What follows belongs to an exercise in optimizing a design on an open flow for small area and a short achievable clock period; a production flow would make more cautious choices.
At most, simulation tests tie the RTL to the original design; equivalence was not proved.
Not every run is shown, and edits may drop behaviour that the tests do not exercise.
For runs 3 to 5, only the layout was checked, not whether the RTL still works.
Power and IR drop assume default switching activity.

==> flow/design.v <==
module halfAdder
(
    input logic x,
    input logic y,
    output logic sum,
    output logic cout
);
assign sum = ~(~x ^ y);
assign cout = ~(~x | ~y);
endmodule
module fullAdder
(
    input logic x,
    input logic y,
    input logic cin,
    output logic sum,
    output logic cout
);
assign sum = ~(~x ^ y ^ cin);
assign cout = ~((~x & ~y) | (~x & ~cin) | (~y & ~cin));
endmodule
module PipelinedRadix4BoothWallace32
(
    input logic clk,
    input logic run,
    input logic signedFlag,  
    input logic [32 - 1 : 0] multiplicand,
    input logic [32 - 1 : 0] multiplier,
    output logic [64 - 1 : 0] out
);
reg [15:0] r1_one;
reg [15:0] r1_two;
reg [15:0] r1_neg;
reg [0:0] r1_u16;
reg [32:0] r1_ax;
wire s1;
wire c2;
wire s3;
wire c4;
wire s5;
wire c6;
wire s7;
wire c8;
wire s9;
wire c10;
wire s11;
wire c12;
wire s13;
wire c14;
wire s15;
wire c16;
wire s17;
wire c18;
wire s19;
wire c20;
wire s21;
wire c22;
wire s23;
wire c24;
wire s25;
wire c26;
wire s27;
wire c28;
wire s29;
wire c30;
wire s31;
wire c32;
wire s33;
wire c34;
wire s35;
wire c36;
wire s37;
wire c38;
wire s39;
wire c40;
wire s41;
wire c42;
wire s43;
wire c44;
wire s45;
wire c46;
wire s47;
wire c48;
wire s49;
wire c50;
wire s51;
wire c52;
wire s53;
wire c54;
wire s55;
wire c56;
wire s57;
wire c58;
wire s59;
wire c60;
wire s61;
wire c62;
wire s63;
wire c64;
wire s65;
wire c66;
wire s67;
wire c68;
wire s69;
wire c70;
wire s71;
wire c72;
wire s73;
wire c74;
wire s75;
wire c76;
wire s77;
wire c78;
wire s79;
wire c80;
wire s81;
wire c82;
wire s83;
wire c84;
wire s85;
wire c86;
wire s87;
wire c88;
wire s89;
wire c90;
wire s91;
wire c92;
wire s93;
wire c94;
wire s95;
wire c96;
wire s97;
wire c98;
wire s99;
wire c100;
wire s101;
wire c102;
wire s103;
wire c104;
wire s105;
wire c106;
wire s107;
wire c108;
wire s109;
wire c110;
wire s111;
wire c112;
wire s113;
wire c114;
wire s115;
wire c116;
wire s117;
wire c118;
wire s119;
wire c120;
wire s121;
wire c122;
wire s123;
wire c124;
wire s125;
wire c126;
wire s127;
wire c128;
wire s129;
wire c130;
wire s131;
wire c132;
wire s133;
wire c134;
wire s135;
wire c136;
wire s137;
wire c138;
wire s139;
wire c140;
wire s141;
wire c142;
wire s143;
wire c144;
wire s145;
wire c146;
wire s147;
wire c148;
wire s149;
wire c150;
wire s151;
wire c152;
wire s153;
wire c154;
wire s155;
wire c156;
wire s157;
wire c158;
wire s159;
wire c160;
wire s161;
wire c162;
wire s163;
wire c164;
wire s165;
wire c166;
wire s167;
wire c168;
wire s169;
wire c170;
wire s171;
wire c172;
wire s173;
wire c174;
wire s175;
wire c176;
wire s177;
wire c178;
wire s179;
wire c180;
wire s181;
wire c182;
wire s183;
wire c184;
wire s185;
wire c186;
wire s187;
wire c188;
wire s189;
wire c190;
wire s191;
wire c192;
wire s193;
wire c194;
wire s195;
wire c196;
wire s197;
wire c198;
wire s199;
wire c200;
wire s201;
wire c202;
wire s203;
wire c204;
wire s205;
wire c206;
wire s207;
wire c208;
wire s209;
wire c210;
wire s211;
wire c212;
wire s213;
wire c214;
wire s215;
wire c216;
wire s217;
wire c218;
wire s219;
wire c220;
wire s221;
wire c222;
wire s223;
wire c224;
wire s225;
wire c226;
wire s227;
wire c228;
wire s229;
wire c230;
wire s231;
wire c232;
wire s233;
wire c234;
wire s235;
wire c236;
wire s237;
wire c238;
wire s239;
wire c240;
wire s241;
wire c242;
wire s243;
wire c244;
wire s245;
wire c246;
wire s247;
wire c248;
wire s249;
wire c250;
wire s251;
wire c252;
wire s253;
wire c254;
wire s255;
wire c256;
wire s257;
wire c258;
wire s259;
wire c260;
wire s261;
wire c262;
wire s263;
wire c264;
wire s265;
wire c266;
wire s267;
wire c268;
wire s269;
wire c270;
wire s271;
wire c272;
wire s273;
wire c274;
wire s275;
wire c276;
wire s277;
wire c278;
wire s279;
wire c280;
wire s281;
wire c282;
wire s283;
wire c284;
wire s285;
wire c286;
wire s287;
wire c288;
wire s289;
wire c290;
wire s291;
wire c292;
wire s293;
wire c294;
wire s295;
wire c296;
wire s297;
wire c298;
wire s299;
wire c300;
wire s301;
wire c302;
wire s303;
wire c304;
wire s305;
wire c306;
wire s307;
wire c308;
wire s309;
wire c310;
wire s311;
wire c312;
wire s313;
wire c314;
wire s315;
wire c316;
wire s317;
wire c318;
wire s319;
wire c320;
wire s321;
wire c322;
wire s323;
wire c324;
wire s325;
wire c326;
wire s327;
wire c328;
wire s329;
wire c330;
wire s331;
wire c332;
wire s333;
wire c334;
wire s335;
wire c336;
wire s337;
wire c338;
wire s339;
wire c340;
wire s341;
wire c342;
wire s343;
wire c344;
wire s345;
wire c346;
wire s347;
wire c348;
wire s349;
wire c350;
wire s351;
wire c352;
wire s353;
wire c354;
wire s355;
wire c356;
wire s357;
wire c358;
wire s359;
wire c360;
wire s361;
wire c362;
wire s363;
wire c364;
wire s365;
wire c366;
wire s367;
wire c368;
wire s369;
wire c370;
wire s371;
wire c372;
wire s373;
wire c374;
wire s375;
wire c376;
wire s377;
wire c378;
wire s379;
wire c380;
wire s381;
wire c382;
wire s383;
wire c384;
wire s385;
wire c386;
wire s387;
wire c388;
wire s389;
wire c390;
wire s391;
wire c392;
wire s393;
wire c394;
wire s395;
wire c396;
wire s397;
wire c398;
wire s399;
wire c400;
wire s401;
wire c402;
wire s403;
wire c404;
wire s405;
wire c406;
wire s407;
wire c408;
wire s409;
wire c410;
wire s411;
wire c412;
wire s413;
wire c414;
wire s415;
wire c416;
wire s417;
wire c418;
wire s419;
wire c420;
wire s421;
wire c422;
wire s423;
wire c424;
wire s425;
wire c426;
wire s427;
wire c428;
wire s429;
wire c430;
wire s431;
wire c432;
wire s433;
wire c434;
wire s435;
wire c436;
wire s437;
wire c438;
wire s439;
wire c440;
wire s441;
wire c442;
wire s443;
wire c444;
wire s445;
wire c446;
wire s447;
wire c448;
wire s449;
wire c450;
wire s451;
wire c452;
wire s453;
wire c454;
wire s455;
wire c456;
wire s457;
wire c458;
wire s459;
wire c460;
wire s461;
wire c462;
wire s463;
wire c464;
wire s465;
wire c466;
wire s467;
wire c468;
wire s469;
wire c470;
wire s471;
wire c472;
wire s473;
wire c474;
wire s475;
wire c476;
wire s477;
wire c478;
wire s479;
wire c480;
wire s481;
wire c482;
wire s483;
wire c484;
wire s485;
wire c486;
wire s487;
wire c488;
wire s489;
wire c490;
wire s491;
wire c492;
wire s493;
wire c494;
wire s495;
wire c496;
wire s497;
wire c498;
wire s499;
wire c500;
wire s501;
wire c502;
wire s503;
wire c504;
wire s505;
wire c506;
wire s507;
wire c508;
wire s509;
wire c510;
wire s511;
wire c512;
wire s513;
wire c514;
wire s515;
wire c516;
wire s517;
wire c518;
wire s519;
wire c520;
wire s521;
wire c522;
wire s523;
wire c524;
wire s525;
wire c526;
wire s527;
wire c528;
wire s529;
wire c530;
wire s531;
wire c532;
wire s533;
wire c534;
wire s535;
wire c536;
wire s537;
wire c538;
wire s539;
wire c540;
wire s541;
wire c542;
wire s543;
wire c544;
wire s545;
wire c546;
wire s547;
wire c548;
wire s549;
wire c550;
wire s551;
wire c552;
wire s553;
wire c554;
wire s555;
wire c556;
wire s557;
wire c558;
wire s559;
wire c560;
wire s561;
wire c562;
wire s563;
wire c564;
wire s565;
wire c566;
wire s567;
wire c568;
wire s569;
wire c570;
wire s571;
wire c572;
wire s573;
wire c574;
wire s575;
wire c576;
wire s577;
wire c578;
wire s579;
wire c580;
wire s581;
wire c582;
wire s583;
wire c584;
wire s585;
wire c586;
wire s587;
wire c588;
wire s589;
wire c590;
wire s591;
wire c592;
wire s593;
wire c594;
wire s595;
wire c596;
wire s597;
wire c598;
wire s599;
wire c600;
wire s601;
wire c602;
reg [298:0] r2;
wire s603;
wire c604;
wire s605;
wire c606;
wire s607;
wire c608;
wire s609;
wire c610;
wire s611;
wire c612;
wire s613;
wire c614;
wire s615;
wire c616;
wire s617;
wire c618;
wire s619;
wire c620;
wire s621;
wire c622;
wire s623;
wire c624;
wire s625;
wire c626;
wire s627;
wire c628;
wire s629;
wire c630;
wire s631;
wire c632;
wire s633;
wire c634;
wire s635;
wire c636;
wire s637;
wire c638;
wire s639;
wire c640;
wire s641;
wire c642;
wire s643;
wire c644;
wire s645;
wire c646;
wire s647;
wire c648;
wire s649;
wire c650;
wire s651;
wire c652;
wire s653;
wire c654;
wire s655;
wire c656;
wire s657;
wire c658;
wire s659;
wire c660;
wire s661;
wire c662;
wire s663;
wire c664;
wire s665;
wire c666;
wire s667;
wire c668;
wire s669;
wire c670;
wire s671;
wire c672;
wire s673;
wire c674;
wire s675;
wire c676;
wire s677;
wire c678;
wire s679;
wire c680;
wire s681;
wire c682;
wire s683;
wire c684;
wire s685;
wire c686;
wire s687;
wire c688;
wire s689;
wire c690;
wire s691;
wire c692;
wire s693;
wire c694;
wire s695;
wire c696;
wire s697;
wire c698;
wire s699;
wire c700;
wire s701;
wire c702;
wire s703;
wire c704;
wire s705;
wire c706;
wire s707;
wire c708;
wire s709;
wire c710;
wire s711;
wire c712;
wire s713;
wire c714;
wire s715;
wire c716;
wire s717;
wire c718;
wire s719;
wire c720;
wire s721;
wire c722;
wire s723;
wire c724;
wire s725;
wire c726;
wire s727;
wire c728;
wire s729;
wire c730;
wire s731;
wire c732;
wire s733;
wire c734;
wire s735;
wire c736;
wire s737;
wire c738;
wire s739;
wire c740;
wire s741;
wire c742;
wire s743;
wire c744;
wire s745;
wire c746;
wire s747;
wire c748;
wire s749;
wire c750;
wire s751;
wire c752;
wire s753;
wire c754;
wire s755;
wire c756;
wire s757;
wire c758;
wire s759;
wire c760;
wire s761;
wire c762;
wire s763;
wire c764;
wire s765;
wire c766;
wire s767;
wire c768;
wire s769;
wire c770;
wire s771;
wire c772;
wire s773;
wire c774;
wire s775;
wire c776;
wire s777;
wire c778;
wire s779;
wire c780;
wire s781;
wire c782;
wire s783;
wire c784;
wire s785;
wire c786;
wire s787;
wire c788;
wire s789;
wire c790;
wire s791;
wire c792;
wire s793;
wire c794;
wire s795;
wire c796;
wire s797;
wire c798;
wire s799;
wire c800;
wire s801;
wire c802;
wire s803;
wire c804;
wire s805;
wire c806;
wire s807;
wire c808;
wire s809;
wire c810;
wire s811;
wire c812;
wire s813;
wire c814;
wire s815;
wire c816;
wire s817;
wire c818;
wire s819;
wire c820;
wire s821;
wire c822;
wire s823;
wire c824;
wire s825;
wire c826;
wire s827;
wire c828;
wire s829;
wire c830;
wire s831;
wire c832;
wire s833;
wire c834;
wire s835;
wire c836;
wire s837;
wire c838;
wire s839;
wire c840;
wire s841;
wire c842;
wire s843;
wire c844;
wire s845;
wire c846;
wire s847;
wire c848;
wire s849;
wire c850;
wire s851;
wire c852;
wire s853;
wire c854;
wire s855;
wire c856;
wire s857;
wire c858;
wire s859;
wire c860;
wire s861;
wire c862;
wire s863;
wire c864;
wire s865;
wire c866;
wire s867;
wire c868;
wire s869;
wire c870;
wire s871;
wire c872;
wire s873;
wire c874;
wire s875;
wire c876;
wire s877;
wire c878;
wire s879;
wire c880;
wire s881;
wire c882;
wire s883;
wire c884;
wire s885;
wire c886;
wire s887;
wire c888;
wire s889;
wire c890;
wire s891;
wire c892;
wire s893;
wire c894;
wire s895;
wire c896;
wire s897;
wire c898;
wire s899;
wire c900;
wire s901;
wire c902;
wire s903;
wire c904;
wire s905;
wire c906;
wire s907;
wire c908;
wire s909;
wire c910;
wire s911;
wire c912;
wire s913;
wire c914;
wire s915;
wire c916;
wire s917;
wire c918;
wire s919;
wire c920;
wire s921;
wire c922;
wire s923;
wire c924;
wire s925;
wire c926;
wire s927;
wire c928;
wire s929;
wire c930;
wire s931;
wire c932;
wire s933;
wire c934;
wire s935;
wire c936;
wire s937;
wire c938;
wire s939;
wire c940;
wire s941;
wire c942;
wire s943;
wire c944;
wire s945;
wire c946;
wire s947;
wire c948;
wire s949;
wire c950;
wire s951;
wire c952;
wire s953;
wire c954;
wire s955;
wire c956;
wire s957;
wire c958;
reg [136:0] r3;
wire s959;
wire c960;
wire s961;
wire c962;
wire s963;
wire c964;
wire s965;
wire c966;
wire s967;
wire c968;
wire s969;
wire c970;
wire s971;
wire c972;
wire s973;
wire c974;
wire s975;
wire c976;
wire s977;
wire c978;
wire s979;
wire c980;
wire s981;
wire c982;
wire s983;
wire c984;
wire s985;
wire c986;
wire s987;
wire c988;
wire s989;
wire c990;
wire s991;
wire c992;
wire s993;
wire c994;
wire s995;
wire c996;
wire s997;
wire c998;
wire s999;
wire c1000;
wire s1001;
wire c1002;
wire s1003;
wire c1004;
wire s1005;
wire c1006;
wire s1007;
wire c1008;
wire s1009;
wire c1010;
wire s1011;
wire c1012;
wire s1013;
wire c1014;
wire s1015;
wire c1016;
wire s1017;
wire c1018;
wire s1019;
wire c1020;
wire s1021;
wire c1022;
wire s1023;
wire c1024;
wire s1025;
wire c1026;
wire s1027;
wire c1028;
wire s1029;
wire c1030;
wire s1031;
wire c1032;
wire s1033;
wire c1034;
wire s1035;
wire c1036;
wire s1037;
wire c1038;
wire s1039;
wire c1040;
wire s1041;
wire c1042;
wire s1043;
wire c1044;
wire s1045;
wire c1046;
wire s1047;
wire c1048;
wire s1049;
wire c1050;
wire s1051;
wire c1052;
reg [63:0] r4_s;
reg [14:0] r4_c;
wire bg1, bp1;
wire bg2, bp2;
wire bg3, bp3;
wire bg4, bp4;
wire bg5, bp5;
wire bg6, bp6;
wire bg7, bp7;
wire bg8, bp8;
wire bg9, bp9;
wire bg10, bp10;
wire bg11, bp11;
wire bg12, bp12;
wire bg13, bp13;
wire bg14, bp14;
wire bg15, bp15;
wire bg16, bp16;
wire bg17, bp17;
wire bg18, bp18;
wire bg19, bp19;
wire bg20, bp20;
wire bg21, bp21;
wire bg22, bp22;
wire bg23, bp23;
wire bg24, bp24;
wire bg25, bp25;
wire bg26, bp26;
wire bg27, bp27;
wire bg28, bp28;
wire bg29, bp29;
wire bg30, bp30;
wire bg31, bp31;
wire bg32, bp32;
wire bg33, bp33;
wire bg34, bp34;
wire bg35, bp35;
wire bg36, bp36;
wire bg37, bp37;
wire bg38, bp38;
wire bg39, bp39;
wire bg40, bp40;
wire bg41, bp41;
wire bg42, bp42;
wire bg43, bp43;
wire bg44, bp44;
wire bg45, bp45;
reg [63:0] r5;
wire [32:0] ax = {signedFlag & multiplicand[31], multiplicand};
wire [34:0] bx = {signedFlag & multiplier[31], signedFlag & multiplier[31], multiplier, 1'b0};
wire [15:0] one_e, two_e, neg_e;
assign one_e[0] = bx[1] ^ bx[0];
assign two_e[0] = (bx[2] & ~bx[1] & ~bx[0]) | (~bx[2] & bx[1] & bx[0]);
assign neg_e[0] = bx[2] & ~(bx[1] & bx[0]);
assign one_e[1] = bx[3] ^ bx[2];
assign two_e[1] = (bx[4] & ~bx[3] & ~bx[2]) | (~bx[4] & bx[3] & bx[2]);
assign neg_e[1] = bx[4] & ~(bx[3] & bx[2]);
assign one_e[2] = bx[5] ^ bx[4];
assign two_e[2] = (bx[6] & ~bx[5] & ~bx[4]) | (~bx[6] & bx[5] & bx[4]);
assign neg_e[2] = bx[6] & ~(bx[5] & bx[4]);
assign one_e[3] = bx[7] ^ bx[6];
assign two_e[3] = (bx[8] & ~bx[7] & ~bx[6]) | (~bx[8] & bx[7] & bx[6]);
assign neg_e[3] = bx[8] & ~(bx[7] & bx[6]);
assign one_e[4] = bx[9] ^ bx[8];
assign two_e[4] = (bx[10] & ~bx[9] & ~bx[8]) | (~bx[10] & bx[9] & bx[8]);
assign neg_e[4] = bx[10] & ~(bx[9] & bx[8]);
assign one_e[5] = bx[11] ^ bx[10];
assign two_e[5] = (bx[12] & ~bx[11] & ~bx[10]) | (~bx[12] & bx[11] & bx[10]);
assign neg_e[5] = bx[12] & ~(bx[11] & bx[10]);
assign one_e[6] = bx[13] ^ bx[12];
assign two_e[6] = (bx[14] & ~bx[13] & ~bx[12]) | (~bx[14] & bx[13] & bx[12]);
assign neg_e[6] = bx[14] & ~(bx[13] & bx[12]);
assign one_e[7] = bx[15] ^ bx[14];
assign two_e[7] = (bx[16] & ~bx[15] & ~bx[14]) | (~bx[16] & bx[15] & bx[14]);
assign neg_e[7] = bx[16] & ~(bx[15] & bx[14]);
assign one_e[8] = bx[17] ^ bx[16];
assign two_e[8] = (bx[18] & ~bx[17] & ~bx[16]) | (~bx[18] & bx[17] & bx[16]);
assign neg_e[8] = bx[18] & ~(bx[17] & bx[16]);
assign one_e[9] = bx[19] ^ bx[18];
assign two_e[9] = (bx[20] & ~bx[19] & ~bx[18]) | (~bx[20] & bx[19] & bx[18]);
assign neg_e[9] = bx[20] & ~(bx[19] & bx[18]);
assign one_e[10] = bx[21] ^ bx[20];
assign two_e[10] = (bx[22] & ~bx[21] & ~bx[20]) | (~bx[22] & bx[21] & bx[20]);
assign neg_e[10] = bx[22] & ~(bx[21] & bx[20]);
assign one_e[11] = bx[23] ^ bx[22];
assign two_e[11] = (bx[24] & ~bx[23] & ~bx[22]) | (~bx[24] & bx[23] & bx[22]);
assign neg_e[11] = bx[24] & ~(bx[23] & bx[22]);
assign one_e[12] = bx[25] ^ bx[24];
assign two_e[12] = (bx[26] & ~bx[25] & ~bx[24]) | (~bx[26] & bx[25] & bx[24]);
assign neg_e[12] = bx[26] & ~(bx[25] & bx[24]);
assign one_e[13] = bx[27] ^ bx[26];
assign two_e[13] = (bx[28] & ~bx[27] & ~bx[26]) | (~bx[28] & bx[27] & bx[26]);
assign neg_e[13] = bx[28] & ~(bx[27] & bx[26]);
assign one_e[14] = bx[29] ^ bx[28];
assign two_e[14] = (bx[30] & ~bx[29] & ~bx[28]) | (~bx[30] & bx[29] & bx[28]);
assign neg_e[14] = bx[30] & ~(bx[29] & bx[28]);
assign one_e[15] = bx[31] ^ bx[30];
assign two_e[15] = (bx[32] & ~bx[31] & ~bx[30]) | (~bx[32] & bx[31] & bx[30]);
assign neg_e[15] = bx[32] & ~(bx[31] & bx[30]);
wire u16_e = multiplier[31] & ~signedFlag;
always_ff @(posedge clk) if (run) r1_one <= one_e;
always_ff @(posedge clk) if (run) r1_two <= two_e;
always_ff @(posedge clk) if (run) r1_neg <= neg_e;
always_ff @(posedge clk) if (run) r1_u16 <= u16_e;
always_ff @(posedge clk) if (run) r1_ax <= ax;
wire [33:0] y0 = {r1_ax ^ {33{r1_neg[0]}}, r1_neg[0]};
wire [33:0] pp0;
assign pp0[0] = (r1_one[0] & y0[1]) | (r1_two[0] & y0[0]);
assign pp0[1] = (r1_one[0] & y0[2]) | (r1_two[0] & y0[1]);
assign pp0[2] = (r1_one[0] & y0[3]) | (r1_two[0] & y0[2]);
assign pp0[3] = (r1_one[0] & y0[4]) | (r1_two[0] & y0[3]);
assign pp0[4] = (r1_one[0] & y0[5]) | (r1_two[0] & y0[4]);
assign pp0[5] = (r1_one[0] & y0[6]) | (r1_two[0] & y0[5]);
assign pp0[6] = (r1_one[0] & y0[7]) | (r1_two[0] & y0[6]);
assign pp0[7] = (r1_one[0] & y0[8]) | (r1_two[0] & y0[7]);
assign pp0[8] = (r1_one[0] & y0[9]) | (r1_two[0] & y0[8]);
assign pp0[9] = (r1_one[0] & y0[10]) | (r1_two[0] & y0[9]);
assign pp0[10] = (r1_one[0] & y0[11]) | (r1_two[0] & y0[10]);
assign pp0[11] = (r1_one[0] & y0[12]) | (r1_two[0] & y0[11]);
assign pp0[12] = (r1_one[0] & y0[13]) | (r1_two[0] & y0[12]);
assign pp0[13] = (r1_one[0] & y0[14]) | (r1_two[0] & y0[13]);
assign pp0[14] = (r1_one[0] & y0[15]) | (r1_two[0] & y0[14]);
assign pp0[15] = (r1_one[0] & y0[16]) | (r1_two[0] & y0[15]);
assign pp0[16] = (r1_one[0] & y0[17]) | (r1_two[0] & y0[16]);
assign pp0[17] = (r1_one[0] & y0[18]) | (r1_two[0] & y0[17]);
assign pp0[18] = (r1_one[0] & y0[19]) | (r1_two[0] & y0[18]);
assign pp0[19] = (r1_one[0] & y0[20]) | (r1_two[0] & y0[19]);
assign pp0[20] = (r1_one[0] & y0[21]) | (r1_two[0] & y0[20]);
assign pp0[21] = (r1_one[0] & y0[22]) | (r1_two[0] & y0[21]);
assign pp0[22] = (r1_one[0] & y0[23]) | (r1_two[0] & y0[22]);
assign pp0[23] = (r1_one[0] & y0[24]) | (r1_two[0] & y0[23]);
assign pp0[24] = (r1_one[0] & y0[25]) | (r1_two[0] & y0[24]);
assign pp0[25] = (r1_one[0] & y0[26]) | (r1_two[0] & y0[25]);
assign pp0[26] = (r1_one[0] & y0[27]) | (r1_two[0] & y0[26]);
assign pp0[27] = (r1_one[0] & y0[28]) | (r1_two[0] & y0[27]);
assign pp0[28] = (r1_one[0] & y0[29]) | (r1_two[0] & y0[28]);
assign pp0[29] = (r1_one[0] & y0[30]) | (r1_two[0] & y0[29]);
assign pp0[30] = (r1_one[0] & y0[31]) | (r1_two[0] & y0[30]);
assign pp0[31] = (r1_one[0] & y0[32]) | (r1_two[0] & y0[31]);
assign pp0[32] = (r1_one[0] & y0[33]) | (r1_two[0] & y0[32]);
assign pp0[33] = ~((r1_one[0] | r1_two[0]) & y0[33]);
wire [33:0] y1 = {r1_ax ^ {33{r1_neg[1]}}, r1_neg[1]};
wire [33:0] pp1;
assign pp1[0] = (r1_one[1] & y1[1]) | (r1_two[1] & y1[0]);
assign pp1[1] = (r1_one[1] & y1[2]) | (r1_two[1] & y1[1]);
assign pp1[2] = (r1_one[1] & y1[3]) | (r1_two[1] & y1[2]);
assign pp1[3] = (r1_one[1] & y1[4]) | (r1_two[1] & y1[3]);
assign pp1[4] = (r1_one[1] & y1[5]) | (r1_two[1] & y1[4]);
assign pp1[5] = (r1_one[1] & y1[6]) | (r1_two[1] & y1[5]);
assign pp1[6] = (r1_one[1] & y1[7]) | (r1_two[1] & y1[6]);
assign pp1[7] = (r1_one[1] & y1[8]) | (r1_two[1] & y1[7]);
assign pp1[8] = (r1_one[1] & y1[9]) | (r1_two[1] & y1[8]);
assign pp1[9] = (r1_one[1] & y1[10]) | (r1_two[1] & y1[9]);
assign pp1[10] = (r1_one[1] & y1[11]) | (r1_two[1] & y1[10]);
assign pp1[11] = (r1_one[1] & y1[12]) | (r1_two[1] & y1[11]);
assign pp1[12] = (r1_one[1] & y1[13]) | (r1_two[1] & y1[12]);
assign pp1[13] = (r1_one[1] & y1[14]) | (r1_two[1] & y1[13]);
assign pp1[14] = (r1_one[1] & y1[15]) | (r1_two[1] & y1[14]);
assign pp1[15] = (r1_one[1] & y1[16]) | (r1_two[1] & y1[15]);
assign pp1[16] = (r1_one[1] & y1[17]) | (r1_two[1] & y1[16]);
assign pp1[17] = (r1_one[1] & y1[18]) | (r1_two[1] & y1[17]);
assign pp1[18] = (r1_one[1] & y1[19]) | (r1_two[1] & y1[18]);
assign pp1[19] = (r1_one[1] & y1[20]) | (r1_two[1] & y1[19]);
assign pp1[20] = (r1_one[1] & y1[21]) | (r1_two[1] & y1[20]);
assign pp1[21] = (r1_one[1] & y1[22]) | (r1_two[1] & y1[21]);
assign pp1[22] = (r1_one[1] & y1[23]) | (r1_two[1] & y1[22]);
assign pp1[23] = (r1_one[1] & y1[24]) | (r1_two[1] & y1[23]);
assign pp1[24] = (r1_one[1] & y1[25]) | (r1_two[1] & y1[24]);
assign pp1[25] = (r1_one[1] & y1[26]) | (r1_two[1] & y1[25]);
assign pp1[26] = (r1_one[1] & y1[27]) | (r1_two[1] & y1[26]);
assign pp1[27] = (r1_one[1] & y1[28]) | (r1_two[1] & y1[27]);
assign pp1[28] = (r1_one[1] & y1[29]) | (r1_two[1] & y1[28]);
assign pp1[29] = (r1_one[1] & y1[30]) | (r1_two[1] & y1[29]);
assign pp1[30] = (r1_one[1] & y1[31]) | (r1_two[1] & y1[30]);
assign pp1[31] = (r1_one[1] & y1[32]) | (r1_two[1] & y1[31]);
assign pp1[32] = (r1_one[1] & y1[33]) | (r1_two[1] & y1[32]);
assign pp1[33] = ~((r1_one[1] | r1_two[1]) & y1[33]);
wire [33:0] y2 = {r1_ax ^ {33{r1_neg[2]}}, r1_neg[2]};
wire [33:0] pp2;
assign pp2[0] = (r1_one[2] & y2[1]) | (r1_two[2] & y2[0]);
assign pp2[1] = (r1_one[2] & y2[2]) | (r1_two[2] & y2[1]);
assign pp2[2] = (r1_one[2] & y2[3]) | (r1_two[2] & y2[2]);
assign pp2[3] = (r1_one[2] & y2[4]) | (r1_two[2] & y2[3]);
assign pp2[4] = (r1_one[2] & y2[5]) | (r1_two[2] & y2[4]);
assign pp2[5] = (r1_one[2] & y2[6]) | (r1_two[2] & y2[5]);
assign pp2[6] = (r1_one[2] & y2[7]) | (r1_two[2] & y2[6]);
assign pp2[7] = (r1_one[2] & y2[8]) | (r1_two[2] & y2[7]);
assign pp2[8] = (r1_one[2] & y2[9]) | (r1_two[2] & y2[8]);
assign pp2[9] = (r1_one[2] & y2[10]) | (r1_two[2] & y2[9]);
assign pp2[10] = (r1_one[2] & y2[11]) | (r1_two[2] & y2[10]);
assign pp2[11] = (r1_one[2] & y2[12]) | (r1_two[2] & y2[11]);
assign pp2[12] = (r1_one[2] & y2[13]) | (r1_two[2] & y2[12]);
assign pp2[13] = (r1_one[2] & y2[14]) | (r1_two[2] & y2[13]);
assign pp2[14] = (r1_one[2] & y2[15]) | (r1_two[2] & y2[14]);
assign pp2[15] = (r1_one[2] & y2[16]) | (r1_two[2] & y2[15]);
assign pp2[16] = (r1_one[2] & y2[17]) | (r1_two[2] & y2[16]);
assign pp2[17] = (r1_one[2] & y2[18]) | (r1_two[2] & y2[17]);
assign pp2[18] = (r1_one[2] & y2[19]) | (r1_two[2] & y2[18]);
assign pp2[19] = (r1_one[2] & y2[20]) | (r1_two[2] & y2[19]);
assign pp2[20] = (r1_one[2] & y2[21]) | (r1_two[2] & y2[20]);
assign pp2[21] = (r1_one[2] & y2[22]) | (r1_two[2] & y2[21]);
assign pp2[22] = (r1_one[2] & y2[23]) | (r1_two[2] & y2[22]);
assign pp2[23] = (r1_one[2] & y2[24]) | (r1_two[2] & y2[23]);
assign pp2[24] = (r1_one[2] & y2[25]) | (r1_two[2] & y2[24]);
assign pp2[25] = (r1_one[2] & y2[26]) | (r1_two[2] & y2[25]);
assign pp2[26] = (r1_one[2] & y2[27]) | (r1_two[2] & y2[26]);
assign pp2[27] = (r1_one[2] & y2[28]) | (r1_two[2] & y2[27]);
assign pp2[28] = (r1_one[2] & y2[29]) | (r1_two[2] & y2[28]);
assign pp2[29] = (r1_one[2] & y2[30]) | (r1_two[2] & y2[29]);
assign pp2[30] = (r1_one[2] & y2[31]) | (r1_two[2] & y2[30]);
assign pp2[31] = (r1_one[2] & y2[32]) | (r1_two[2] & y2[31]);
assign pp2[32] = (r1_one[2] & y2[33]) | (r1_two[2] & y2[32]);
assign pp2[33] = ~((r1_one[2] | r1_two[2]) & y2[33]);
wire [33:0] y3 = {r1_ax ^ {33{r1_neg[3]}}, r1_neg[3]};
wire [33:0] pp3;
assign pp3[0] = (r1_one[3] & y3[1]) | (r1_two[3] & y3[0]);
assign pp3[1] = (r1_one[3] & y3[2]) | (r1_two[3] & y3[1]);
assign pp3[2] = (r1_one[3] & y3[3]) | (r1_two[3] & y3[2]);
assign pp3[3] = (r1_one[3] & y3[4]) | (r1_two[3] & y3[3]);
assign pp3[4] = (r1_one[3] & y3[5]) | (r1_two[3] & y3[4]);
assign pp3[5] = (r1_one[3] & y3[6]) | (r1_two[3] & y3[5]);
assign pp3[6] = (r1_one[3] & y3[7]) | (r1_two[3] & y3[6]);
assign pp3[7] = (r1_one[3] & y3[8]) | (r1_two[3] & y3[7]);
assign pp3[8] = (r1_one[3] & y3[9]) | (r1_two[3] & y3[8]);
assign pp3[9] = (r1_one[3] & y3[10]) | (r1_two[3] & y3[9]);
assign pp3[10] = (r1_one[3] & y3[11]) | (r1_two[3] & y3[10]);
assign pp3[11] = (r1_one[3] & y3[12]) | (r1_two[3] & y3[11]);
assign pp3[12] = (r1_one[3] & y3[13]) | (r1_two[3] & y3[12]);
assign pp3[13] = (r1_one[3] & y3[14]) | (r1_two[3] & y3[13]);
assign pp3[14] = (r1_one[3] & y3[15]) | (r1_two[3] & y3[14]);
assign pp3[15] = (r1_one[3] & y3[16]) | (r1_two[3] & y3[15]);
assign pp3[16] = (r1_one[3] & y3[17]) | (r1_two[3] & y3[16]);
assign pp3[17] = (r1_one[3] & y3[18]) | (r1_two[3] & y3[17]);
assign pp3[18] = (r1_one[3] & y3[19]) | (r1_two[3] & y3[18]);
assign pp3[19] = (r1_one[3] & y3[20]) | (r1_two[3] & y3[19]);
assign pp3[20] = (r1_one[3] & y3[21]) | (r1_two[3] & y3[20]);
assign pp3[21] = (r1_one[3] & y3[22]) | (r1_two[3] & y3[21]);
assign pp3[22] = (r1_one[3] & y3[23]) | (r1_two[3] & y3[22]);
assign pp3[23] = (r1_one[3] & y3[24]) | (r1_two[3] & y3[23]);
assign pp3[24] = (r1_one[3] & y3[25]) | (r1_two[3] & y3[24]);
assign pp3[25] = (r1_one[3] & y3[26]) | (r1_two[3] & y3[25]);
assign pp3[26] = (r1_one[3] & y3[27]) | (r1_two[3] & y3[26]);
assign pp3[27] = (r1_one[3] & y3[28]) | (r1_two[3] & y3[27]);
assign pp3[28] = (r1_one[3] & y3[29]) | (r1_two[3] & y3[28]);
assign pp3[29] = (r1_one[3] & y3[30]) | (r1_two[3] & y3[29]);
assign pp3[30] = (r1_one[3] & y3[31]) | (r1_two[3] & y3[30]);
assign pp3[31] = (r1_one[3] & y3[32]) | (r1_two[3] & y3[31]);
assign pp3[32] = (r1_one[3] & y3[33]) | (r1_two[3] & y3[32]);
assign pp3[33] = ~((r1_one[3] | r1_two[3]) & y3[33]);
wire [33:0] y4 = {r1_ax ^ {33{r1_neg[4]}}, r1_neg[4]};
wire [33:0] pp4;
assign pp4[0] = (r1_one[4] & y4[1]) | (r1_two[4] & y4[0]);
assign pp4[1] = (r1_one[4] & y4[2]) | (r1_two[4] & y4[1]);
assign pp4[2] = (r1_one[4] & y4[3]) | (r1_two[4] & y4[2]);
assign pp4[3] = (r1_one[4] & y4[4]) | (r1_two[4] & y4[3]);
assign pp4[4] = (r1_one[4] & y4[5]) | (r1_two[4] & y4[4]);
assign pp4[5] = (r1_one[4] & y4[6]) | (r1_two[4] & y4[5]);
assign pp4[6] = (r1_one[4] & y4[7]) | (r1_two[4] & y4[6]);
assign pp4[7] = (r1_one[4] & y4[8]) | (r1_two[4] & y4[7]);
assign pp4[8] = (r1_one[4] & y4[9]) | (r1_two[4] & y4[8]);
assign pp4[9] = (r1_one[4] & y4[10]) | (r1_two[4] & y4[9]);
assign pp4[10] = (r1_one[4] & y4[11]) | (r1_two[4] & y4[10]);
assign pp4[11] = (r1_one[4] & y4[12]) | (r1_two[4] & y4[11]);
assign pp4[12] = (r1_one[4] & y4[13]) | (r1_two[4] & y4[12]);
assign pp4[13] = (r1_one[4] & y4[14]) | (r1_two[4] & y4[13]);
assign pp4[14] = (r1_one[4] & y4[15]) | (r1_two[4] & y4[14]);
assign pp4[15] = (r1_one[4] & y4[16]) | (r1_two[4] & y4[15]);
assign pp4[16] = (r1_one[4] & y4[17]) | (r1_two[4] & y4[16]);
assign pp4[17] = (r1_one[4] & y4[18]) | (r1_two[4] & y4[17]);
assign pp4[18] = (r1_one[4] & y4[19]) | (r1_two[4] & y4[18]);
assign pp4[19] = (r1_one[4] & y4[20]) | (r1_two[4] & y4[19]);
assign pp4[20] = (r1_one[4] & y4[21]) | (r1_two[4] & y4[20]);
assign pp4[21] = (r1_one[4] & y4[22]) | (r1_two[4] & y4[21]);
assign pp4[22] = (r1_one[4] & y4[23]) | (r1_two[4] & y4[22]);
assign pp4[23] = (r1_one[4] & y4[24]) | (r1_two[4] & y4[23]);
assign pp4[24] = (r1_one[4] & y4[25]) | (r1_two[4] & y4[24]);
assign pp4[25] = (r1_one[4] & y4[26]) | (r1_two[4] & y4[25]);
assign pp4[26] = (r1_one[4] & y4[27]) | (r1_two[4] & y4[26]);
assign pp4[27] = (r1_one[4] & y4[28]) | (r1_two[4] & y4[27]);
assign pp4[28] = (r1_one[4] & y4[29]) | (r1_two[4] & y4[28]);
assign pp4[29] = (r1_one[4] & y4[30]) | (r1_two[4] & y4[29]);
assign pp4[30] = (r1_one[4] & y4[31]) | (r1_two[4] & y4[30]);
assign pp4[31] = (r1_one[4] & y4[32]) | (r1_two[4] & y4[31]);
assign pp4[32] = (r1_one[4] & y4[33]) | (r1_two[4] & y4[32]);
assign pp4[33] = ~((r1_one[4] | r1_two[4]) & y4[33]);
wire [33:0] y5 = {r1_ax ^ {33{r1_neg[5]}}, r1_neg[5]};
wire [33:0] pp5;
assign pp5[0] = (r1_one[5] & y5[1]) | (r1_two[5] & y5[0]);
assign pp5[1] = (r1_one[5] & y5[2]) | (r1_two[5] & y5[1]);
assign pp5[2] = (r1_one[5] & y5[3]) | (r1_two[5] & y5[2]);
assign pp5[3] = (r1_one[5] & y5[4]) | (r1_two[5] & y5[3]);
assign pp5[4] = (r1_one[5] & y5[5]) | (r1_two[5] & y5[4]);
assign pp5[5] = (r1_one[5] & y5[6]) | (r1_two[5] & y5[5]);
assign pp5[6] = (r1_one[5] & y5[7]) | (r1_two[5] & y5[6]);
assign pp5[7] = (r1_one[5] & y5[8]) | (r1_two[5] & y5[7]);
assign pp5[8] = (r1_one[5] & y5[9]) | (r1_two[5] & y5[8]);
assign pp5[9] = (r1_one[5] & y5[10]) | (r1_two[5] & y5[9]);
assign pp5[10] = (r1_one[5] & y5[11]) | (r1_two[5] & y5[10]);
assign pp5[11] = (r1_one[5] & y5[12]) | (r1_two[5] & y5[11]);
assign pp5[12] = (r1_one[5] & y5[13]) | (r1_two[5] & y5[12]);
assign pp5[13] = (r1_one[5] & y5[14]) | (r1_two[5] & y5[13]);
assign pp5[14] = (r1_one[5] & y5[15]) | (r1_two[5] & y5[14]);
assign pp5[15] = (r1_one[5] & y5[16]) | (r1_two[5] & y5[15]);
assign pp5[16] = (r1_one[5] & y5[17]) | (r1_two[5] & y5[16]);
assign pp5[17] = (r1_one[5] & y5[18]) | (r1_two[5] & y5[17]);
assign pp5[18] = (r1_one[5] & y5[19]) | (r1_two[5] & y5[18]);
assign pp5[19] = (r1_one[5] & y5[20]) | (r1_two[5] & y5[19]);
assign pp5[20] = (r1_one[5] & y5[21]) | (r1_two[5] & y5[20]);
assign pp5[21] = (r1_one[5] & y5[22]) | (r1_two[5] & y5[21]);
assign pp5[22] = (r1_one[5] & y5[23]) | (r1_two[5] & y5[22]);
assign pp5[23] = (r1_one[5] & y5[24]) | (r1_two[5] & y5[23]);
assign pp5[24] = (r1_one[5] & y5[25]) | (r1_two[5] & y5[24]);
assign pp5[25] = (r1_one[5] & y5[26]) | (r1_two[5] & y5[25]);
assign pp5[26] = (r1_one[5] & y5[27]) | (r1_two[5] & y5[26]);
assign pp5[27] = (r1_one[5] & y5[28]) | (r1_two[5] & y5[27]);
assign pp5[28] = (r1_one[5] & y5[29]) | (r1_two[5] & y5[28]);
assign pp5[29] = (r1_one[5] & y5[30]) | (r1_two[5] & y5[29]);
assign pp5[30] = (r1_one[5] & y5[31]) | (r1_two[5] & y5[30]);
assign pp5[31] = (r1_one[5] & y5[32]) | (r1_two[5] & y5[31]);
assign pp5[32] = (r1_one[5] & y5[33]) | (r1_two[5] & y5[32]);
assign pp5[33] = ~((r1_one[5] | r1_two[5]) & y5[33]);
wire [33:0] y6 = {r1_ax ^ {33{r1_neg[6]}}, r1_neg[6]};
wire [33:0] pp6;
assign pp6[0] = (r1_one[6] & y6[1]) | (r1_two[6] & y6[0]);
assign pp6[1] = (r1_one[6] & y6[2]) | (r1_two[6] & y6[1]);
assign pp6[2] = (r1_one[6] & y6[3]) | (r1_two[6] & y6[2]);
assign pp6[3] = (r1_one[6] & y6[4]) | (r1_two[6] & y6[3]);
assign pp6[4] = (r1_one[6] & y6[5]) | (r1_two[6] & y6[4]);
assign pp6[5] = (r1_one[6] & y6[6]) | (r1_two[6] & y6[5]);
assign pp6[6] = (r1_one[6] & y6[7]) | (r1_two[6] & y6[6]);
assign pp6[7] = (r1_one[6] & y6[8]) | (r1_two[6] & y6[7]);
assign pp6[8] = (r1_one[6] & y6[9]) | (r1_two[6] & y6[8]);
assign pp6[9] = (r1_one[6] & y6[10]) | (r1_two[6] & y6[9]);
assign pp6[10] = (r1_one[6] & y6[11]) | (r1_two[6] & y6[10]);
assign pp6[11] = (r1_one[6] & y6[12]) | (r1_two[6] & y6[11]);
assign pp6[12] = (r1_one[6] & y6[13]) | (r1_two[6] & y6[12]);
assign pp6[13] = (r1_one[6] & y6[14]) | (r1_two[6] & y6[13]);
assign pp6[14] = (r1_one[6] & y6[15]) | (r1_two[6] & y6[14]);
assign pp6[15] = (r1_one[6] & y6[16]) | (r1_two[6] & y6[15]);
assign pp6[16] = (r1_one[6] & y6[17]) | (r1_two[6] & y6[16]);
assign pp6[17] = (r1_one[6] & y6[18]) | (r1_two[6] & y6[17]);
assign pp6[18] = (r1_one[6] & y6[19]) | (r1_two[6] & y6[18]);
assign pp6[19] = (r1_one[6] & y6[20]) | (r1_two[6] & y6[19]);
assign pp6[20] = (r1_one[6] & y6[21]) | (r1_two[6] & y6[20]);
assign pp6[21] = (r1_one[6] & y6[22]) | (r1_two[6] & y6[21]);
assign pp6[22] = (r1_one[6] & y6[23]) | (r1_two[6] & y6[22]);
assign pp6[23] = (r1_one[6] & y6[24]) | (r1_two[6] & y6[23]);
assign pp6[24] = (r1_one[6] & y6[25]) | (r1_two[6] & y6[24]);
assign pp6[25] = (r1_one[6] & y6[26]) | (r1_two[6] & y6[25]);
assign pp6[26] = (r1_one[6] & y6[27]) | (r1_two[6] & y6[26]);
assign pp6[27] = (r1_one[6] & y6[28]) | (r1_two[6] & y6[27]);
assign pp6[28] = (r1_one[6] & y6[29]) | (r1_two[6] & y6[28]);
assign pp6[29] = (r1_one[6] & y6[30]) | (r1_two[6] & y6[29]);
assign pp6[30] = (r1_one[6] & y6[31]) | (r1_two[6] & y6[30]);
assign pp6[31] = (r1_one[6] & y6[32]) | (r1_two[6] & y6[31]);
assign pp6[32] = (r1_one[6] & y6[33]) | (r1_two[6] & y6[32]);
assign pp6[33] = ~((r1_one[6] | r1_two[6]) & y6[33]);
wire [33:0] y7 = {r1_ax ^ {33{r1_neg[7]}}, r1_neg[7]};
wire [33:0] pp7;
assign pp7[0] = (r1_one[7] & y7[1]) | (r1_two[7] & y7[0]);
assign pp7[1] = (r1_one[7] & y7[2]) | (r1_two[7] & y7[1]);
assign pp7[2] = (r1_one[7] & y7[3]) | (r1_two[7] & y7[2]);
assign pp7[3] = (r1_one[7] & y7[4]) | (r1_two[7] & y7[3]);
assign pp7[4] = (r1_one[7] & y7[5]) | (r1_two[7] & y7[4]);
assign pp7[5] = (r1_one[7] & y7[6]) | (r1_two[7] & y7[5]);
assign pp7[6] = (r1_one[7] & y7[7]) | (r1_two[7] & y7[6]);
assign pp7[7] = (r1_one[7] & y7[8]) | (r1_two[7] & y7[7]);
assign pp7[8] = (r1_one[7] & y7[9]) | (r1_two[7] & y7[8]);
assign pp7[9] = (r1_one[7] & y7[10]) | (r1_two[7] & y7[9]);
assign pp7[10] = (r1_one[7] & y7[11]) | (r1_two[7] & y7[10]);
assign pp7[11] = (r1_one[7] & y7[12]) | (r1_two[7] & y7[11]);
assign pp7[12] = (r1_one[7] & y7[13]) | (r1_two[7] & y7[12]);
assign pp7[13] = (r1_one[7] & y7[14]) | (r1_two[7] & y7[13]);
assign pp7[14] = (r1_one[7] & y7[15]) | (r1_two[7] & y7[14]);
assign pp7[15] = (r1_one[7] & y7[16]) | (r1_two[7] & y7[15]);
assign pp7[16] = (r1_one[7] & y7[17]) | (r1_two[7] & y7[16]);
assign pp7[17] = (r1_one[7] & y7[18]) | (r1_two[7] & y7[17]);
assign pp7[18] = (r1_one[7] & y7[19]) | (r1_two[7] & y7[18]);
assign pp7[19] = (r1_one[7] & y7[20]) | (r1_two[7] & y7[19]);
assign pp7[20] = (r1_one[7] & y7[21]) | (r1_two[7] & y7[20]);
assign pp7[21] = (r1_one[7] & y7[22]) | (r1_two[7] & y7[21]);
assign pp7[22] = (r1_one[7] & y7[23]) | (r1_two[7] & y7[22]);
assign pp7[23] = (r1_one[7] & y7[24]) | (r1_two[7] & y7[23]);
assign pp7[24] = (r1_one[7] & y7[25]) | (r1_two[7] & y7[24]);
assign pp7[25] = (r1_one[7] & y7[26]) | (r1_two[7] & y7[25]);
assign pp7[26] = (r1_one[7] & y7[27]) | (r1_two[7] & y7[26]);
assign pp7[27] = (r1_one[7] & y7[28]) | (r1_two[7] & y7[27]);
assign pp7[28] = (r1_one[7] & y7[29]) | (r1_two[7] & y7[28]);
assign pp7[29] = (r1_one[7] & y7[30]) | (r1_two[7] & y7[29]);
assign pp7[30] = (r1_one[7] & y7[31]) | (r1_two[7] & y7[30]);
assign pp7[31] = (r1_one[7] & y7[32]) | (r1_two[7] & y7[31]);
assign pp7[32] = (r1_one[7] & y7[33]) | (r1_two[7] & y7[32]);
assign pp7[33] = ~((r1_one[7] | r1_two[7]) & y7[33]);
wire [33:0] y8 = {r1_ax ^ {33{r1_neg[8]}}, r1_neg[8]};
wire [33:0] pp8;
assign pp8[0] = (r1_one[8] & y8[1]) | (r1_two[8] & y8[0]);
assign pp8[1] = (r1_one[8] & y8[2]) | (r1_two[8] & y8[1]);
assign pp8[2] = (r1_one[8] & y8[3]) | (r1_two[8] & y8[2]);
assign pp8[3] = (r1_one[8] & y8[4]) | (r1_two[8] & y8[3]);
assign pp8[4] = (r1_one[8] & y8[5]) | (r1_two[8] & y8[4]);
assign pp8[5] = (r1_one[8] & y8[6]) | (r1_two[8] & y8[5]);
assign pp8[6] = (r1_one[8] & y8[7]) | (r1_two[8] & y8[6]);
assign pp8[7] = (r1_one[8] & y8[8]) | (r1_two[8] & y8[7]);
assign pp8[8] = (r1_one[8] & y8[9]) | (r1_two[8] & y8[8]);
assign pp8[9] = (r1_one[8] & y8[10]) | (r1_two[8] & y8[9]);
assign pp8[10] = (r1_one[8] & y8[11]) | (r1_two[8] & y8[10]);
assign pp8[11] = (r1_one[8] & y8[12]) | (r1_two[8] & y8[11]);
assign pp8[12] = (r1_one[8] & y8[13]) | (r1_two[8] & y8[12]);
assign pp8[13] = (r1_one[8] & y8[14]) | (r1_two[8] & y8[13]);
assign pp8[14] = (r1_one[8] & y8[15]) | (r1_two[8] & y8[14]);
assign pp8[15] = (r1_one[8] & y8[16]) | (r1_two[8] & y8[15]);
assign pp8[16] = (r1_one[8] & y8[17]) | (r1_two[8] & y8[16]);
assign pp8[17] = (r1_one[8] & y8[18]) | (r1_two[8] & y8[17]);
assign pp8[18] = (r1_one[8] & y8[19]) | (r1_two[8] & y8[18]);
assign pp8[19] = (r1_one[8] & y8[20]) | (r1_two[8] & y8[19]);
assign pp8[20] = (r1_one[8] & y8[21]) | (r1_two[8] & y8[20]);
assign pp8[21] = (r1_one[8] & y8[22]) | (r1_two[8] & y8[21]);
assign pp8[22] = (r1_one[8] & y8[23]) | (r1_two[8] & y8[22]);
assign pp8[23] = (r1_one[8] & y8[24]) | (r1_two[8] & y8[23]);
assign pp8[24] = (r1_one[8] & y8[25]) | (r1_two[8] & y8[24]);
assign pp8[25] = (r1_one[8] & y8[26]) | (r1_two[8] & y8[25]);
assign pp8[26] = (r1_one[8] & y8[27]) | (r1_two[8] & y8[26]);
assign pp8[27] = (r1_one[8] & y8[28]) | (r1_two[8] & y8[27]);
assign pp8[28] = (r1_one[8] & y8[29]) | (r1_two[8] & y8[28]);
assign pp8[29] = (r1_one[8] & y8[30]) | (r1_two[8] & y8[29]);
assign pp8[30] = (r1_one[8] & y8[31]) | (r1_two[8] & y8[30]);
assign pp8[31] = (r1_one[8] & y8[32]) | (r1_two[8] & y8[31]);
assign pp8[32] = (r1_one[8] & y8[33]) | (r1_two[8] & y8[32]);
assign pp8[33] = ~((r1_one[8] | r1_two[8]) & y8[33]);
wire [33:0] y9 = {r1_ax ^ {33{r1_neg[9]}}, r1_neg[9]};
wire [33:0] pp9;
assign pp9[0] = (r1_one[9] & y9[1]) | (r1_two[9] & y9[0]);
assign pp9[1] = (r1_one[9] & y9[2]) | (r1_two[9] & y9[1]);
assign pp9[2] = (r1_one[9] & y9[3]) | (r1_two[9] & y9[2]);
assign pp9[3] = (r1_one[9] & y9[4]) | (r1_two[9] & y9[3]);
assign pp9[4] = (r1_one[9] & y9[5]) | (r1_two[9] & y9[4]);
assign pp9[5] = (r1_one[9] & y9[6]) | (r1_two[9] & y9[5]);
assign pp9[6] = (r1_one[9] & y9[7]) | (r1_two[9] & y9[6]);
assign pp9[7] = (r1_one[9] & y9[8]) | (r1_two[9] & y9[7]);
assign pp9[8] = (r1_one[9] & y9[9]) | (r1_two[9] & y9[8]);
assign pp9[9] = (r1_one[9] & y9[10]) | (r1_two[9] & y9[9]);
assign pp9[10] = (r1_one[9] & y9[11]) | (r1_two[9] & y9[10]);
assign pp9[11] = (r1_one[9] & y9[12]) | (r1_two[9] & y9[11]);
assign pp9[12] = (r1_one[9] & y9[13]) | (r1_two[9] & y9[12]);
assign pp9[13] = (r1_one[9] & y9[14]) | (r1_two[9] & y9[13]);
assign pp9[14] = (r1_one[9] & y9[15]) | (r1_two[9] & y9[14]);
assign pp9[15] = (r1_one[9] & y9[16]) | (r1_two[9] & y9[15]);
assign pp9[16] = (r1_one[9] & y9[17]) | (r1_two[9] & y9[16]);
assign pp9[17] = (r1_one[9] & y9[18]) | (r1_two[9] & y9[17]);
assign pp9[18] = (r1_one[9] & y9[19]) | (r1_two[9] & y9[18]);
assign pp9[19] = (r1_one[9] & y9[20]) | (r1_two[9] & y9[19]);
assign pp9[20] = (r1_one[9] & y9[21]) | (r1_two[9] & y9[20]);
assign pp9[21] = (r1_one[9] & y9[22]) | (r1_two[9] & y9[21]);
assign pp9[22] = (r1_one[9] & y9[23]) | (r1_two[9] & y9[22]);
assign pp9[23] = (r1_one[9] & y9[24]) | (r1_two[9] & y9[23]);
assign pp9[24] = (r1_one[9] & y9[25]) | (r1_two[9] & y9[24]);
assign pp9[25] = (r1_one[9] & y9[26]) | (r1_two[9] & y9[25]);
assign pp9[26] = (r1_one[9] & y9[27]) | (r1_two[9] & y9[26]);
assign pp9[27] = (r1_one[9] & y9[28]) | (r1_two[9] & y9[27]);
assign pp9[28] = (r1_one[9] & y9[29]) | (r1_two[9] & y9[28]);
assign pp9[29] = (r1_one[9] & y9[30]) | (r1_two[9] & y9[29]);
assign pp9[30] = (r1_one[9] & y9[31]) | (r1_two[9] & y9[30]);
assign pp9[31] = (r1_one[9] & y9[32]) | (r1_two[9] & y9[31]);
assign pp9[32] = (r1_one[9] & y9[33]) | (r1_two[9] & y9[32]);
assign pp9[33] = ~((r1_one[9] | r1_two[9]) & y9[33]);
wire [33:0] y10 = {r1_ax ^ {33{r1_neg[10]}}, r1_neg[10]};
wire [33:0] pp10;
assign pp10[0] = (r1_one[10] & y10[1]) | (r1_two[10] & y10[0]);
assign pp10[1] = (r1_one[10] & y10[2]) | (r1_two[10] & y10[1]);
assign pp10[2] = (r1_one[10] & y10[3]) | (r1_two[10] & y10[2]);
assign pp10[3] = (r1_one[10] & y10[4]) | (r1_two[10] & y10[3]);
assign pp10[4] = (r1_one[10] & y10[5]) | (r1_two[10] & y10[4]);
assign pp10[5] = (r1_one[10] & y10[6]) | (r1_two[10] & y10[5]);
assign pp10[6] = (r1_one[10] & y10[7]) | (r1_two[10] & y10[6]);
assign pp10[7] = (r1_one[10] & y10[8]) | (r1_two[10] & y10[7]);
assign pp10[8] = (r1_one[10] & y10[9]) | (r1_two[10] & y10[8]);
assign pp10[9] = (r1_one[10] & y10[10]) | (r1_two[10] & y10[9]);
assign pp10[10] = (r1_one[10] & y10[11]) | (r1_two[10] & y10[10]);
assign pp10[11] = (r1_one[10] & y10[12]) | (r1_two[10] & y10[11]);
assign pp10[12] = (r1_one[10] & y10[13]) | (r1_two[10] & y10[12]);
assign pp10[13] = (r1_one[10] & y10[14]) | (r1_two[10] & y10[13]);
assign pp10[14] = (r1_one[10] & y10[15]) | (r1_two[10] & y10[14]);
assign pp10[15] = (r1_one[10] & y10[16]) | (r1_two[10] & y10[15]);
assign pp10[16] = (r1_one[10] & y10[17]) | (r1_two[10] & y10[16]);
assign pp10[17] = (r1_one[10] & y10[18]) | (r1_two[10] & y10[17]);
assign pp10[18] = (r1_one[10] & y10[19]) | (r1_two[10] & y10[18]);
assign pp10[19] = (r1_one[10] & y10[20]) | (r1_two[10] & y10[19]);
assign pp10[20] = (r1_one[10] & y10[21]) | (r1_two[10] & y10[20]);
assign pp10[21] = (r1_one[10] & y10[22]) | (r1_two[10] & y10[21]);
assign pp10[22] = (r1_one[10] & y10[23]) | (r1_two[10] & y10[22]);
assign pp10[23] = (r1_one[10] & y10[24]) | (r1_two[10] & y10[23]);
assign pp10[24] = (r1_one[10] & y10[25]) | (r1_two[10] & y10[24]);
assign pp10[25] = (r1_one[10] & y10[26]) | (r1_two[10] & y10[25]);
assign pp10[26] = (r1_one[10] & y10[27]) | (r1_two[10] & y10[26]);
assign pp10[27] = (r1_one[10] & y10[28]) | (r1_two[10] & y10[27]);
assign pp10[28] = (r1_one[10] & y10[29]) | (r1_two[10] & y10[28]);
assign pp10[29] = (r1_one[10] & y10[30]) | (r1_two[10] & y10[29]);
assign pp10[30] = (r1_one[10] & y10[31]) | (r1_two[10] & y10[30]);
assign pp10[31] = (r1_one[10] & y10[32]) | (r1_two[10] & y10[31]);
assign pp10[32] = (r1_one[10] & y10[33]) | (r1_two[10] & y10[32]);
assign pp10[33] = ~((r1_one[10] | r1_two[10]) & y10[33]);
wire [33:0] y11 = {r1_ax ^ {33{r1_neg[11]}}, r1_neg[11]};
wire [33:0] pp11;
assign pp11[0] = (r1_one[11] & y11[1]) | (r1_two[11] & y11[0]);
assign pp11[1] = (r1_one[11] & y11[2]) | (r1_two[11] & y11[1]);
assign pp11[2] = (r1_one[11] & y11[3]) | (r1_two[11] & y11[2]);
assign pp11[3] = (r1_one[11] & y11[4]) | (r1_two[11] & y11[3]);
assign pp11[4] = (r1_one[11] & y11[5]) | (r1_two[11] & y11[4]);
assign pp11[5] = (r1_one[11] & y11[6]) | (r1_two[11] & y11[5]);
assign pp11[6] = (r1_one[11] & y11[7]) | (r1_two[11] & y11[6]);
assign pp11[7] = (r1_one[11] & y11[8]) | (r1_two[11] & y11[7]);
assign pp11[8] = (r1_one[11] & y11[9]) | (r1_two[11] & y11[8]);
assign pp11[9] = (r1_one[11] & y11[10]) | (r1_two[11] & y11[9]);
assign pp11[10] = (r1_one[11] & y11[11]) | (r1_two[11] & y11[10]);
assign pp11[11] = (r1_one[11] & y11[12]) | (r1_two[11] & y11[11]);
assign pp11[12] = (r1_one[11] & y11[13]) | (r1_two[11] & y11[12]);
assign pp11[13] = (r1_one[11] & y11[14]) | (r1_two[11] & y11[13]);
assign pp11[14] = (r1_one[11] & y11[15]) | (r1_two[11] & y11[14]);
assign pp11[15] = (r1_one[11] & y11[16]) | (r1_two[11] & y11[15]);
assign pp11[16] = (r1_one[11] & y11[17]) | (r1_two[11] & y11[16]);
assign pp11[17] = (r1_one[11] & y11[18]) | (r1_two[11] & y11[17]);
assign pp11[18] = (r1_one[11] & y11[19]) | (r1_two[11] & y11[18]);
assign pp11[19] = (r1_one[11] & y11[20]) | (r1_two[11] & y11[19]);
assign pp11[20] = (r1_one[11] & y11[21]) | (r1_two[11] & y11[20]);
assign pp11[21] = (r1_one[11] & y11[22]) | (r1_two[11] & y11[21]);
assign pp11[22] = (r1_one[11] & y11[23]) | (r1_two[11] & y11[22]);
assign pp11[23] = (r1_one[11] & y11[24]) | (r1_two[11] & y11[23]);
assign pp11[24] = (r1_one[11] & y11[25]) | (r1_two[11] & y11[24]);
assign pp11[25] = (r1_one[11] & y11[26]) | (r1_two[11] & y11[25]);
assign pp11[26] = (r1_one[11] & y11[27]) | (r1_two[11] & y11[26]);
assign pp11[27] = (r1_one[11] & y11[28]) | (r1_two[11] & y11[27]);
assign pp11[28] = (r1_one[11] & y11[29]) | (r1_two[11] & y11[28]);
assign pp11[29] = (r1_one[11] & y11[30]) | (r1_two[11] & y11[29]);
assign pp11[30] = (r1_one[11] & y11[31]) | (r1_two[11] & y11[30]);
assign pp11[31] = (r1_one[11] & y11[32]) | (r1_two[11] & y11[31]);
assign pp11[32] = (r1_one[11] & y11[33]) | (r1_two[11] & y11[32]);
assign pp11[33] = ~((r1_one[11] | r1_two[11]) & y11[33]);
wire [33:0] y12 = {r1_ax ^ {33{r1_neg[12]}}, r1_neg[12]};
wire [33:0] pp12;
assign pp12[0] = (r1_one[12] & y12[1]) | (r1_two[12] & y12[0]);
assign pp12[1] = (r1_one[12] & y12[2]) | (r1_two[12] & y12[1]);
assign pp12[2] = (r1_one[12] & y12[3]) | (r1_two[12] & y12[2]);
assign pp12[3] = (r1_one[12] & y12[4]) | (r1_two[12] & y12[3]);
assign pp12[4] = (r1_one[12] & y12[5]) | (r1_two[12] & y12[4]);
assign pp12[5] = (r1_one[12] & y12[6]) | (r1_two[12] & y12[5]);
assign pp12[6] = (r1_one[12] & y12[7]) | (r1_two[12] & y12[6]);
assign pp12[7] = (r1_one[12] & y12[8]) | (r1_two[12] & y12[7]);
assign pp12[8] = (r1_one[12] & y12[9]) | (r1_two[12] & y12[8]);
assign pp12[9] = (r1_one[12] & y12[10]) | (r1_two[12] & y12[9]);
assign pp12[10] = (r1_one[12] & y12[11]) | (r1_two[12] & y12[10]);
assign pp12[11] = (r1_one[12] & y12[12]) | (r1_two[12] & y12[11]);
assign pp12[12] = (r1_one[12] & y12[13]) | (r1_two[12] & y12[12]);
assign pp12[13] = (r1_one[12] & y12[14]) | (r1_two[12] & y12[13]);
assign pp12[14] = (r1_one[12] & y12[15]) | (r1_two[12] & y12[14]);
assign pp12[15] = (r1_one[12] & y12[16]) | (r1_two[12] & y12[15]);
assign pp12[16] = (r1_one[12] & y12[17]) | (r1_two[12] & y12[16]);
assign pp12[17] = (r1_one[12] & y12[18]) | (r1_two[12] & y12[17]);
assign pp12[18] = (r1_one[12] & y12[19]) | (r1_two[12] & y12[18]);
assign pp12[19] = (r1_one[12] & y12[20]) | (r1_two[12] & y12[19]);
assign pp12[20] = (r1_one[12] & y12[21]) | (r1_two[12] & y12[20]);
assign pp12[21] = (r1_one[12] & y12[22]) | (r1_two[12] & y12[21]);
assign pp12[22] = (r1_one[12] & y12[23]) | (r1_two[12] & y12[22]);
assign pp12[23] = (r1_one[12] & y12[24]) | (r1_two[12] & y12[23]);
assign pp12[24] = (r1_one[12] & y12[25]) | (r1_two[12] & y12[24]);
assign pp12[25] = (r1_one[12] & y12[26]) | (r1_two[12] & y12[25]);
assign pp12[26] = (r1_one[12] & y12[27]) | (r1_two[12] & y12[26]);
assign pp12[27] = (r1_one[12] & y12[28]) | (r1_two[12] & y12[27]);
assign pp12[28] = (r1_one[12] & y12[29]) | (r1_two[12] & y12[28]);
assign pp12[29] = (r1_one[12] & y12[30]) | (r1_two[12] & y12[29]);
assign pp12[30] = (r1_one[12] & y12[31]) | (r1_two[12] & y12[30]);
assign pp12[31] = (r1_one[12] & y12[32]) | (r1_two[12] & y12[31]);
assign pp12[32] = (r1_one[12] & y12[33]) | (r1_two[12] & y12[32]);
assign pp12[33] = ~((r1_one[12] | r1_two[12]) & y12[33]);
wire [33:0] y13 = {r1_ax ^ {33{r1_neg[13]}}, r1_neg[13]};
wire [33:0] pp13;
assign pp13[0] = (r1_one[13] & y13[1]) | (r1_two[13] & y13[0]);
assign pp13[1] = (r1_one[13] & y13[2]) | (r1_two[13] & y13[1]);
assign pp13[2] = (r1_one[13] & y13[3]) | (r1_two[13] & y13[2]);
assign pp13[3] = (r1_one[13] & y13[4]) | (r1_two[13] & y13[3]);
assign pp13[4] = (r1_one[13] & y13[5]) | (r1_two[13] & y13[4]);
assign pp13[5] = (r1_one[13] & y13[6]) | (r1_two[13] & y13[5]);
assign pp13[6] = (r1_one[13] & y13[7]) | (r1_two[13] & y13[6]);
assign pp13[7] = (r1_one[13] & y13[8]) | (r1_two[13] & y13[7]);
assign pp13[8] = (r1_one[13] & y13[9]) | (r1_two[13] & y13[8]);
assign pp13[9] = (r1_one[13] & y13[10]) | (r1_two[13] & y13[9]);
assign pp13[10] = (r1_one[13] & y13[11]) | (r1_two[13] & y13[10]);
assign pp13[11] = (r1_one[13] & y13[12]) | (r1_two[13] & y13[11]);
assign pp13[12] = (r1_one[13] & y13[13]) | (r1_two[13] & y13[12]);
assign pp13[13] = (r1_one[13] & y13[14]) | (r1_two[13] & y13[13]);
assign pp13[14] = (r1_one[13] & y13[15]) | (r1_two[13] & y13[14]);
assign pp13[15] = (r1_one[13] & y13[16]) | (r1_two[13] & y13[15]);
assign pp13[16] = (r1_one[13] & y13[17]) | (r1_two[13] & y13[16]);
assign pp13[17] = (r1_one[13] & y13[18]) | (r1_two[13] & y13[17]);
assign pp13[18] = (r1_one[13] & y13[19]) | (r1_two[13] & y13[18]);
assign pp13[19] = (r1_one[13] & y13[20]) | (r1_two[13] & y13[19]);
assign pp13[20] = (r1_one[13] & y13[21]) | (r1_two[13] & y13[20]);
assign pp13[21] = (r1_one[13] & y13[22]) | (r1_two[13] & y13[21]);
assign pp13[22] = (r1_one[13] & y13[23]) | (r1_two[13] & y13[22]);
assign pp13[23] = (r1_one[13] & y13[24]) | (r1_two[13] & y13[23]);
assign pp13[24] = (r1_one[13] & y13[25]) | (r1_two[13] & y13[24]);
assign pp13[25] = (r1_one[13] & y13[26]) | (r1_two[13] & y13[25]);
assign pp13[26] = (r1_one[13] & y13[27]) | (r1_two[13] & y13[26]);
assign pp13[27] = (r1_one[13] & y13[28]) | (r1_two[13] & y13[27]);
assign pp13[28] = (r1_one[13] & y13[29]) | (r1_two[13] & y13[28]);
assign pp13[29] = (r1_one[13] & y13[30]) | (r1_two[13] & y13[29]);
assign pp13[30] = (r1_one[13] & y13[31]) | (r1_two[13] & y13[30]);
assign pp13[31] = (r1_one[13] & y13[32]) | (r1_two[13] & y13[31]);
assign pp13[32] = (r1_one[13] & y13[33]) | (r1_two[13] & y13[32]);
assign pp13[33] = ~((r1_one[13] | r1_two[13]) & y13[33]);
wire [33:0] y14 = {r1_ax ^ {33{r1_neg[14]}}, r1_neg[14]};
wire [33:0] pp14;
assign pp14[0] = (r1_one[14] & y14[1]) | (r1_two[14] & y14[0]);
assign pp14[1] = (r1_one[14] & y14[2]) | (r1_two[14] & y14[1]);
assign pp14[2] = (r1_one[14] & y14[3]) | (r1_two[14] & y14[2]);
assign pp14[3] = (r1_one[14] & y14[4]) | (r1_two[14] & y14[3]);
assign pp14[4] = (r1_one[14] & y14[5]) | (r1_two[14] & y14[4]);
assign pp14[5] = (r1_one[14] & y14[6]) | (r1_two[14] & y14[5]);
assign pp14[6] = (r1_one[14] & y14[7]) | (r1_two[14] & y14[6]);
assign pp14[7] = (r1_one[14] & y14[8]) | (r1_two[14] & y14[7]);
assign pp14[8] = (r1_one[14] & y14[9]) | (r1_two[14] & y14[8]);
assign pp14[9] = (r1_one[14] & y14[10]) | (r1_two[14] & y14[9]);
assign pp14[10] = (r1_one[14] & y14[11]) | (r1_two[14] & y14[10]);
assign pp14[11] = (r1_one[14] & y14[12]) | (r1_two[14] & y14[11]);
assign pp14[12] = (r1_one[14] & y14[13]) | (r1_two[14] & y14[12]);
assign pp14[13] = (r1_one[14] & y14[14]) | (r1_two[14] & y14[13]);
assign pp14[14] = (r1_one[14] & y14[15]) | (r1_two[14] & y14[14]);
assign pp14[15] = (r1_one[14] & y14[16]) | (r1_two[14] & y14[15]);
assign pp14[16] = (r1_one[14] & y14[17]) | (r1_two[14] & y14[16]);
assign pp14[17] = (r1_one[14] & y14[18]) | (r1_two[14] & y14[17]);
assign pp14[18] = (r1_one[14] & y14[19]) | (r1_two[14] & y14[18]);
assign pp14[19] = (r1_one[14] & y14[20]) | (r1_two[14] & y14[19]);
assign pp14[20] = (r1_one[14] & y14[21]) | (r1_two[14] & y14[20]);
assign pp14[21] = (r1_one[14] & y14[22]) | (r1_two[14] & y14[21]);
assign pp14[22] = (r1_one[14] & y14[23]) | (r1_two[14] & y14[22]);
assign pp14[23] = (r1_one[14] & y14[24]) | (r1_two[14] & y14[23]);
assign pp14[24] = (r1_one[14] & y14[25]) | (r1_two[14] & y14[24]);
assign pp14[25] = (r1_one[14] & y14[26]) | (r1_two[14] & y14[25]);
assign pp14[26] = (r1_one[14] & y14[27]) | (r1_two[14] & y14[26]);
assign pp14[27] = (r1_one[14] & y14[28]) | (r1_two[14] & y14[27]);
assign pp14[28] = (r1_one[14] & y14[29]) | (r1_two[14] & y14[28]);
assign pp14[29] = (r1_one[14] & y14[30]) | (r1_two[14] & y14[29]);
assign pp14[30] = (r1_one[14] & y14[31]) | (r1_two[14] & y14[30]);
assign pp14[31] = (r1_one[14] & y14[32]) | (r1_two[14] & y14[31]);
assign pp14[32] = (r1_one[14] & y14[33]) | (r1_two[14] & y14[32]);
assign pp14[33] = ~((r1_one[14] | r1_two[14]) & y14[33]);
wire [33:0] y15 = {r1_ax ^ {33{r1_neg[15]}}, r1_neg[15]};
wire [33:0] pp15;
assign pp15[0] = (r1_one[15] & y15[1]) | (r1_two[15] & y15[0]);
assign pp15[1] = (r1_one[15] & y15[2]) | (r1_two[15] & y15[1]);
assign pp15[2] = (r1_one[15] & y15[3]) | (r1_two[15] & y15[2]);
assign pp15[3] = (r1_one[15] & y15[4]) | (r1_two[15] & y15[3]);
assign pp15[4] = (r1_one[15] & y15[5]) | (r1_two[15] & y15[4]);
assign pp15[5] = (r1_one[15] & y15[6]) | (r1_two[15] & y15[5]);
assign pp15[6] = (r1_one[15] & y15[7]) | (r1_two[15] & y15[6]);
assign pp15[7] = (r1_one[15] & y15[8]) | (r1_two[15] & y15[7]);
assign pp15[8] = (r1_one[15] & y15[9]) | (r1_two[15] & y15[8]);
assign pp15[9] = (r1_one[15] & y15[10]) | (r1_two[15] & y15[9]);
assign pp15[10] = (r1_one[15] & y15[11]) | (r1_two[15] & y15[10]);
assign pp15[11] = (r1_one[15] & y15[12]) | (r1_two[15] & y15[11]);
assign pp15[12] = (r1_one[15] & y15[13]) | (r1_two[15] & y15[12]);
assign pp15[13] = (r1_one[15] & y15[14]) | (r1_two[15] & y15[13]);
assign pp15[14] = (r1_one[15] & y15[15]) | (r1_two[15] & y15[14]);
assign pp15[15] = (r1_one[15] & y15[16]) | (r1_two[15] & y15[15]);
assign pp15[16] = (r1_one[15] & y15[17]) | (r1_two[15] & y15[16]);
assign pp15[17] = (r1_one[15] & y15[18]) | (r1_two[15] & y15[17]);
assign pp15[18] = (r1_one[15] & y15[19]) | (r1_two[15] & y15[18]);
assign pp15[19] = (r1_one[15] & y15[20]) | (r1_two[15] & y15[19]);
assign pp15[20] = (r1_one[15] & y15[21]) | (r1_two[15] & y15[20]);
assign pp15[21] = (r1_one[15] & y15[22]) | (r1_two[15] & y15[21]);
assign pp15[22] = (r1_one[15] & y15[23]) | (r1_two[15] & y15[22]);
assign pp15[23] = (r1_one[15] & y15[24]) | (r1_two[15] & y15[23]);
assign pp15[24] = (r1_one[15] & y15[25]) | (r1_two[15] & y15[24]);
assign pp15[25] = (r1_one[15] & y15[26]) | (r1_two[15] & y15[25]);
assign pp15[26] = (r1_one[15] & y15[27]) | (r1_two[15] & y15[26]);
assign pp15[27] = (r1_one[15] & y15[28]) | (r1_two[15] & y15[27]);
assign pp15[28] = (r1_one[15] & y15[29]) | (r1_two[15] & y15[28]);
assign pp15[29] = (r1_one[15] & y15[30]) | (r1_two[15] & y15[29]);
assign pp15[30] = (r1_one[15] & y15[31]) | (r1_two[15] & y15[30]);
assign pp15[31] = (r1_one[15] & y15[32]) | (r1_two[15] & y15[31]);
assign pp15[32] = (r1_one[15] & y15[33]) | (r1_two[15] & y15[32]);
assign pp15[33] = ~((r1_one[15] | r1_two[15]) & y15[33]);
wire [31:0] pq = r1_ax[31:0] & {32{r1_u16}};
fullAdder fa_l1_1 (.x(pp0[2]), .y(pp1[0]), .cin(r1_neg[1]), .sum(s1), .cout(c2));
fullAdder fa_l1_2 (.x(pp0[4]), .y(pp1[2]), .cin(pp2[0]), .sum(s3), .cout(c4));
fullAdder fa_l1_3 (.x(pp0[5]), .y(pp1[3]), .cin(pp2[1]), .sum(s5), .cout(c6));
fullAdder fa_l1_4 (.x(pp0[6]), .y(pp1[4]), .cin(pp2[2]), .sum(s7), .cout(c8));
fullAdder fa_l1_5 (.x(pp0[7]), .y(pp1[5]), .cin(pp2[3]), .sum(s9), .cout(c10));
fullAdder fa_l1_6 (.x(pp0[8]), .y(pp1[6]), .cin(pp2[4]), .sum(s11), .cout(c12));
fullAdder fa_l1_7 (.x(pp3[2]), .y(pp4[0]), .cin(r1_neg[4]), .sum(s13), .cout(c14));
fullAdder fa_l1_8 (.x(pp0[9]), .y(pp1[7]), .cin(pp2[5]), .sum(s15), .cout(c16));
fullAdder fa_l1_9 (.x(pp0[10]), .y(pp1[8]), .cin(pp2[6]), .sum(s17), .cout(c18));
fullAdder fa_l1_10 (.x(pp3[4]), .y(pp4[2]), .cin(pp5[0]), .sum(s19), .cout(c20));
fullAdder fa_l1_11 (.x(pp0[11]), .y(pp1[9]), .cin(pp2[7]), .sum(s21), .cout(c22));
fullAdder fa_l1_12 (.x(pp3[5]), .y(pp4[3]), .cin(pp5[1]), .sum(s23), .cout(c24));
fullAdder fa_l1_13 (.x(pp0[12]), .y(pp1[10]), .cin(pp2[8]), .sum(s25), .cout(c26));
fullAdder fa_l1_14 (.x(pp3[6]), .y(pp4[4]), .cin(pp5[2]), .sum(s27), .cout(c28));
fullAdder fa_l1_15 (.x(pp0[13]), .y(pp1[11]), .cin(pp2[9]), .sum(s29), .cout(c30));
fullAdder fa_l1_16 (.x(pp3[7]), .y(pp4[5]), .cin(pp5[3]), .sum(s31), .cout(c32));
fullAdder fa_l1_17 (.x(pp0[14]), .y(pp1[12]), .cin(pp2[10]), .sum(s33), .cout(c34));
fullAdder fa_l1_18 (.x(pp3[8]), .y(pp4[6]), .cin(pp5[4]), .sum(s35), .cout(c36));
fullAdder fa_l1_19 (.x(pp6[2]), .y(pp7[0]), .cin(r1_neg[7]), .sum(s37), .cout(c38));
fullAdder fa_l1_20 (.x(pp0[15]), .y(pp1[13]), .cin(pp2[11]), .sum(s39), .cout(c40));
fullAdder fa_l1_21 (.x(pp3[9]), .y(pp4[7]), .cin(pp5[5]), .sum(s41), .cout(c42));
fullAdder fa_l1_22 (.x(pp0[16]), .y(pp1[14]), .cin(pp2[12]), .sum(s43), .cout(c44));
fullAdder fa_l1_23 (.x(pp3[10]), .y(pp4[8]), .cin(pp5[6]), .sum(s45), .cout(c46));
fullAdder fa_l1_24 (.x(pp6[4]), .y(pp7[2]), .cin(pp8[0]), .sum(s47), .cout(c48));
fullAdder fa_l1_25 (.x(pp0[17]), .y(pp1[15]), .cin(pp2[13]), .sum(s49), .cout(c50));
fullAdder fa_l1_26 (.x(pp3[11]), .y(pp4[9]), .cin(pp5[7]), .sum(s51), .cout(c52));
fullAdder fa_l1_27 (.x(pp6[5]), .y(pp7[3]), .cin(pp8[1]), .sum(s53), .cout(c54));
fullAdder fa_l1_28 (.x(pp0[18]), .y(pp1[16]), .cin(pp2[14]), .sum(s55), .cout(c56));
fullAdder fa_l1_29 (.x(pp3[12]), .y(pp4[10]), .cin(pp5[8]), .sum(s57), .cout(c58));
fullAdder fa_l1_30 (.x(pp6[6]), .y(pp7[4]), .cin(pp8[2]), .sum(s59), .cout(c60));
fullAdder fa_l1_31 (.x(pp0[19]), .y(pp1[17]), .cin(pp2[15]), .sum(s61), .cout(c62));
fullAdder fa_l1_32 (.x(pp3[13]), .y(pp4[11]), .cin(pp5[9]), .sum(s63), .cout(c64));
fullAdder fa_l1_33 (.x(pp6[7]), .y(pp7[5]), .cin(pp8[3]), .sum(s65), .cout(c66));
fullAdder fa_l1_34 (.x(pp0[20]), .y(pp1[18]), .cin(pp2[16]), .sum(s67), .cout(c68));
fullAdder fa_l1_35 (.x(pp3[14]), .y(pp4[12]), .cin(pp5[10]), .sum(s69), .cout(c70));
fullAdder fa_l1_36 (.x(pp6[8]), .y(pp7[6]), .cin(pp8[4]), .sum(s71), .cout(c72));
fullAdder fa_l1_37 (.x(pp9[2]), .y(pp10[0]), .cin(r1_neg[10]), .sum(s73), .cout(c74));
fullAdder fa_l1_38 (.x(pp0[21]), .y(pp1[19]), .cin(pp2[17]), .sum(s75), .cout(c76));
fullAdder fa_l1_39 (.x(pp3[15]), .y(pp4[13]), .cin(pp5[11]), .sum(s77), .cout(c78));
fullAdder fa_l1_40 (.x(pp6[9]), .y(pp7[7]), .cin(pp8[5]), .sum(s79), .cout(c80));
fullAdder fa_l1_41 (.x(pp0[22]), .y(pp1[20]), .cin(pp2[18]), .sum(s81), .cout(c82));
fullAdder fa_l1_42 (.x(pp3[16]), .y(pp4[14]), .cin(pp5[12]), .sum(s83), .cout(c84));
fullAdder fa_l1_43 (.x(pp6[10]), .y(pp7[8]), .cin(pp8[6]), .sum(s85), .cout(c86));
fullAdder fa_l1_44 (.x(pp9[4]), .y(pp10[2]), .cin(pp11[0]), .sum(s87), .cout(c88));
fullAdder fa_l1_45 (.x(pp0[23]), .y(pp1[21]), .cin(pp2[19]), .sum(s89), .cout(c90));
fullAdder fa_l1_46 (.x(pp3[17]), .y(pp4[15]), .cin(pp5[13]), .sum(s91), .cout(c92));
fullAdder fa_l1_47 (.x(pp6[11]), .y(pp7[9]), .cin(pp8[7]), .sum(s93), .cout(c94));
fullAdder fa_l1_48 (.x(pp9[5]), .y(pp10[3]), .cin(pp11[1]), .sum(s95), .cout(c96));
fullAdder fa_l1_49 (.x(pp0[24]), .y(pp1[22]), .cin(pp2[20]), .sum(s97), .cout(c98));
fullAdder fa_l1_50 (.x(pp3[18]), .y(pp4[16]), .cin(pp5[14]), .sum(s99), .cout(c100));
fullAdder fa_l1_51 (.x(pp6[12]), .y(pp7[10]), .cin(pp8[8]), .sum(s101), .cout(c102));
fullAdder fa_l1_52 (.x(pp9[6]), .y(pp10[4]), .cin(pp11[2]), .sum(s103), .cout(c104));
fullAdder fa_l1_53 (.x(pp0[25]), .y(pp1[23]), .cin(pp2[21]), .sum(s105), .cout(c106));
fullAdder fa_l1_54 (.x(pp3[19]), .y(pp4[17]), .cin(pp5[15]), .sum(s107), .cout(c108));
fullAdder fa_l1_55 (.x(pp6[13]), .y(pp7[11]), .cin(pp8[9]), .sum(s109), .cout(c110));
fullAdder fa_l1_56 (.x(pp9[7]), .y(pp10[5]), .cin(pp11[3]), .sum(s111), .cout(c112));
fullAdder fa_l1_57 (.x(pp0[26]), .y(pp1[24]), .cin(pp2[22]), .sum(s113), .cout(c114));
fullAdder fa_l1_58 (.x(pp3[20]), .y(pp4[18]), .cin(pp5[16]), .sum(s115), .cout(c116));
fullAdder fa_l1_59 (.x(pp6[14]), .y(pp7[12]), .cin(pp8[10]), .sum(s117), .cout(c118));
fullAdder fa_l1_60 (.x(pp9[8]), .y(pp10[6]), .cin(pp11[4]), .sum(s119), .cout(c120));
fullAdder fa_l1_61 (.x(pp12[2]), .y(pp13[0]), .cin(r1_neg[13]), .sum(s121), .cout(c122));
fullAdder fa_l1_62 (.x(pp0[27]), .y(pp1[25]), .cin(pp2[23]), .sum(s123), .cout(c124));
fullAdder fa_l1_63 (.x(pp3[21]), .y(pp4[19]), .cin(pp5[17]), .sum(s125), .cout(c126));
fullAdder fa_l1_64 (.x(pp6[15]), .y(pp7[13]), .cin(pp8[11]), .sum(s127), .cout(c128));
fullAdder fa_l1_65 (.x(pp9[9]), .y(pp10[7]), .cin(pp11[5]), .sum(s129), .cout(c130));
fullAdder fa_l1_66 (.x(pp0[28]), .y(pp1[26]), .cin(pp2[24]), .sum(s131), .cout(c132));
fullAdder fa_l1_67 (.x(pp3[22]), .y(pp4[20]), .cin(pp5[18]), .sum(s133), .cout(c134));
fullAdder fa_l1_68 (.x(pp6[16]), .y(pp7[14]), .cin(pp8[12]), .sum(s135), .cout(c136));
fullAdder fa_l1_69 (.x(pp9[10]), .y(pp10[8]), .cin(pp11[6]), .sum(s137), .cout(c138));
fullAdder fa_l1_70 (.x(pp12[4]), .y(pp13[2]), .cin(pp14[0]), .sum(s139), .cout(c140));
fullAdder fa_l1_71 (.x(pp0[29]), .y(pp1[27]), .cin(pp2[25]), .sum(s141), .cout(c142));
fullAdder fa_l1_72 (.x(pp3[23]), .y(pp4[21]), .cin(pp5[19]), .sum(s143), .cout(c144));
fullAdder fa_l1_73 (.x(pp6[17]), .y(pp7[15]), .cin(pp8[13]), .sum(s145), .cout(c146));
fullAdder fa_l1_74 (.x(pp9[11]), .y(pp10[9]), .cin(pp11[7]), .sum(s147), .cout(c148));
fullAdder fa_l1_75 (.x(pp12[5]), .y(pp13[3]), .cin(pp14[1]), .sum(s149), .cout(c150));
fullAdder fa_l1_76 (.x(pp0[30]), .y(pp1[28]), .cin(pp2[26]), .sum(s151), .cout(c152));
fullAdder fa_l1_77 (.x(pp3[24]), .y(pp4[22]), .cin(pp5[20]), .sum(s153), .cout(c154));
fullAdder fa_l1_78 (.x(pp6[18]), .y(pp7[16]), .cin(pp8[14]), .sum(s155), .cout(c156));
fullAdder fa_l1_79 (.x(pp9[12]), .y(pp10[10]), .cin(pp11[8]), .sum(s157), .cout(c158));
fullAdder fa_l1_80 (.x(pp12[6]), .y(pp13[4]), .cin(pp14[2]), .sum(s159), .cout(c160));
fullAdder fa_l1_81 (.x(pp0[31]), .y(pp1[29]), .cin(pp2[27]), .sum(s161), .cout(c162));
fullAdder fa_l1_82 (.x(pp3[25]), .y(pp4[23]), .cin(pp5[21]), .sum(s163), .cout(c164));
fullAdder fa_l1_83 (.x(pp6[19]), .y(pp7[17]), .cin(pp8[15]), .sum(s165), .cout(c166));
fullAdder fa_l1_84 (.x(pp9[13]), .y(pp10[11]), .cin(pp11[9]), .sum(s167), .cout(c168));
fullAdder fa_l1_85 (.x(pp12[7]), .y(pp13[5]), .cin(pp14[3]), .sum(s169), .cout(c170));
fullAdder fa_l1_86 (.x(pp0[32]), .y(pp1[30]), .cin(pp2[28]), .sum(s171), .cout(c172));
fullAdder fa_l1_87 (.x(pp3[26]), .y(pp4[24]), .cin(pp5[22]), .sum(s173), .cout(c174));
fullAdder fa_l1_88 (.x(pp6[20]), .y(pp7[18]), .cin(pp8[16]), .sum(s175), .cout(c176));
fullAdder fa_l1_89 (.x(pp9[14]), .y(pp10[12]), .cin(pp11[10]), .sum(s177), .cout(c178));
fullAdder fa_l1_90 (.x(pp12[8]), .y(pp13[6]), .cin(pp14[4]), .sum(s179), .cout(c180));
fullAdder fa_l1_91 (.x(pp0[33]), .y(pp1[31]), .cin(pp2[29]), .sum(s181), .cout(c182));
fullAdder fa_l1_92 (.x(pp3[27]), .y(pp4[25]), .cin(pp5[23]), .sum(s183), .cout(c184));
fullAdder fa_l1_93 (.x(pp6[21]), .y(pp7[19]), .cin(pp8[17]), .sum(s185), .cout(c186));
fullAdder fa_l1_94 (.x(pp9[15]), .y(pp10[13]), .cin(pp11[11]), .sum(s187), .cout(c188));
fullAdder fa_l1_95 (.x(pp12[9]), .y(pp13[7]), .cin(pp14[5]), .sum(s189), .cout(c190));
assign s191 = ~(pp15[3] ^ pq[1]);
assign c192 = pp15[3] | pq[1];
fullAdder fa_l1_96 (.x(pp1[32]), .y(pp2[30]), .cin(pp3[28]), .sum(s193), .cout(c194));
fullAdder fa_l1_97 (.x(pp4[26]), .y(pp5[24]), .cin(pp6[22]), .sum(s195), .cout(c196));
fullAdder fa_l1_98 (.x(pp7[20]), .y(pp8[18]), .cin(pp9[16]), .sum(s197), .cout(c198));
fullAdder fa_l1_99 (.x(pp10[14]), .y(pp11[12]), .cin(pp12[10]), .sum(s199), .cout(c200));
fullAdder fa_l1_100 (.x(pp13[8]), .y(pp14[6]), .cin(pp15[4]), .sum(s201), .cout(c202));
fullAdder fa_l1_101 (.x(pp1[33]), .y(pp2[31]), .cin(pp3[29]), .sum(s203), .cout(c204));
fullAdder fa_l1_102 (.x(pp4[27]), .y(pp5[25]), .cin(pp6[23]), .sum(s205), .cout(c206));
fullAdder fa_l1_103 (.x(pp7[21]), .y(pp8[19]), .cin(pp9[17]), .sum(s207), .cout(c208));
fullAdder fa_l1_104 (.x(pp10[15]), .y(pp11[13]), .cin(pp12[11]), .sum(s209), .cout(c210));
fullAdder fa_l1_105 (.x(pp13[9]), .y(pp14[7]), .cin(pp15[5]), .sum(s211), .cout(c212));
fullAdder fa_l1_106 (.x(pp2[32]), .y(pp3[30]), .cin(pp4[28]), .sum(s213), .cout(c214));
fullAdder fa_l1_107 (.x(pp5[26]), .y(pp6[24]), .cin(pp7[22]), .sum(s215), .cout(c216));
fullAdder fa_l1_108 (.x(pp8[20]), .y(pp9[18]), .cin(pp10[16]), .sum(s217), .cout(c218));
fullAdder fa_l1_109 (.x(pp11[14]), .y(pp12[12]), .cin(pp13[10]), .sum(s219), .cout(c220));
fullAdder fa_l1_110 (.x(pp14[8]), .y(pp15[6]), .cin(pq[4]), .sum(s221), .cout(c222));
fullAdder fa_l1_111 (.x(pp2[33]), .y(pp3[31]), .cin(pp4[29]), .sum(s223), .cout(c224));
fullAdder fa_l1_112 (.x(pp5[27]), .y(pp6[25]), .cin(pp7[23]), .sum(s225), .cout(c226));
fullAdder fa_l1_113 (.x(pp8[21]), .y(pp9[19]), .cin(pp10[17]), .sum(s227), .cout(c228));
fullAdder fa_l1_114 (.x(pp11[15]), .y(pp12[13]), .cin(pp13[11]), .sum(s229), .cout(c230));
fullAdder fa_l1_115 (.x(pp14[9]), .y(pp15[7]), .cin(pq[5]), .sum(s231), .cout(c232));
fullAdder fa_l1_116 (.x(pp3[32]), .y(pp4[30]), .cin(pp5[28]), .sum(s233), .cout(c234));
fullAdder fa_l1_117 (.x(pp6[26]), .y(pp7[24]), .cin(pp8[22]), .sum(s235), .cout(c236));
fullAdder fa_l1_118 (.x(pp9[20]), .y(pp10[18]), .cin(pp11[16]), .sum(s237), .cout(c238));
fullAdder fa_l1_119 (.x(pp12[14]), .y(pp13[12]), .cin(pp14[10]), .sum(s239), .cout(c240));
assign s241 = ~(pp15[8] ^ pq[6]);
assign c242 = pp15[8] | pq[6];
fullAdder fa_l1_120 (.x(pp3[33]), .y(pp4[31]), .cin(pp5[29]), .sum(s243), .cout(c244));
fullAdder fa_l1_121 (.x(pp6[27]), .y(pp7[25]), .cin(pp8[23]), .sum(s245), .cout(c246));
fullAdder fa_l1_122 (.x(pp9[21]), .y(pp10[19]), .cin(pp11[17]), .sum(s247), .cout(c248));
fullAdder fa_l1_123 (.x(pp12[15]), .y(pp13[13]), .cin(pp14[11]), .sum(s249), .cout(c250));
fullAdder fa_l1_124 (.x(pp4[32]), .y(pp5[30]), .cin(pp6[28]), .sum(s251), .cout(c252));
fullAdder fa_l1_125 (.x(pp7[26]), .y(pp8[24]), .cin(pp9[22]), .sum(s253), .cout(c254));
fullAdder fa_l1_126 (.x(pp10[20]), .y(pp11[18]), .cin(pp12[16]), .sum(s255), .cout(c256));
fullAdder fa_l1_127 (.x(pp13[14]), .y(pp14[12]), .cin(pp15[10]), .sum(s257), .cout(c258));
fullAdder fa_l1_128 (.x(pp4[33]), .y(pp5[31]), .cin(pp6[29]), .sum(s259), .cout(c260));
fullAdder fa_l1_129 (.x(pp7[27]), .y(pp8[25]), .cin(pp9[23]), .sum(s261), .cout(c262));
fullAdder fa_l1_130 (.x(pp10[21]), .y(pp11[19]), .cin(pp12[17]), .sum(s263), .cout(c264));
fullAdder fa_l1_131 (.x(pp13[15]), .y(pp14[13]), .cin(pp15[11]), .sum(s265), .cout(c266));
fullAdder fa_l1_132 (.x(pp5[32]), .y(pp6[30]), .cin(pp7[28]), .sum(s267), .cout(c268));
fullAdder fa_l1_133 (.x(pp8[26]), .y(pp9[24]), .cin(pp10[22]), .sum(s269), .cout(c270));
fullAdder fa_l1_134 (.x(pp11[20]), .y(pp12[18]), .cin(pp13[16]), .sum(s271), .cout(c272));
fullAdder fa_l1_135 (.x(pp14[14]), .y(pp15[12]), .cin(pq[10]), .sum(s273), .cout(c274));
fullAdder fa_l1_136 (.x(pp5[33]), .y(pp6[31]), .cin(pp7[29]), .sum(s275), .cout(c276));
fullAdder fa_l1_137 (.x(pp8[27]), .y(pp9[25]), .cin(pp10[23]), .sum(s277), .cout(c278));
fullAdder fa_l1_138 (.x(pp11[21]), .y(pp12[19]), .cin(pp13[17]), .sum(s279), .cout(c280));
fullAdder fa_l1_139 (.x(pp14[15]), .y(pp15[13]), .cin(pq[11]), .sum(s281), .cout(c282));
fullAdder fa_l1_140 (.x(pp6[32]), .y(pp7[30]), .cin(pp8[28]), .sum(s283), .cout(c284));
fullAdder fa_l1_141 (.x(pp9[26]), .y(pp10[24]), .cin(pp11[22]), .sum(s285), .cout(c286));
fullAdder fa_l1_142 (.x(pp12[20]), .y(pp13[18]), .cin(pp14[16]), .sum(s287), .cout(c288));
assign s289 = ~(pp15[14] ^ pq[12]);
assign c290 = pp15[14] | pq[12];
fullAdder fa_l1_143 (.x(pp6[33]), .y(pp7[31]), .cin(pp8[29]), .sum(s291), .cout(c292));
fullAdder fa_l1_144 (.x(pp9[27]), .y(pp10[25]), .cin(pp11[23]), .sum(s293), .cout(c294));
fullAdder fa_l1_145 (.x(pp12[21]), .y(pp13[19]), .cin(pp14[17]), .sum(s295), .cout(c296));
fullAdder fa_l1_146 (.x(pp7[32]), .y(pp8[30]), .cin(pp9[28]), .sum(s297), .cout(c298));
fullAdder fa_l1_147 (.x(pp10[26]), .y(pp11[24]), .cin(pp12[22]), .sum(s299), .cout(c300));
fullAdder fa_l1_148 (.x(pp13[20]), .y(pp14[18]), .cin(pp15[16]), .sum(s301), .cout(c302));
fullAdder fa_l1_149 (.x(pp7[33]), .y(pp8[31]), .cin(pp9[29]), .sum(s303), .cout(c304));
fullAdder fa_l1_150 (.x(pp10[27]), .y(pp11[25]), .cin(pp12[23]), .sum(s305), .cout(c306));
fullAdder fa_l1_151 (.x(pp13[21]), .y(pp14[19]), .cin(pp15[17]), .sum(s307), .cout(c308));
fullAdder fa_l1_152 (.x(pp8[32]), .y(pp9[30]), .cin(pp10[28]), .sum(s309), .cout(c310));
fullAdder fa_l1_153 (.x(pp11[26]), .y(pp12[24]), .cin(pp13[22]), .sum(s311), .cout(c312));
fullAdder fa_l1_154 (.x(pp14[20]), .y(pp15[18]), .cin(pq[16]), .sum(s313), .cout(c314));
fullAdder fa_l1_155 (.x(pp8[33]), .y(pp9[31]), .cin(pp10[29]), .sum(s315), .cout(c316));
fullAdder fa_l1_156 (.x(pp11[27]), .y(pp12[25]), .cin(pp13[23]), .sum(s317), .cout(c318));
fullAdder fa_l1_157 (.x(pp14[21]), .y(pp15[19]), .cin(pq[17]), .sum(s319), .cout(c320));
fullAdder fa_l1_158 (.x(pp9[32]), .y(pp10[30]), .cin(pp11[28]), .sum(s321), .cout(c322));
fullAdder fa_l1_159 (.x(pp12[26]), .y(pp13[24]), .cin(pp14[22]), .sum(s323), .cout(c324));
assign s325 = ~(pp15[20] ^ pq[18]);
assign c326 = pp15[20] | pq[18];
fullAdder fa_l1_160 (.x(pp9[33]), .y(pp10[31]), .cin(pp11[29]), .sum(s327), .cout(c328));
fullAdder fa_l1_161 (.x(pp12[27]), .y(pp13[25]), .cin(pp14[23]), .sum(s329), .cout(c330));
fullAdder fa_l1_162 (.x(pp10[32]), .y(pp11[30]), .cin(pp12[28]), .sum(s331), .cout(c332));
fullAdder fa_l1_163 (.x(pp13[26]), .y(pp14[24]), .cin(pp15[22]), .sum(s333), .cout(c334));
fullAdder fa_l1_164 (.x(pp10[33]), .y(pp11[31]), .cin(pp12[29]), .sum(s335), .cout(c336));
fullAdder fa_l1_165 (.x(pp13[27]), .y(pp14[25]), .cin(pp15[23]), .sum(s337), .cout(c338));
fullAdder fa_l1_166 (.x(pp11[32]), .y(pp12[30]), .cin(pp13[28]), .sum(s339), .cout(c340));
fullAdder fa_l1_167 (.x(pp14[26]), .y(pp15[24]), .cin(pq[22]), .sum(s341), .cout(c342));
fullAdder fa_l1_168 (.x(pp11[33]), .y(pp12[31]), .cin(pp13[29]), .sum(s343), .cout(c344));
fullAdder fa_l1_169 (.x(pp14[27]), .y(pp15[25]), .cin(pq[23]), .sum(s345), .cout(c346));
fullAdder fa_l1_170 (.x(pp12[32]), .y(pp13[30]), .cin(pp14[28]), .sum(s347), .cout(c348));
assign s349 = ~(pp15[26] ^ pq[24]);
assign c350 = pp15[26] | pq[24];
fullAdder fa_l1_171 (.x(pp12[33]), .y(pp13[31]), .cin(pp14[29]), .sum(s351), .cout(c352));
fullAdder fa_l1_172 (.x(pp13[32]), .y(pp14[30]), .cin(pp15[28]), .sum(s353), .cout(c354));
fullAdder fa_l1_173 (.x(pp13[33]), .y(pp14[31]), .cin(pp15[29]), .sum(s355), .cout(c356));
fullAdder fa_l1_174 (.x(pp14[32]), .y(pp15[30]), .cin(pq[28]), .sum(s357), .cout(c358));
fullAdder fa_l1_175 (.x(pp14[33]), .y(pp15[31]), .cin(pq[29]), .sum(s359), .cout(c360));
assign s361 = ~(pp15[32] ^ pq[30]);
assign c362 = pp15[32] | pq[30];
fullAdder fa_l2_176 (.x(c2), .y(pp0[3]), .cin(pp1[1]), .sum(s363), .cout(c364));
fullAdder fa_l2_177 (.x(c6), .y(s7), .cin(pp3[0]), .sum(s365), .cout(c366));
fullAdder fa_l2_178 (.x(c8), .y(s9), .cin(pp3[1]), .sum(s367), .cout(c368));
fullAdder fa_l2_179 (.x(c10), .y(s11), .cin(s13), .sum(s369), .cout(c370));
fullAdder fa_l2_180 (.x(c12), .y(c14), .cin(s15), .sum(s371), .cout(c372));
fullAdder fa_l2_181 (.x(c16), .y(s17), .cin(s19), .sum(s373), .cout(c374));
fullAdder fa_l2_182 (.x(c18), .y(c20), .cin(s21), .sum(s375), .cout(c376));
fullAdder fa_l2_183 (.x(c22), .y(c24), .cin(s25), .sum(s377), .cout(c378));
fullAdder fa_l2_184 (.x(s27), .y(pp6[0]), .cin(r1_neg[6]), .sum(s379), .cout(c380));
fullAdder fa_l2_185 (.x(c26), .y(c28), .cin(s29), .sum(s381), .cout(c382));
fullAdder fa_l2_186 (.x(c30), .y(c32), .cin(s33), .sum(s383), .cout(c384));
fullAdder fa_l2_187 (.x(c34), .y(c36), .cin(c38), .sum(s385), .cout(c386));
fullAdder fa_l2_188 (.x(s39), .y(s41), .cin(pp6[3]), .sum(s387), .cout(c388));
fullAdder fa_l2_189 (.x(c40), .y(c42), .cin(s43), .sum(s389), .cout(c390));
fullAdder fa_l2_190 (.x(s45), .y(s47), .cin(r1_neg[8]), .sum(s391), .cout(c392));
fullAdder fa_l2_191 (.x(c44), .y(c46), .cin(c48), .sum(s393), .cout(c394));
fullAdder fa_l2_192 (.x(s49), .y(s51), .cin(s53), .sum(s395), .cout(c396));
fullAdder fa_l2_193 (.x(c50), .y(c52), .cin(c54), .sum(s397), .cout(c398));
fullAdder fa_l2_194 (.x(s55), .y(s57), .cin(s59), .sum(s399), .cout(c400));
fullAdder fa_l2_195 (.x(c56), .y(c58), .cin(c60), .sum(s401), .cout(c402));
fullAdder fa_l2_196 (.x(s61), .y(s63), .cin(s65), .sum(s403), .cout(c404));
fullAdder fa_l2_197 (.x(c62), .y(c64), .cin(c66), .sum(s405), .cout(c406));
fullAdder fa_l2_198 (.x(s67), .y(s69), .cin(s71), .sum(s407), .cout(c408));
fullAdder fa_l2_199 (.x(c68), .y(c70), .cin(c72), .sum(s409), .cout(c410));
fullAdder fa_l2_200 (.x(c74), .y(s75), .cin(s77), .sum(s411), .cout(c412));
fullAdder fa_l2_201 (.x(s79), .y(pp9[3]), .cin(pp10[1]), .sum(s413), .cout(c414));
fullAdder fa_l2_202 (.x(c76), .y(c78), .cin(c80), .sum(s415), .cout(c416));
fullAdder fa_l2_203 (.x(s81), .y(s83), .cin(s85), .sum(s417), .cout(c418));
fullAdder fa_l2_204 (.x(c82), .y(c84), .cin(c86), .sum(s419), .cout(c420));
fullAdder fa_l2_205 (.x(c88), .y(s89), .cin(s91), .sum(s421), .cout(c422));
fullAdder fa_l2_206 (.x(c90), .y(c92), .cin(c94), .sum(s423), .cout(c424));
fullAdder fa_l2_207 (.x(c96), .y(s97), .cin(s99), .sum(s425), .cout(c426));
fullAdder fa_l2_208 (.x(s101), .y(s103), .cin(pp12[0]), .sum(s427), .cout(c428));
fullAdder fa_l2_209 (.x(c98), .y(c100), .cin(c102), .sum(s429), .cout(c430));
fullAdder fa_l2_210 (.x(c104), .y(s105), .cin(s107), .sum(s431), .cout(c432));
fullAdder fa_l2_211 (.x(s109), .y(s111), .cin(pp12[1]), .sum(s433), .cout(c434));
fullAdder fa_l2_212 (.x(c106), .y(c108), .cin(c110), .sum(s435), .cout(c436));
fullAdder fa_l2_213 (.x(c112), .y(s113), .cin(s115), .sum(s437), .cout(c438));
fullAdder fa_l2_214 (.x(s117), .y(s119), .cin(s121), .sum(s439), .cout(c440));
fullAdder fa_l2_215 (.x(c114), .y(c116), .cin(c118), .sum(s441), .cout(c442));
fullAdder fa_l2_216 (.x(c120), .y(c122), .cin(s123), .sum(s443), .cout(c444));
fullAdder fa_l2_217 (.x(s125), .y(s127), .cin(s129), .sum(s445), .cout(c446));
fullAdder fa_l2_218 (.x(c124), .y(c126), .cin(c128), .sum(s447), .cout(c448));
fullAdder fa_l2_219 (.x(c130), .y(s131), .cin(s133), .sum(s449), .cout(c450));
fullAdder fa_l2_220 (.x(s135), .y(s137), .cin(s139), .sum(s451), .cout(c452));
fullAdder fa_l2_221 (.x(c132), .y(c134), .cin(c136), .sum(s453), .cout(c454));
fullAdder fa_l2_222 (.x(c138), .y(c140), .cin(s141), .sum(s455), .cout(c456));
fullAdder fa_l2_223 (.x(s143), .y(s145), .cin(s147), .sum(s457), .cout(c458));
fullAdder fa_l2_224 (.x(c142), .y(c144), .cin(c146), .sum(s459), .cout(c460));
fullAdder fa_l2_225 (.x(c148), .y(c150), .cin(s151), .sum(s461), .cout(c462));
fullAdder fa_l2_226 (.x(s153), .y(s155), .cin(s157), .sum(s463), .cout(c464));
fullAdder fa_l2_227 (.x(s159), .y(pp15[0]), .cin(r1_neg[15]), .sum(s465), .cout(c466));
fullAdder fa_l2_228 (.x(c152), .y(c154), .cin(c156), .sum(s467), .cout(c468));
fullAdder fa_l2_229 (.x(c158), .y(c160), .cin(s161), .sum(s469), .cout(c470));
fullAdder fa_l2_230 (.x(s163), .y(s165), .cin(s167), .sum(s471), .cout(c472));
fullAdder fa_l2_231 (.x(c162), .y(c164), .cin(c166), .sum(s473), .cout(c474));
fullAdder fa_l2_232 (.x(c168), .y(c170), .cin(s171), .sum(s475), .cout(c476));
fullAdder fa_l2_233 (.x(s173), .y(s175), .cin(s177), .sum(s477), .cout(c478));
fullAdder fa_l2_234 (.x(s179), .y(pp15[2]), .cin(pq[0]), .sum(s479), .cout(c480));
fullAdder fa_l2_235 (.x(c172), .y(c174), .cin(c176), .sum(s481), .cout(c482));
fullAdder fa_l2_236 (.x(c178), .y(c180), .cin(s181), .sum(s483), .cout(c484));
fullAdder fa_l2_237 (.x(s183), .y(s185), .cin(s187), .sum(s485), .cout(c486));
fullAdder fa_l2_238 (.x(c182), .y(c184), .cin(c186), .sum(s487), .cout(c488));
fullAdder fa_l2_239 (.x(c188), .y(c190), .cin(c192), .sum(s489), .cout(c490));
fullAdder fa_l2_240 (.x(s193), .y(s195), .cin(s197), .sum(s491), .cout(c492));
fullAdder fa_l2_241 (.x(s199), .y(s201), .cin(pq[2]), .sum(s493), .cout(c494));
fullAdder fa_l2_242 (.x(c194), .y(c196), .cin(c198), .sum(s495), .cout(c496));
fullAdder fa_l2_243 (.x(c200), .y(c202), .cin(s203), .sum(s497), .cout(c498));
fullAdder fa_l2_244 (.x(s205), .y(s207), .cin(s209), .sum(s499), .cout(c500));
fullAdder fa_l2_245 (.x(c204), .y(c206), .cin(c208), .sum(s501), .cout(c502));
fullAdder fa_l2_246 (.x(c210), .y(c212), .cin(s213), .sum(s503), .cout(c504));
fullAdder fa_l2_247 (.x(s215), .y(s217), .cin(s219), .sum(s505), .cout(c506));
fullAdder fa_l2_248 (.x(c214), .y(c216), .cin(c218), .sum(s507), .cout(c508));
fullAdder fa_l2_249 (.x(c220), .y(c222), .cin(s223), .sum(s509), .cout(c510));
fullAdder fa_l2_250 (.x(s225), .y(s227), .cin(s229), .sum(s511), .cout(c512));
fullAdder fa_l2_251 (.x(c224), .y(c226), .cin(c228), .sum(s513), .cout(c514));
fullAdder fa_l2_252 (.x(c230), .y(c232), .cin(s233), .sum(s515), .cout(c516));
fullAdder fa_l2_253 (.x(s235), .y(s237), .cin(s239), .sum(s517), .cout(c518));
fullAdder fa_l2_254 (.x(c234), .y(c236), .cin(c238), .sum(s519), .cout(c520));
fullAdder fa_l2_255 (.x(c240), .y(c242), .cin(s243), .sum(s521), .cout(c522));
fullAdder fa_l2_256 (.x(s245), .y(s247), .cin(s249), .sum(s523), .cout(c524));
fullAdder fa_l2_257 (.x(c244), .y(c246), .cin(c248), .sum(s525), .cout(c526));
fullAdder fa_l2_258 (.x(c250), .y(s251), .cin(s253), .sum(s527), .cout(c528));
fullAdder fa_l2_259 (.x(s255), .y(s257), .cin(pq[8]), .sum(s529), .cout(c530));
fullAdder fa_l2_260 (.x(c252), .y(c254), .cin(c256), .sum(s531), .cout(c532));
fullAdder fa_l2_261 (.x(c258), .y(s259), .cin(s261), .sum(s533), .cout(c534));
fullAdder fa_l2_262 (.x(s263), .y(s265), .cin(pq[9]), .sum(s535), .cout(c536));
fullAdder fa_l2_263 (.x(c260), .y(c262), .cin(c264), .sum(s537), .cout(c538));
fullAdder fa_l2_264 (.x(c266), .y(s267), .cin(s269), .sum(s539), .cout(c540));
assign s541 = ~(s271 ^ s273);
assign c542 = s271 | s273;
fullAdder fa_l2_265 (.x(c268), .y(c270), .cin(c272), .sum(s543), .cout(c544));
fullAdder fa_l2_266 (.x(c274), .y(s275), .cin(s277), .sum(s545), .cout(c546));
fullAdder fa_l2_267 (.x(c276), .y(c278), .cin(c280), .sum(s547), .cout(c548));
fullAdder fa_l2_268 (.x(c282), .y(s283), .cin(s285), .sum(s549), .cout(c550));
fullAdder fa_l2_269 (.x(c284), .y(c286), .cin(c288), .sum(s551), .cout(c552));
fullAdder fa_l2_270 (.x(c290), .y(s291), .cin(s293), .sum(s553), .cout(c554));
fullAdder fa_l2_271 (.x(s295), .y(pp15[15]), .cin(pq[13]), .sum(s555), .cout(c556));
fullAdder fa_l2_272 (.x(c292), .y(c294), .cin(c296), .sum(s557), .cout(c558));
fullAdder fa_l2_273 (.x(s297), .y(s299), .cin(s301), .sum(s559), .cout(c560));
fullAdder fa_l2_274 (.x(c298), .y(c300), .cin(c302), .sum(s561), .cout(c562));
fullAdder fa_l2_275 (.x(s303), .y(s305), .cin(s307), .sum(s563), .cout(c564));
fullAdder fa_l2_276 (.x(c304), .y(c306), .cin(c308), .sum(s565), .cout(c566));
fullAdder fa_l2_277 (.x(s309), .y(s311), .cin(s313), .sum(s567), .cout(c568));
fullAdder fa_l2_278 (.x(c310), .y(c312), .cin(c314), .sum(s569), .cout(c570));
fullAdder fa_l2_279 (.x(s315), .y(s317), .cin(s319), .sum(s571), .cout(c572));
fullAdder fa_l2_280 (.x(c316), .y(c318), .cin(c320), .sum(s573), .cout(c574));
fullAdder fa_l2_281 (.x(s321), .y(s323), .cin(s325), .sum(s575), .cout(c576));
fullAdder fa_l2_282 (.x(c322), .y(c324), .cin(c326), .sum(s577), .cout(c578));
fullAdder fa_l2_283 (.x(s327), .y(s329), .cin(pp15[21]), .sum(s579), .cout(c580));
fullAdder fa_l2_284 (.x(c328), .y(c330), .cin(s331), .sum(s581), .cout(c582));
assign s583 = ~(s333 ^ pq[20]);
assign c584 = s333 | pq[20];
fullAdder fa_l2_285 (.x(c332), .y(c334), .cin(s335), .sum(s585), .cout(c586));
fullAdder fa_l2_286 (.x(c336), .y(c338), .cin(s339), .sum(s587), .cout(c588));
fullAdder fa_l2_287 (.x(c340), .y(c342), .cin(s343), .sum(s589), .cout(c590));
fullAdder fa_l2_288 (.x(c344), .y(c346), .cin(s347), .sum(s591), .cout(c592));
fullAdder fa_l2_289 (.x(c348), .y(c350), .cin(s351), .sum(s593), .cout(c594));
fullAdder fa_l2_290 (.x(c352), .y(s353), .cin(pq[26]), .sum(s595), .cout(c596));
fullAdder fa_l2_291 (.x(c354), .y(s355), .cin(pq[27]), .sum(s597), .cout(c598));
assign s599 = ~(c356 ^ s357);
assign c600 = c356 | s357;
fullAdder fa_l2_292 (.x(c362), .y(pp15[33]), .cin(pq[31]), .sum(s601), .cout(c602));
always_ff @(posedge clk) if (run) r2 <= {s601, s361, c360, s359, c358, c600, s599, c598, s597, c596, s595, c594, pq[25], pp15[27], s593, c592, s349, s591, c590, s345, s589, c588, s341, s587, c586, pq[21], s337, s585, c584, c582, s583, s581, c580, c578, pq[19], s579, s577, c576, c574, s575, s573, c572, c570, s571, s569, c568, c566, s567, s565, c564, c562, pq[15], s563, s561, c560, c558, pq[14], s559, s557, c556, c554, c552, s555, s553, s551, c550, c548, s289, s287, s549, s547, c546, c544, s281, s279, s545, s543, c542, c540, c538, s541, s539, s537, c536, c534, c532, s535, s533, s531, c530, c528, c526, s529, s527, s525, c524, c522, c520, pq[7], pp15[9], s523, s521, s519, c518, c516, c514, s241, s517, s515, s513, c512, c510, c508, s231, s511, s509, s507, c506, c504, c502, s221, s505, s503, s501, c500, c498, c496, pq[3], s211, s499, s497, s495, c494, c492, c490, c488, s493, s491, s489, s487, c486, c484, c482, s191, s189, s485, s483, s481, c480, c478, c476, c474, s479, s477, s475, s473, c472, c470, c468, pp15[1], s169, s471, s469, s467, c466, c464, c462, c460, s465, s463, s461, s459, c458, c456, c454, s149, s457, s455, s453, c452, c450, c448, r1_neg[14], s451, s449, s447, c446, c444, c442, pp13[1], pp12[3], s445, s443, s441, c440, c438, c436, s439, s437, s435, c434, c432, c430, s433, s431, s429, c428, c426, c424, r1_neg[12], s427, s425, s423, c422, c420, s95, s93, s421, s419, c418, c416, r1_neg[11], s87, s417, s415, c414, c412, c410, s413, s411, s409, c408, c406, s73, s407, s405, c404, c402, pp9[1], s403, s401, c400, c398, r1_neg[9], pp9[0], s399, s397, c396, c394, s395, s393, c392, c390, s391, s389, c388, c386, pp7[1], s387, s385, c384, s37, s35, s383, c382, pp6[1], s31, s381, c380, c378, s379, s377, c376, s23, s375, c374, r1_neg[5], s373, c372, pp4[1], pp3[3], s371, c370, s369, c368, s367, c366, r1_neg[3], s365, s5, c4, r1_neg[2], s3, c364, s363, s1, pp0[1], r1_neg[0], pp0[0]};
fullAdder fa_l3_293 (.x(r2[5]), .y(r2[6]), .cin(r2[7]), .sum(s603), .cout(c604));
fullAdder fa_l3_294 (.x(r2[16]), .y(r2[17]), .cin(r2[18]), .sum(s605), .cout(c606));
fullAdder fa_l3_295 (.x(r2[20]), .y(r2[21]), .cin(r2[22]), .sum(s607), .cout(c608));
fullAdder fa_l3_296 (.x(r2[23]), .y(r2[24]), .cin(r2[25]), .sum(s609), .cout(c610));
fullAdder fa_l3_297 (.x(r2[26]), .y(r2[27]), .cin(r2[28]), .sum(s611), .cout(c612));
fullAdder fa_l3_298 (.x(r2[29]), .y(r2[30]), .cin(r2[31]), .sum(s613), .cout(c614));
fullAdder fa_l3_299 (.x(r2[34]), .y(r2[35]), .cin(r2[36]), .sum(s615), .cout(c616));
fullAdder fa_l3_300 (.x(r2[38]), .y(r2[39]), .cin(r2[40]), .sum(s617), .cout(c618));
fullAdder fa_l3_301 (.x(r2[42]), .y(r2[43]), .cin(r2[44]), .sum(s619), .cout(c620));
fullAdder fa_l3_302 (.x(r2[46]), .y(r2[47]), .cin(r2[48]), .sum(s621), .cout(c622));
fullAdder fa_l3_303 (.x(r2[50]), .y(r2[51]), .cin(r2[52]), .sum(s623), .cout(c624));
fullAdder fa_l3_304 (.x(r2[53]), .y(r2[54]), .cin(r2[55]), .sum(s625), .cout(c626));
fullAdder fa_l3_305 (.x(r2[56]), .y(r2[57]), .cin(r2[58]), .sum(s627), .cout(c628));
fullAdder fa_l3_306 (.x(r2[61]), .y(r2[62]), .cin(r2[63]), .sum(s629), .cout(c630));
fullAdder fa_l3_307 (.x(r2[66]), .y(r2[67]), .cin(r2[68]), .sum(s631), .cout(c632));
fullAdder fa_l3_308 (.x(r2[71]), .y(r2[72]), .cin(r2[73]), .sum(s633), .cout(c634));
fullAdder fa_l3_309 (.x(r2[74]), .y(r2[75]), .cin(r2[76]), .sum(s635), .cout(c636));
fullAdder fa_l3_310 (.x(r2[78]), .y(r2[79]), .cin(r2[80]), .sum(s637), .cout(c638));
fullAdder fa_l3_311 (.x(r2[81]), .y(r2[82]), .cin(r2[83]), .sum(s639), .cout(c640));
fullAdder fa_l3_312 (.x(r2[84]), .y(r2[85]), .cin(r2[86]), .sum(s641), .cout(c642));
fullAdder fa_l3_313 (.x(r2[87]), .y(r2[88]), .cin(r2[89]), .sum(s643), .cout(c644));
fullAdder fa_l3_314 (.x(r2[90]), .y(r2[91]), .cin(r2[92]), .sum(s645), .cout(c646));
fullAdder fa_l3_315 (.x(r2[93]), .y(r2[94]), .cin(r2[95]), .sum(s647), .cout(c648));
fullAdder fa_l3_316 (.x(r2[96]), .y(r2[97]), .cin(r2[98]), .sum(s649), .cout(c650));
fullAdder fa_l3_317 (.x(r2[99]), .y(r2[100]), .cin(r2[101]), .sum(s651), .cout(c652));
fullAdder fa_l3_318 (.x(r2[102]), .y(r2[103]), .cin(r2[104]), .sum(s653), .cout(c654));
fullAdder fa_l3_319 (.x(r2[105]), .y(r2[106]), .cin(r2[107]), .sum(s655), .cout(c656));
fullAdder fa_l3_320 (.x(r2[110]), .y(r2[111]), .cin(r2[112]), .sum(s657), .cout(c658));
fullAdder fa_l3_321 (.x(r2[113]), .y(r2[114]), .cin(r2[115]), .sum(s659), .cout(c660));
fullAdder fa_l3_322 (.x(r2[117]), .y(r2[118]), .cin(r2[119]), .sum(s661), .cout(c662));
fullAdder fa_l3_323 (.x(r2[120]), .y(r2[121]), .cin(r2[122]), .sum(s663), .cout(c664));
fullAdder fa_l3_324 (.x(r2[124]), .y(r2[125]), .cin(r2[126]), .sum(s665), .cout(c666));
fullAdder fa_l3_325 (.x(r2[127]), .y(r2[128]), .cin(r2[129]), .sum(s667), .cout(c668));
fullAdder fa_l3_326 (.x(r2[131]), .y(r2[132]), .cin(r2[133]), .sum(s669), .cout(c670));
fullAdder fa_l3_327 (.x(r2[134]), .y(r2[135]), .cin(r2[136]), .sum(s671), .cout(c672));
fullAdder fa_l3_328 (.x(r2[137]), .y(r2[138]), .cin(r2[139]), .sum(s673), .cout(c674));
fullAdder fa_l3_329 (.x(r2[140]), .y(r2[141]), .cin(r2[142]), .sum(s675), .cout(c676));
fullAdder fa_l3_330 (.x(r2[143]), .y(r2[144]), .cin(r2[145]), .sum(s677), .cout(c678));
fullAdder fa_l3_331 (.x(r2[147]), .y(r2[148]), .cin(r2[149]), .sum(s679), .cout(c680));
fullAdder fa_l3_332 (.x(r2[150]), .y(r2[151]), .cin(r2[152]), .sum(s681), .cout(c682));
fullAdder fa_l3_333 (.x(r2[153]), .y(r2[154]), .cin(r2[155]), .sum(s683), .cout(c684));
fullAdder fa_l3_334 (.x(r2[156]), .y(r2[157]), .cin(r2[158]), .sum(s685), .cout(c686));
fullAdder fa_l3_335 (.x(r2[159]), .y(r2[160]), .cin(r2[161]), .sum(s687), .cout(c688));
assign s689 = ~r2[162];
assign c690 = r2[162];
fullAdder fa_l3_336 (.x(r2[163]), .y(r2[164]), .cin(r2[165]), .sum(s691), .cout(c692));
fullAdder fa_l3_337 (.x(r2[166]), .y(r2[167]), .cin(r2[168]), .sum(s693), .cout(c694));
fullAdder fa_l3_338 (.x(r2[169]), .y(r2[170]), .cin(r2[171]), .sum(s695), .cout(c696));
fullAdder fa_l3_339 (.x(r2[172]), .y(r2[173]), .cin(r2[174]), .sum(s697), .cout(c698));
fullAdder fa_l3_340 (.x(r2[175]), .y(r2[176]), .cin(r2[177]), .sum(s699), .cout(c700));
assign s701 = ~r2[178];
assign c702 = r2[178];
fullAdder fa_l3_341 (.x(r2[179]), .y(r2[180]), .cin(r2[181]), .sum(s703), .cout(c704));
fullAdder fa_l3_342 (.x(r2[182]), .y(r2[183]), .cin(r2[184]), .sum(s705), .cout(c706));
fullAdder fa_l3_343 (.x(r2[186]), .y(r2[187]), .cin(r2[188]), .sum(s707), .cout(c708));
fullAdder fa_l3_344 (.x(r2[189]), .y(r2[190]), .cin(r2[191]), .sum(s709), .cout(c710));
fullAdder fa_l3_345 (.x(r2[193]), .y(r2[194]), .cin(r2[195]), .sum(s711), .cout(c712));
fullAdder fa_l3_346 (.x(r2[196]), .y(r2[197]), .cin(r2[198]), .sum(s713), .cout(c714));
fullAdder fa_l3_347 (.x(r2[201]), .y(r2[202]), .cin(r2[203]), .sum(s715), .cout(c716));
fullAdder fa_l3_348 (.x(r2[204]), .y(r2[205]), .cin(r2[206]), .sum(s717), .cout(c718));
fullAdder fa_l3_349 (.x(r2[207]), .y(r2[208]), .cin(r2[209]), .sum(s719), .cout(c720));
fullAdder fa_l3_350 (.x(r2[210]), .y(r2[211]), .cin(r2[212]), .sum(s721), .cout(c722));
fullAdder fa_l3_351 (.x(r2[213]), .y(r2[214]), .cin(r2[215]), .sum(s723), .cout(c724));
fullAdder fa_l3_352 (.x(r2[216]), .y(r2[217]), .cin(r2[218]), .sum(s725), .cout(c726));
fullAdder fa_l3_353 (.x(r2[219]), .y(r2[220]), .cin(r2[221]), .sum(s727), .cout(c728));
fullAdder fa_l3_354 (.x(r2[222]), .y(r2[223]), .cin(r2[224]), .sum(s729), .cout(c730));
fullAdder fa_l3_355 (.x(r2[226]), .y(r2[227]), .cin(r2[228]), .sum(s731), .cout(c732));
fullAdder fa_l3_356 (.x(r2[229]), .y(r2[230]), .cin(r2[231]), .sum(s733), .cout(c734));
fullAdder fa_l3_357 (.x(r2[232]), .y(r2[233]), .cin(r2[234]), .sum(s735), .cout(c736));
fullAdder fa_l3_358 (.x(r2[237]), .y(r2[238]), .cin(r2[239]), .sum(s737), .cout(c738));
fullAdder fa_l3_359 (.x(r2[240]), .y(r2[241]), .cin(r2[242]), .sum(s739), .cout(c740));
fullAdder fa_l3_360 (.x(r2[243]), .y(r2[244]), .cin(r2[245]), .sum(s741), .cout(c742));
fullAdder fa_l3_361 (.x(r2[248]), .y(r2[249]), .cin(r2[250]), .sum(s743), .cout(c744));
fullAdder fa_l3_362 (.x(r2[252]), .y(r2[253]), .cin(r2[254]), .sum(s745), .cout(c746));
fullAdder fa_l3_363 (.x(r2[256]), .y(r2[257]), .cin(r2[258]), .sum(s747), .cout(c748));
fullAdder fa_l3_364 (.x(r2[260]), .y(r2[261]), .cin(r2[262]), .sum(s749), .cout(c750));
fullAdder fa_l3_365 (.x(r2[265]), .y(r2[266]), .cin(r2[267]), .sum(s751), .cout(c752));
fullAdder fa_l3_366 (.x(r2[269]), .y(r2[270]), .cin(r2[271]), .sum(s753), .cout(c754));
fullAdder fa_l3_367 (.x(r2[274]), .y(r2[275]), .cin(r2[276]), .sum(s755), .cout(c756));
fullAdder fa_l3_368 (.x(r2[277]), .y(r2[278]), .cin(r2[279]), .sum(s757), .cout(c758));
fullAdder fa_l3_369 (.x(r2[280]), .y(r2[281]), .cin(r2[282]), .sum(s759), .cout(c760));
fullAdder fa_l3_370 (.x(r2[283]), .y(r2[284]), .cin(r2[285]), .sum(s761), .cout(c762));
assign s763 = ~(r2[287] ^ r2[288]);
assign c764 = r2[287] | r2[288];
fullAdder fa_l3_371 (.x(r2[293]), .y(r2[294]), .cin(r2[295]), .sum(s765), .cout(c766));
fullAdder fa_l4_372 (.x(c604), .y(r2[8]), .cin(r2[9]), .sum(s767), .cout(c768));
fullAdder fa_l4_373 (.x(c612), .y(s613), .cin(r2[32]), .sum(s769), .cout(c770));
fullAdder fa_l4_374 (.x(c614), .y(s615), .cin(r2[37]), .sum(s771), .cout(c772));
fullAdder fa_l4_375 (.x(c616), .y(s617), .cin(r2[41]), .sum(s773), .cout(c774));
fullAdder fa_l4_376 (.x(c618), .y(s619), .cin(r2[45]), .sum(s775), .cout(c776));
fullAdder fa_l4_377 (.x(c620), .y(s621), .cin(r2[49]), .sum(s777), .cout(c778));
fullAdder fa_l4_378 (.x(c622), .y(s623), .cin(s625), .sum(s779), .cout(c780));
fullAdder fa_l4_379 (.x(c624), .y(c626), .cin(s627), .sum(s781), .cout(c782));
fullAdder fa_l4_380 (.x(c628), .y(s629), .cin(r2[64]), .sum(s783), .cout(c784));
fullAdder fa_l4_381 (.x(c630), .y(s631), .cin(r2[69]), .sum(s785), .cout(c786));
fullAdder fa_l4_382 (.x(c632), .y(s633), .cin(s635), .sum(s787), .cout(c788));
fullAdder fa_l4_383 (.x(c634), .y(c636), .cin(s637), .sum(s789), .cout(c790));
fullAdder fa_l4_384 (.x(c638), .y(c640), .cin(s641), .sum(s791), .cout(c792));
fullAdder fa_l4_385 (.x(c642), .y(c644), .cin(s645), .sum(s793), .cout(c794));
fullAdder fa_l4_386 (.x(c646), .y(c648), .cin(s649), .sum(s795), .cout(c796));
fullAdder fa_l4_387 (.x(c650), .y(c652), .cin(s653), .sum(s797), .cout(c798));
fullAdder fa_l4_388 (.x(s655), .y(r2[108]), .cin(r2[109]), .sum(s799), .cout(c800));
fullAdder fa_l4_389 (.x(c654), .y(c656), .cin(s657), .sum(s801), .cout(c802));
halfAdder ha_l4_1 (.x(s659), .y(r2[116]), .sum(s803), .cout(c804));
fullAdder fa_l4_390 (.x(c658), .y(c660), .cin(s661), .sum(s805), .cout(c806));
halfAdder ha_l4_2 (.x(s663), .y(r2[123]), .sum(s807), .cout(c808));
fullAdder fa_l4_391 (.x(c662), .y(c664), .cin(s665), .sum(s809), .cout(c810));
halfAdder ha_l4_3 (.x(s667), .y(r2[130]), .sum(s811), .cout(c812));
fullAdder fa_l4_392 (.x(c666), .y(c668), .cin(s669), .sum(s813), .cout(c814));
halfAdder ha_l4_4 (.x(s671), .y(s673), .sum(s815), .cout(c816));
fullAdder fa_l4_393 (.x(c670), .y(c672), .cin(c674), .sum(s817), .cout(c818));
fullAdder fa_l4_394 (.x(s675), .y(s677), .cin(r2[146]), .sum(s819), .cout(c820));
fullAdder fa_l4_395 (.x(c676), .y(c678), .cin(s679), .sum(s821), .cout(c822));
halfAdder ha_l4_5 (.x(s681), .y(s683), .sum(s823), .cout(c824));
fullAdder fa_l4_396 (.x(c680), .y(c682), .cin(c684), .sum(s825), .cout(c826));
fullAdder fa_l4_397 (.x(s685), .y(s687), .cin(s689), .sum(s827), .cout(c828));
fullAdder fa_l4_398 (.x(c686), .y(c688), .cin(c690), .sum(s829), .cout(c830));
fullAdder fa_l4_399 (.x(s691), .y(s693), .cin(s695), .sum(s831), .cout(c832));
fullAdder fa_l4_400 (.x(c692), .y(c694), .cin(c696), .sum(s833), .cout(c834));
fullAdder fa_l4_401 (.x(s697), .y(s699), .cin(s701), .sum(s835), .cout(c836));
fullAdder fa_l4_402 (.x(c698), .y(c700), .cin(c702), .sum(s837), .cout(c838));
fullAdder fa_l4_403 (.x(s703), .y(s705), .cin(r2[185]), .sum(s839), .cout(c840));
fullAdder fa_l4_404 (.x(c704), .y(c706), .cin(s707), .sum(s841), .cout(c842));
halfAdder ha_l4_6 (.x(s709), .y(r2[192]), .sum(s843), .cout(c844));
fullAdder fa_l4_405 (.x(c708), .y(c710), .cin(s711), .sum(s845), .cout(c846));
fullAdder fa_l4_406 (.x(s713), .y(r2[199]), .cin(r2[200]), .sum(s847), .cout(c848));
fullAdder fa_l4_407 (.x(c712), .y(c714), .cin(s715), .sum(s849), .cout(c850));
assign s851 = ~s717;
assign c852 = s717;
fullAdder fa_l4_408 (.x(c716), .y(c718), .cin(s719), .sum(s853), .cout(c854));
fullAdder fa_l4_409 (.x(c720), .y(c722), .cin(s723), .sum(s855), .cout(c856));
fullAdder fa_l4_410 (.x(c724), .y(c726), .cin(s727), .sum(s857), .cout(c858));
fullAdder fa_l4_411 (.x(c728), .y(c730), .cin(s731), .sum(s859), .cout(c860));
fullAdder fa_l4_412 (.x(c732), .y(c734), .cin(s735), .sum(s861), .cout(c862));
fullAdder fa_l4_413 (.x(c736), .y(s737), .cin(s739), .sum(s863), .cout(c864));
fullAdder fa_l4_414 (.x(c738), .y(c740), .cin(s741), .sum(s865), .cout(c866));
fullAdder fa_l4_415 (.x(c742), .y(s743), .cin(r2[251]), .sum(s867), .cout(c868));
fullAdder fa_l4_416 (.x(c744), .y(s745), .cin(r2[255]), .sum(s869), .cout(c870));
fullAdder fa_l4_417 (.x(c746), .y(s747), .cin(r2[259]), .sum(s871), .cout(c872));
fullAdder fa_l4_418 (.x(c748), .y(s749), .cin(r2[263]), .sum(s873), .cout(c874));
fullAdder fa_l4_419 (.x(c750), .y(s751), .cin(r2[268]), .sum(s875), .cout(c876));
fullAdder fa_l4_420 (.x(c752), .y(s753), .cin(r2[272]), .sum(s877), .cout(c878));
assign s879 = ~(c754 ^ s755);
assign c880 = c754 | s755;
fullAdder fa_l4_421 (.x(c760), .y(s761), .cin(r2[286]), .sum(s881), .cout(c882));
fullAdder fa_l4_422 (.x(c764), .y(r2[289]), .cin(r2[290]), .sum(s883), .cout(c884));
fullAdder fa_l4_423 (.x(c766), .y(r2[296]), .cin(r2[297]), .sum(s885), .cout(c886));
fullAdder fa_l5_424 (.x(c768), .y(r2[10]), .cin(r2[11]), .sum(s887), .cout(c888));
fullAdder fa_l5_425 (.x(c780), .y(s781), .cin(r2[59]), .sum(s889), .cout(c890));
fullAdder fa_l5_426 (.x(c782), .y(s783), .cin(r2[65]), .sum(s891), .cout(c892));
fullAdder fa_l5_427 (.x(c784), .y(s785), .cin(r2[70]), .sum(s893), .cout(c894));
fullAdder fa_l5_428 (.x(c786), .y(s787), .cin(r2[77]), .sum(s895), .cout(c896));
fullAdder fa_l5_429 (.x(c788), .y(s789), .cin(s639), .sum(s897), .cout(c898));
fullAdder fa_l5_430 (.x(c790), .y(s791), .cin(s643), .sum(s899), .cout(c900));
fullAdder fa_l5_431 (.x(c792), .y(s793), .cin(s647), .sum(s901), .cout(c902));
fullAdder fa_l5_432 (.x(c794), .y(s795), .cin(s651), .sum(s903), .cout(c904));
fullAdder fa_l5_433 (.x(c796), .y(s797), .cin(s799), .sum(s905), .cout(c906));
fullAdder fa_l5_434 (.x(c798), .y(c800), .cin(s801), .sum(s907), .cout(c908));
fullAdder fa_l5_435 (.x(c802), .y(c804), .cin(s805), .sum(s909), .cout(c910));
fullAdder fa_l5_436 (.x(c806), .y(c808), .cin(s809), .sum(s911), .cout(c912));
fullAdder fa_l5_437 (.x(c810), .y(c812), .cin(s813), .sum(s913), .cout(c914));
fullAdder fa_l5_438 (.x(c814), .y(c816), .cin(s817), .sum(s915), .cout(c916));
fullAdder fa_l5_439 (.x(c818), .y(c820), .cin(s821), .sum(s917), .cout(c918));
fullAdder fa_l5_440 (.x(c822), .y(c824), .cin(s825), .sum(s919), .cout(c920));
fullAdder fa_l5_441 (.x(c826), .y(c828), .cin(s829), .sum(s921), .cout(c922));
fullAdder fa_l5_442 (.x(c830), .y(c832), .cin(s833), .sum(s923), .cout(c924));
fullAdder fa_l5_443 (.x(c834), .y(c836), .cin(s837), .sum(s925), .cout(c926));
fullAdder fa_l5_444 (.x(c838), .y(c840), .cin(s841), .sum(s927), .cout(c928));
fullAdder fa_l5_445 (.x(c842), .y(c844), .cin(s845), .sum(s929), .cout(c930));
fullAdder fa_l5_446 (.x(c846), .y(c848), .cin(s849), .sum(s931), .cout(c932));
fullAdder fa_l5_447 (.x(c850), .y(c852), .cin(s853), .sum(s933), .cout(c934));
fullAdder fa_l5_448 (.x(c854), .y(s855), .cin(s725), .sum(s935), .cout(c936));
fullAdder fa_l5_449 (.x(c856), .y(s857), .cin(s729), .sum(s937), .cout(c938));
fullAdder fa_l5_450 (.x(c858), .y(s859), .cin(s733), .sum(s939), .cout(c940));
fullAdder fa_l5_451 (.x(c860), .y(s861), .cin(r2[235]), .sum(s941), .cout(c942));
assign s943 = ~(c862 ^ s863);
assign c944 = c862 | s863;
fullAdder fa_l5_452 (.x(c864), .y(s865), .cin(r2[246]), .sum(s945), .cout(c946));
assign s947 = ~(c866 ^ s867);
assign c948 = c866 | s867;
fullAdder fa_l5_453 (.x(c872), .y(s873), .cin(r2[264]), .sum(s949), .cout(c950));
fullAdder fa_l5_454 (.x(c876), .y(s877), .cin(r2[273]), .sum(s951), .cout(c952));
fullAdder fa_l5_455 (.x(c880), .y(c756), .cin(s757), .sum(s953), .cout(c954));
fullAdder fa_l5_456 (.x(c882), .y(c762), .cin(s763), .sum(s955), .cout(c956));
fullAdder fa_l5_457 (.x(c884), .y(r2[291]), .cin(r2[292]), .sum(s957), .cout(c958));
always_ff @(posedge clk) if (run) r3 <= {r2[298], c886, s885, s765, c958, s957, s883, c956, s955, s881, s759, c758, c954, s953, s879, c878, c952, s951, s875, c874, c950, s949, s871, c870, s869, c868, c948, s947, c946, r2[247], s945, c944, s943, c942, r2[236], s941, c940, s939, c938, r2[225], s937, c936, s935, c934, s721, s933, c932, s851, s931, c930, s847, s929, c928, s843, s927, c926, s839, s925, c924, s835, s923, c922, s831, s921, c920, s827, s919, c918, s823, s917, c916, s819, s915, c914, s815, s913, c912, s811, s911, c910, s807, s909, c908, s803, s907, c906, s905, c904, s903, c902, s901, c900, s899, c898, s897, c896, s895, c894, s893, c892, s891, c890, r2[60], s889, s779, c778, s777, c776, s775, c774, s773, c772, s771, c770, r2[33], s769, s611, c610, s609, c608, s607, c606, r2[19], s605, r2[15], r2[14], r2[13], r2[12], c888, s887, s767, s603, r2[4], r2[3], r2[2], r2[1], r2[0]};
fullAdder fa_l6_458 (.x(r3[8]), .y(r3[9]), .cin(r3[10]), .sum(s959), .cout(c960));
halfAdder ha_l6_7 (.x(r3[11]), .y(r3[12]), .sum(s961), .cout(c962));
halfAdder ha_l6_8 (.x(r3[13]), .y(r3[14]), .sum(s963), .cout(c964));
halfAdder ha_l6_9 (.x(r3[15]), .y(r3[16]), .sum(s965), .cout(c966));
halfAdder ha_l6_10 (.x(r3[17]), .y(r3[18]), .sum(s967), .cout(c968));
halfAdder ha_l6_11 (.x(r3[19]), .y(r3[20]), .sum(s969), .cout(c970));
halfAdder ha_l6_12 (.x(r3[21]), .y(r3[22]), .sum(s971), .cout(c972));
halfAdder ha_l6_13 (.x(r3[23]), .y(r3[24]), .sum(s973), .cout(c974));
halfAdder ha_l6_14 (.x(r3[25]), .y(r3[26]), .sum(s975), .cout(c976));
halfAdder ha_l6_15 (.x(r3[27]), .y(r3[28]), .sum(s977), .cout(c978));
halfAdder ha_l6_16 (.x(r3[29]), .y(r3[30]), .sum(s979), .cout(c980));
halfAdder ha_l6_17 (.x(r3[31]), .y(r3[32]), .sum(s981), .cout(c982));
halfAdder ha_l6_18 (.x(r3[33]), .y(r3[34]), .sum(s983), .cout(c984));
halfAdder ha_l6_19 (.x(r3[35]), .y(r3[36]), .sum(s985), .cout(c986));
halfAdder ha_l6_20 (.x(r3[37]), .y(r3[38]), .sum(s987), .cout(c988));
halfAdder ha_l6_21 (.x(r3[39]), .y(r3[40]), .sum(s989), .cout(c990));
halfAdder ha_l6_22 (.x(r3[41]), .y(r3[42]), .sum(s991), .cout(c992));
halfAdder ha_l6_23 (.x(r3[43]), .y(r3[44]), .sum(s993), .cout(c994));
halfAdder ha_l6_24 (.x(r3[45]), .y(r3[46]), .sum(s995), .cout(c996));
halfAdder ha_l6_25 (.x(r3[47]), .y(r3[48]), .sum(s997), .cout(c998));
halfAdder ha_l6_26 (.x(r3[49]), .y(r3[50]), .sum(s999), .cout(c1000));
fullAdder fa_l6_459 (.x(r3[51]), .y(r3[52]), .cin(r3[53]), .sum(s1001), .cout(c1002));
fullAdder fa_l6_460 (.x(r3[54]), .y(r3[55]), .cin(r3[56]), .sum(s1003), .cout(c1004));
fullAdder fa_l6_461 (.x(r3[57]), .y(r3[58]), .cin(r3[59]), .sum(s1005), .cout(c1006));
fullAdder fa_l6_462 (.x(r3[60]), .y(r3[61]), .cin(r3[62]), .sum(s1007), .cout(c1008));
fullAdder fa_l6_463 (.x(r3[63]), .y(r3[64]), .cin(r3[65]), .sum(s1009), .cout(c1010));
fullAdder fa_l6_464 (.x(r3[66]), .y(r3[67]), .cin(r3[68]), .sum(s1011), .cout(c1012));
fullAdder fa_l6_465 (.x(r3[69]), .y(r3[70]), .cin(r3[71]), .sum(s1013), .cout(c1014));
fullAdder fa_l6_466 (.x(r3[72]), .y(r3[73]), .cin(r3[74]), .sum(s1015), .cout(c1016));
fullAdder fa_l6_467 (.x(r3[75]), .y(r3[76]), .cin(r3[77]), .sum(s1017), .cout(c1018));
fullAdder fa_l6_468 (.x(r3[78]), .y(r3[79]), .cin(r3[80]), .sum(s1019), .cout(c1020));
fullAdder fa_l6_469 (.x(r3[81]), .y(r3[82]), .cin(r3[83]), .sum(s1021), .cout(c1022));
fullAdder fa_l6_470 (.x(r3[84]), .y(r3[85]), .cin(r3[86]), .sum(s1023), .cout(c1024));
fullAdder fa_l6_471 (.x(r3[87]), .y(r3[88]), .cin(r3[89]), .sum(s1025), .cout(c1026));
fullAdder fa_l6_472 (.x(r3[90]), .y(r3[91]), .cin(r3[92]), .sum(s1027), .cout(c1028));
halfAdder ha_l6_27 (.x(r3[93]), .y(r3[94]), .sum(s1029), .cout(c1030));
fullAdder fa_l6_473 (.x(r3[95]), .y(r3[96]), .cin(r3[97]), .sum(s1031), .cout(c1032));
halfAdder ha_l6_28 (.x(r3[98]), .y(r3[99]), .sum(s1033), .cout(c1034));
fullAdder fa_l6_474 (.x(r3[100]), .y(r3[101]), .cin(r3[102]), .sum(s1035), .cout(c1036));
halfAdder ha_l6_29 (.x(r3[103]), .y(r3[104]), .sum(s1037), .cout(c1038));
fullAdder fa_l6_475 (.x(r3[105]), .y(r3[106]), .cin(r3[107]), .sum(s1039), .cout(c1040));
halfAdder ha_l6_30 (.x(r3[108]), .y(r3[109]), .sum(s1041), .cout(c1042));
fullAdder fa_l6_476 (.x(r3[110]), .y(r3[111]), .cin(r3[112]), .sum(s1043), .cout(c1044));
halfAdder ha_l6_31 (.x(r3[113]), .y(r3[114]), .sum(s1045), .cout(c1046));
fullAdder fa_l6_477 (.x(r3[116]), .y(r3[117]), .cin(r3[118]), .sum(s1047), .cout(c1048));
fullAdder fa_l6_478 (.x(r3[120]), .y(r3[121]), .cin(r3[122]), .sum(s1049), .cout(c1050));
fullAdder fa_l6_479 (.x(r3[124]), .y(r3[125]), .cin(r3[126]), .sum(s1051), .cout(c1052));
wire [63:0] opx = {r3[135], r3[134], r3[132], r3[131], r3[129], r3[128], c1052, s1051, c1050, s1049, c1048, s1047, c1046, c1044, c1042, c1040, c1038, c1036, c1034, c1032, c1030, c1028, c1026, c1024, c1022, c1020, c1018, c1016, c1014, c1012, c1010, c1008, c1006, c1004, c1002, c1000, c998, c996, c994, c992, c990, c988, c986, c984, c982, c980, c978, c976, c974, c972, c970, c968, c966, c964, c962, c960, s959, r3[7], r3[6], r3[5], r3[4], r3[3], r3[2], r3[0]};
wire [63:0] opy = {r3[136], 1'b0, r3[133], 1'b0, r3[130], 1'b0, r3[127], 1'b0, r3[123], 1'b0, r3[119], 1'b0, r3[115], s1045, s1043, s1041, s1039, s1037, s1035, s1033, s1031, s1029, s1027, s1025, s1023, s1021, s1019, s1017, s1015, s1013, s1011, s1009, s1007, s1005, s1003, s1001, s999, s997, s995, s993, s991, s989, s987, s985, s983, s981, s979, s977, s975, s973, s971, s969, s967, s965, s963, s961, 1'b0, 1'b0, 1'b0, 1'b0, 1'b0, 1'b0, 1'b0, r3[1]};
wire [4:0] bs0 = {1'b0, opx[3:0]} + {1'b0, opy[3:0]};
wire [4:0] bs1 = {1'b0, opx[7:4]} + {1'b0, opy[7:4]};
wire [4:0] bs2 = {1'b0, opx[11:8]} + {1'b0, opy[11:8]};
wire [4:0] bs3 = {1'b0, opx[15:12]} + {1'b0, opy[15:12]};
wire [4:0] bs4 = {1'b0, opx[19:16]} + {1'b0, opy[19:16]};
wire [4:0] bs5 = {1'b0, opx[23:20]} + {1'b0, opy[23:20]};
wire [4:0] bs6 = {1'b0, opx[27:24]} + {1'b0, opy[27:24]};
wire [4:0] bs7 = {1'b0, opx[31:28]} + {1'b0, opy[31:28]};
wire [4:0] bs8 = {1'b0, opx[35:32]} + {1'b0, opy[35:32]};
wire [4:0] bs9 = {1'b0, opx[39:36]} + {1'b0, opy[39:36]};
wire [4:0] bs10 = {1'b0, opx[43:40]} + {1'b0, opy[43:40]};
wire [4:0] bs11 = {1'b0, opx[47:44]} + {1'b0, opy[47:44]};
wire [4:0] bs12 = {1'b0, opx[51:48]} + {1'b0, opy[51:48]};
wire [4:0] bs13 = {1'b0, opx[55:52]} + {1'b0, opy[55:52]};
wire [4:0] bs14 = {1'b0, opx[59:56]} + {1'b0, opy[59:56]};
wire [4:0] bs15 = {1'b0, opx[63:60]} + {1'b0, opy[63:60]};
always_ff @(posedge clk) if (run) r4_s <= {bs15[3:0], bs14[3:0], bs13[3:0], bs12[3:0], bs11[3:0], bs10[3:0], bs9[3:0], bs8[3:0], bs7[3:0], bs6[3:0], bs5[3:0], bs4[3:0], bs3[3:0], bs2[3:0], bs1[3:0], bs0[3:0]};
always_ff @(posedge clk) if (run) r4_c <= {bs14[4], bs13[4], bs12[4], bs11[4], bs10[4], bs9[4], bs8[4], bs7[4], bs6[4], bs5[4], bs4[4], bs3[4], bs2[4], bs1[4], bs0[4]};
wire [15:0] ball;
assign ball[0] = &r4_s[3:0];
assign ball[1] = &r4_s[7:4];
assign ball[2] = &r4_s[11:8];
assign ball[3] = &r4_s[15:12];
assign ball[4] = &r4_s[19:16];
assign ball[5] = &r4_s[23:20];
assign ball[6] = &r4_s[27:24];
assign ball[7] = &r4_s[31:28];
assign ball[8] = &r4_s[35:32];
assign ball[9] = &r4_s[39:36];
assign ball[10] = &r4_s[43:40];
assign ball[11] = &r4_s[47:44];
assign ball[12] = &r4_s[51:48];
assign ball[13] = &r4_s[55:52];
assign ball[14] = &r4_s[59:56];
assign ball[15] = &r4_s[63:60];
assign bg1 = r4_c[1] | (ball[1] & r4_c[0]);
assign bp1 = ball[1] & ball[0];
assign bg2 = r4_c[2] | (ball[2] & r4_c[1]);
assign bp2 = ball[2] & ball[1];
assign bg3 = r4_c[3] | (ball[3] & r4_c[2]);
assign bp3 = ball[3] & ball[2];
assign bg4 = r4_c[4] | (ball[4] & r4_c[3]);
assign bp4 = ball[4] & ball[3];
assign bg5 = r4_c[5] | (ball[5] & r4_c[4]);
assign bp5 = ball[5] & ball[4];
assign bg6 = r4_c[6] | (ball[6] & r4_c[5]);
assign bp6 = ball[6] & ball[5];
assign bg7 = r4_c[7] | (ball[7] & r4_c[6]);
assign bp7 = ball[7] & ball[6];
assign bg8 = r4_c[8] | (ball[8] & r4_c[7]);
assign bp8 = ball[8] & ball[7];
assign bg9 = r4_c[9] | (ball[9] & r4_c[8]);
assign bp9 = ball[9] & ball[8];
assign bg10 = r4_c[10] | (ball[10] & r4_c[9]);
assign bp10 = ball[10] & ball[9];
assign bg11 = r4_c[11] | (ball[11] & r4_c[10]);
assign bp11 = ball[11] & ball[10];
assign bg12 = r4_c[12] | (ball[12] & r4_c[11]);
assign bp12 = ball[12] & ball[11];
assign bg13 = r4_c[13] | (ball[13] & r4_c[12]);
assign bp13 = ball[13] & ball[12];
assign bg14 = r4_c[14] | (ball[14] & r4_c[13]);
assign bp14 = ball[14] & ball[13];
assign bg15 = bg2 | (bp2 & r4_c[0]);
assign bp15 = bp2 & ball[0];
assign bg16 = bg3 | (bp3 & bg1);
assign bp16 = bp3 & bp1;
assign bg17 = bg4 | (bp4 & bg2);
assign bp17 = bp4 & bp2;
assign bg18 = bg5 | (bp5 & bg3);
assign bp18 = bp5 & bp3;
assign bg19 = bg6 | (bp6 & bg4);
assign bp19 = bp6 & bp4;
assign bg20 = bg7 | (bp7 & bg5);
assign bp20 = bp7 & bp5;
assign bg21 = bg8 | (bp8 & bg6);
assign bp21 = bp8 & bp6;
assign bg22 = bg9 | (bp9 & bg7);
assign bp22 = bp9 & bp7;
assign bg23 = bg10 | (bp10 & bg8);
assign bp23 = bp10 & bp8;
assign bg24 = bg11 | (bp11 & bg9);
assign bp24 = bp11 & bp9;
assign bg25 = bg12 | (bp12 & bg10);
assign bp25 = bp12 & bp10;
assign bg26 = bg13 | (bp13 & bg11);
assign bp26 = bp13 & bp11;
assign bg27 = bg14 | (bp14 & bg12);
assign bp27 = bp14 & bp12;
assign bg28 = bg17 | (bp17 & r4_c[0]);
assign bp28 = bp17 & ball[0];
assign bg29 = bg18 | (bp18 & bg1);
assign bp29 = bp18 & bp1;
assign bg30 = bg19 | (bp19 & bg15);
assign bp30 = bp19 & bp15;
assign bg31 = bg20 | (bp20 & bg16);
assign bp31 = bp20 & bp16;
assign bg32 = bg21 | (bp21 & bg17);
assign bp32 = bp21 & bp17;
assign bg33 = bg22 | (bp22 & bg18);
assign bp33 = bp22 & bp18;
assign bg34 = bg23 | (bp23 & bg19);
assign bp34 = bp23 & bp19;
assign bg35 = bg24 | (bp24 & bg20);
assign bp35 = bp24 & bp20;
assign bg36 = bg25 | (bp25 & bg21);
assign bp36 = bp25 & bp21;
assign bg37 = bg26 | (bp26 & bg22);
assign bp37 = bp26 & bp22;
assign bg38 = bg27 | (bp27 & bg23);
assign bp38 = bp27 & bp23;
assign bg39 = bg32 | (bp32 & r4_c[0]);
assign bp39 = bp32 & ball[0];
assign bg40 = bg33 | (bp33 & bg1);
assign bp40 = bp33 & bp1;
assign bg41 = bg34 | (bp34 & bg15);
assign bp41 = bp34 & bp15;
assign bg42 = bg35 | (bp35 & bg16);
assign bp42 = bp35 & bp16;
assign bg43 = bg36 | (bp36 & bg28);
assign bp43 = bp36 & bp28;
assign bg44 = bg37 | (bp37 & bg29);
assign bp44 = bp37 & bp29;
assign bg45 = bg38 | (bp38 & bg30);
assign bp45 = bp38 & bp30;
wire [15:0] bcin;
assign bcin[0] = 1'b0;
assign bcin[1] = r4_c[0];
assign bcin[2] = bg1;
assign bcin[3] = bg15;
assign bcin[4] = bg16;
assign bcin[5] = bg28;
assign bcin[6] = bg29;
assign bcin[7] = bg30;
assign bcin[8] = bg31;
assign bcin[9] = bg39;
assign bcin[10] = bg40;
assign bcin[11] = bg41;
assign bcin[12] = bg42;
assign bcin[13] = bg43;
assign bcin[14] = bg44;
assign bcin[15] = bg45;
wire [63:0] prod = {(r4_s[63] ^ (bcin[15] & (&r4_s[62:60]))), (r4_s[62] ^ (bcin[15] & (&r4_s[61:60]))), (r4_s[61] ^ (bcin[15] & (&r4_s[60:60]))), (r4_s[60] ^ bcin[15]), (r4_s[59] ^ (bcin[14] & (&r4_s[58:56]))), (r4_s[58] ^ (bcin[14] & (&r4_s[57:56]))), (r4_s[57] ^ (bcin[14] & (&r4_s[56:56]))), (r4_s[56] ^ bcin[14]), (r4_s[55] ^ (bcin[13] & (&r4_s[54:52]))), (r4_s[54] ^ (bcin[13] & (&r4_s[53:52]))), (r4_s[53] ^ (bcin[13] & (&r4_s[52:52]))), (r4_s[52] ^ bcin[13]), (r4_s[51] ^ (bcin[12] & (&r4_s[50:48]))), (r4_s[50] ^ (bcin[12] & (&r4_s[49:48]))), (r4_s[49] ^ (bcin[12] & (&r4_s[48:48]))), (r4_s[48] ^ bcin[12]), (r4_s[47] ^ (bcin[11] & (&r4_s[46:44]))), (r4_s[46] ^ (bcin[11] & (&r4_s[45:44]))), (r4_s[45] ^ (bcin[11] & (&r4_s[44:44]))), (r4_s[44] ^ bcin[11]), (r4_s[43] ^ (bcin[10] & (&r4_s[42:40]))), (r4_s[42] ^ (bcin[10] & (&r4_s[41:40]))), (r4_s[41] ^ (bcin[10] & (&r4_s[40:40]))), (r4_s[40] ^ bcin[10]), (r4_s[39] ^ (bcin[9] & (&r4_s[38:36]))), (r4_s[38] ^ (bcin[9] & (&r4_s[37:36]))), (r4_s[37] ^ (bcin[9] & (&r4_s[36:36]))), (r4_s[36] ^ bcin[9]), (r4_s[35] ^ (bcin[8] & (&r4_s[34:32]))), (r4_s[34] ^ (bcin[8] & (&r4_s[33:32]))), (r4_s[33] ^ (bcin[8] & (&r4_s[32:32]))), (r4_s[32] ^ bcin[8]), (r4_s[31] ^ (bcin[7] & (&r4_s[30:28]))), (r4_s[30] ^ (bcin[7] & (&r4_s[29:28]))), (r4_s[29] ^ (bcin[7] & (&r4_s[28:28]))), (r4_s[28] ^ bcin[7]), (r4_s[27] ^ (bcin[6] & (&r4_s[26:24]))), (r4_s[26] ^ (bcin[6] & (&r4_s[25:24]))), (r4_s[25] ^ (bcin[6] & (&r4_s[24:24]))), (r4_s[24] ^ bcin[6]), (r4_s[23] ^ (bcin[5] & (&r4_s[22:20]))), (r4_s[22] ^ (bcin[5] & (&r4_s[21:20]))), (r4_s[21] ^ (bcin[5] & (&r4_s[20:20]))), (r4_s[20] ^ bcin[5]), (r4_s[19] ^ (bcin[4] & (&r4_s[18:16]))), (r4_s[18] ^ (bcin[4] & (&r4_s[17:16]))), (r4_s[17] ^ (bcin[4] & (&r4_s[16:16]))), (r4_s[16] ^ bcin[4]), (r4_s[15] ^ (bcin[3] & (&r4_s[14:12]))), (r4_s[14] ^ (bcin[3] & (&r4_s[13:12]))), (r4_s[13] ^ (bcin[3] & (&r4_s[12:12]))), (r4_s[12] ^ bcin[3]), (r4_s[11] ^ (bcin[2] & (&r4_s[10:8]))), (r4_s[10] ^ (bcin[2] & (&r4_s[9:8]))), (r4_s[9] ^ (bcin[2] & (&r4_s[8:8]))), (r4_s[8] ^ bcin[2]), (r4_s[7] ^ (bcin[1] & (&r4_s[6:4]))), (r4_s[6] ^ (bcin[1] & (&r4_s[5:4]))), (r4_s[5] ^ (bcin[1] & (&r4_s[4:4]))), (r4_s[4] ^ bcin[1]), (r4_s[3] ^ (bcin[0] & (&r4_s[2:0]))), (r4_s[2] ^ (bcin[0] & (&r4_s[1:0]))), (r4_s[1] ^ (bcin[0] & (&r4_s[0:0]))), (r4_s[0] ^ bcin[0])};
always_ff @(posedge clk) if (run) r5 <= prod;
assign out = r5;
endmodule
==> flow/run.sh <==
#!/bin/bash
# synth_recipe.tcl (not shown) runs the flow's synth.tcl, then flattens the netlist and writes it again
# the make line also repeats each setting of config.mk as NAME=value (left out here)
make -C /OpenROAD-flow-scripts/flow DESIGN_CONFIG=/design/flow/config.mk WORK_HOME=/design/flow/orfs CLKGATE_MAP_FILE= SYNTH_SCRIPT=/design/flow/synth_recipe.tcl finish
==> flow/config.mk <==
export PLATFORM = sky130hd
export DESIGN_NAME = PipelinedRadix4BoothWallace32
export DESIGN_NICKNAME = PipelinedRadix4BoothWallace32
export VERILOG_FILES = /design/flow/design.v
export SDC_FILE = /design/flow/constraint.sdc
export NUM_CORES = 4
export LEC_CHECK = 0
export CAP_MARGIN = 20
export CORE_MARGIN = 2
export CORE_UTILIZATION = 45
export CTS_BUF_LIST = sky130_fd_sc_hd__clkbuf_4 sky130_fd_sc_hd__clkbuf_8
export CTS_CLUSTER_SIZE = 30
export PLACE_DENSITY = 0.6
export SETUP_SLACK_MARGIN = 1.7
export SLEW_MARGIN = 20
export SYNTH_HIERARCHICAL = 1
export SYNTH_MINIMUM_KEEP_SIZE = 0
==> flow/constraint.sdc <==
create_clock -name core_clock -period 4.2 [get_ports {clk}]
set_input_delay 0.8400 -clock core_clock [delete_from_list [all_inputs] [get_ports {clk}]]
set_output_delay 0.8400 -clock core_clock [all_outputs]
set_load 0.01 [all_outputs]
Run 1, the clock tree on the layout:
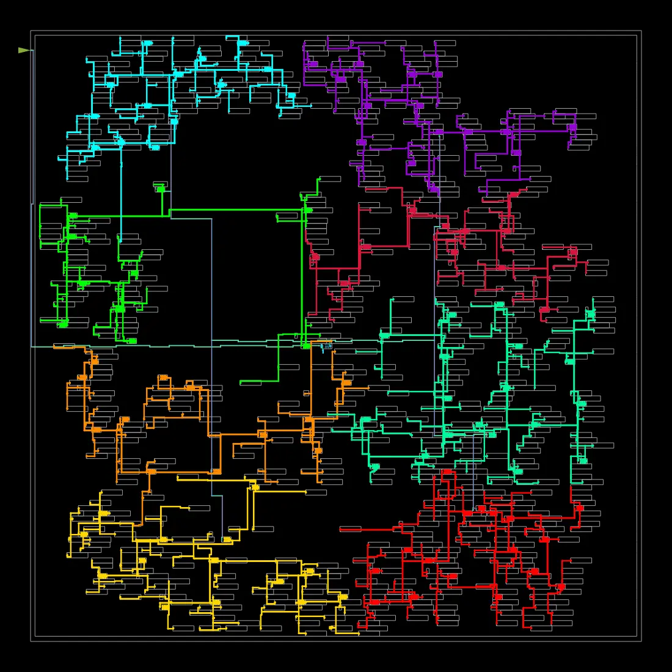
CTS buffer count: 114
CTS root buffer: clkbuf_8
clk sink count: 660
H-Tree Level Count: 3
num sequential: 660

Run 1, cell sizes after repair:
Scale bar: 100 um.
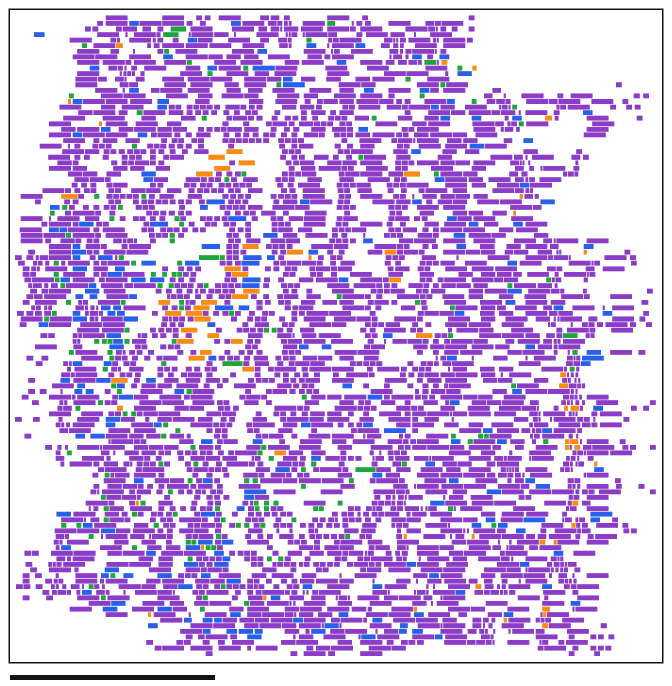
_0 and _1 cells -> purple  # cells 2908, share 87%, most used edfxtp_1
_6 and larger -> blue  # cells 221, share 6.6%, most used clkbuf_8
_3 and _4 cells -> green  # cells 162, share 4.8%, most used buf_4
_2 cells -> orange  # cells 67, share 2.0%, most used fa_2
nonclk buf count: 348
final instance area: 51200 um2

Run 1, M1 wires:
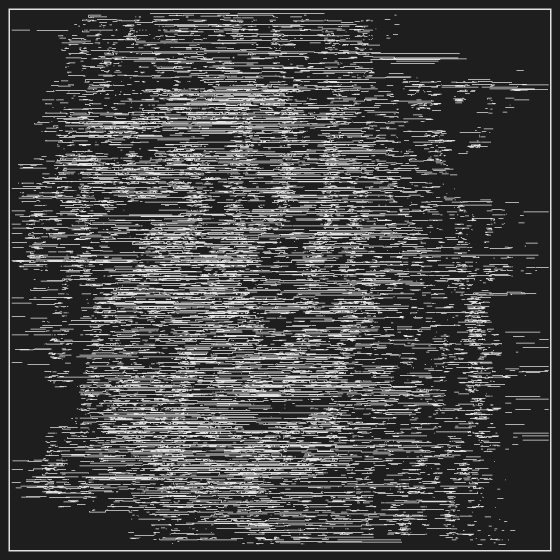
wire length on this layer = 52.1 mm
main direction = horizontal
Total Wirelength: 122 mm
grt met1 use: 33.5%
via count: 27100

Run 1, cell area per tile:
32 x 32 tiles, from white (low) to dark blue (high), 0 to 100% covered.
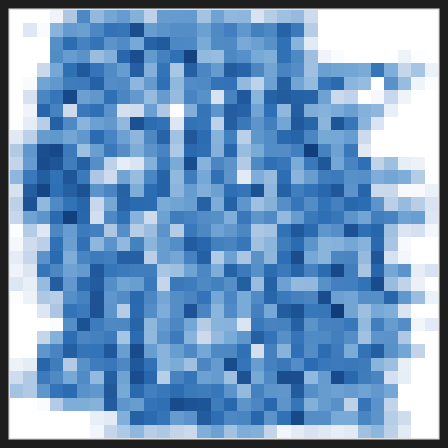
mean over tiles = 49%
nearly empty tiles = 12%
emptiest ninth of the die = north-east
tiles over 75% full = 15%
fullest tile = 95%
Initial Utilization: 45.3%
core footprint: 98000 um2

==> impl_metrics.toml, run 1 <==
[cells_and_area]
buf_share_pct = 7.36
mostFrequentLayoutCells = "660 x edfxtp_1, 549 x xor2_1, 522 x a22o_1"
nFillCells = 8005
fin_cells = 4648
multi_input_area_um2 = 23400
largestClassByArea = "multi-input combinational cells"
comb.multi_input.count = 2048
n_all_inverters = 93
final_common_cell = "edfxtp_1"
syn_to_final_growth_pct = 15.5
multi_input_area_share_pct = 45.6
clkbuf_count = 141
seq_area_um2 = 19800
layout.nets = 3950
drive_above_1_share_pct = 13.4

[timing]
timing.fmax_mhz = 398
setup_tns_ns = 0
setup_viol = 0
finalMaxSlewViolations = 0
slew_headroom_pct = 33.7
skew_ns = 0.0703
hold_viol = 0
grt_setup_unrepaired = "yes"
fin_crit_ns = 2.51

[grt]
grtUsageTotal_pct = 23.5
grt_pass1_wl_mm = 179
grt_pass1_vias = 28800
antenna_found_initial = 5
grt_max_degree = 97

[die]
die_height_um = 318
nWellTaps = 1287

[logic_synthesis]
synth_area_per_cell_um2 = 14.5
synth_common_cells = "660 x edfxtp_1, 560 x xor2_1, 522 x a22o_1, 490 x fa_1, 166 x clkbuf_1"
synth_warnings = 7
syn_nets = 3749
syn_area_um2 = 44400
ys.flop_type = "edfxtp_1"
synthTopCellsByArea = "edfxtp_1 45%, fa_1 22%, xor2_1 11%"
synth.distinct_cells = 47
netlist.area_leader.share_pct = 44.7

[power_and_ir_drop]
power_w = 0.0373
switching_share_pct = 37.9
power_leakage_nw = 20.2
clkPwrFrac_pct = 16.1
combPwrFrac_pct = 47.9
power_density_nw_per_um2 = 727
irDropWorstVdd_v = 0.000440
seqPwrFrac_pct = 36.0

[worst_setup_path]
endpoint_kind = "register"
cp-start-kind = "register"
r2r_setup_slack_ns = 1.69
cp_max_fo = 23

[detailed_routing]
antenna_left = 0
wl_per_cell_um = 26.2

[worst_hold_path]
hold_class = "reg -> reg"

[cts]
cts.path.max_buffers = 3
cts_tree = "yes"
clk_latency_ns = 0.81
cts.reportedPaths.clkPinSlew_ns = 0.06

[place]
gp_congestion = 0.902
dp_hpwl_mm = 88.0
io_buffers = 130

[status]
status = "timing/DRC/antenna clean"
-- run 1: kinds of logic after synthesis --
group	synth area share, %
compound gates	12.0
xor+xnor	11.9
fa+ha+maj	25.7
buf+inv	3.19
flops	44.7
simple gates	2.59
-- run 1: modules after synthesis, one instance, submodules excluded --
module | area [um2] | copies in the design | flip-flops and latches
PipelinedRadix4BoothWallace32 | 34400 | 1 | 660
halfAdder | 12.5 | 31 | 0
fullAdder | 20.0 | 479 | 0
-- run 1: state kept, by name, summed over array words and instances, names as in the netlist --
register  count
r5           64
r2          299
r4_s         64
r1_one       16
r1_two       16
r1_u16        1
r4_c         14
r1_ax        33
r3          137
r1_neg       16
-- run 1: critical path: stages, from the launching register on --
cell and delay, ns:
edfxtp_1 0.51, buf_12 0.23, xor2_1 0.20, a22o_1 0.29, fa_1 0.57, fa_1 0.42
-- run 1: path summary, 6_finish.rpt --
path,end,cells after the start,start
setup reg to reg,r2[184],5,r1_neg[12]
hold / removal,r3[0],0,r2[0]
setup / recovery,r2[184],5,r1_neg[12]
hold reg to reg,r3[0],0,r2[0]
-- run 1: power by group through the flow --
| stage | clock, W | sequential, W | combinational [W] |
|---|---|---|---|
| finish | 0.00601 | 0.0134 | 0.0179 |
| global route | 0.00645 | 0.0137 | 0.0200 |
| CTS | 0.00617 | 0.0134 | 0.0178 |
| detailed placement | 0 | 0.0137 | 0.0174 |
| global placement | 0 | 0.0136 | 0.0169 |
| floorplan | 0 | 0.0131 | 0.0107 |
-- run 1: repair_timing --
action / in CTS / in global routing
resized for setup: 119 / 88
gates cloned: 0 / 13
setup buffers: 69 / 16
setup endpoints to repair: 328 / 93
pin swaps: 1 / 109
-- run 1: per-stage QoR --
| step | util (%) | cell area (um2) | setup WS, ns | hold WS [ns] |
|---|---|---|---|---|
| 6_report | 52.3 | 51200 | 1.69 | 0.422 |
| 5_1_grt | 52.3 | 51200 | 1.67 | 0.429 |
| 4_1_cts | 51.5 | 50500 | 1.69 | 0.421 |
| 3_5_place_dp | 48.2 | 47300 | 1.10 | 0.405 |
| 3_3_place_gp | 48.2 | 47300 | 1.11 | 0.404 |
| 2_1_floorplan | - | 44400 | 1.70 | 0.400 |
-- run 1: metal layers --
layer,track usage [%],share of wire [%]
met1,33.5,43
met2,35.1,43
met3,5.53,10
met4,8.89,3.9
met5,0,0
Run 1, cell outlines without signal wires:
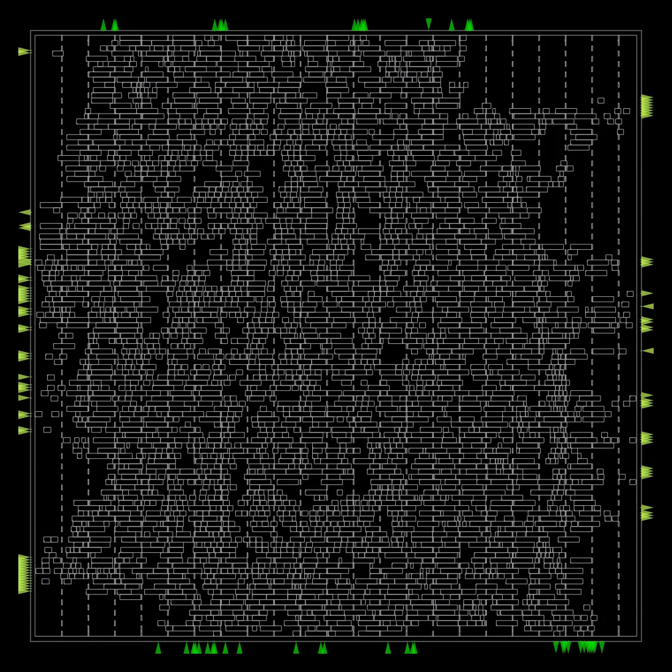

--- run 2 (diff from run 1) ---
--- a/flow/config.mk
+++ b/flow/config.mk
@@ -9,6 +9,6 @@
 export CORE_MARGIN = 2
-export CORE_UTILIZATION = 45
+export CORE_UTILIZATION = 62
 export CTS_BUF_LIST = sky130_fd_sc_hd__clkbuf_4 sky130_fd_sc_hd__clkbuf_8
 export CTS_CLUSTER_SIZE = 30
-export PLACE_DENSITY = 0.6
+export PLACE_DENSITY = 0.72
 export SETUP_SLACK_MARGIN = 1.7
Run 2, cell outlines without signal wires:
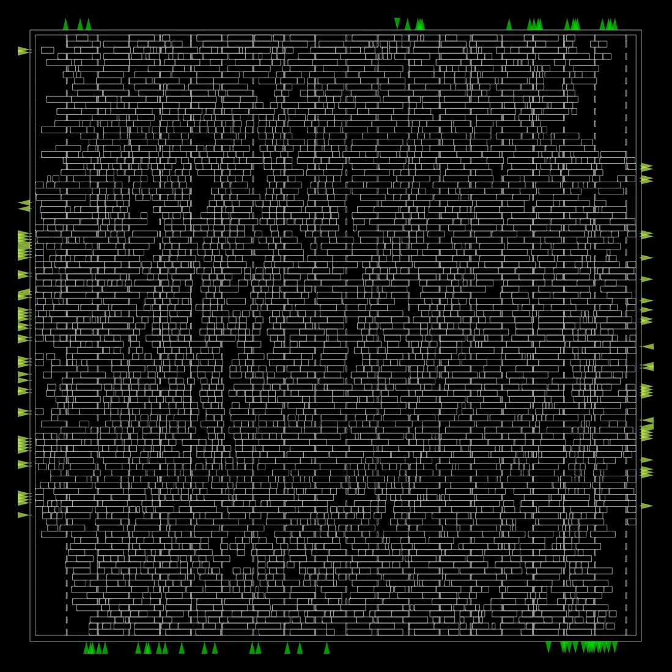
core footprint: 71100 um2
Core Rows: 98
fillers: 4684

Run 2, M1 wires:
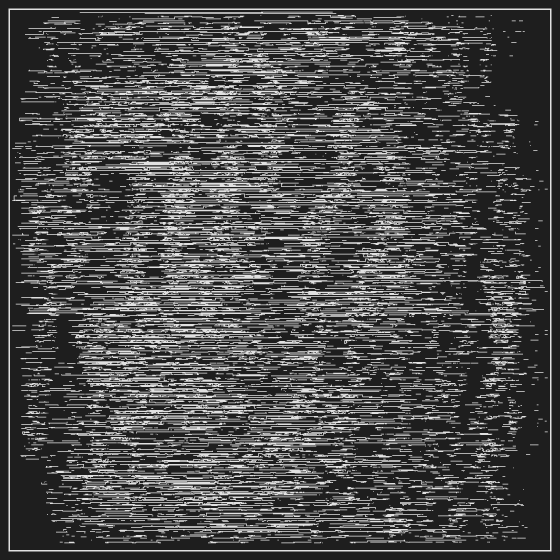
longest straight run = 96.1 um
main direction = horizontal
wire length on this layer = 47.6 mm
share of all routed wire = 42%
grt met1 use: 46.5%
via count: 27100

==> impl_metrics.toml, run 2 <==
[status]
status = "timing/DRC/antenna clean"

[place]
io_buffers = 130
gp_congestion = 0.925
dp_hpwl_mm = 82.7

[cells_and_area]
mostFrequentLayoutCells = "660 x edfxtp_1, 546 x xor2_1, 521 x a22o_1"
layout.nets = 3915
fin_cells = 4265
final_common_cell = "edfxtp_1"
fin_util_pct = 70.7
largest_register_ffs = 299
drive_above_1_share_pct = 13.2
syn_to_final_growth_pct = 13.4
top_register = "r2"
largestRegisters = "r2 x299, r3 x137"

[worst_setup_path]
arrival_ns = 3.01
cp_data_required_time_ns = 4.67
cp-start-kind = "register"
crit_type = "reg -> reg"
cp_max_fo = 8
endpoint_kind = "register"

[timing]
tightestPinTransition_ns = 0.731
fin_crit_ns = 2.54
slew_headroom_pct = 51.3
timing.fmax_mhz = 394
hold_viol = 0
setup_viol = 0
finalMaxSlewViolations = 0
setup_tns_ns = 0
grt_setup_unrepaired = "yes"
finalCritPeriodShare_pct = 60.5
skew_ns = 0.0421

[cts]
cts_max_level = 3
cts.reportedPaths.clkPinSlew_ns = 0.06
cts.path.max_buffers = 3
clk_latency_ns = 0.74
cts.sinks = 660
cts_tree = "yes"
cts_made_buffers = 106
clockRootBuffer = "clkbuf_8"
ctsHoldBuffers = 0

[die]
start_util_pct = 62.4
die_x_um = 271
die_area_um2 = 73700
die_height_um = 271
io_pins = 131

[logic_synthesis]
synth_common_cells = "660 x edfxtp_1, 560 x xor2_1, 522 x a22o_1, 490 x fa_1, 166 x clkbuf_1"
synth.distinct_cells = 47
ys_ff_latch = 660
synth_area_per_cell_um2 = 14.5
ys_seq_area_share_pct = 44.7
syn_area_um2 = 44400
syn_nets = 3749
synth_warnings = 7
ys.flop_type = "edfxtp_1"
ys_async_sr_fraction_pct = 0
synthTopCellsByArea = "edfxtp_1 45%, fa_1 22%, xor2_1 11%"
netlist.area_leader.share_pct = 44.7
syn_inst = 3064
synth_edf_count = 660
yosysMostFrequentCell = "edfxtp_1"
synth_top_cell_by_area = "edfxtp_1"

[detailed_routing]
wl_met3_mm = 14.1
m1WireLength_mm = 47.6
wl_per_cell_um = 26.6
route.met2.wl_mm = 48.5
top_layer_used = "met5"
drc = 0
via_per_inst = 6.36
drtIter0Drc = 3533
dr.pass1.iters = 6
antenna_left = 0
wl_mm = 113

[job]
cap_violations = 0

[power_and_ir_drop]
power_density_nw_per_um2 = 731
power_leakage_nw = 19.9
irDropWorstVdd_v = 0.000385

[grt]
grt_pass1_vias = 28200
grt_pass1_wl_mm = 171
grt_max_degree = 105
grt-ovfl-total = 0
antenna_found_initial = 5
grtUsageTotal_pct = 31.1

[worst_hold_path]
hold_class = "reg -> reg"
==> run 2: cell counts after synthesis <==
Identical to the previous run, type by type.
==> run 2: cells by family after synthesis <==
group / synth area share, %
AOI/OAI and AO/OA: 12.0
xor gates and xnor gates: 11.9
adders and majority gates: 25.7
buffers and inverters: 3.19
DFF: 44.7
and+or+nand+nor: 2.59
==> run 2: where the power goes <==
part | switching, W | internal [W] | leakage, nW
combinational | 0.00960 | 0.00808 | 12.2
clock | 0.00261 | 0.00307 | 1.14
sequential | 0.00152 | 0.0119 | 6.49
==> run 2: path summary, 6_finish.rpt <==
path / endpoint / cells after the start / slack (ns) / startpoint
worst min register to register: r3[136] / 0 / 0.40 / r2[298]
worst max-delay path: r2[101] / 5 / 1.66 / r1_ax[13]
worst min-delay path: r3[136] / 0 / 0.40 / r2[298]
worst max register to register: r2[101] / 5 / 1.66 / r1_ax[13]
==> run 2: stage by stage <==
| stage | hold WS (ns) | total power [W] | area (um2) | setup WS, ns |
|---|---|---|---|---|
| 5_1_grt | 0.416 | 0.0396 | 50300 | 1.67 |
| 3_5_place_dp | 0.405 | 0.0307 | 46700 | 1.07 |
| 3_3_place_gp | 0.405 | 0.0298 | 46700 | 1.09 |
| 2_1_floorplan | 0.400 | 0.0238 | 44400 | 1.70 |
| 6_report | 0.400 | 0.0368 | 50300 | 1.66 |
| 4_1_cts | 0.409 | 0.0367 | 49800 | 1.65 |
==> run 2: area by class of cell <==
type | instances | area [um2] | share of cell area, %
flip-flops and latches | 660 | 19800 | 39.4
clock buffers | 141 | 1730 | 3.43
multi-input cells | 2048 | 23400 | 46.5
inverters | 93 | 349 | 0.694
repair buffers | 321 | 3410 | 6.78
clock inverters | 50 | 435 | 0.865
well taps | 950 | 1190 | 2.36
diodes | 2 | 5.00 | 0.00995
==> run 2: worst max-delay path, cell delays in order, from the launching register on <==
cell and delay (ns):
edfxtp_1 0.45, buf_4 0.24, xor2_2 0.22, a22o_1 0.28
fa_2 0.65, fa_1 0.44
==> run 2: metal layers <==
layer  vias up  global-route usage (%)
met5         -                       0
met4         2                    9.46
met3       254                    8.70
met2      1751                    44.7
met1     13800                    46.5
li1      11400                       -
==> run 2: repair_timing <==
item                       in CTS  in global routing
resized for setup              71                 92
setup endpoints to repair     256                101
hold endpoints to repair        0                  0
pin swaps                      17                 51
gates cloned                    1                  4
buffers inserted               69                 12
Run 2, placement by cell class:
Fill, decap, tap and diode cells in grey.
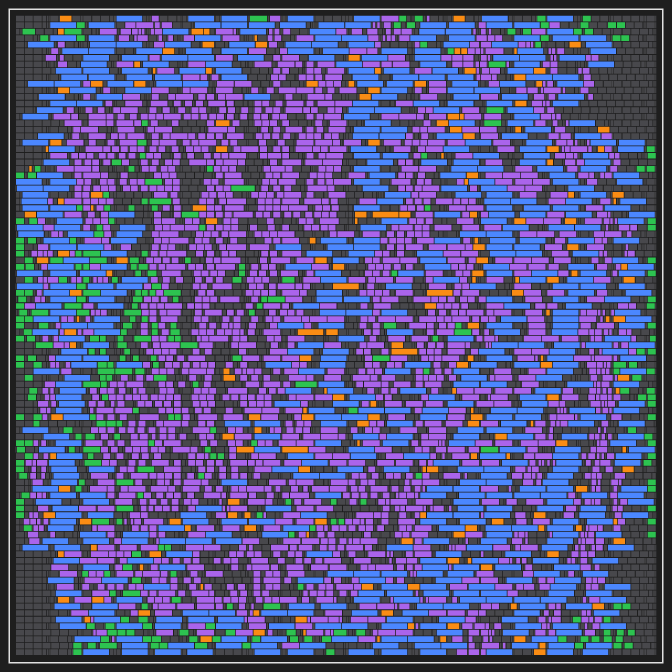

## Run 3: large edit since run 2, in outline
flow/design.v: 2463 -> 3184 lines; modules unchanged: 2
  PipelinedRadix4BoothWallace32: edited, 2442 -> 3163 lines
--- a/flow/config.mk
+++ b/flow/config.mk
@@ -6,10 +6,9 @@
 export NUM_CORES = 4
 export LEC_CHECK = 0
+export ABC_CLOCK_PERIOD_IN_PS = 2000
 export CAP_MARGIN = 20
 export CORE_MARGIN = 2
-export CORE_UTILIZATION = 62
-export CTS_BUF_LIST = sky130_fd_sc_hd__clkbuf_4 sky130_fd_sc_hd__clkbuf_8
-export CTS_CLUSTER_SIZE = 30
-export PLACE_DENSITY = 0.72
+export CORE_UTILIZATION = 50
+export PLACE_DENSITY = 0.65
 export SETUP_SLACK_MARGIN = 1.7
 export SLEW_MARGIN = 20
Run 3, placement by cell class:
Fill, decap, tap and diode cells in grey.
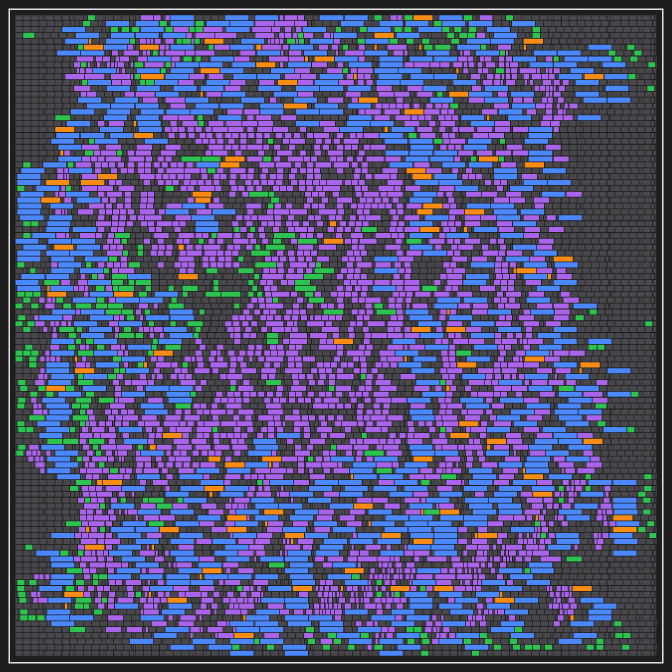
other buffers and delay cells -> green  # cells 378, share of their area 8.5%
clock drivers and dummy loads -> orange  # cells 133, share of their area 4.7%
flops -> blue  # cells 647, share of their area 38%
combinational and other logic -> purple  # cells 2220, share of their area 49%
Core Rows: 109
Seq area share: 37.2%
final instance area: 52200 um2

==> impl_metrics.toml, run 3 <==
[detailed_routing]
antenna_left = 0
drc = 0
drtIter0Drc = 2980
wl_per_cell_um = 26.2
via_per_inst = 6.11
dr.pass1.iters = 5

[logic_synthesis]
ys_ff_latch = 647
ys_async_sr_fraction_pct = 0
synth_top_cell_by_area = "edfxtp_1"
yosysMostFrequentCell = "edfxtp_1"
synth_warnings = 7
syn_inst = 3137
ys_seq_area_share_pct = 43.9
ys.flop_type = "edfxtp_1"
synth_area_per_cell_um2 = 14.1
synth_edf_count = 647
syn_area_um2 = 44200
netlist.area_leader.share_pct = 43.9
synthTopCellsByArea = "edfxtp_1 44%, fa_1 22%, xor2_1 11%"
synth_common_cells = "647 x edfxtp_1, 554 x xor2_1, 522 x a22o_1, 480 x fa_1, 233 x clkbuf_1"
synth.distinct_cells = 67
syn_nets = 3796

[cts]
clockRootBuffer = "clkbuf_16"
cts_tree = "yes"
cts.reportedPaths.clkPinSlew_ns = 0.06
clk_latency_ns = 0.63
ctsHoldBuffers = 0
cts_max_level = 3
cts.sinks = 647
cts.path.max_buffers = 3
cts_made_buffers = 74
postCtsSetupBuffers = 79
cts-resized-gates = 147

[power_and_ir_drop]
seqPwrFrac_pct = 30.6
power_leakage_nw = 20.1
switching_power_w = 0.0164
p_int_w = 0.0259
power_density_nw_per_um2 = 809
irDropWorstVdd_v = 0.000523
combPwrFrac_pct = 54.3
switching_share_pct = 38.7
clkPwrFrac_pct = 15.1

[cells_and_area]
final_common_cell = "edfxtp_1"
mostFrequentLayoutCells = "647 x edfxtp_1, 538 x xor2_1, 522 x a22o_1"
layout.nets = 3980
largest_register_ffs = 299
top_register = "r2"
syn_to_final_growth_pct = 18.0
largestRegisters = "r2 x299, r3 x137, r5 x64"
drive_above_1_share_pct = 14.7
fin_util_pct = 59.3
fin_cells = 4544
nFillCells = 6695

[grt]
antenna_found_initial = 2
grt_pass1_wl_mm = 177
grt_pass1_vias = 29400
grt_max_degree = 90
grt-ovfl-total = 0
grtUsageTotal_pct = 25.6

[timing]
fin_crit_ns = 3.22
slew_headroom_pct = 30.0
finalMaxSlewViolations = 0
tightestPinTransition_ns = 1.05
skew_ns = 0.0186
hold_viol = 0
timing.fmax_mhz = 310
setup_tns_ns = 0
finalCritPeriodShare_pct = 76.8
setup_viol = 0
grt_setup_unrepaired = "yes"

[worst_setup_path]
reg2reg_from = "r3[64]"
cp_max_fo = 4
cp_data_required_time_ns = 4.58
crit_path_end = "r4_hi[30]"
crit_family = "adder cells"
r2r-end = "r4_hi[30]"
arrival_ns = 3.60
path_cells = "fa_1, ha_4, fa_2, a211oi_2, o21a_1, o31ai_4, a221oi_4, buf_4, buf_4, o2111ai_1, nand2_1, xnor2_1"
cp-start-kind = "register"
startpoint = "r3[64]"
path_depth = 12
endpoint_kind = "register"
crit_type = "reg -> reg"
reg2reg_depth = 12
worst-path-buf-inv = 2
cpMostUsedCell = "buf_4"
slowest_stage = "fa_1"
slowest_delay_ns = 0.53
r2r_setup_slack_ns = 0.98

[die]
die_area_um2 = 90900
die_x_um = 301
io_pins = 131
die_height_um = 301
core_um2 = 88000
start_util_pct = 50.3

[place]
dp_hpwl_mm = 82.4
dp.cells = 4264
io_buffers = 130
gp_congestion = 0.890

[job]
cap_violations = 0

[status]
status = "timing/DRC/antenna clean"

[worst_hold_path]
hold_class = "reg -> reg"
hold_depth = 0
Run 3, M1 wires:
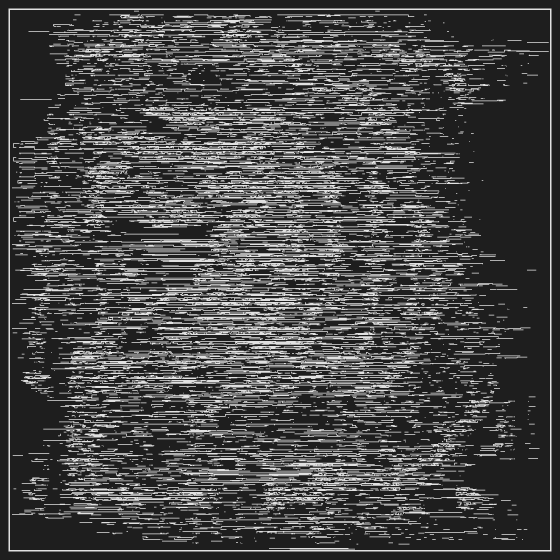
longest straight run = 73.6 um
wire length on this layer = 49.8 mm
share of all routed wire = 42%
nets with wire on the layer = 3742
main direction = horizontal
Total Wirelength: 119 mm
grt met1 use: 36.4%
via count: 27800

==> run 3: cell count changes after synthesis, moves of 12 or more <==
cell,before,now
ha_1,128,112
o21ai_0,44,56
a21oi_1,22,39
inv_1,93,57
edfxtp_1,660,647
buf_2,64,3
clkbuf_1,166,233
nor2_1,9,37
xnor2_1,41,59
nand2_1,23,49
==> run 3: area by class of cell <==
| cell class | instances | area [um2] | area share (%) |
|---|---|---|---|
| Multi-Input combinational cell | 2163 | 24400 | 46.8 |
| Clock buffer | 92 | 2000 | 3.84 |
| Inverter | 57 | 220 | 0.422 |
| Sequential cell | 647 | 19400 | 37.2 |
| Timing Repair Buffer | 378 | 4300 | 8.24 |
| Clock inverter | 41 | 367 | 0.702 |
| Antenna cell | 1 | 2.50 | 0.00479 |
| Tap cell | 1165 | 1460 | 2.79 |
==> run 3: metal layers <==
layer  vias to the layer above  share of wire, %  track usage (%)
met2                      1473                46             40.0
met5                         -             0.021                0
met1                     14200                42             36.4
met3                       266               9.2             4.99
li1                      11800                 -                -
met4                         4               3.1             8.01
==> run 3: power groups by stage <==
stage / Combinational, W / Sequential [W] / Clock [W]
finish: 0.0229 / 0.0129 / 0.00638
global route: 0.0254 / 0.0132 / 0.00675
CTS: 0.0223 / 0.0130 / 0.00651
detailed placement: 0.0205 / 0.0132 / 0
global placement: 0.0201 / 0.0131 / 0
floorplan: 0.0137 / 0.0127 / 0
==> run 3: how the worst min path moves through the flow <==
stage,end,slack [ns],from
after floorplan,r3[0],0.40,r2[0]
after detailed placement,r5[24],0.40,r4_lo[24]
final,r5[30],0.42,r4_lo[30]
after global placement,r5[12],0.40,r4_lo[12]
after CTS,r5[24],0.42,r4_lo[24]
after global routing,r5[24],0.43,r4_lo[24]
==> run 3: logic make-up after synthesis <==
logic type	synth area share, %
xor+xnor	12.1
fa+ha+maj	24.9
buf+inv	2.82
flops	43.9
simple gates	3.00
compound gates	13.2
==> run 3: through the flow <==
stage               hold slack, ns  instance area (um2)  worst slack, ns  total power, W
finish                       0.417                52200            0.976          0.0423
global route                 0.426                52200            0.835          0.0454
CTS                          0.417                51000            0.976          0.0417
detailed placement           0.405                47000            0.907          0.0337
global placement             0.403                47000            0.923          0.0332
floorplan                    0.400                44600             1.30          0.0264
--- run 4 (diff from run 3) ---
--- a/flow/config.mk
+++ b/flow/config.mk
@@ -7,3 +7,3 @@
 export LEC_CHECK = 0
-export ABC_CLOCK_PERIOD_IN_PS = 2000
+export ABC_CLOCK_PERIOD_IN_PS = 1000
 export CAP_MARGIN = 20
Run 4, cell sizes after repair:
Scale bar: 100 um.
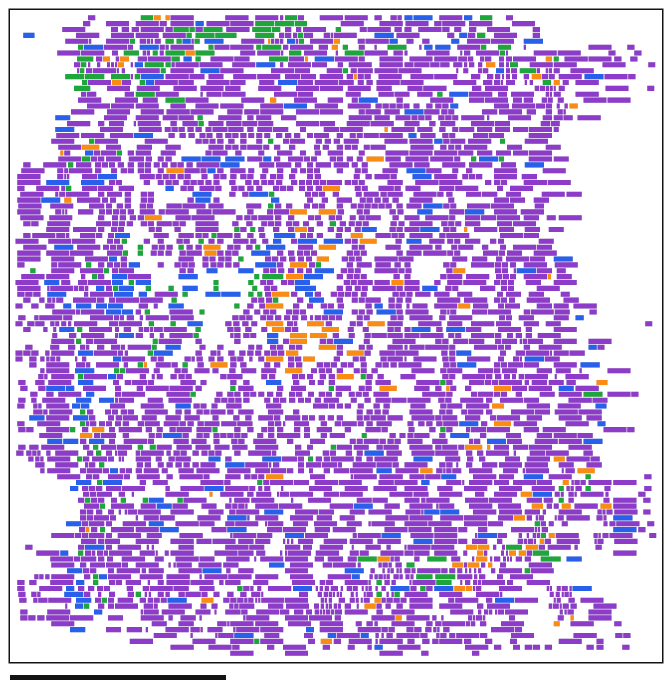
_3 and _4 cells -> green  # cells 180, share 5.3%, most used buf_4
_6 and larger -> blue  # cells 210, share 6.2%, most used clkbuf_16
_0 and _1 cells -> purple  # cells 2883, share 85%, most used edfxtp_1
_2 cells -> orange  # cells 105, share 3.1%, most used fa_2
nonclk buf count: 378
Area Overhead vs Synth: 18.0%

==> impl_metrics.toml, run 4 <==
[cells_and_area]
largest_register_ffs = 299
mostFrequentLayoutCells = "647 x edfxtp_1, 538 x xor2_1, 522 x a22o_1"
drive_above_1_share_pct = 14.7
largestRegisters = "r2 x299, r3 x137, r5 x64"
multi_input_area_um2 = 24400
top_register = "r2"
seq_area_um2 = 19400
nFillCells = 6695
layout.nets = 3980
final_common_cell = "edfxtp_1"

[power_and_ir_drop]
switching_power_w = 0.0164
power_w = 0.0423
power_density_nw_per_um2 = 809
seqPwrFrac_pct = 30.6
p_int_w = 0.0259
clkPwrFrac_pct = 15.1
irDropWorstVdd_v = 0.000523
combPwrFrac_pct = 54.3
switching_share_pct = 38.7
power_leakage_nw = 20.1

[worst_setup_path]
endpoint_kind = "register"
cp_data_required_time_ns = 4.58
crit_type = "reg -> reg"
slowest_stage = "fa_1"
arrival_ns = 3.60
slowest_delay_ns = 0.53
path_cells = "fa_1, ha_4, fa_2, a211oi_2, o21a_1, o31ai_4, a221oi_4, buf_4, buf_4, o2111ai_1, nand2_1, xnor2_1"
crit_family = "adder cells"
worst-path-buf-inv = 2
cp_max_fo = 4
cp-start-kind = "register"
cpMostUsedCell = "buf_4"

[timing]
tightestPinTransition_ns = 1.05
setup_viol = 0
finalMaxSlewViolations = 0
skew_ns = 0.0186
setup_tns_ns = 0
fin_crit_ns = 3.22
finalCritPeriodShare_pct = 76.8
grt_setup_unrepaired = "yes"
hold_ws_ns = 0.417
slew_headroom_pct = 30.0
hold_viol = 0
timing.fmax_mhz = 310

[logic_synthesis]
synth_top_cell_by_area = "edfxtp_1"
syn_nets = 3796
ys_async_sr_fraction_pct = 0
ys.flop_type = "edfxtp_1"
ys_seq_area_share_pct = 43.9
syn_area_um2 = 44200
synth_edf_count = 647
synthTopCellsByArea = "edfxtp_1 44%, fa_1 22%, xor2_1 11%"
synth_common_cells = "647 x edfxtp_1, 554 x xor2_1, 522 x a22o_1, 480 x fa_1, 233 x clkbuf_1"
ys_ff_latch = 647
synth_area_per_cell_um2 = 14.1
syn_inst = 3137
synth_warnings = 7
synth.distinct_cells = 67
netlist.area_leader.share_pct = 43.9
yosysMostFrequentCell = "edfxtp_1"

[grt]
grt_use_met1_pct = 36.4
antenna_found_initial = 2
grt-ovfl-total = 0
use_met2_pct = 40.0
grtUsageTotal_pct = 25.6
grt_use_met3_pct = 4.99
grt_pass1_wl_mm = 177
grt.busiest_layer = "met2"
grt_pass1_vias = 29400
grt_max_degree = 90

[cts]
cts_tree = "yes"
clockRootBuffer = "clkbuf_16"
cts_max_level = 3
cts.path.max_buffers = 3
cts.sinks = 647
cts_made_buffers = 74
clk_latency_ns = 0.63
cts.reportedPaths.clkPinSlew_ns = 0.06

[place]
io_buffers = 130
dp_hpwl_mm = 82.4
gp_congestion = 0.890

[worst_hold_path]
hold_class = "reg -> reg"

[job]
cap_violations = 0

[detailed_routing]
antenna_left = 0
vias = 27800
via_per_inst = 6.11
dr.pass1.iters = 5
wl_per_cell_um = 26.2
drtIter0Drc = 2980
drc = 0
wl_mm = 119

[die]
row_count = 109
io_pins = 131
die_area_um2 = 90900
die_height_um = 301
die_x_um = 301

[status]
status = "timing/DRC/antenna clean"
Run 4, cell area per tile:
30 x 30 tiles, from white (low) to dark blue (high), 0 to 100% covered.
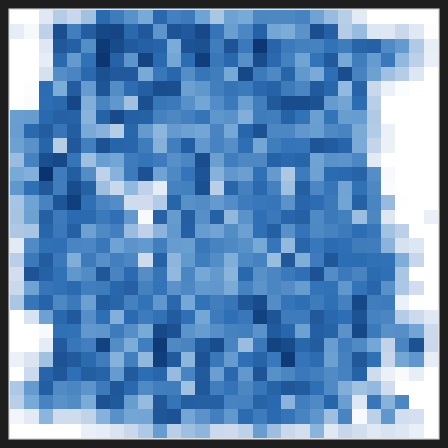
mean over tiles = 56%
emptiest ninth of the die = north-east
tiles over 75% full = 25%
nearly empty tiles = 8.7%
fullest tile = 99%
core footprint: 88000 um2
Core Util, Final: 59.3%
Initial Utilization: 50.3%

-- run 4: cell counts in the layout (fill, tap and decap cells not counted) --
No cell type changed its count.
-- run 4: what timing repair did --
item / in CTS / in global routing
buffers inserted: 79 / 44
gates cloned: 3 / 20
hold buffers: 0 / 0
resized for setup: 147 / 99
pin swaps: 63 / 183
setup endpoints to repair: 283 / 136
-- run 4: path summary, 6_finish.rpt --
check / start / endpoint / slack, ns / cells past startpoint
hold / removal: r4_lo[30] / r5[30] / 0.42 / 0
setup reg to reg: r3[64] / r4_hi[30] / 0.98 / 12
hold reg to reg: r4_lo[30] / r5[30] / 0.42 / 0
setup / recovery: r3[64] / r4_hi[30] / 0.98 / 12
-- run 4: kinds of logic after synthesis --
group	share of synthesized area [%]
buffers and inverters	2.82
xor gates and xnor gates	12.1
and+or+nand+nor	3.00
adders and majority gates	24.9
DFF	43.9
AOI/OAI and AO/OA	13.2
-- run 4: area by class of cell --
cell class	count	area share, %
inverter	57	0.422
clock inverter	41	0.702
tap	1165	2.79
timing repair buffer	378	8.24
clock buffer	92	3.84
multi-input combinational	2163	46.8
sequential	647	37.2
antenna	1	0.00479
-- run 4: power groups by stage --
stage               clock (W)  combinational, W  sequential, W
CTS                   0.00651            0.0223         0.0130
global placement            0            0.0201         0.0131
global route          0.00675            0.0254         0.0132
detailed placement          0            0.0205         0.0132
finish                0.00638            0.0229         0.0129
floorplan                   0            0.0137         0.0127
-- run 4: metal layers --
layer,vias to the layer above,part of all wire (%)
met3,266,9.2
met1,14200,42
met2,1473,46
met4,4,3.1
li1,11800,-
met5,-,0.021
-- run 4: per-module statistics from Yosys (local to each module, per instance) --
module,cells inside,flops+latches,copies in the design
PipelinedRadix4BoothWallace32,2627,647,1
halfAdder,1,0,31
fullAdder,1,0,479
-- run 4: per-stage QoR --
| step | std cells | util, % | instance area, um2 | setup slack (ns) |
|---|---|---|---|---|
| after global placement | 4263 | 53.4 | 47000 | 0.923 |
| after global routing | 4543 | 59.3 | 52200 | 0.835 |
| after CTS | 4479 | 58.0 | 51000 | 0.976 |
| after detailed placement | 4264 | 53.4 | 47000 | 0.907 |
| after floorplan | 3137 | - | 44600 | 1.30 |
| final | 4544 | 59.3 | 52200 | 0.976 |
Run 4, cell outlines without signal wires:
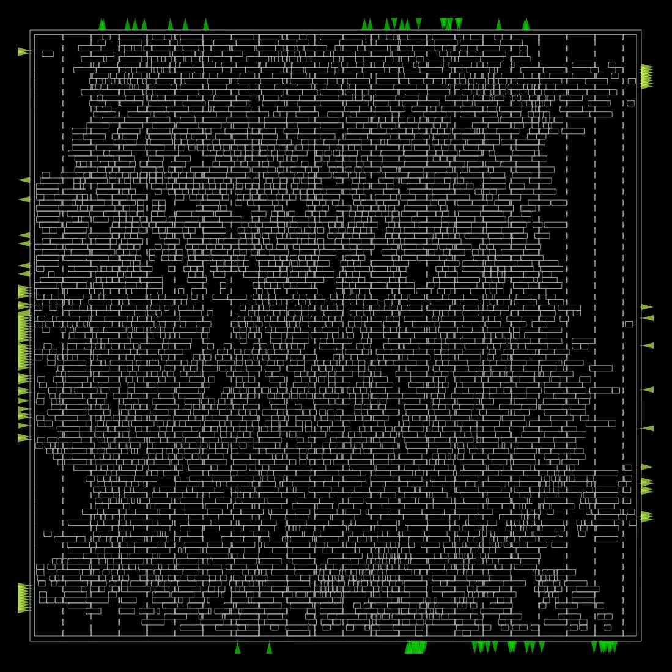

--- run 5: outline of the changes from run 4 ---
flow/design.v: 3184 -> 3180 lines; modules unchanged: 2
  PipelinedRadix4BoothWallace32: edited, 3163 -> 3159 lines
--- a/flow/config.mk
+++ b/flow/config.mk
@@ -6,5 +6,5 @@
 export NUM_CORES = 4
 export LEC_CHECK = 0
-export ABC_CLOCK_PERIOD_IN_PS = 1000
+export ABC_CLOCK_PERIOD_IN_PS = 2000
 export CAP_MARGIN = 20
 export CORE_MARGIN = 2
Run 5, cell outlines without signal wires:
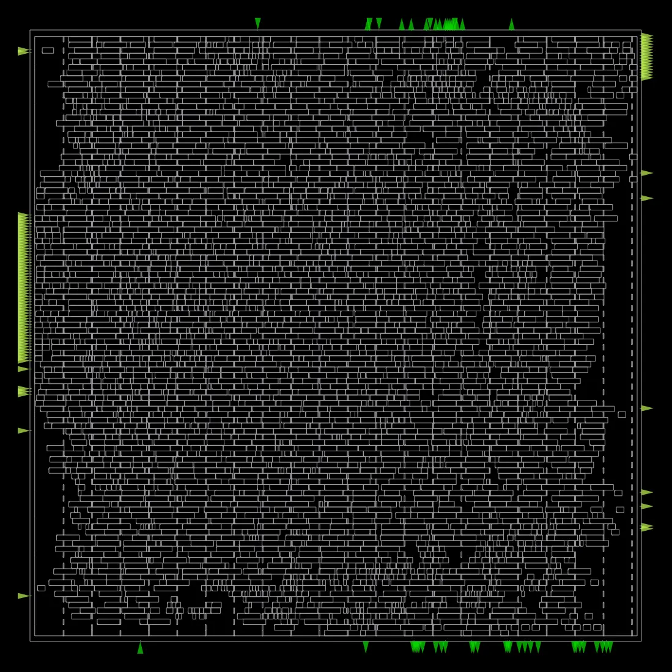
core footprint: 85100 um2
Core Util, Final: 74.0%
Layout Cells excl Fill: 4908
Core Rows: 107

Run 5, the clock tree on the layout:
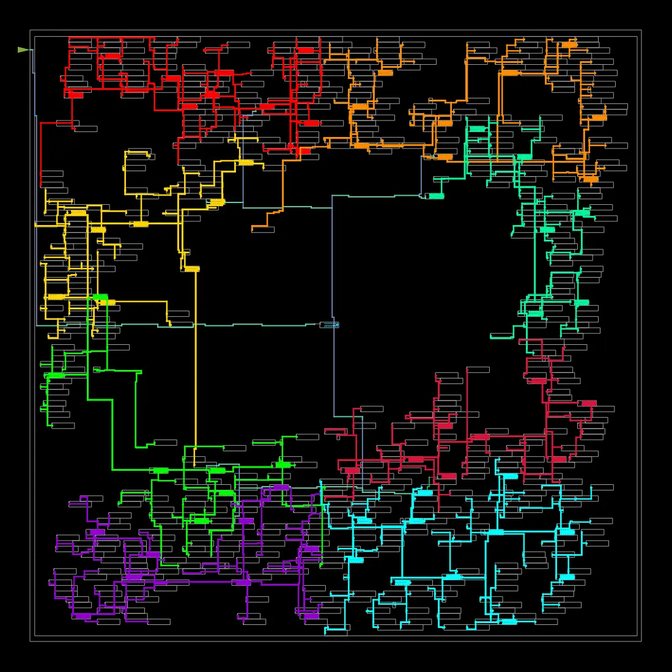
CTS root buffer: clkbuf_16
num sequential: 630
clk sink count: 630
CTS buffer count: 70

==> impl_metrics.toml, run 5 <==
[worst_setup_path]
arrival_ns = 3.67
cp_max_fo = 7
reg2reg_from = "r1_b[3]"
reg2reg_depth = 8
crit_type = "reg -> reg"
cp_data_required_time_ns = 4.56
r2r-end = "r2[152]"
endpoint_kind = "register"
r2r_setup_slack_ns = 0.89
cp-start-kind = "register"

[place]
io_buffers = 130
pre_cts_ws_ns = 0.948
dp.cells = 4377
place_area_um2 = 48600

[grt]
grt_pass1_wl_mm = 227
antenna_found_initial = 6
grt_pass1_vias = 34200

[logic_synthesis]
synth.distinct_cells = 68
ys_ff_latch = 630
ys_async_sr_fraction_pct = 0
synth_edf_count = 630
synth_warnings = 7
synth_fa_ha_area_share_pct = 25.7
yosysMostFrequentCell = "edfxtp_1"
synth_top_cell_by_area = "edfxtp_1"
synth.mux.area_fraction_pct = 0
synthSimpleGateAreaFrac_pct = 3.36

[timing]
fin_ws_ns = 0.890
finalCritPeriodShare_pct = 78.8
slew_headroom_pct = 35.3
fin_crit_ns = 3.31
hold_ws_ns = 0.416
tightestPinTransition_ns = 0.970
skew_ns = 0.0316
finalMaxSlewViolations = 0
setup_tns_ns = 0

[detailed_routing]
drtIter0Drc = 4543
wl_per_cell_um = 35.8
via_per_inst = 6.96
vias = 34200
antenna_left = 0

[die]
start_util_pct = 50.4
io_pins = 131
die_height_um = 297

[cells_and_area]
mostFrequentLayoutCells = "630 x edfxtp_1, 264 x fa_2, 256 x o22ai_2"
largest_register_ffs = 299
fin_area_um2 = 63000
final_common_cell = "edfxtp_1"
syn_to_final_growth_pct = 46.9
top_register = "r2"

[worst_hold_path]
hold_depth = 0
hold_class = "reg -> reg"

[status]
status = "timing/DRC/antenna clean"

[cts]
cts.reportedPaths.clkPinSlew_ns = 0.06
cts_tree = "yes"
run 5: cell families (layout without fill, tap and decap cells):
logic type      count (synthesis)  in the layout
simple gates                  295            295
fa+ha+maj                     592            592
xor+xnor                      613            613
compound gates                773            773
buf+inv                       336            861
flops                         630            630
run 5: area by class of cell:
cell class | instances | area, um2 | area share (%)
multi-input cells | 2273 | 31700 | 50.4
flip-flops and latches | 630 | 18900 | 30.0
well taps | 1144 | 1430 | 2.27
clock inverters | 37 | 428 | 0.679
inverters | 106 | 728 | 1.16
clock buffers | 88 | 1840 | 2.92
repair buffers | 568 | 6800 | 10.8
repair inverters | 62 | 1130 | 1.79
run 5: how the worst max path moves through the flow:
| stage | end | depth (start not counted) | slack, ns | from |
|---|---|---|---|---|
| after detailed placement | r4_hi[30] | 10 | 0.95 | r3[64] |
| after global routing | r4_hi[30] | 10 | 0.90 | r3[64] |
| after global placement | r4_hi[30] | 10 | 0.96 | r3[64] |
| after floorplan | r4_hi[30] | 10 | 1.29 | r3[64] |
| after CTS | r4_hi[30] | 10 | 0.99 | r3[64] |
| final | r2[152] | 8 | 0.89 | r1_b[3] |
run 5: per-module statistics from Yosys (local to each module, per instance):
module,times used,flip-flops and latches
PipelinedRadix4BoothWallace32,1,630
fullAdder,479,0
halfAdder,31,0
run 5: critical path, stage by stage (launching register included):
cell      delay, ns
edfxtp_1       0.48
buf_6          0.20
nand2b_4       0.15
inv_16         0.07
buf_4          0.21
xnor2_2        0.53
o22ai_4        0.17
fa_2           0.75
fa_2           0.48
run 5: power breakdown:
| group | total [W] | internal (W) | switching (W) |
|---|---|---|---|
| logic | 0.0290 | 0.0131 | 0.0159 |
| registers | 0.0128 | 0.0115 | 0.00130 |
| clock network | 0.00624 | 0.00358 | 0.00267 |
| total | 0.0480 | 0.0281 | 0.0199 |
run 5: what timing repair did:
item,4_1_cts,5_1_grt
buffers inserted,253,70
gates resized for setup,1063,340
pin swaps,378,212
endpoints found under the setup margin,314,298
hold buffers,0,0
gates cloned,80,3
run 5: layer usage:
layer,vias up,share of wire [%],GRT usage [%],routed length [um]
li1,12800,-,-,-
met1,16900,34,45.7,59300
met2,3135,42,50.7,74100
met3,1268,15,14.4,26900
met4,24,8.5,18.6,15000
met5,-,0.29,0.162,517

## re-timing with driven ports
The flow's constraints put no driver on any port. The routed layouts listed below were extracted and timed again, unchanged, in two steps.
Step 1: set_driving_cell puts a clkbuf_16 on clk and a buf_2 on each other input, an assumption about the parent block.
Step 2 adds t to the input delays and takes it off the output delays; t is the mean of the earliest and latest rising clock arrival at the registers after step 1. Input paths then give back, and output paths get back, about the clock's delay inside the block.
Three values: no drivers, after step 1, after step 2; two values: the first two.
run | t, ns | setup WS [ns] | worst slew at a driven data input, ns
run 1 | 0.846 | 1.690 / 1.690 / 1.690 | 0.05
run 2 | 0.786 | 1.660 / 1.660 / 1.660 | 0.05
run 3 | 0.694 | 0.976 / 0.976 / 0.976 | 0.07
run 4 | 0.694 | 0.976 / 0.976 / 0.976 | 0.07
run 5 | 0.712 | 0.890 / 0.890 / 0.890 | 0.06
After both steps every run listed still meets setup and hold.
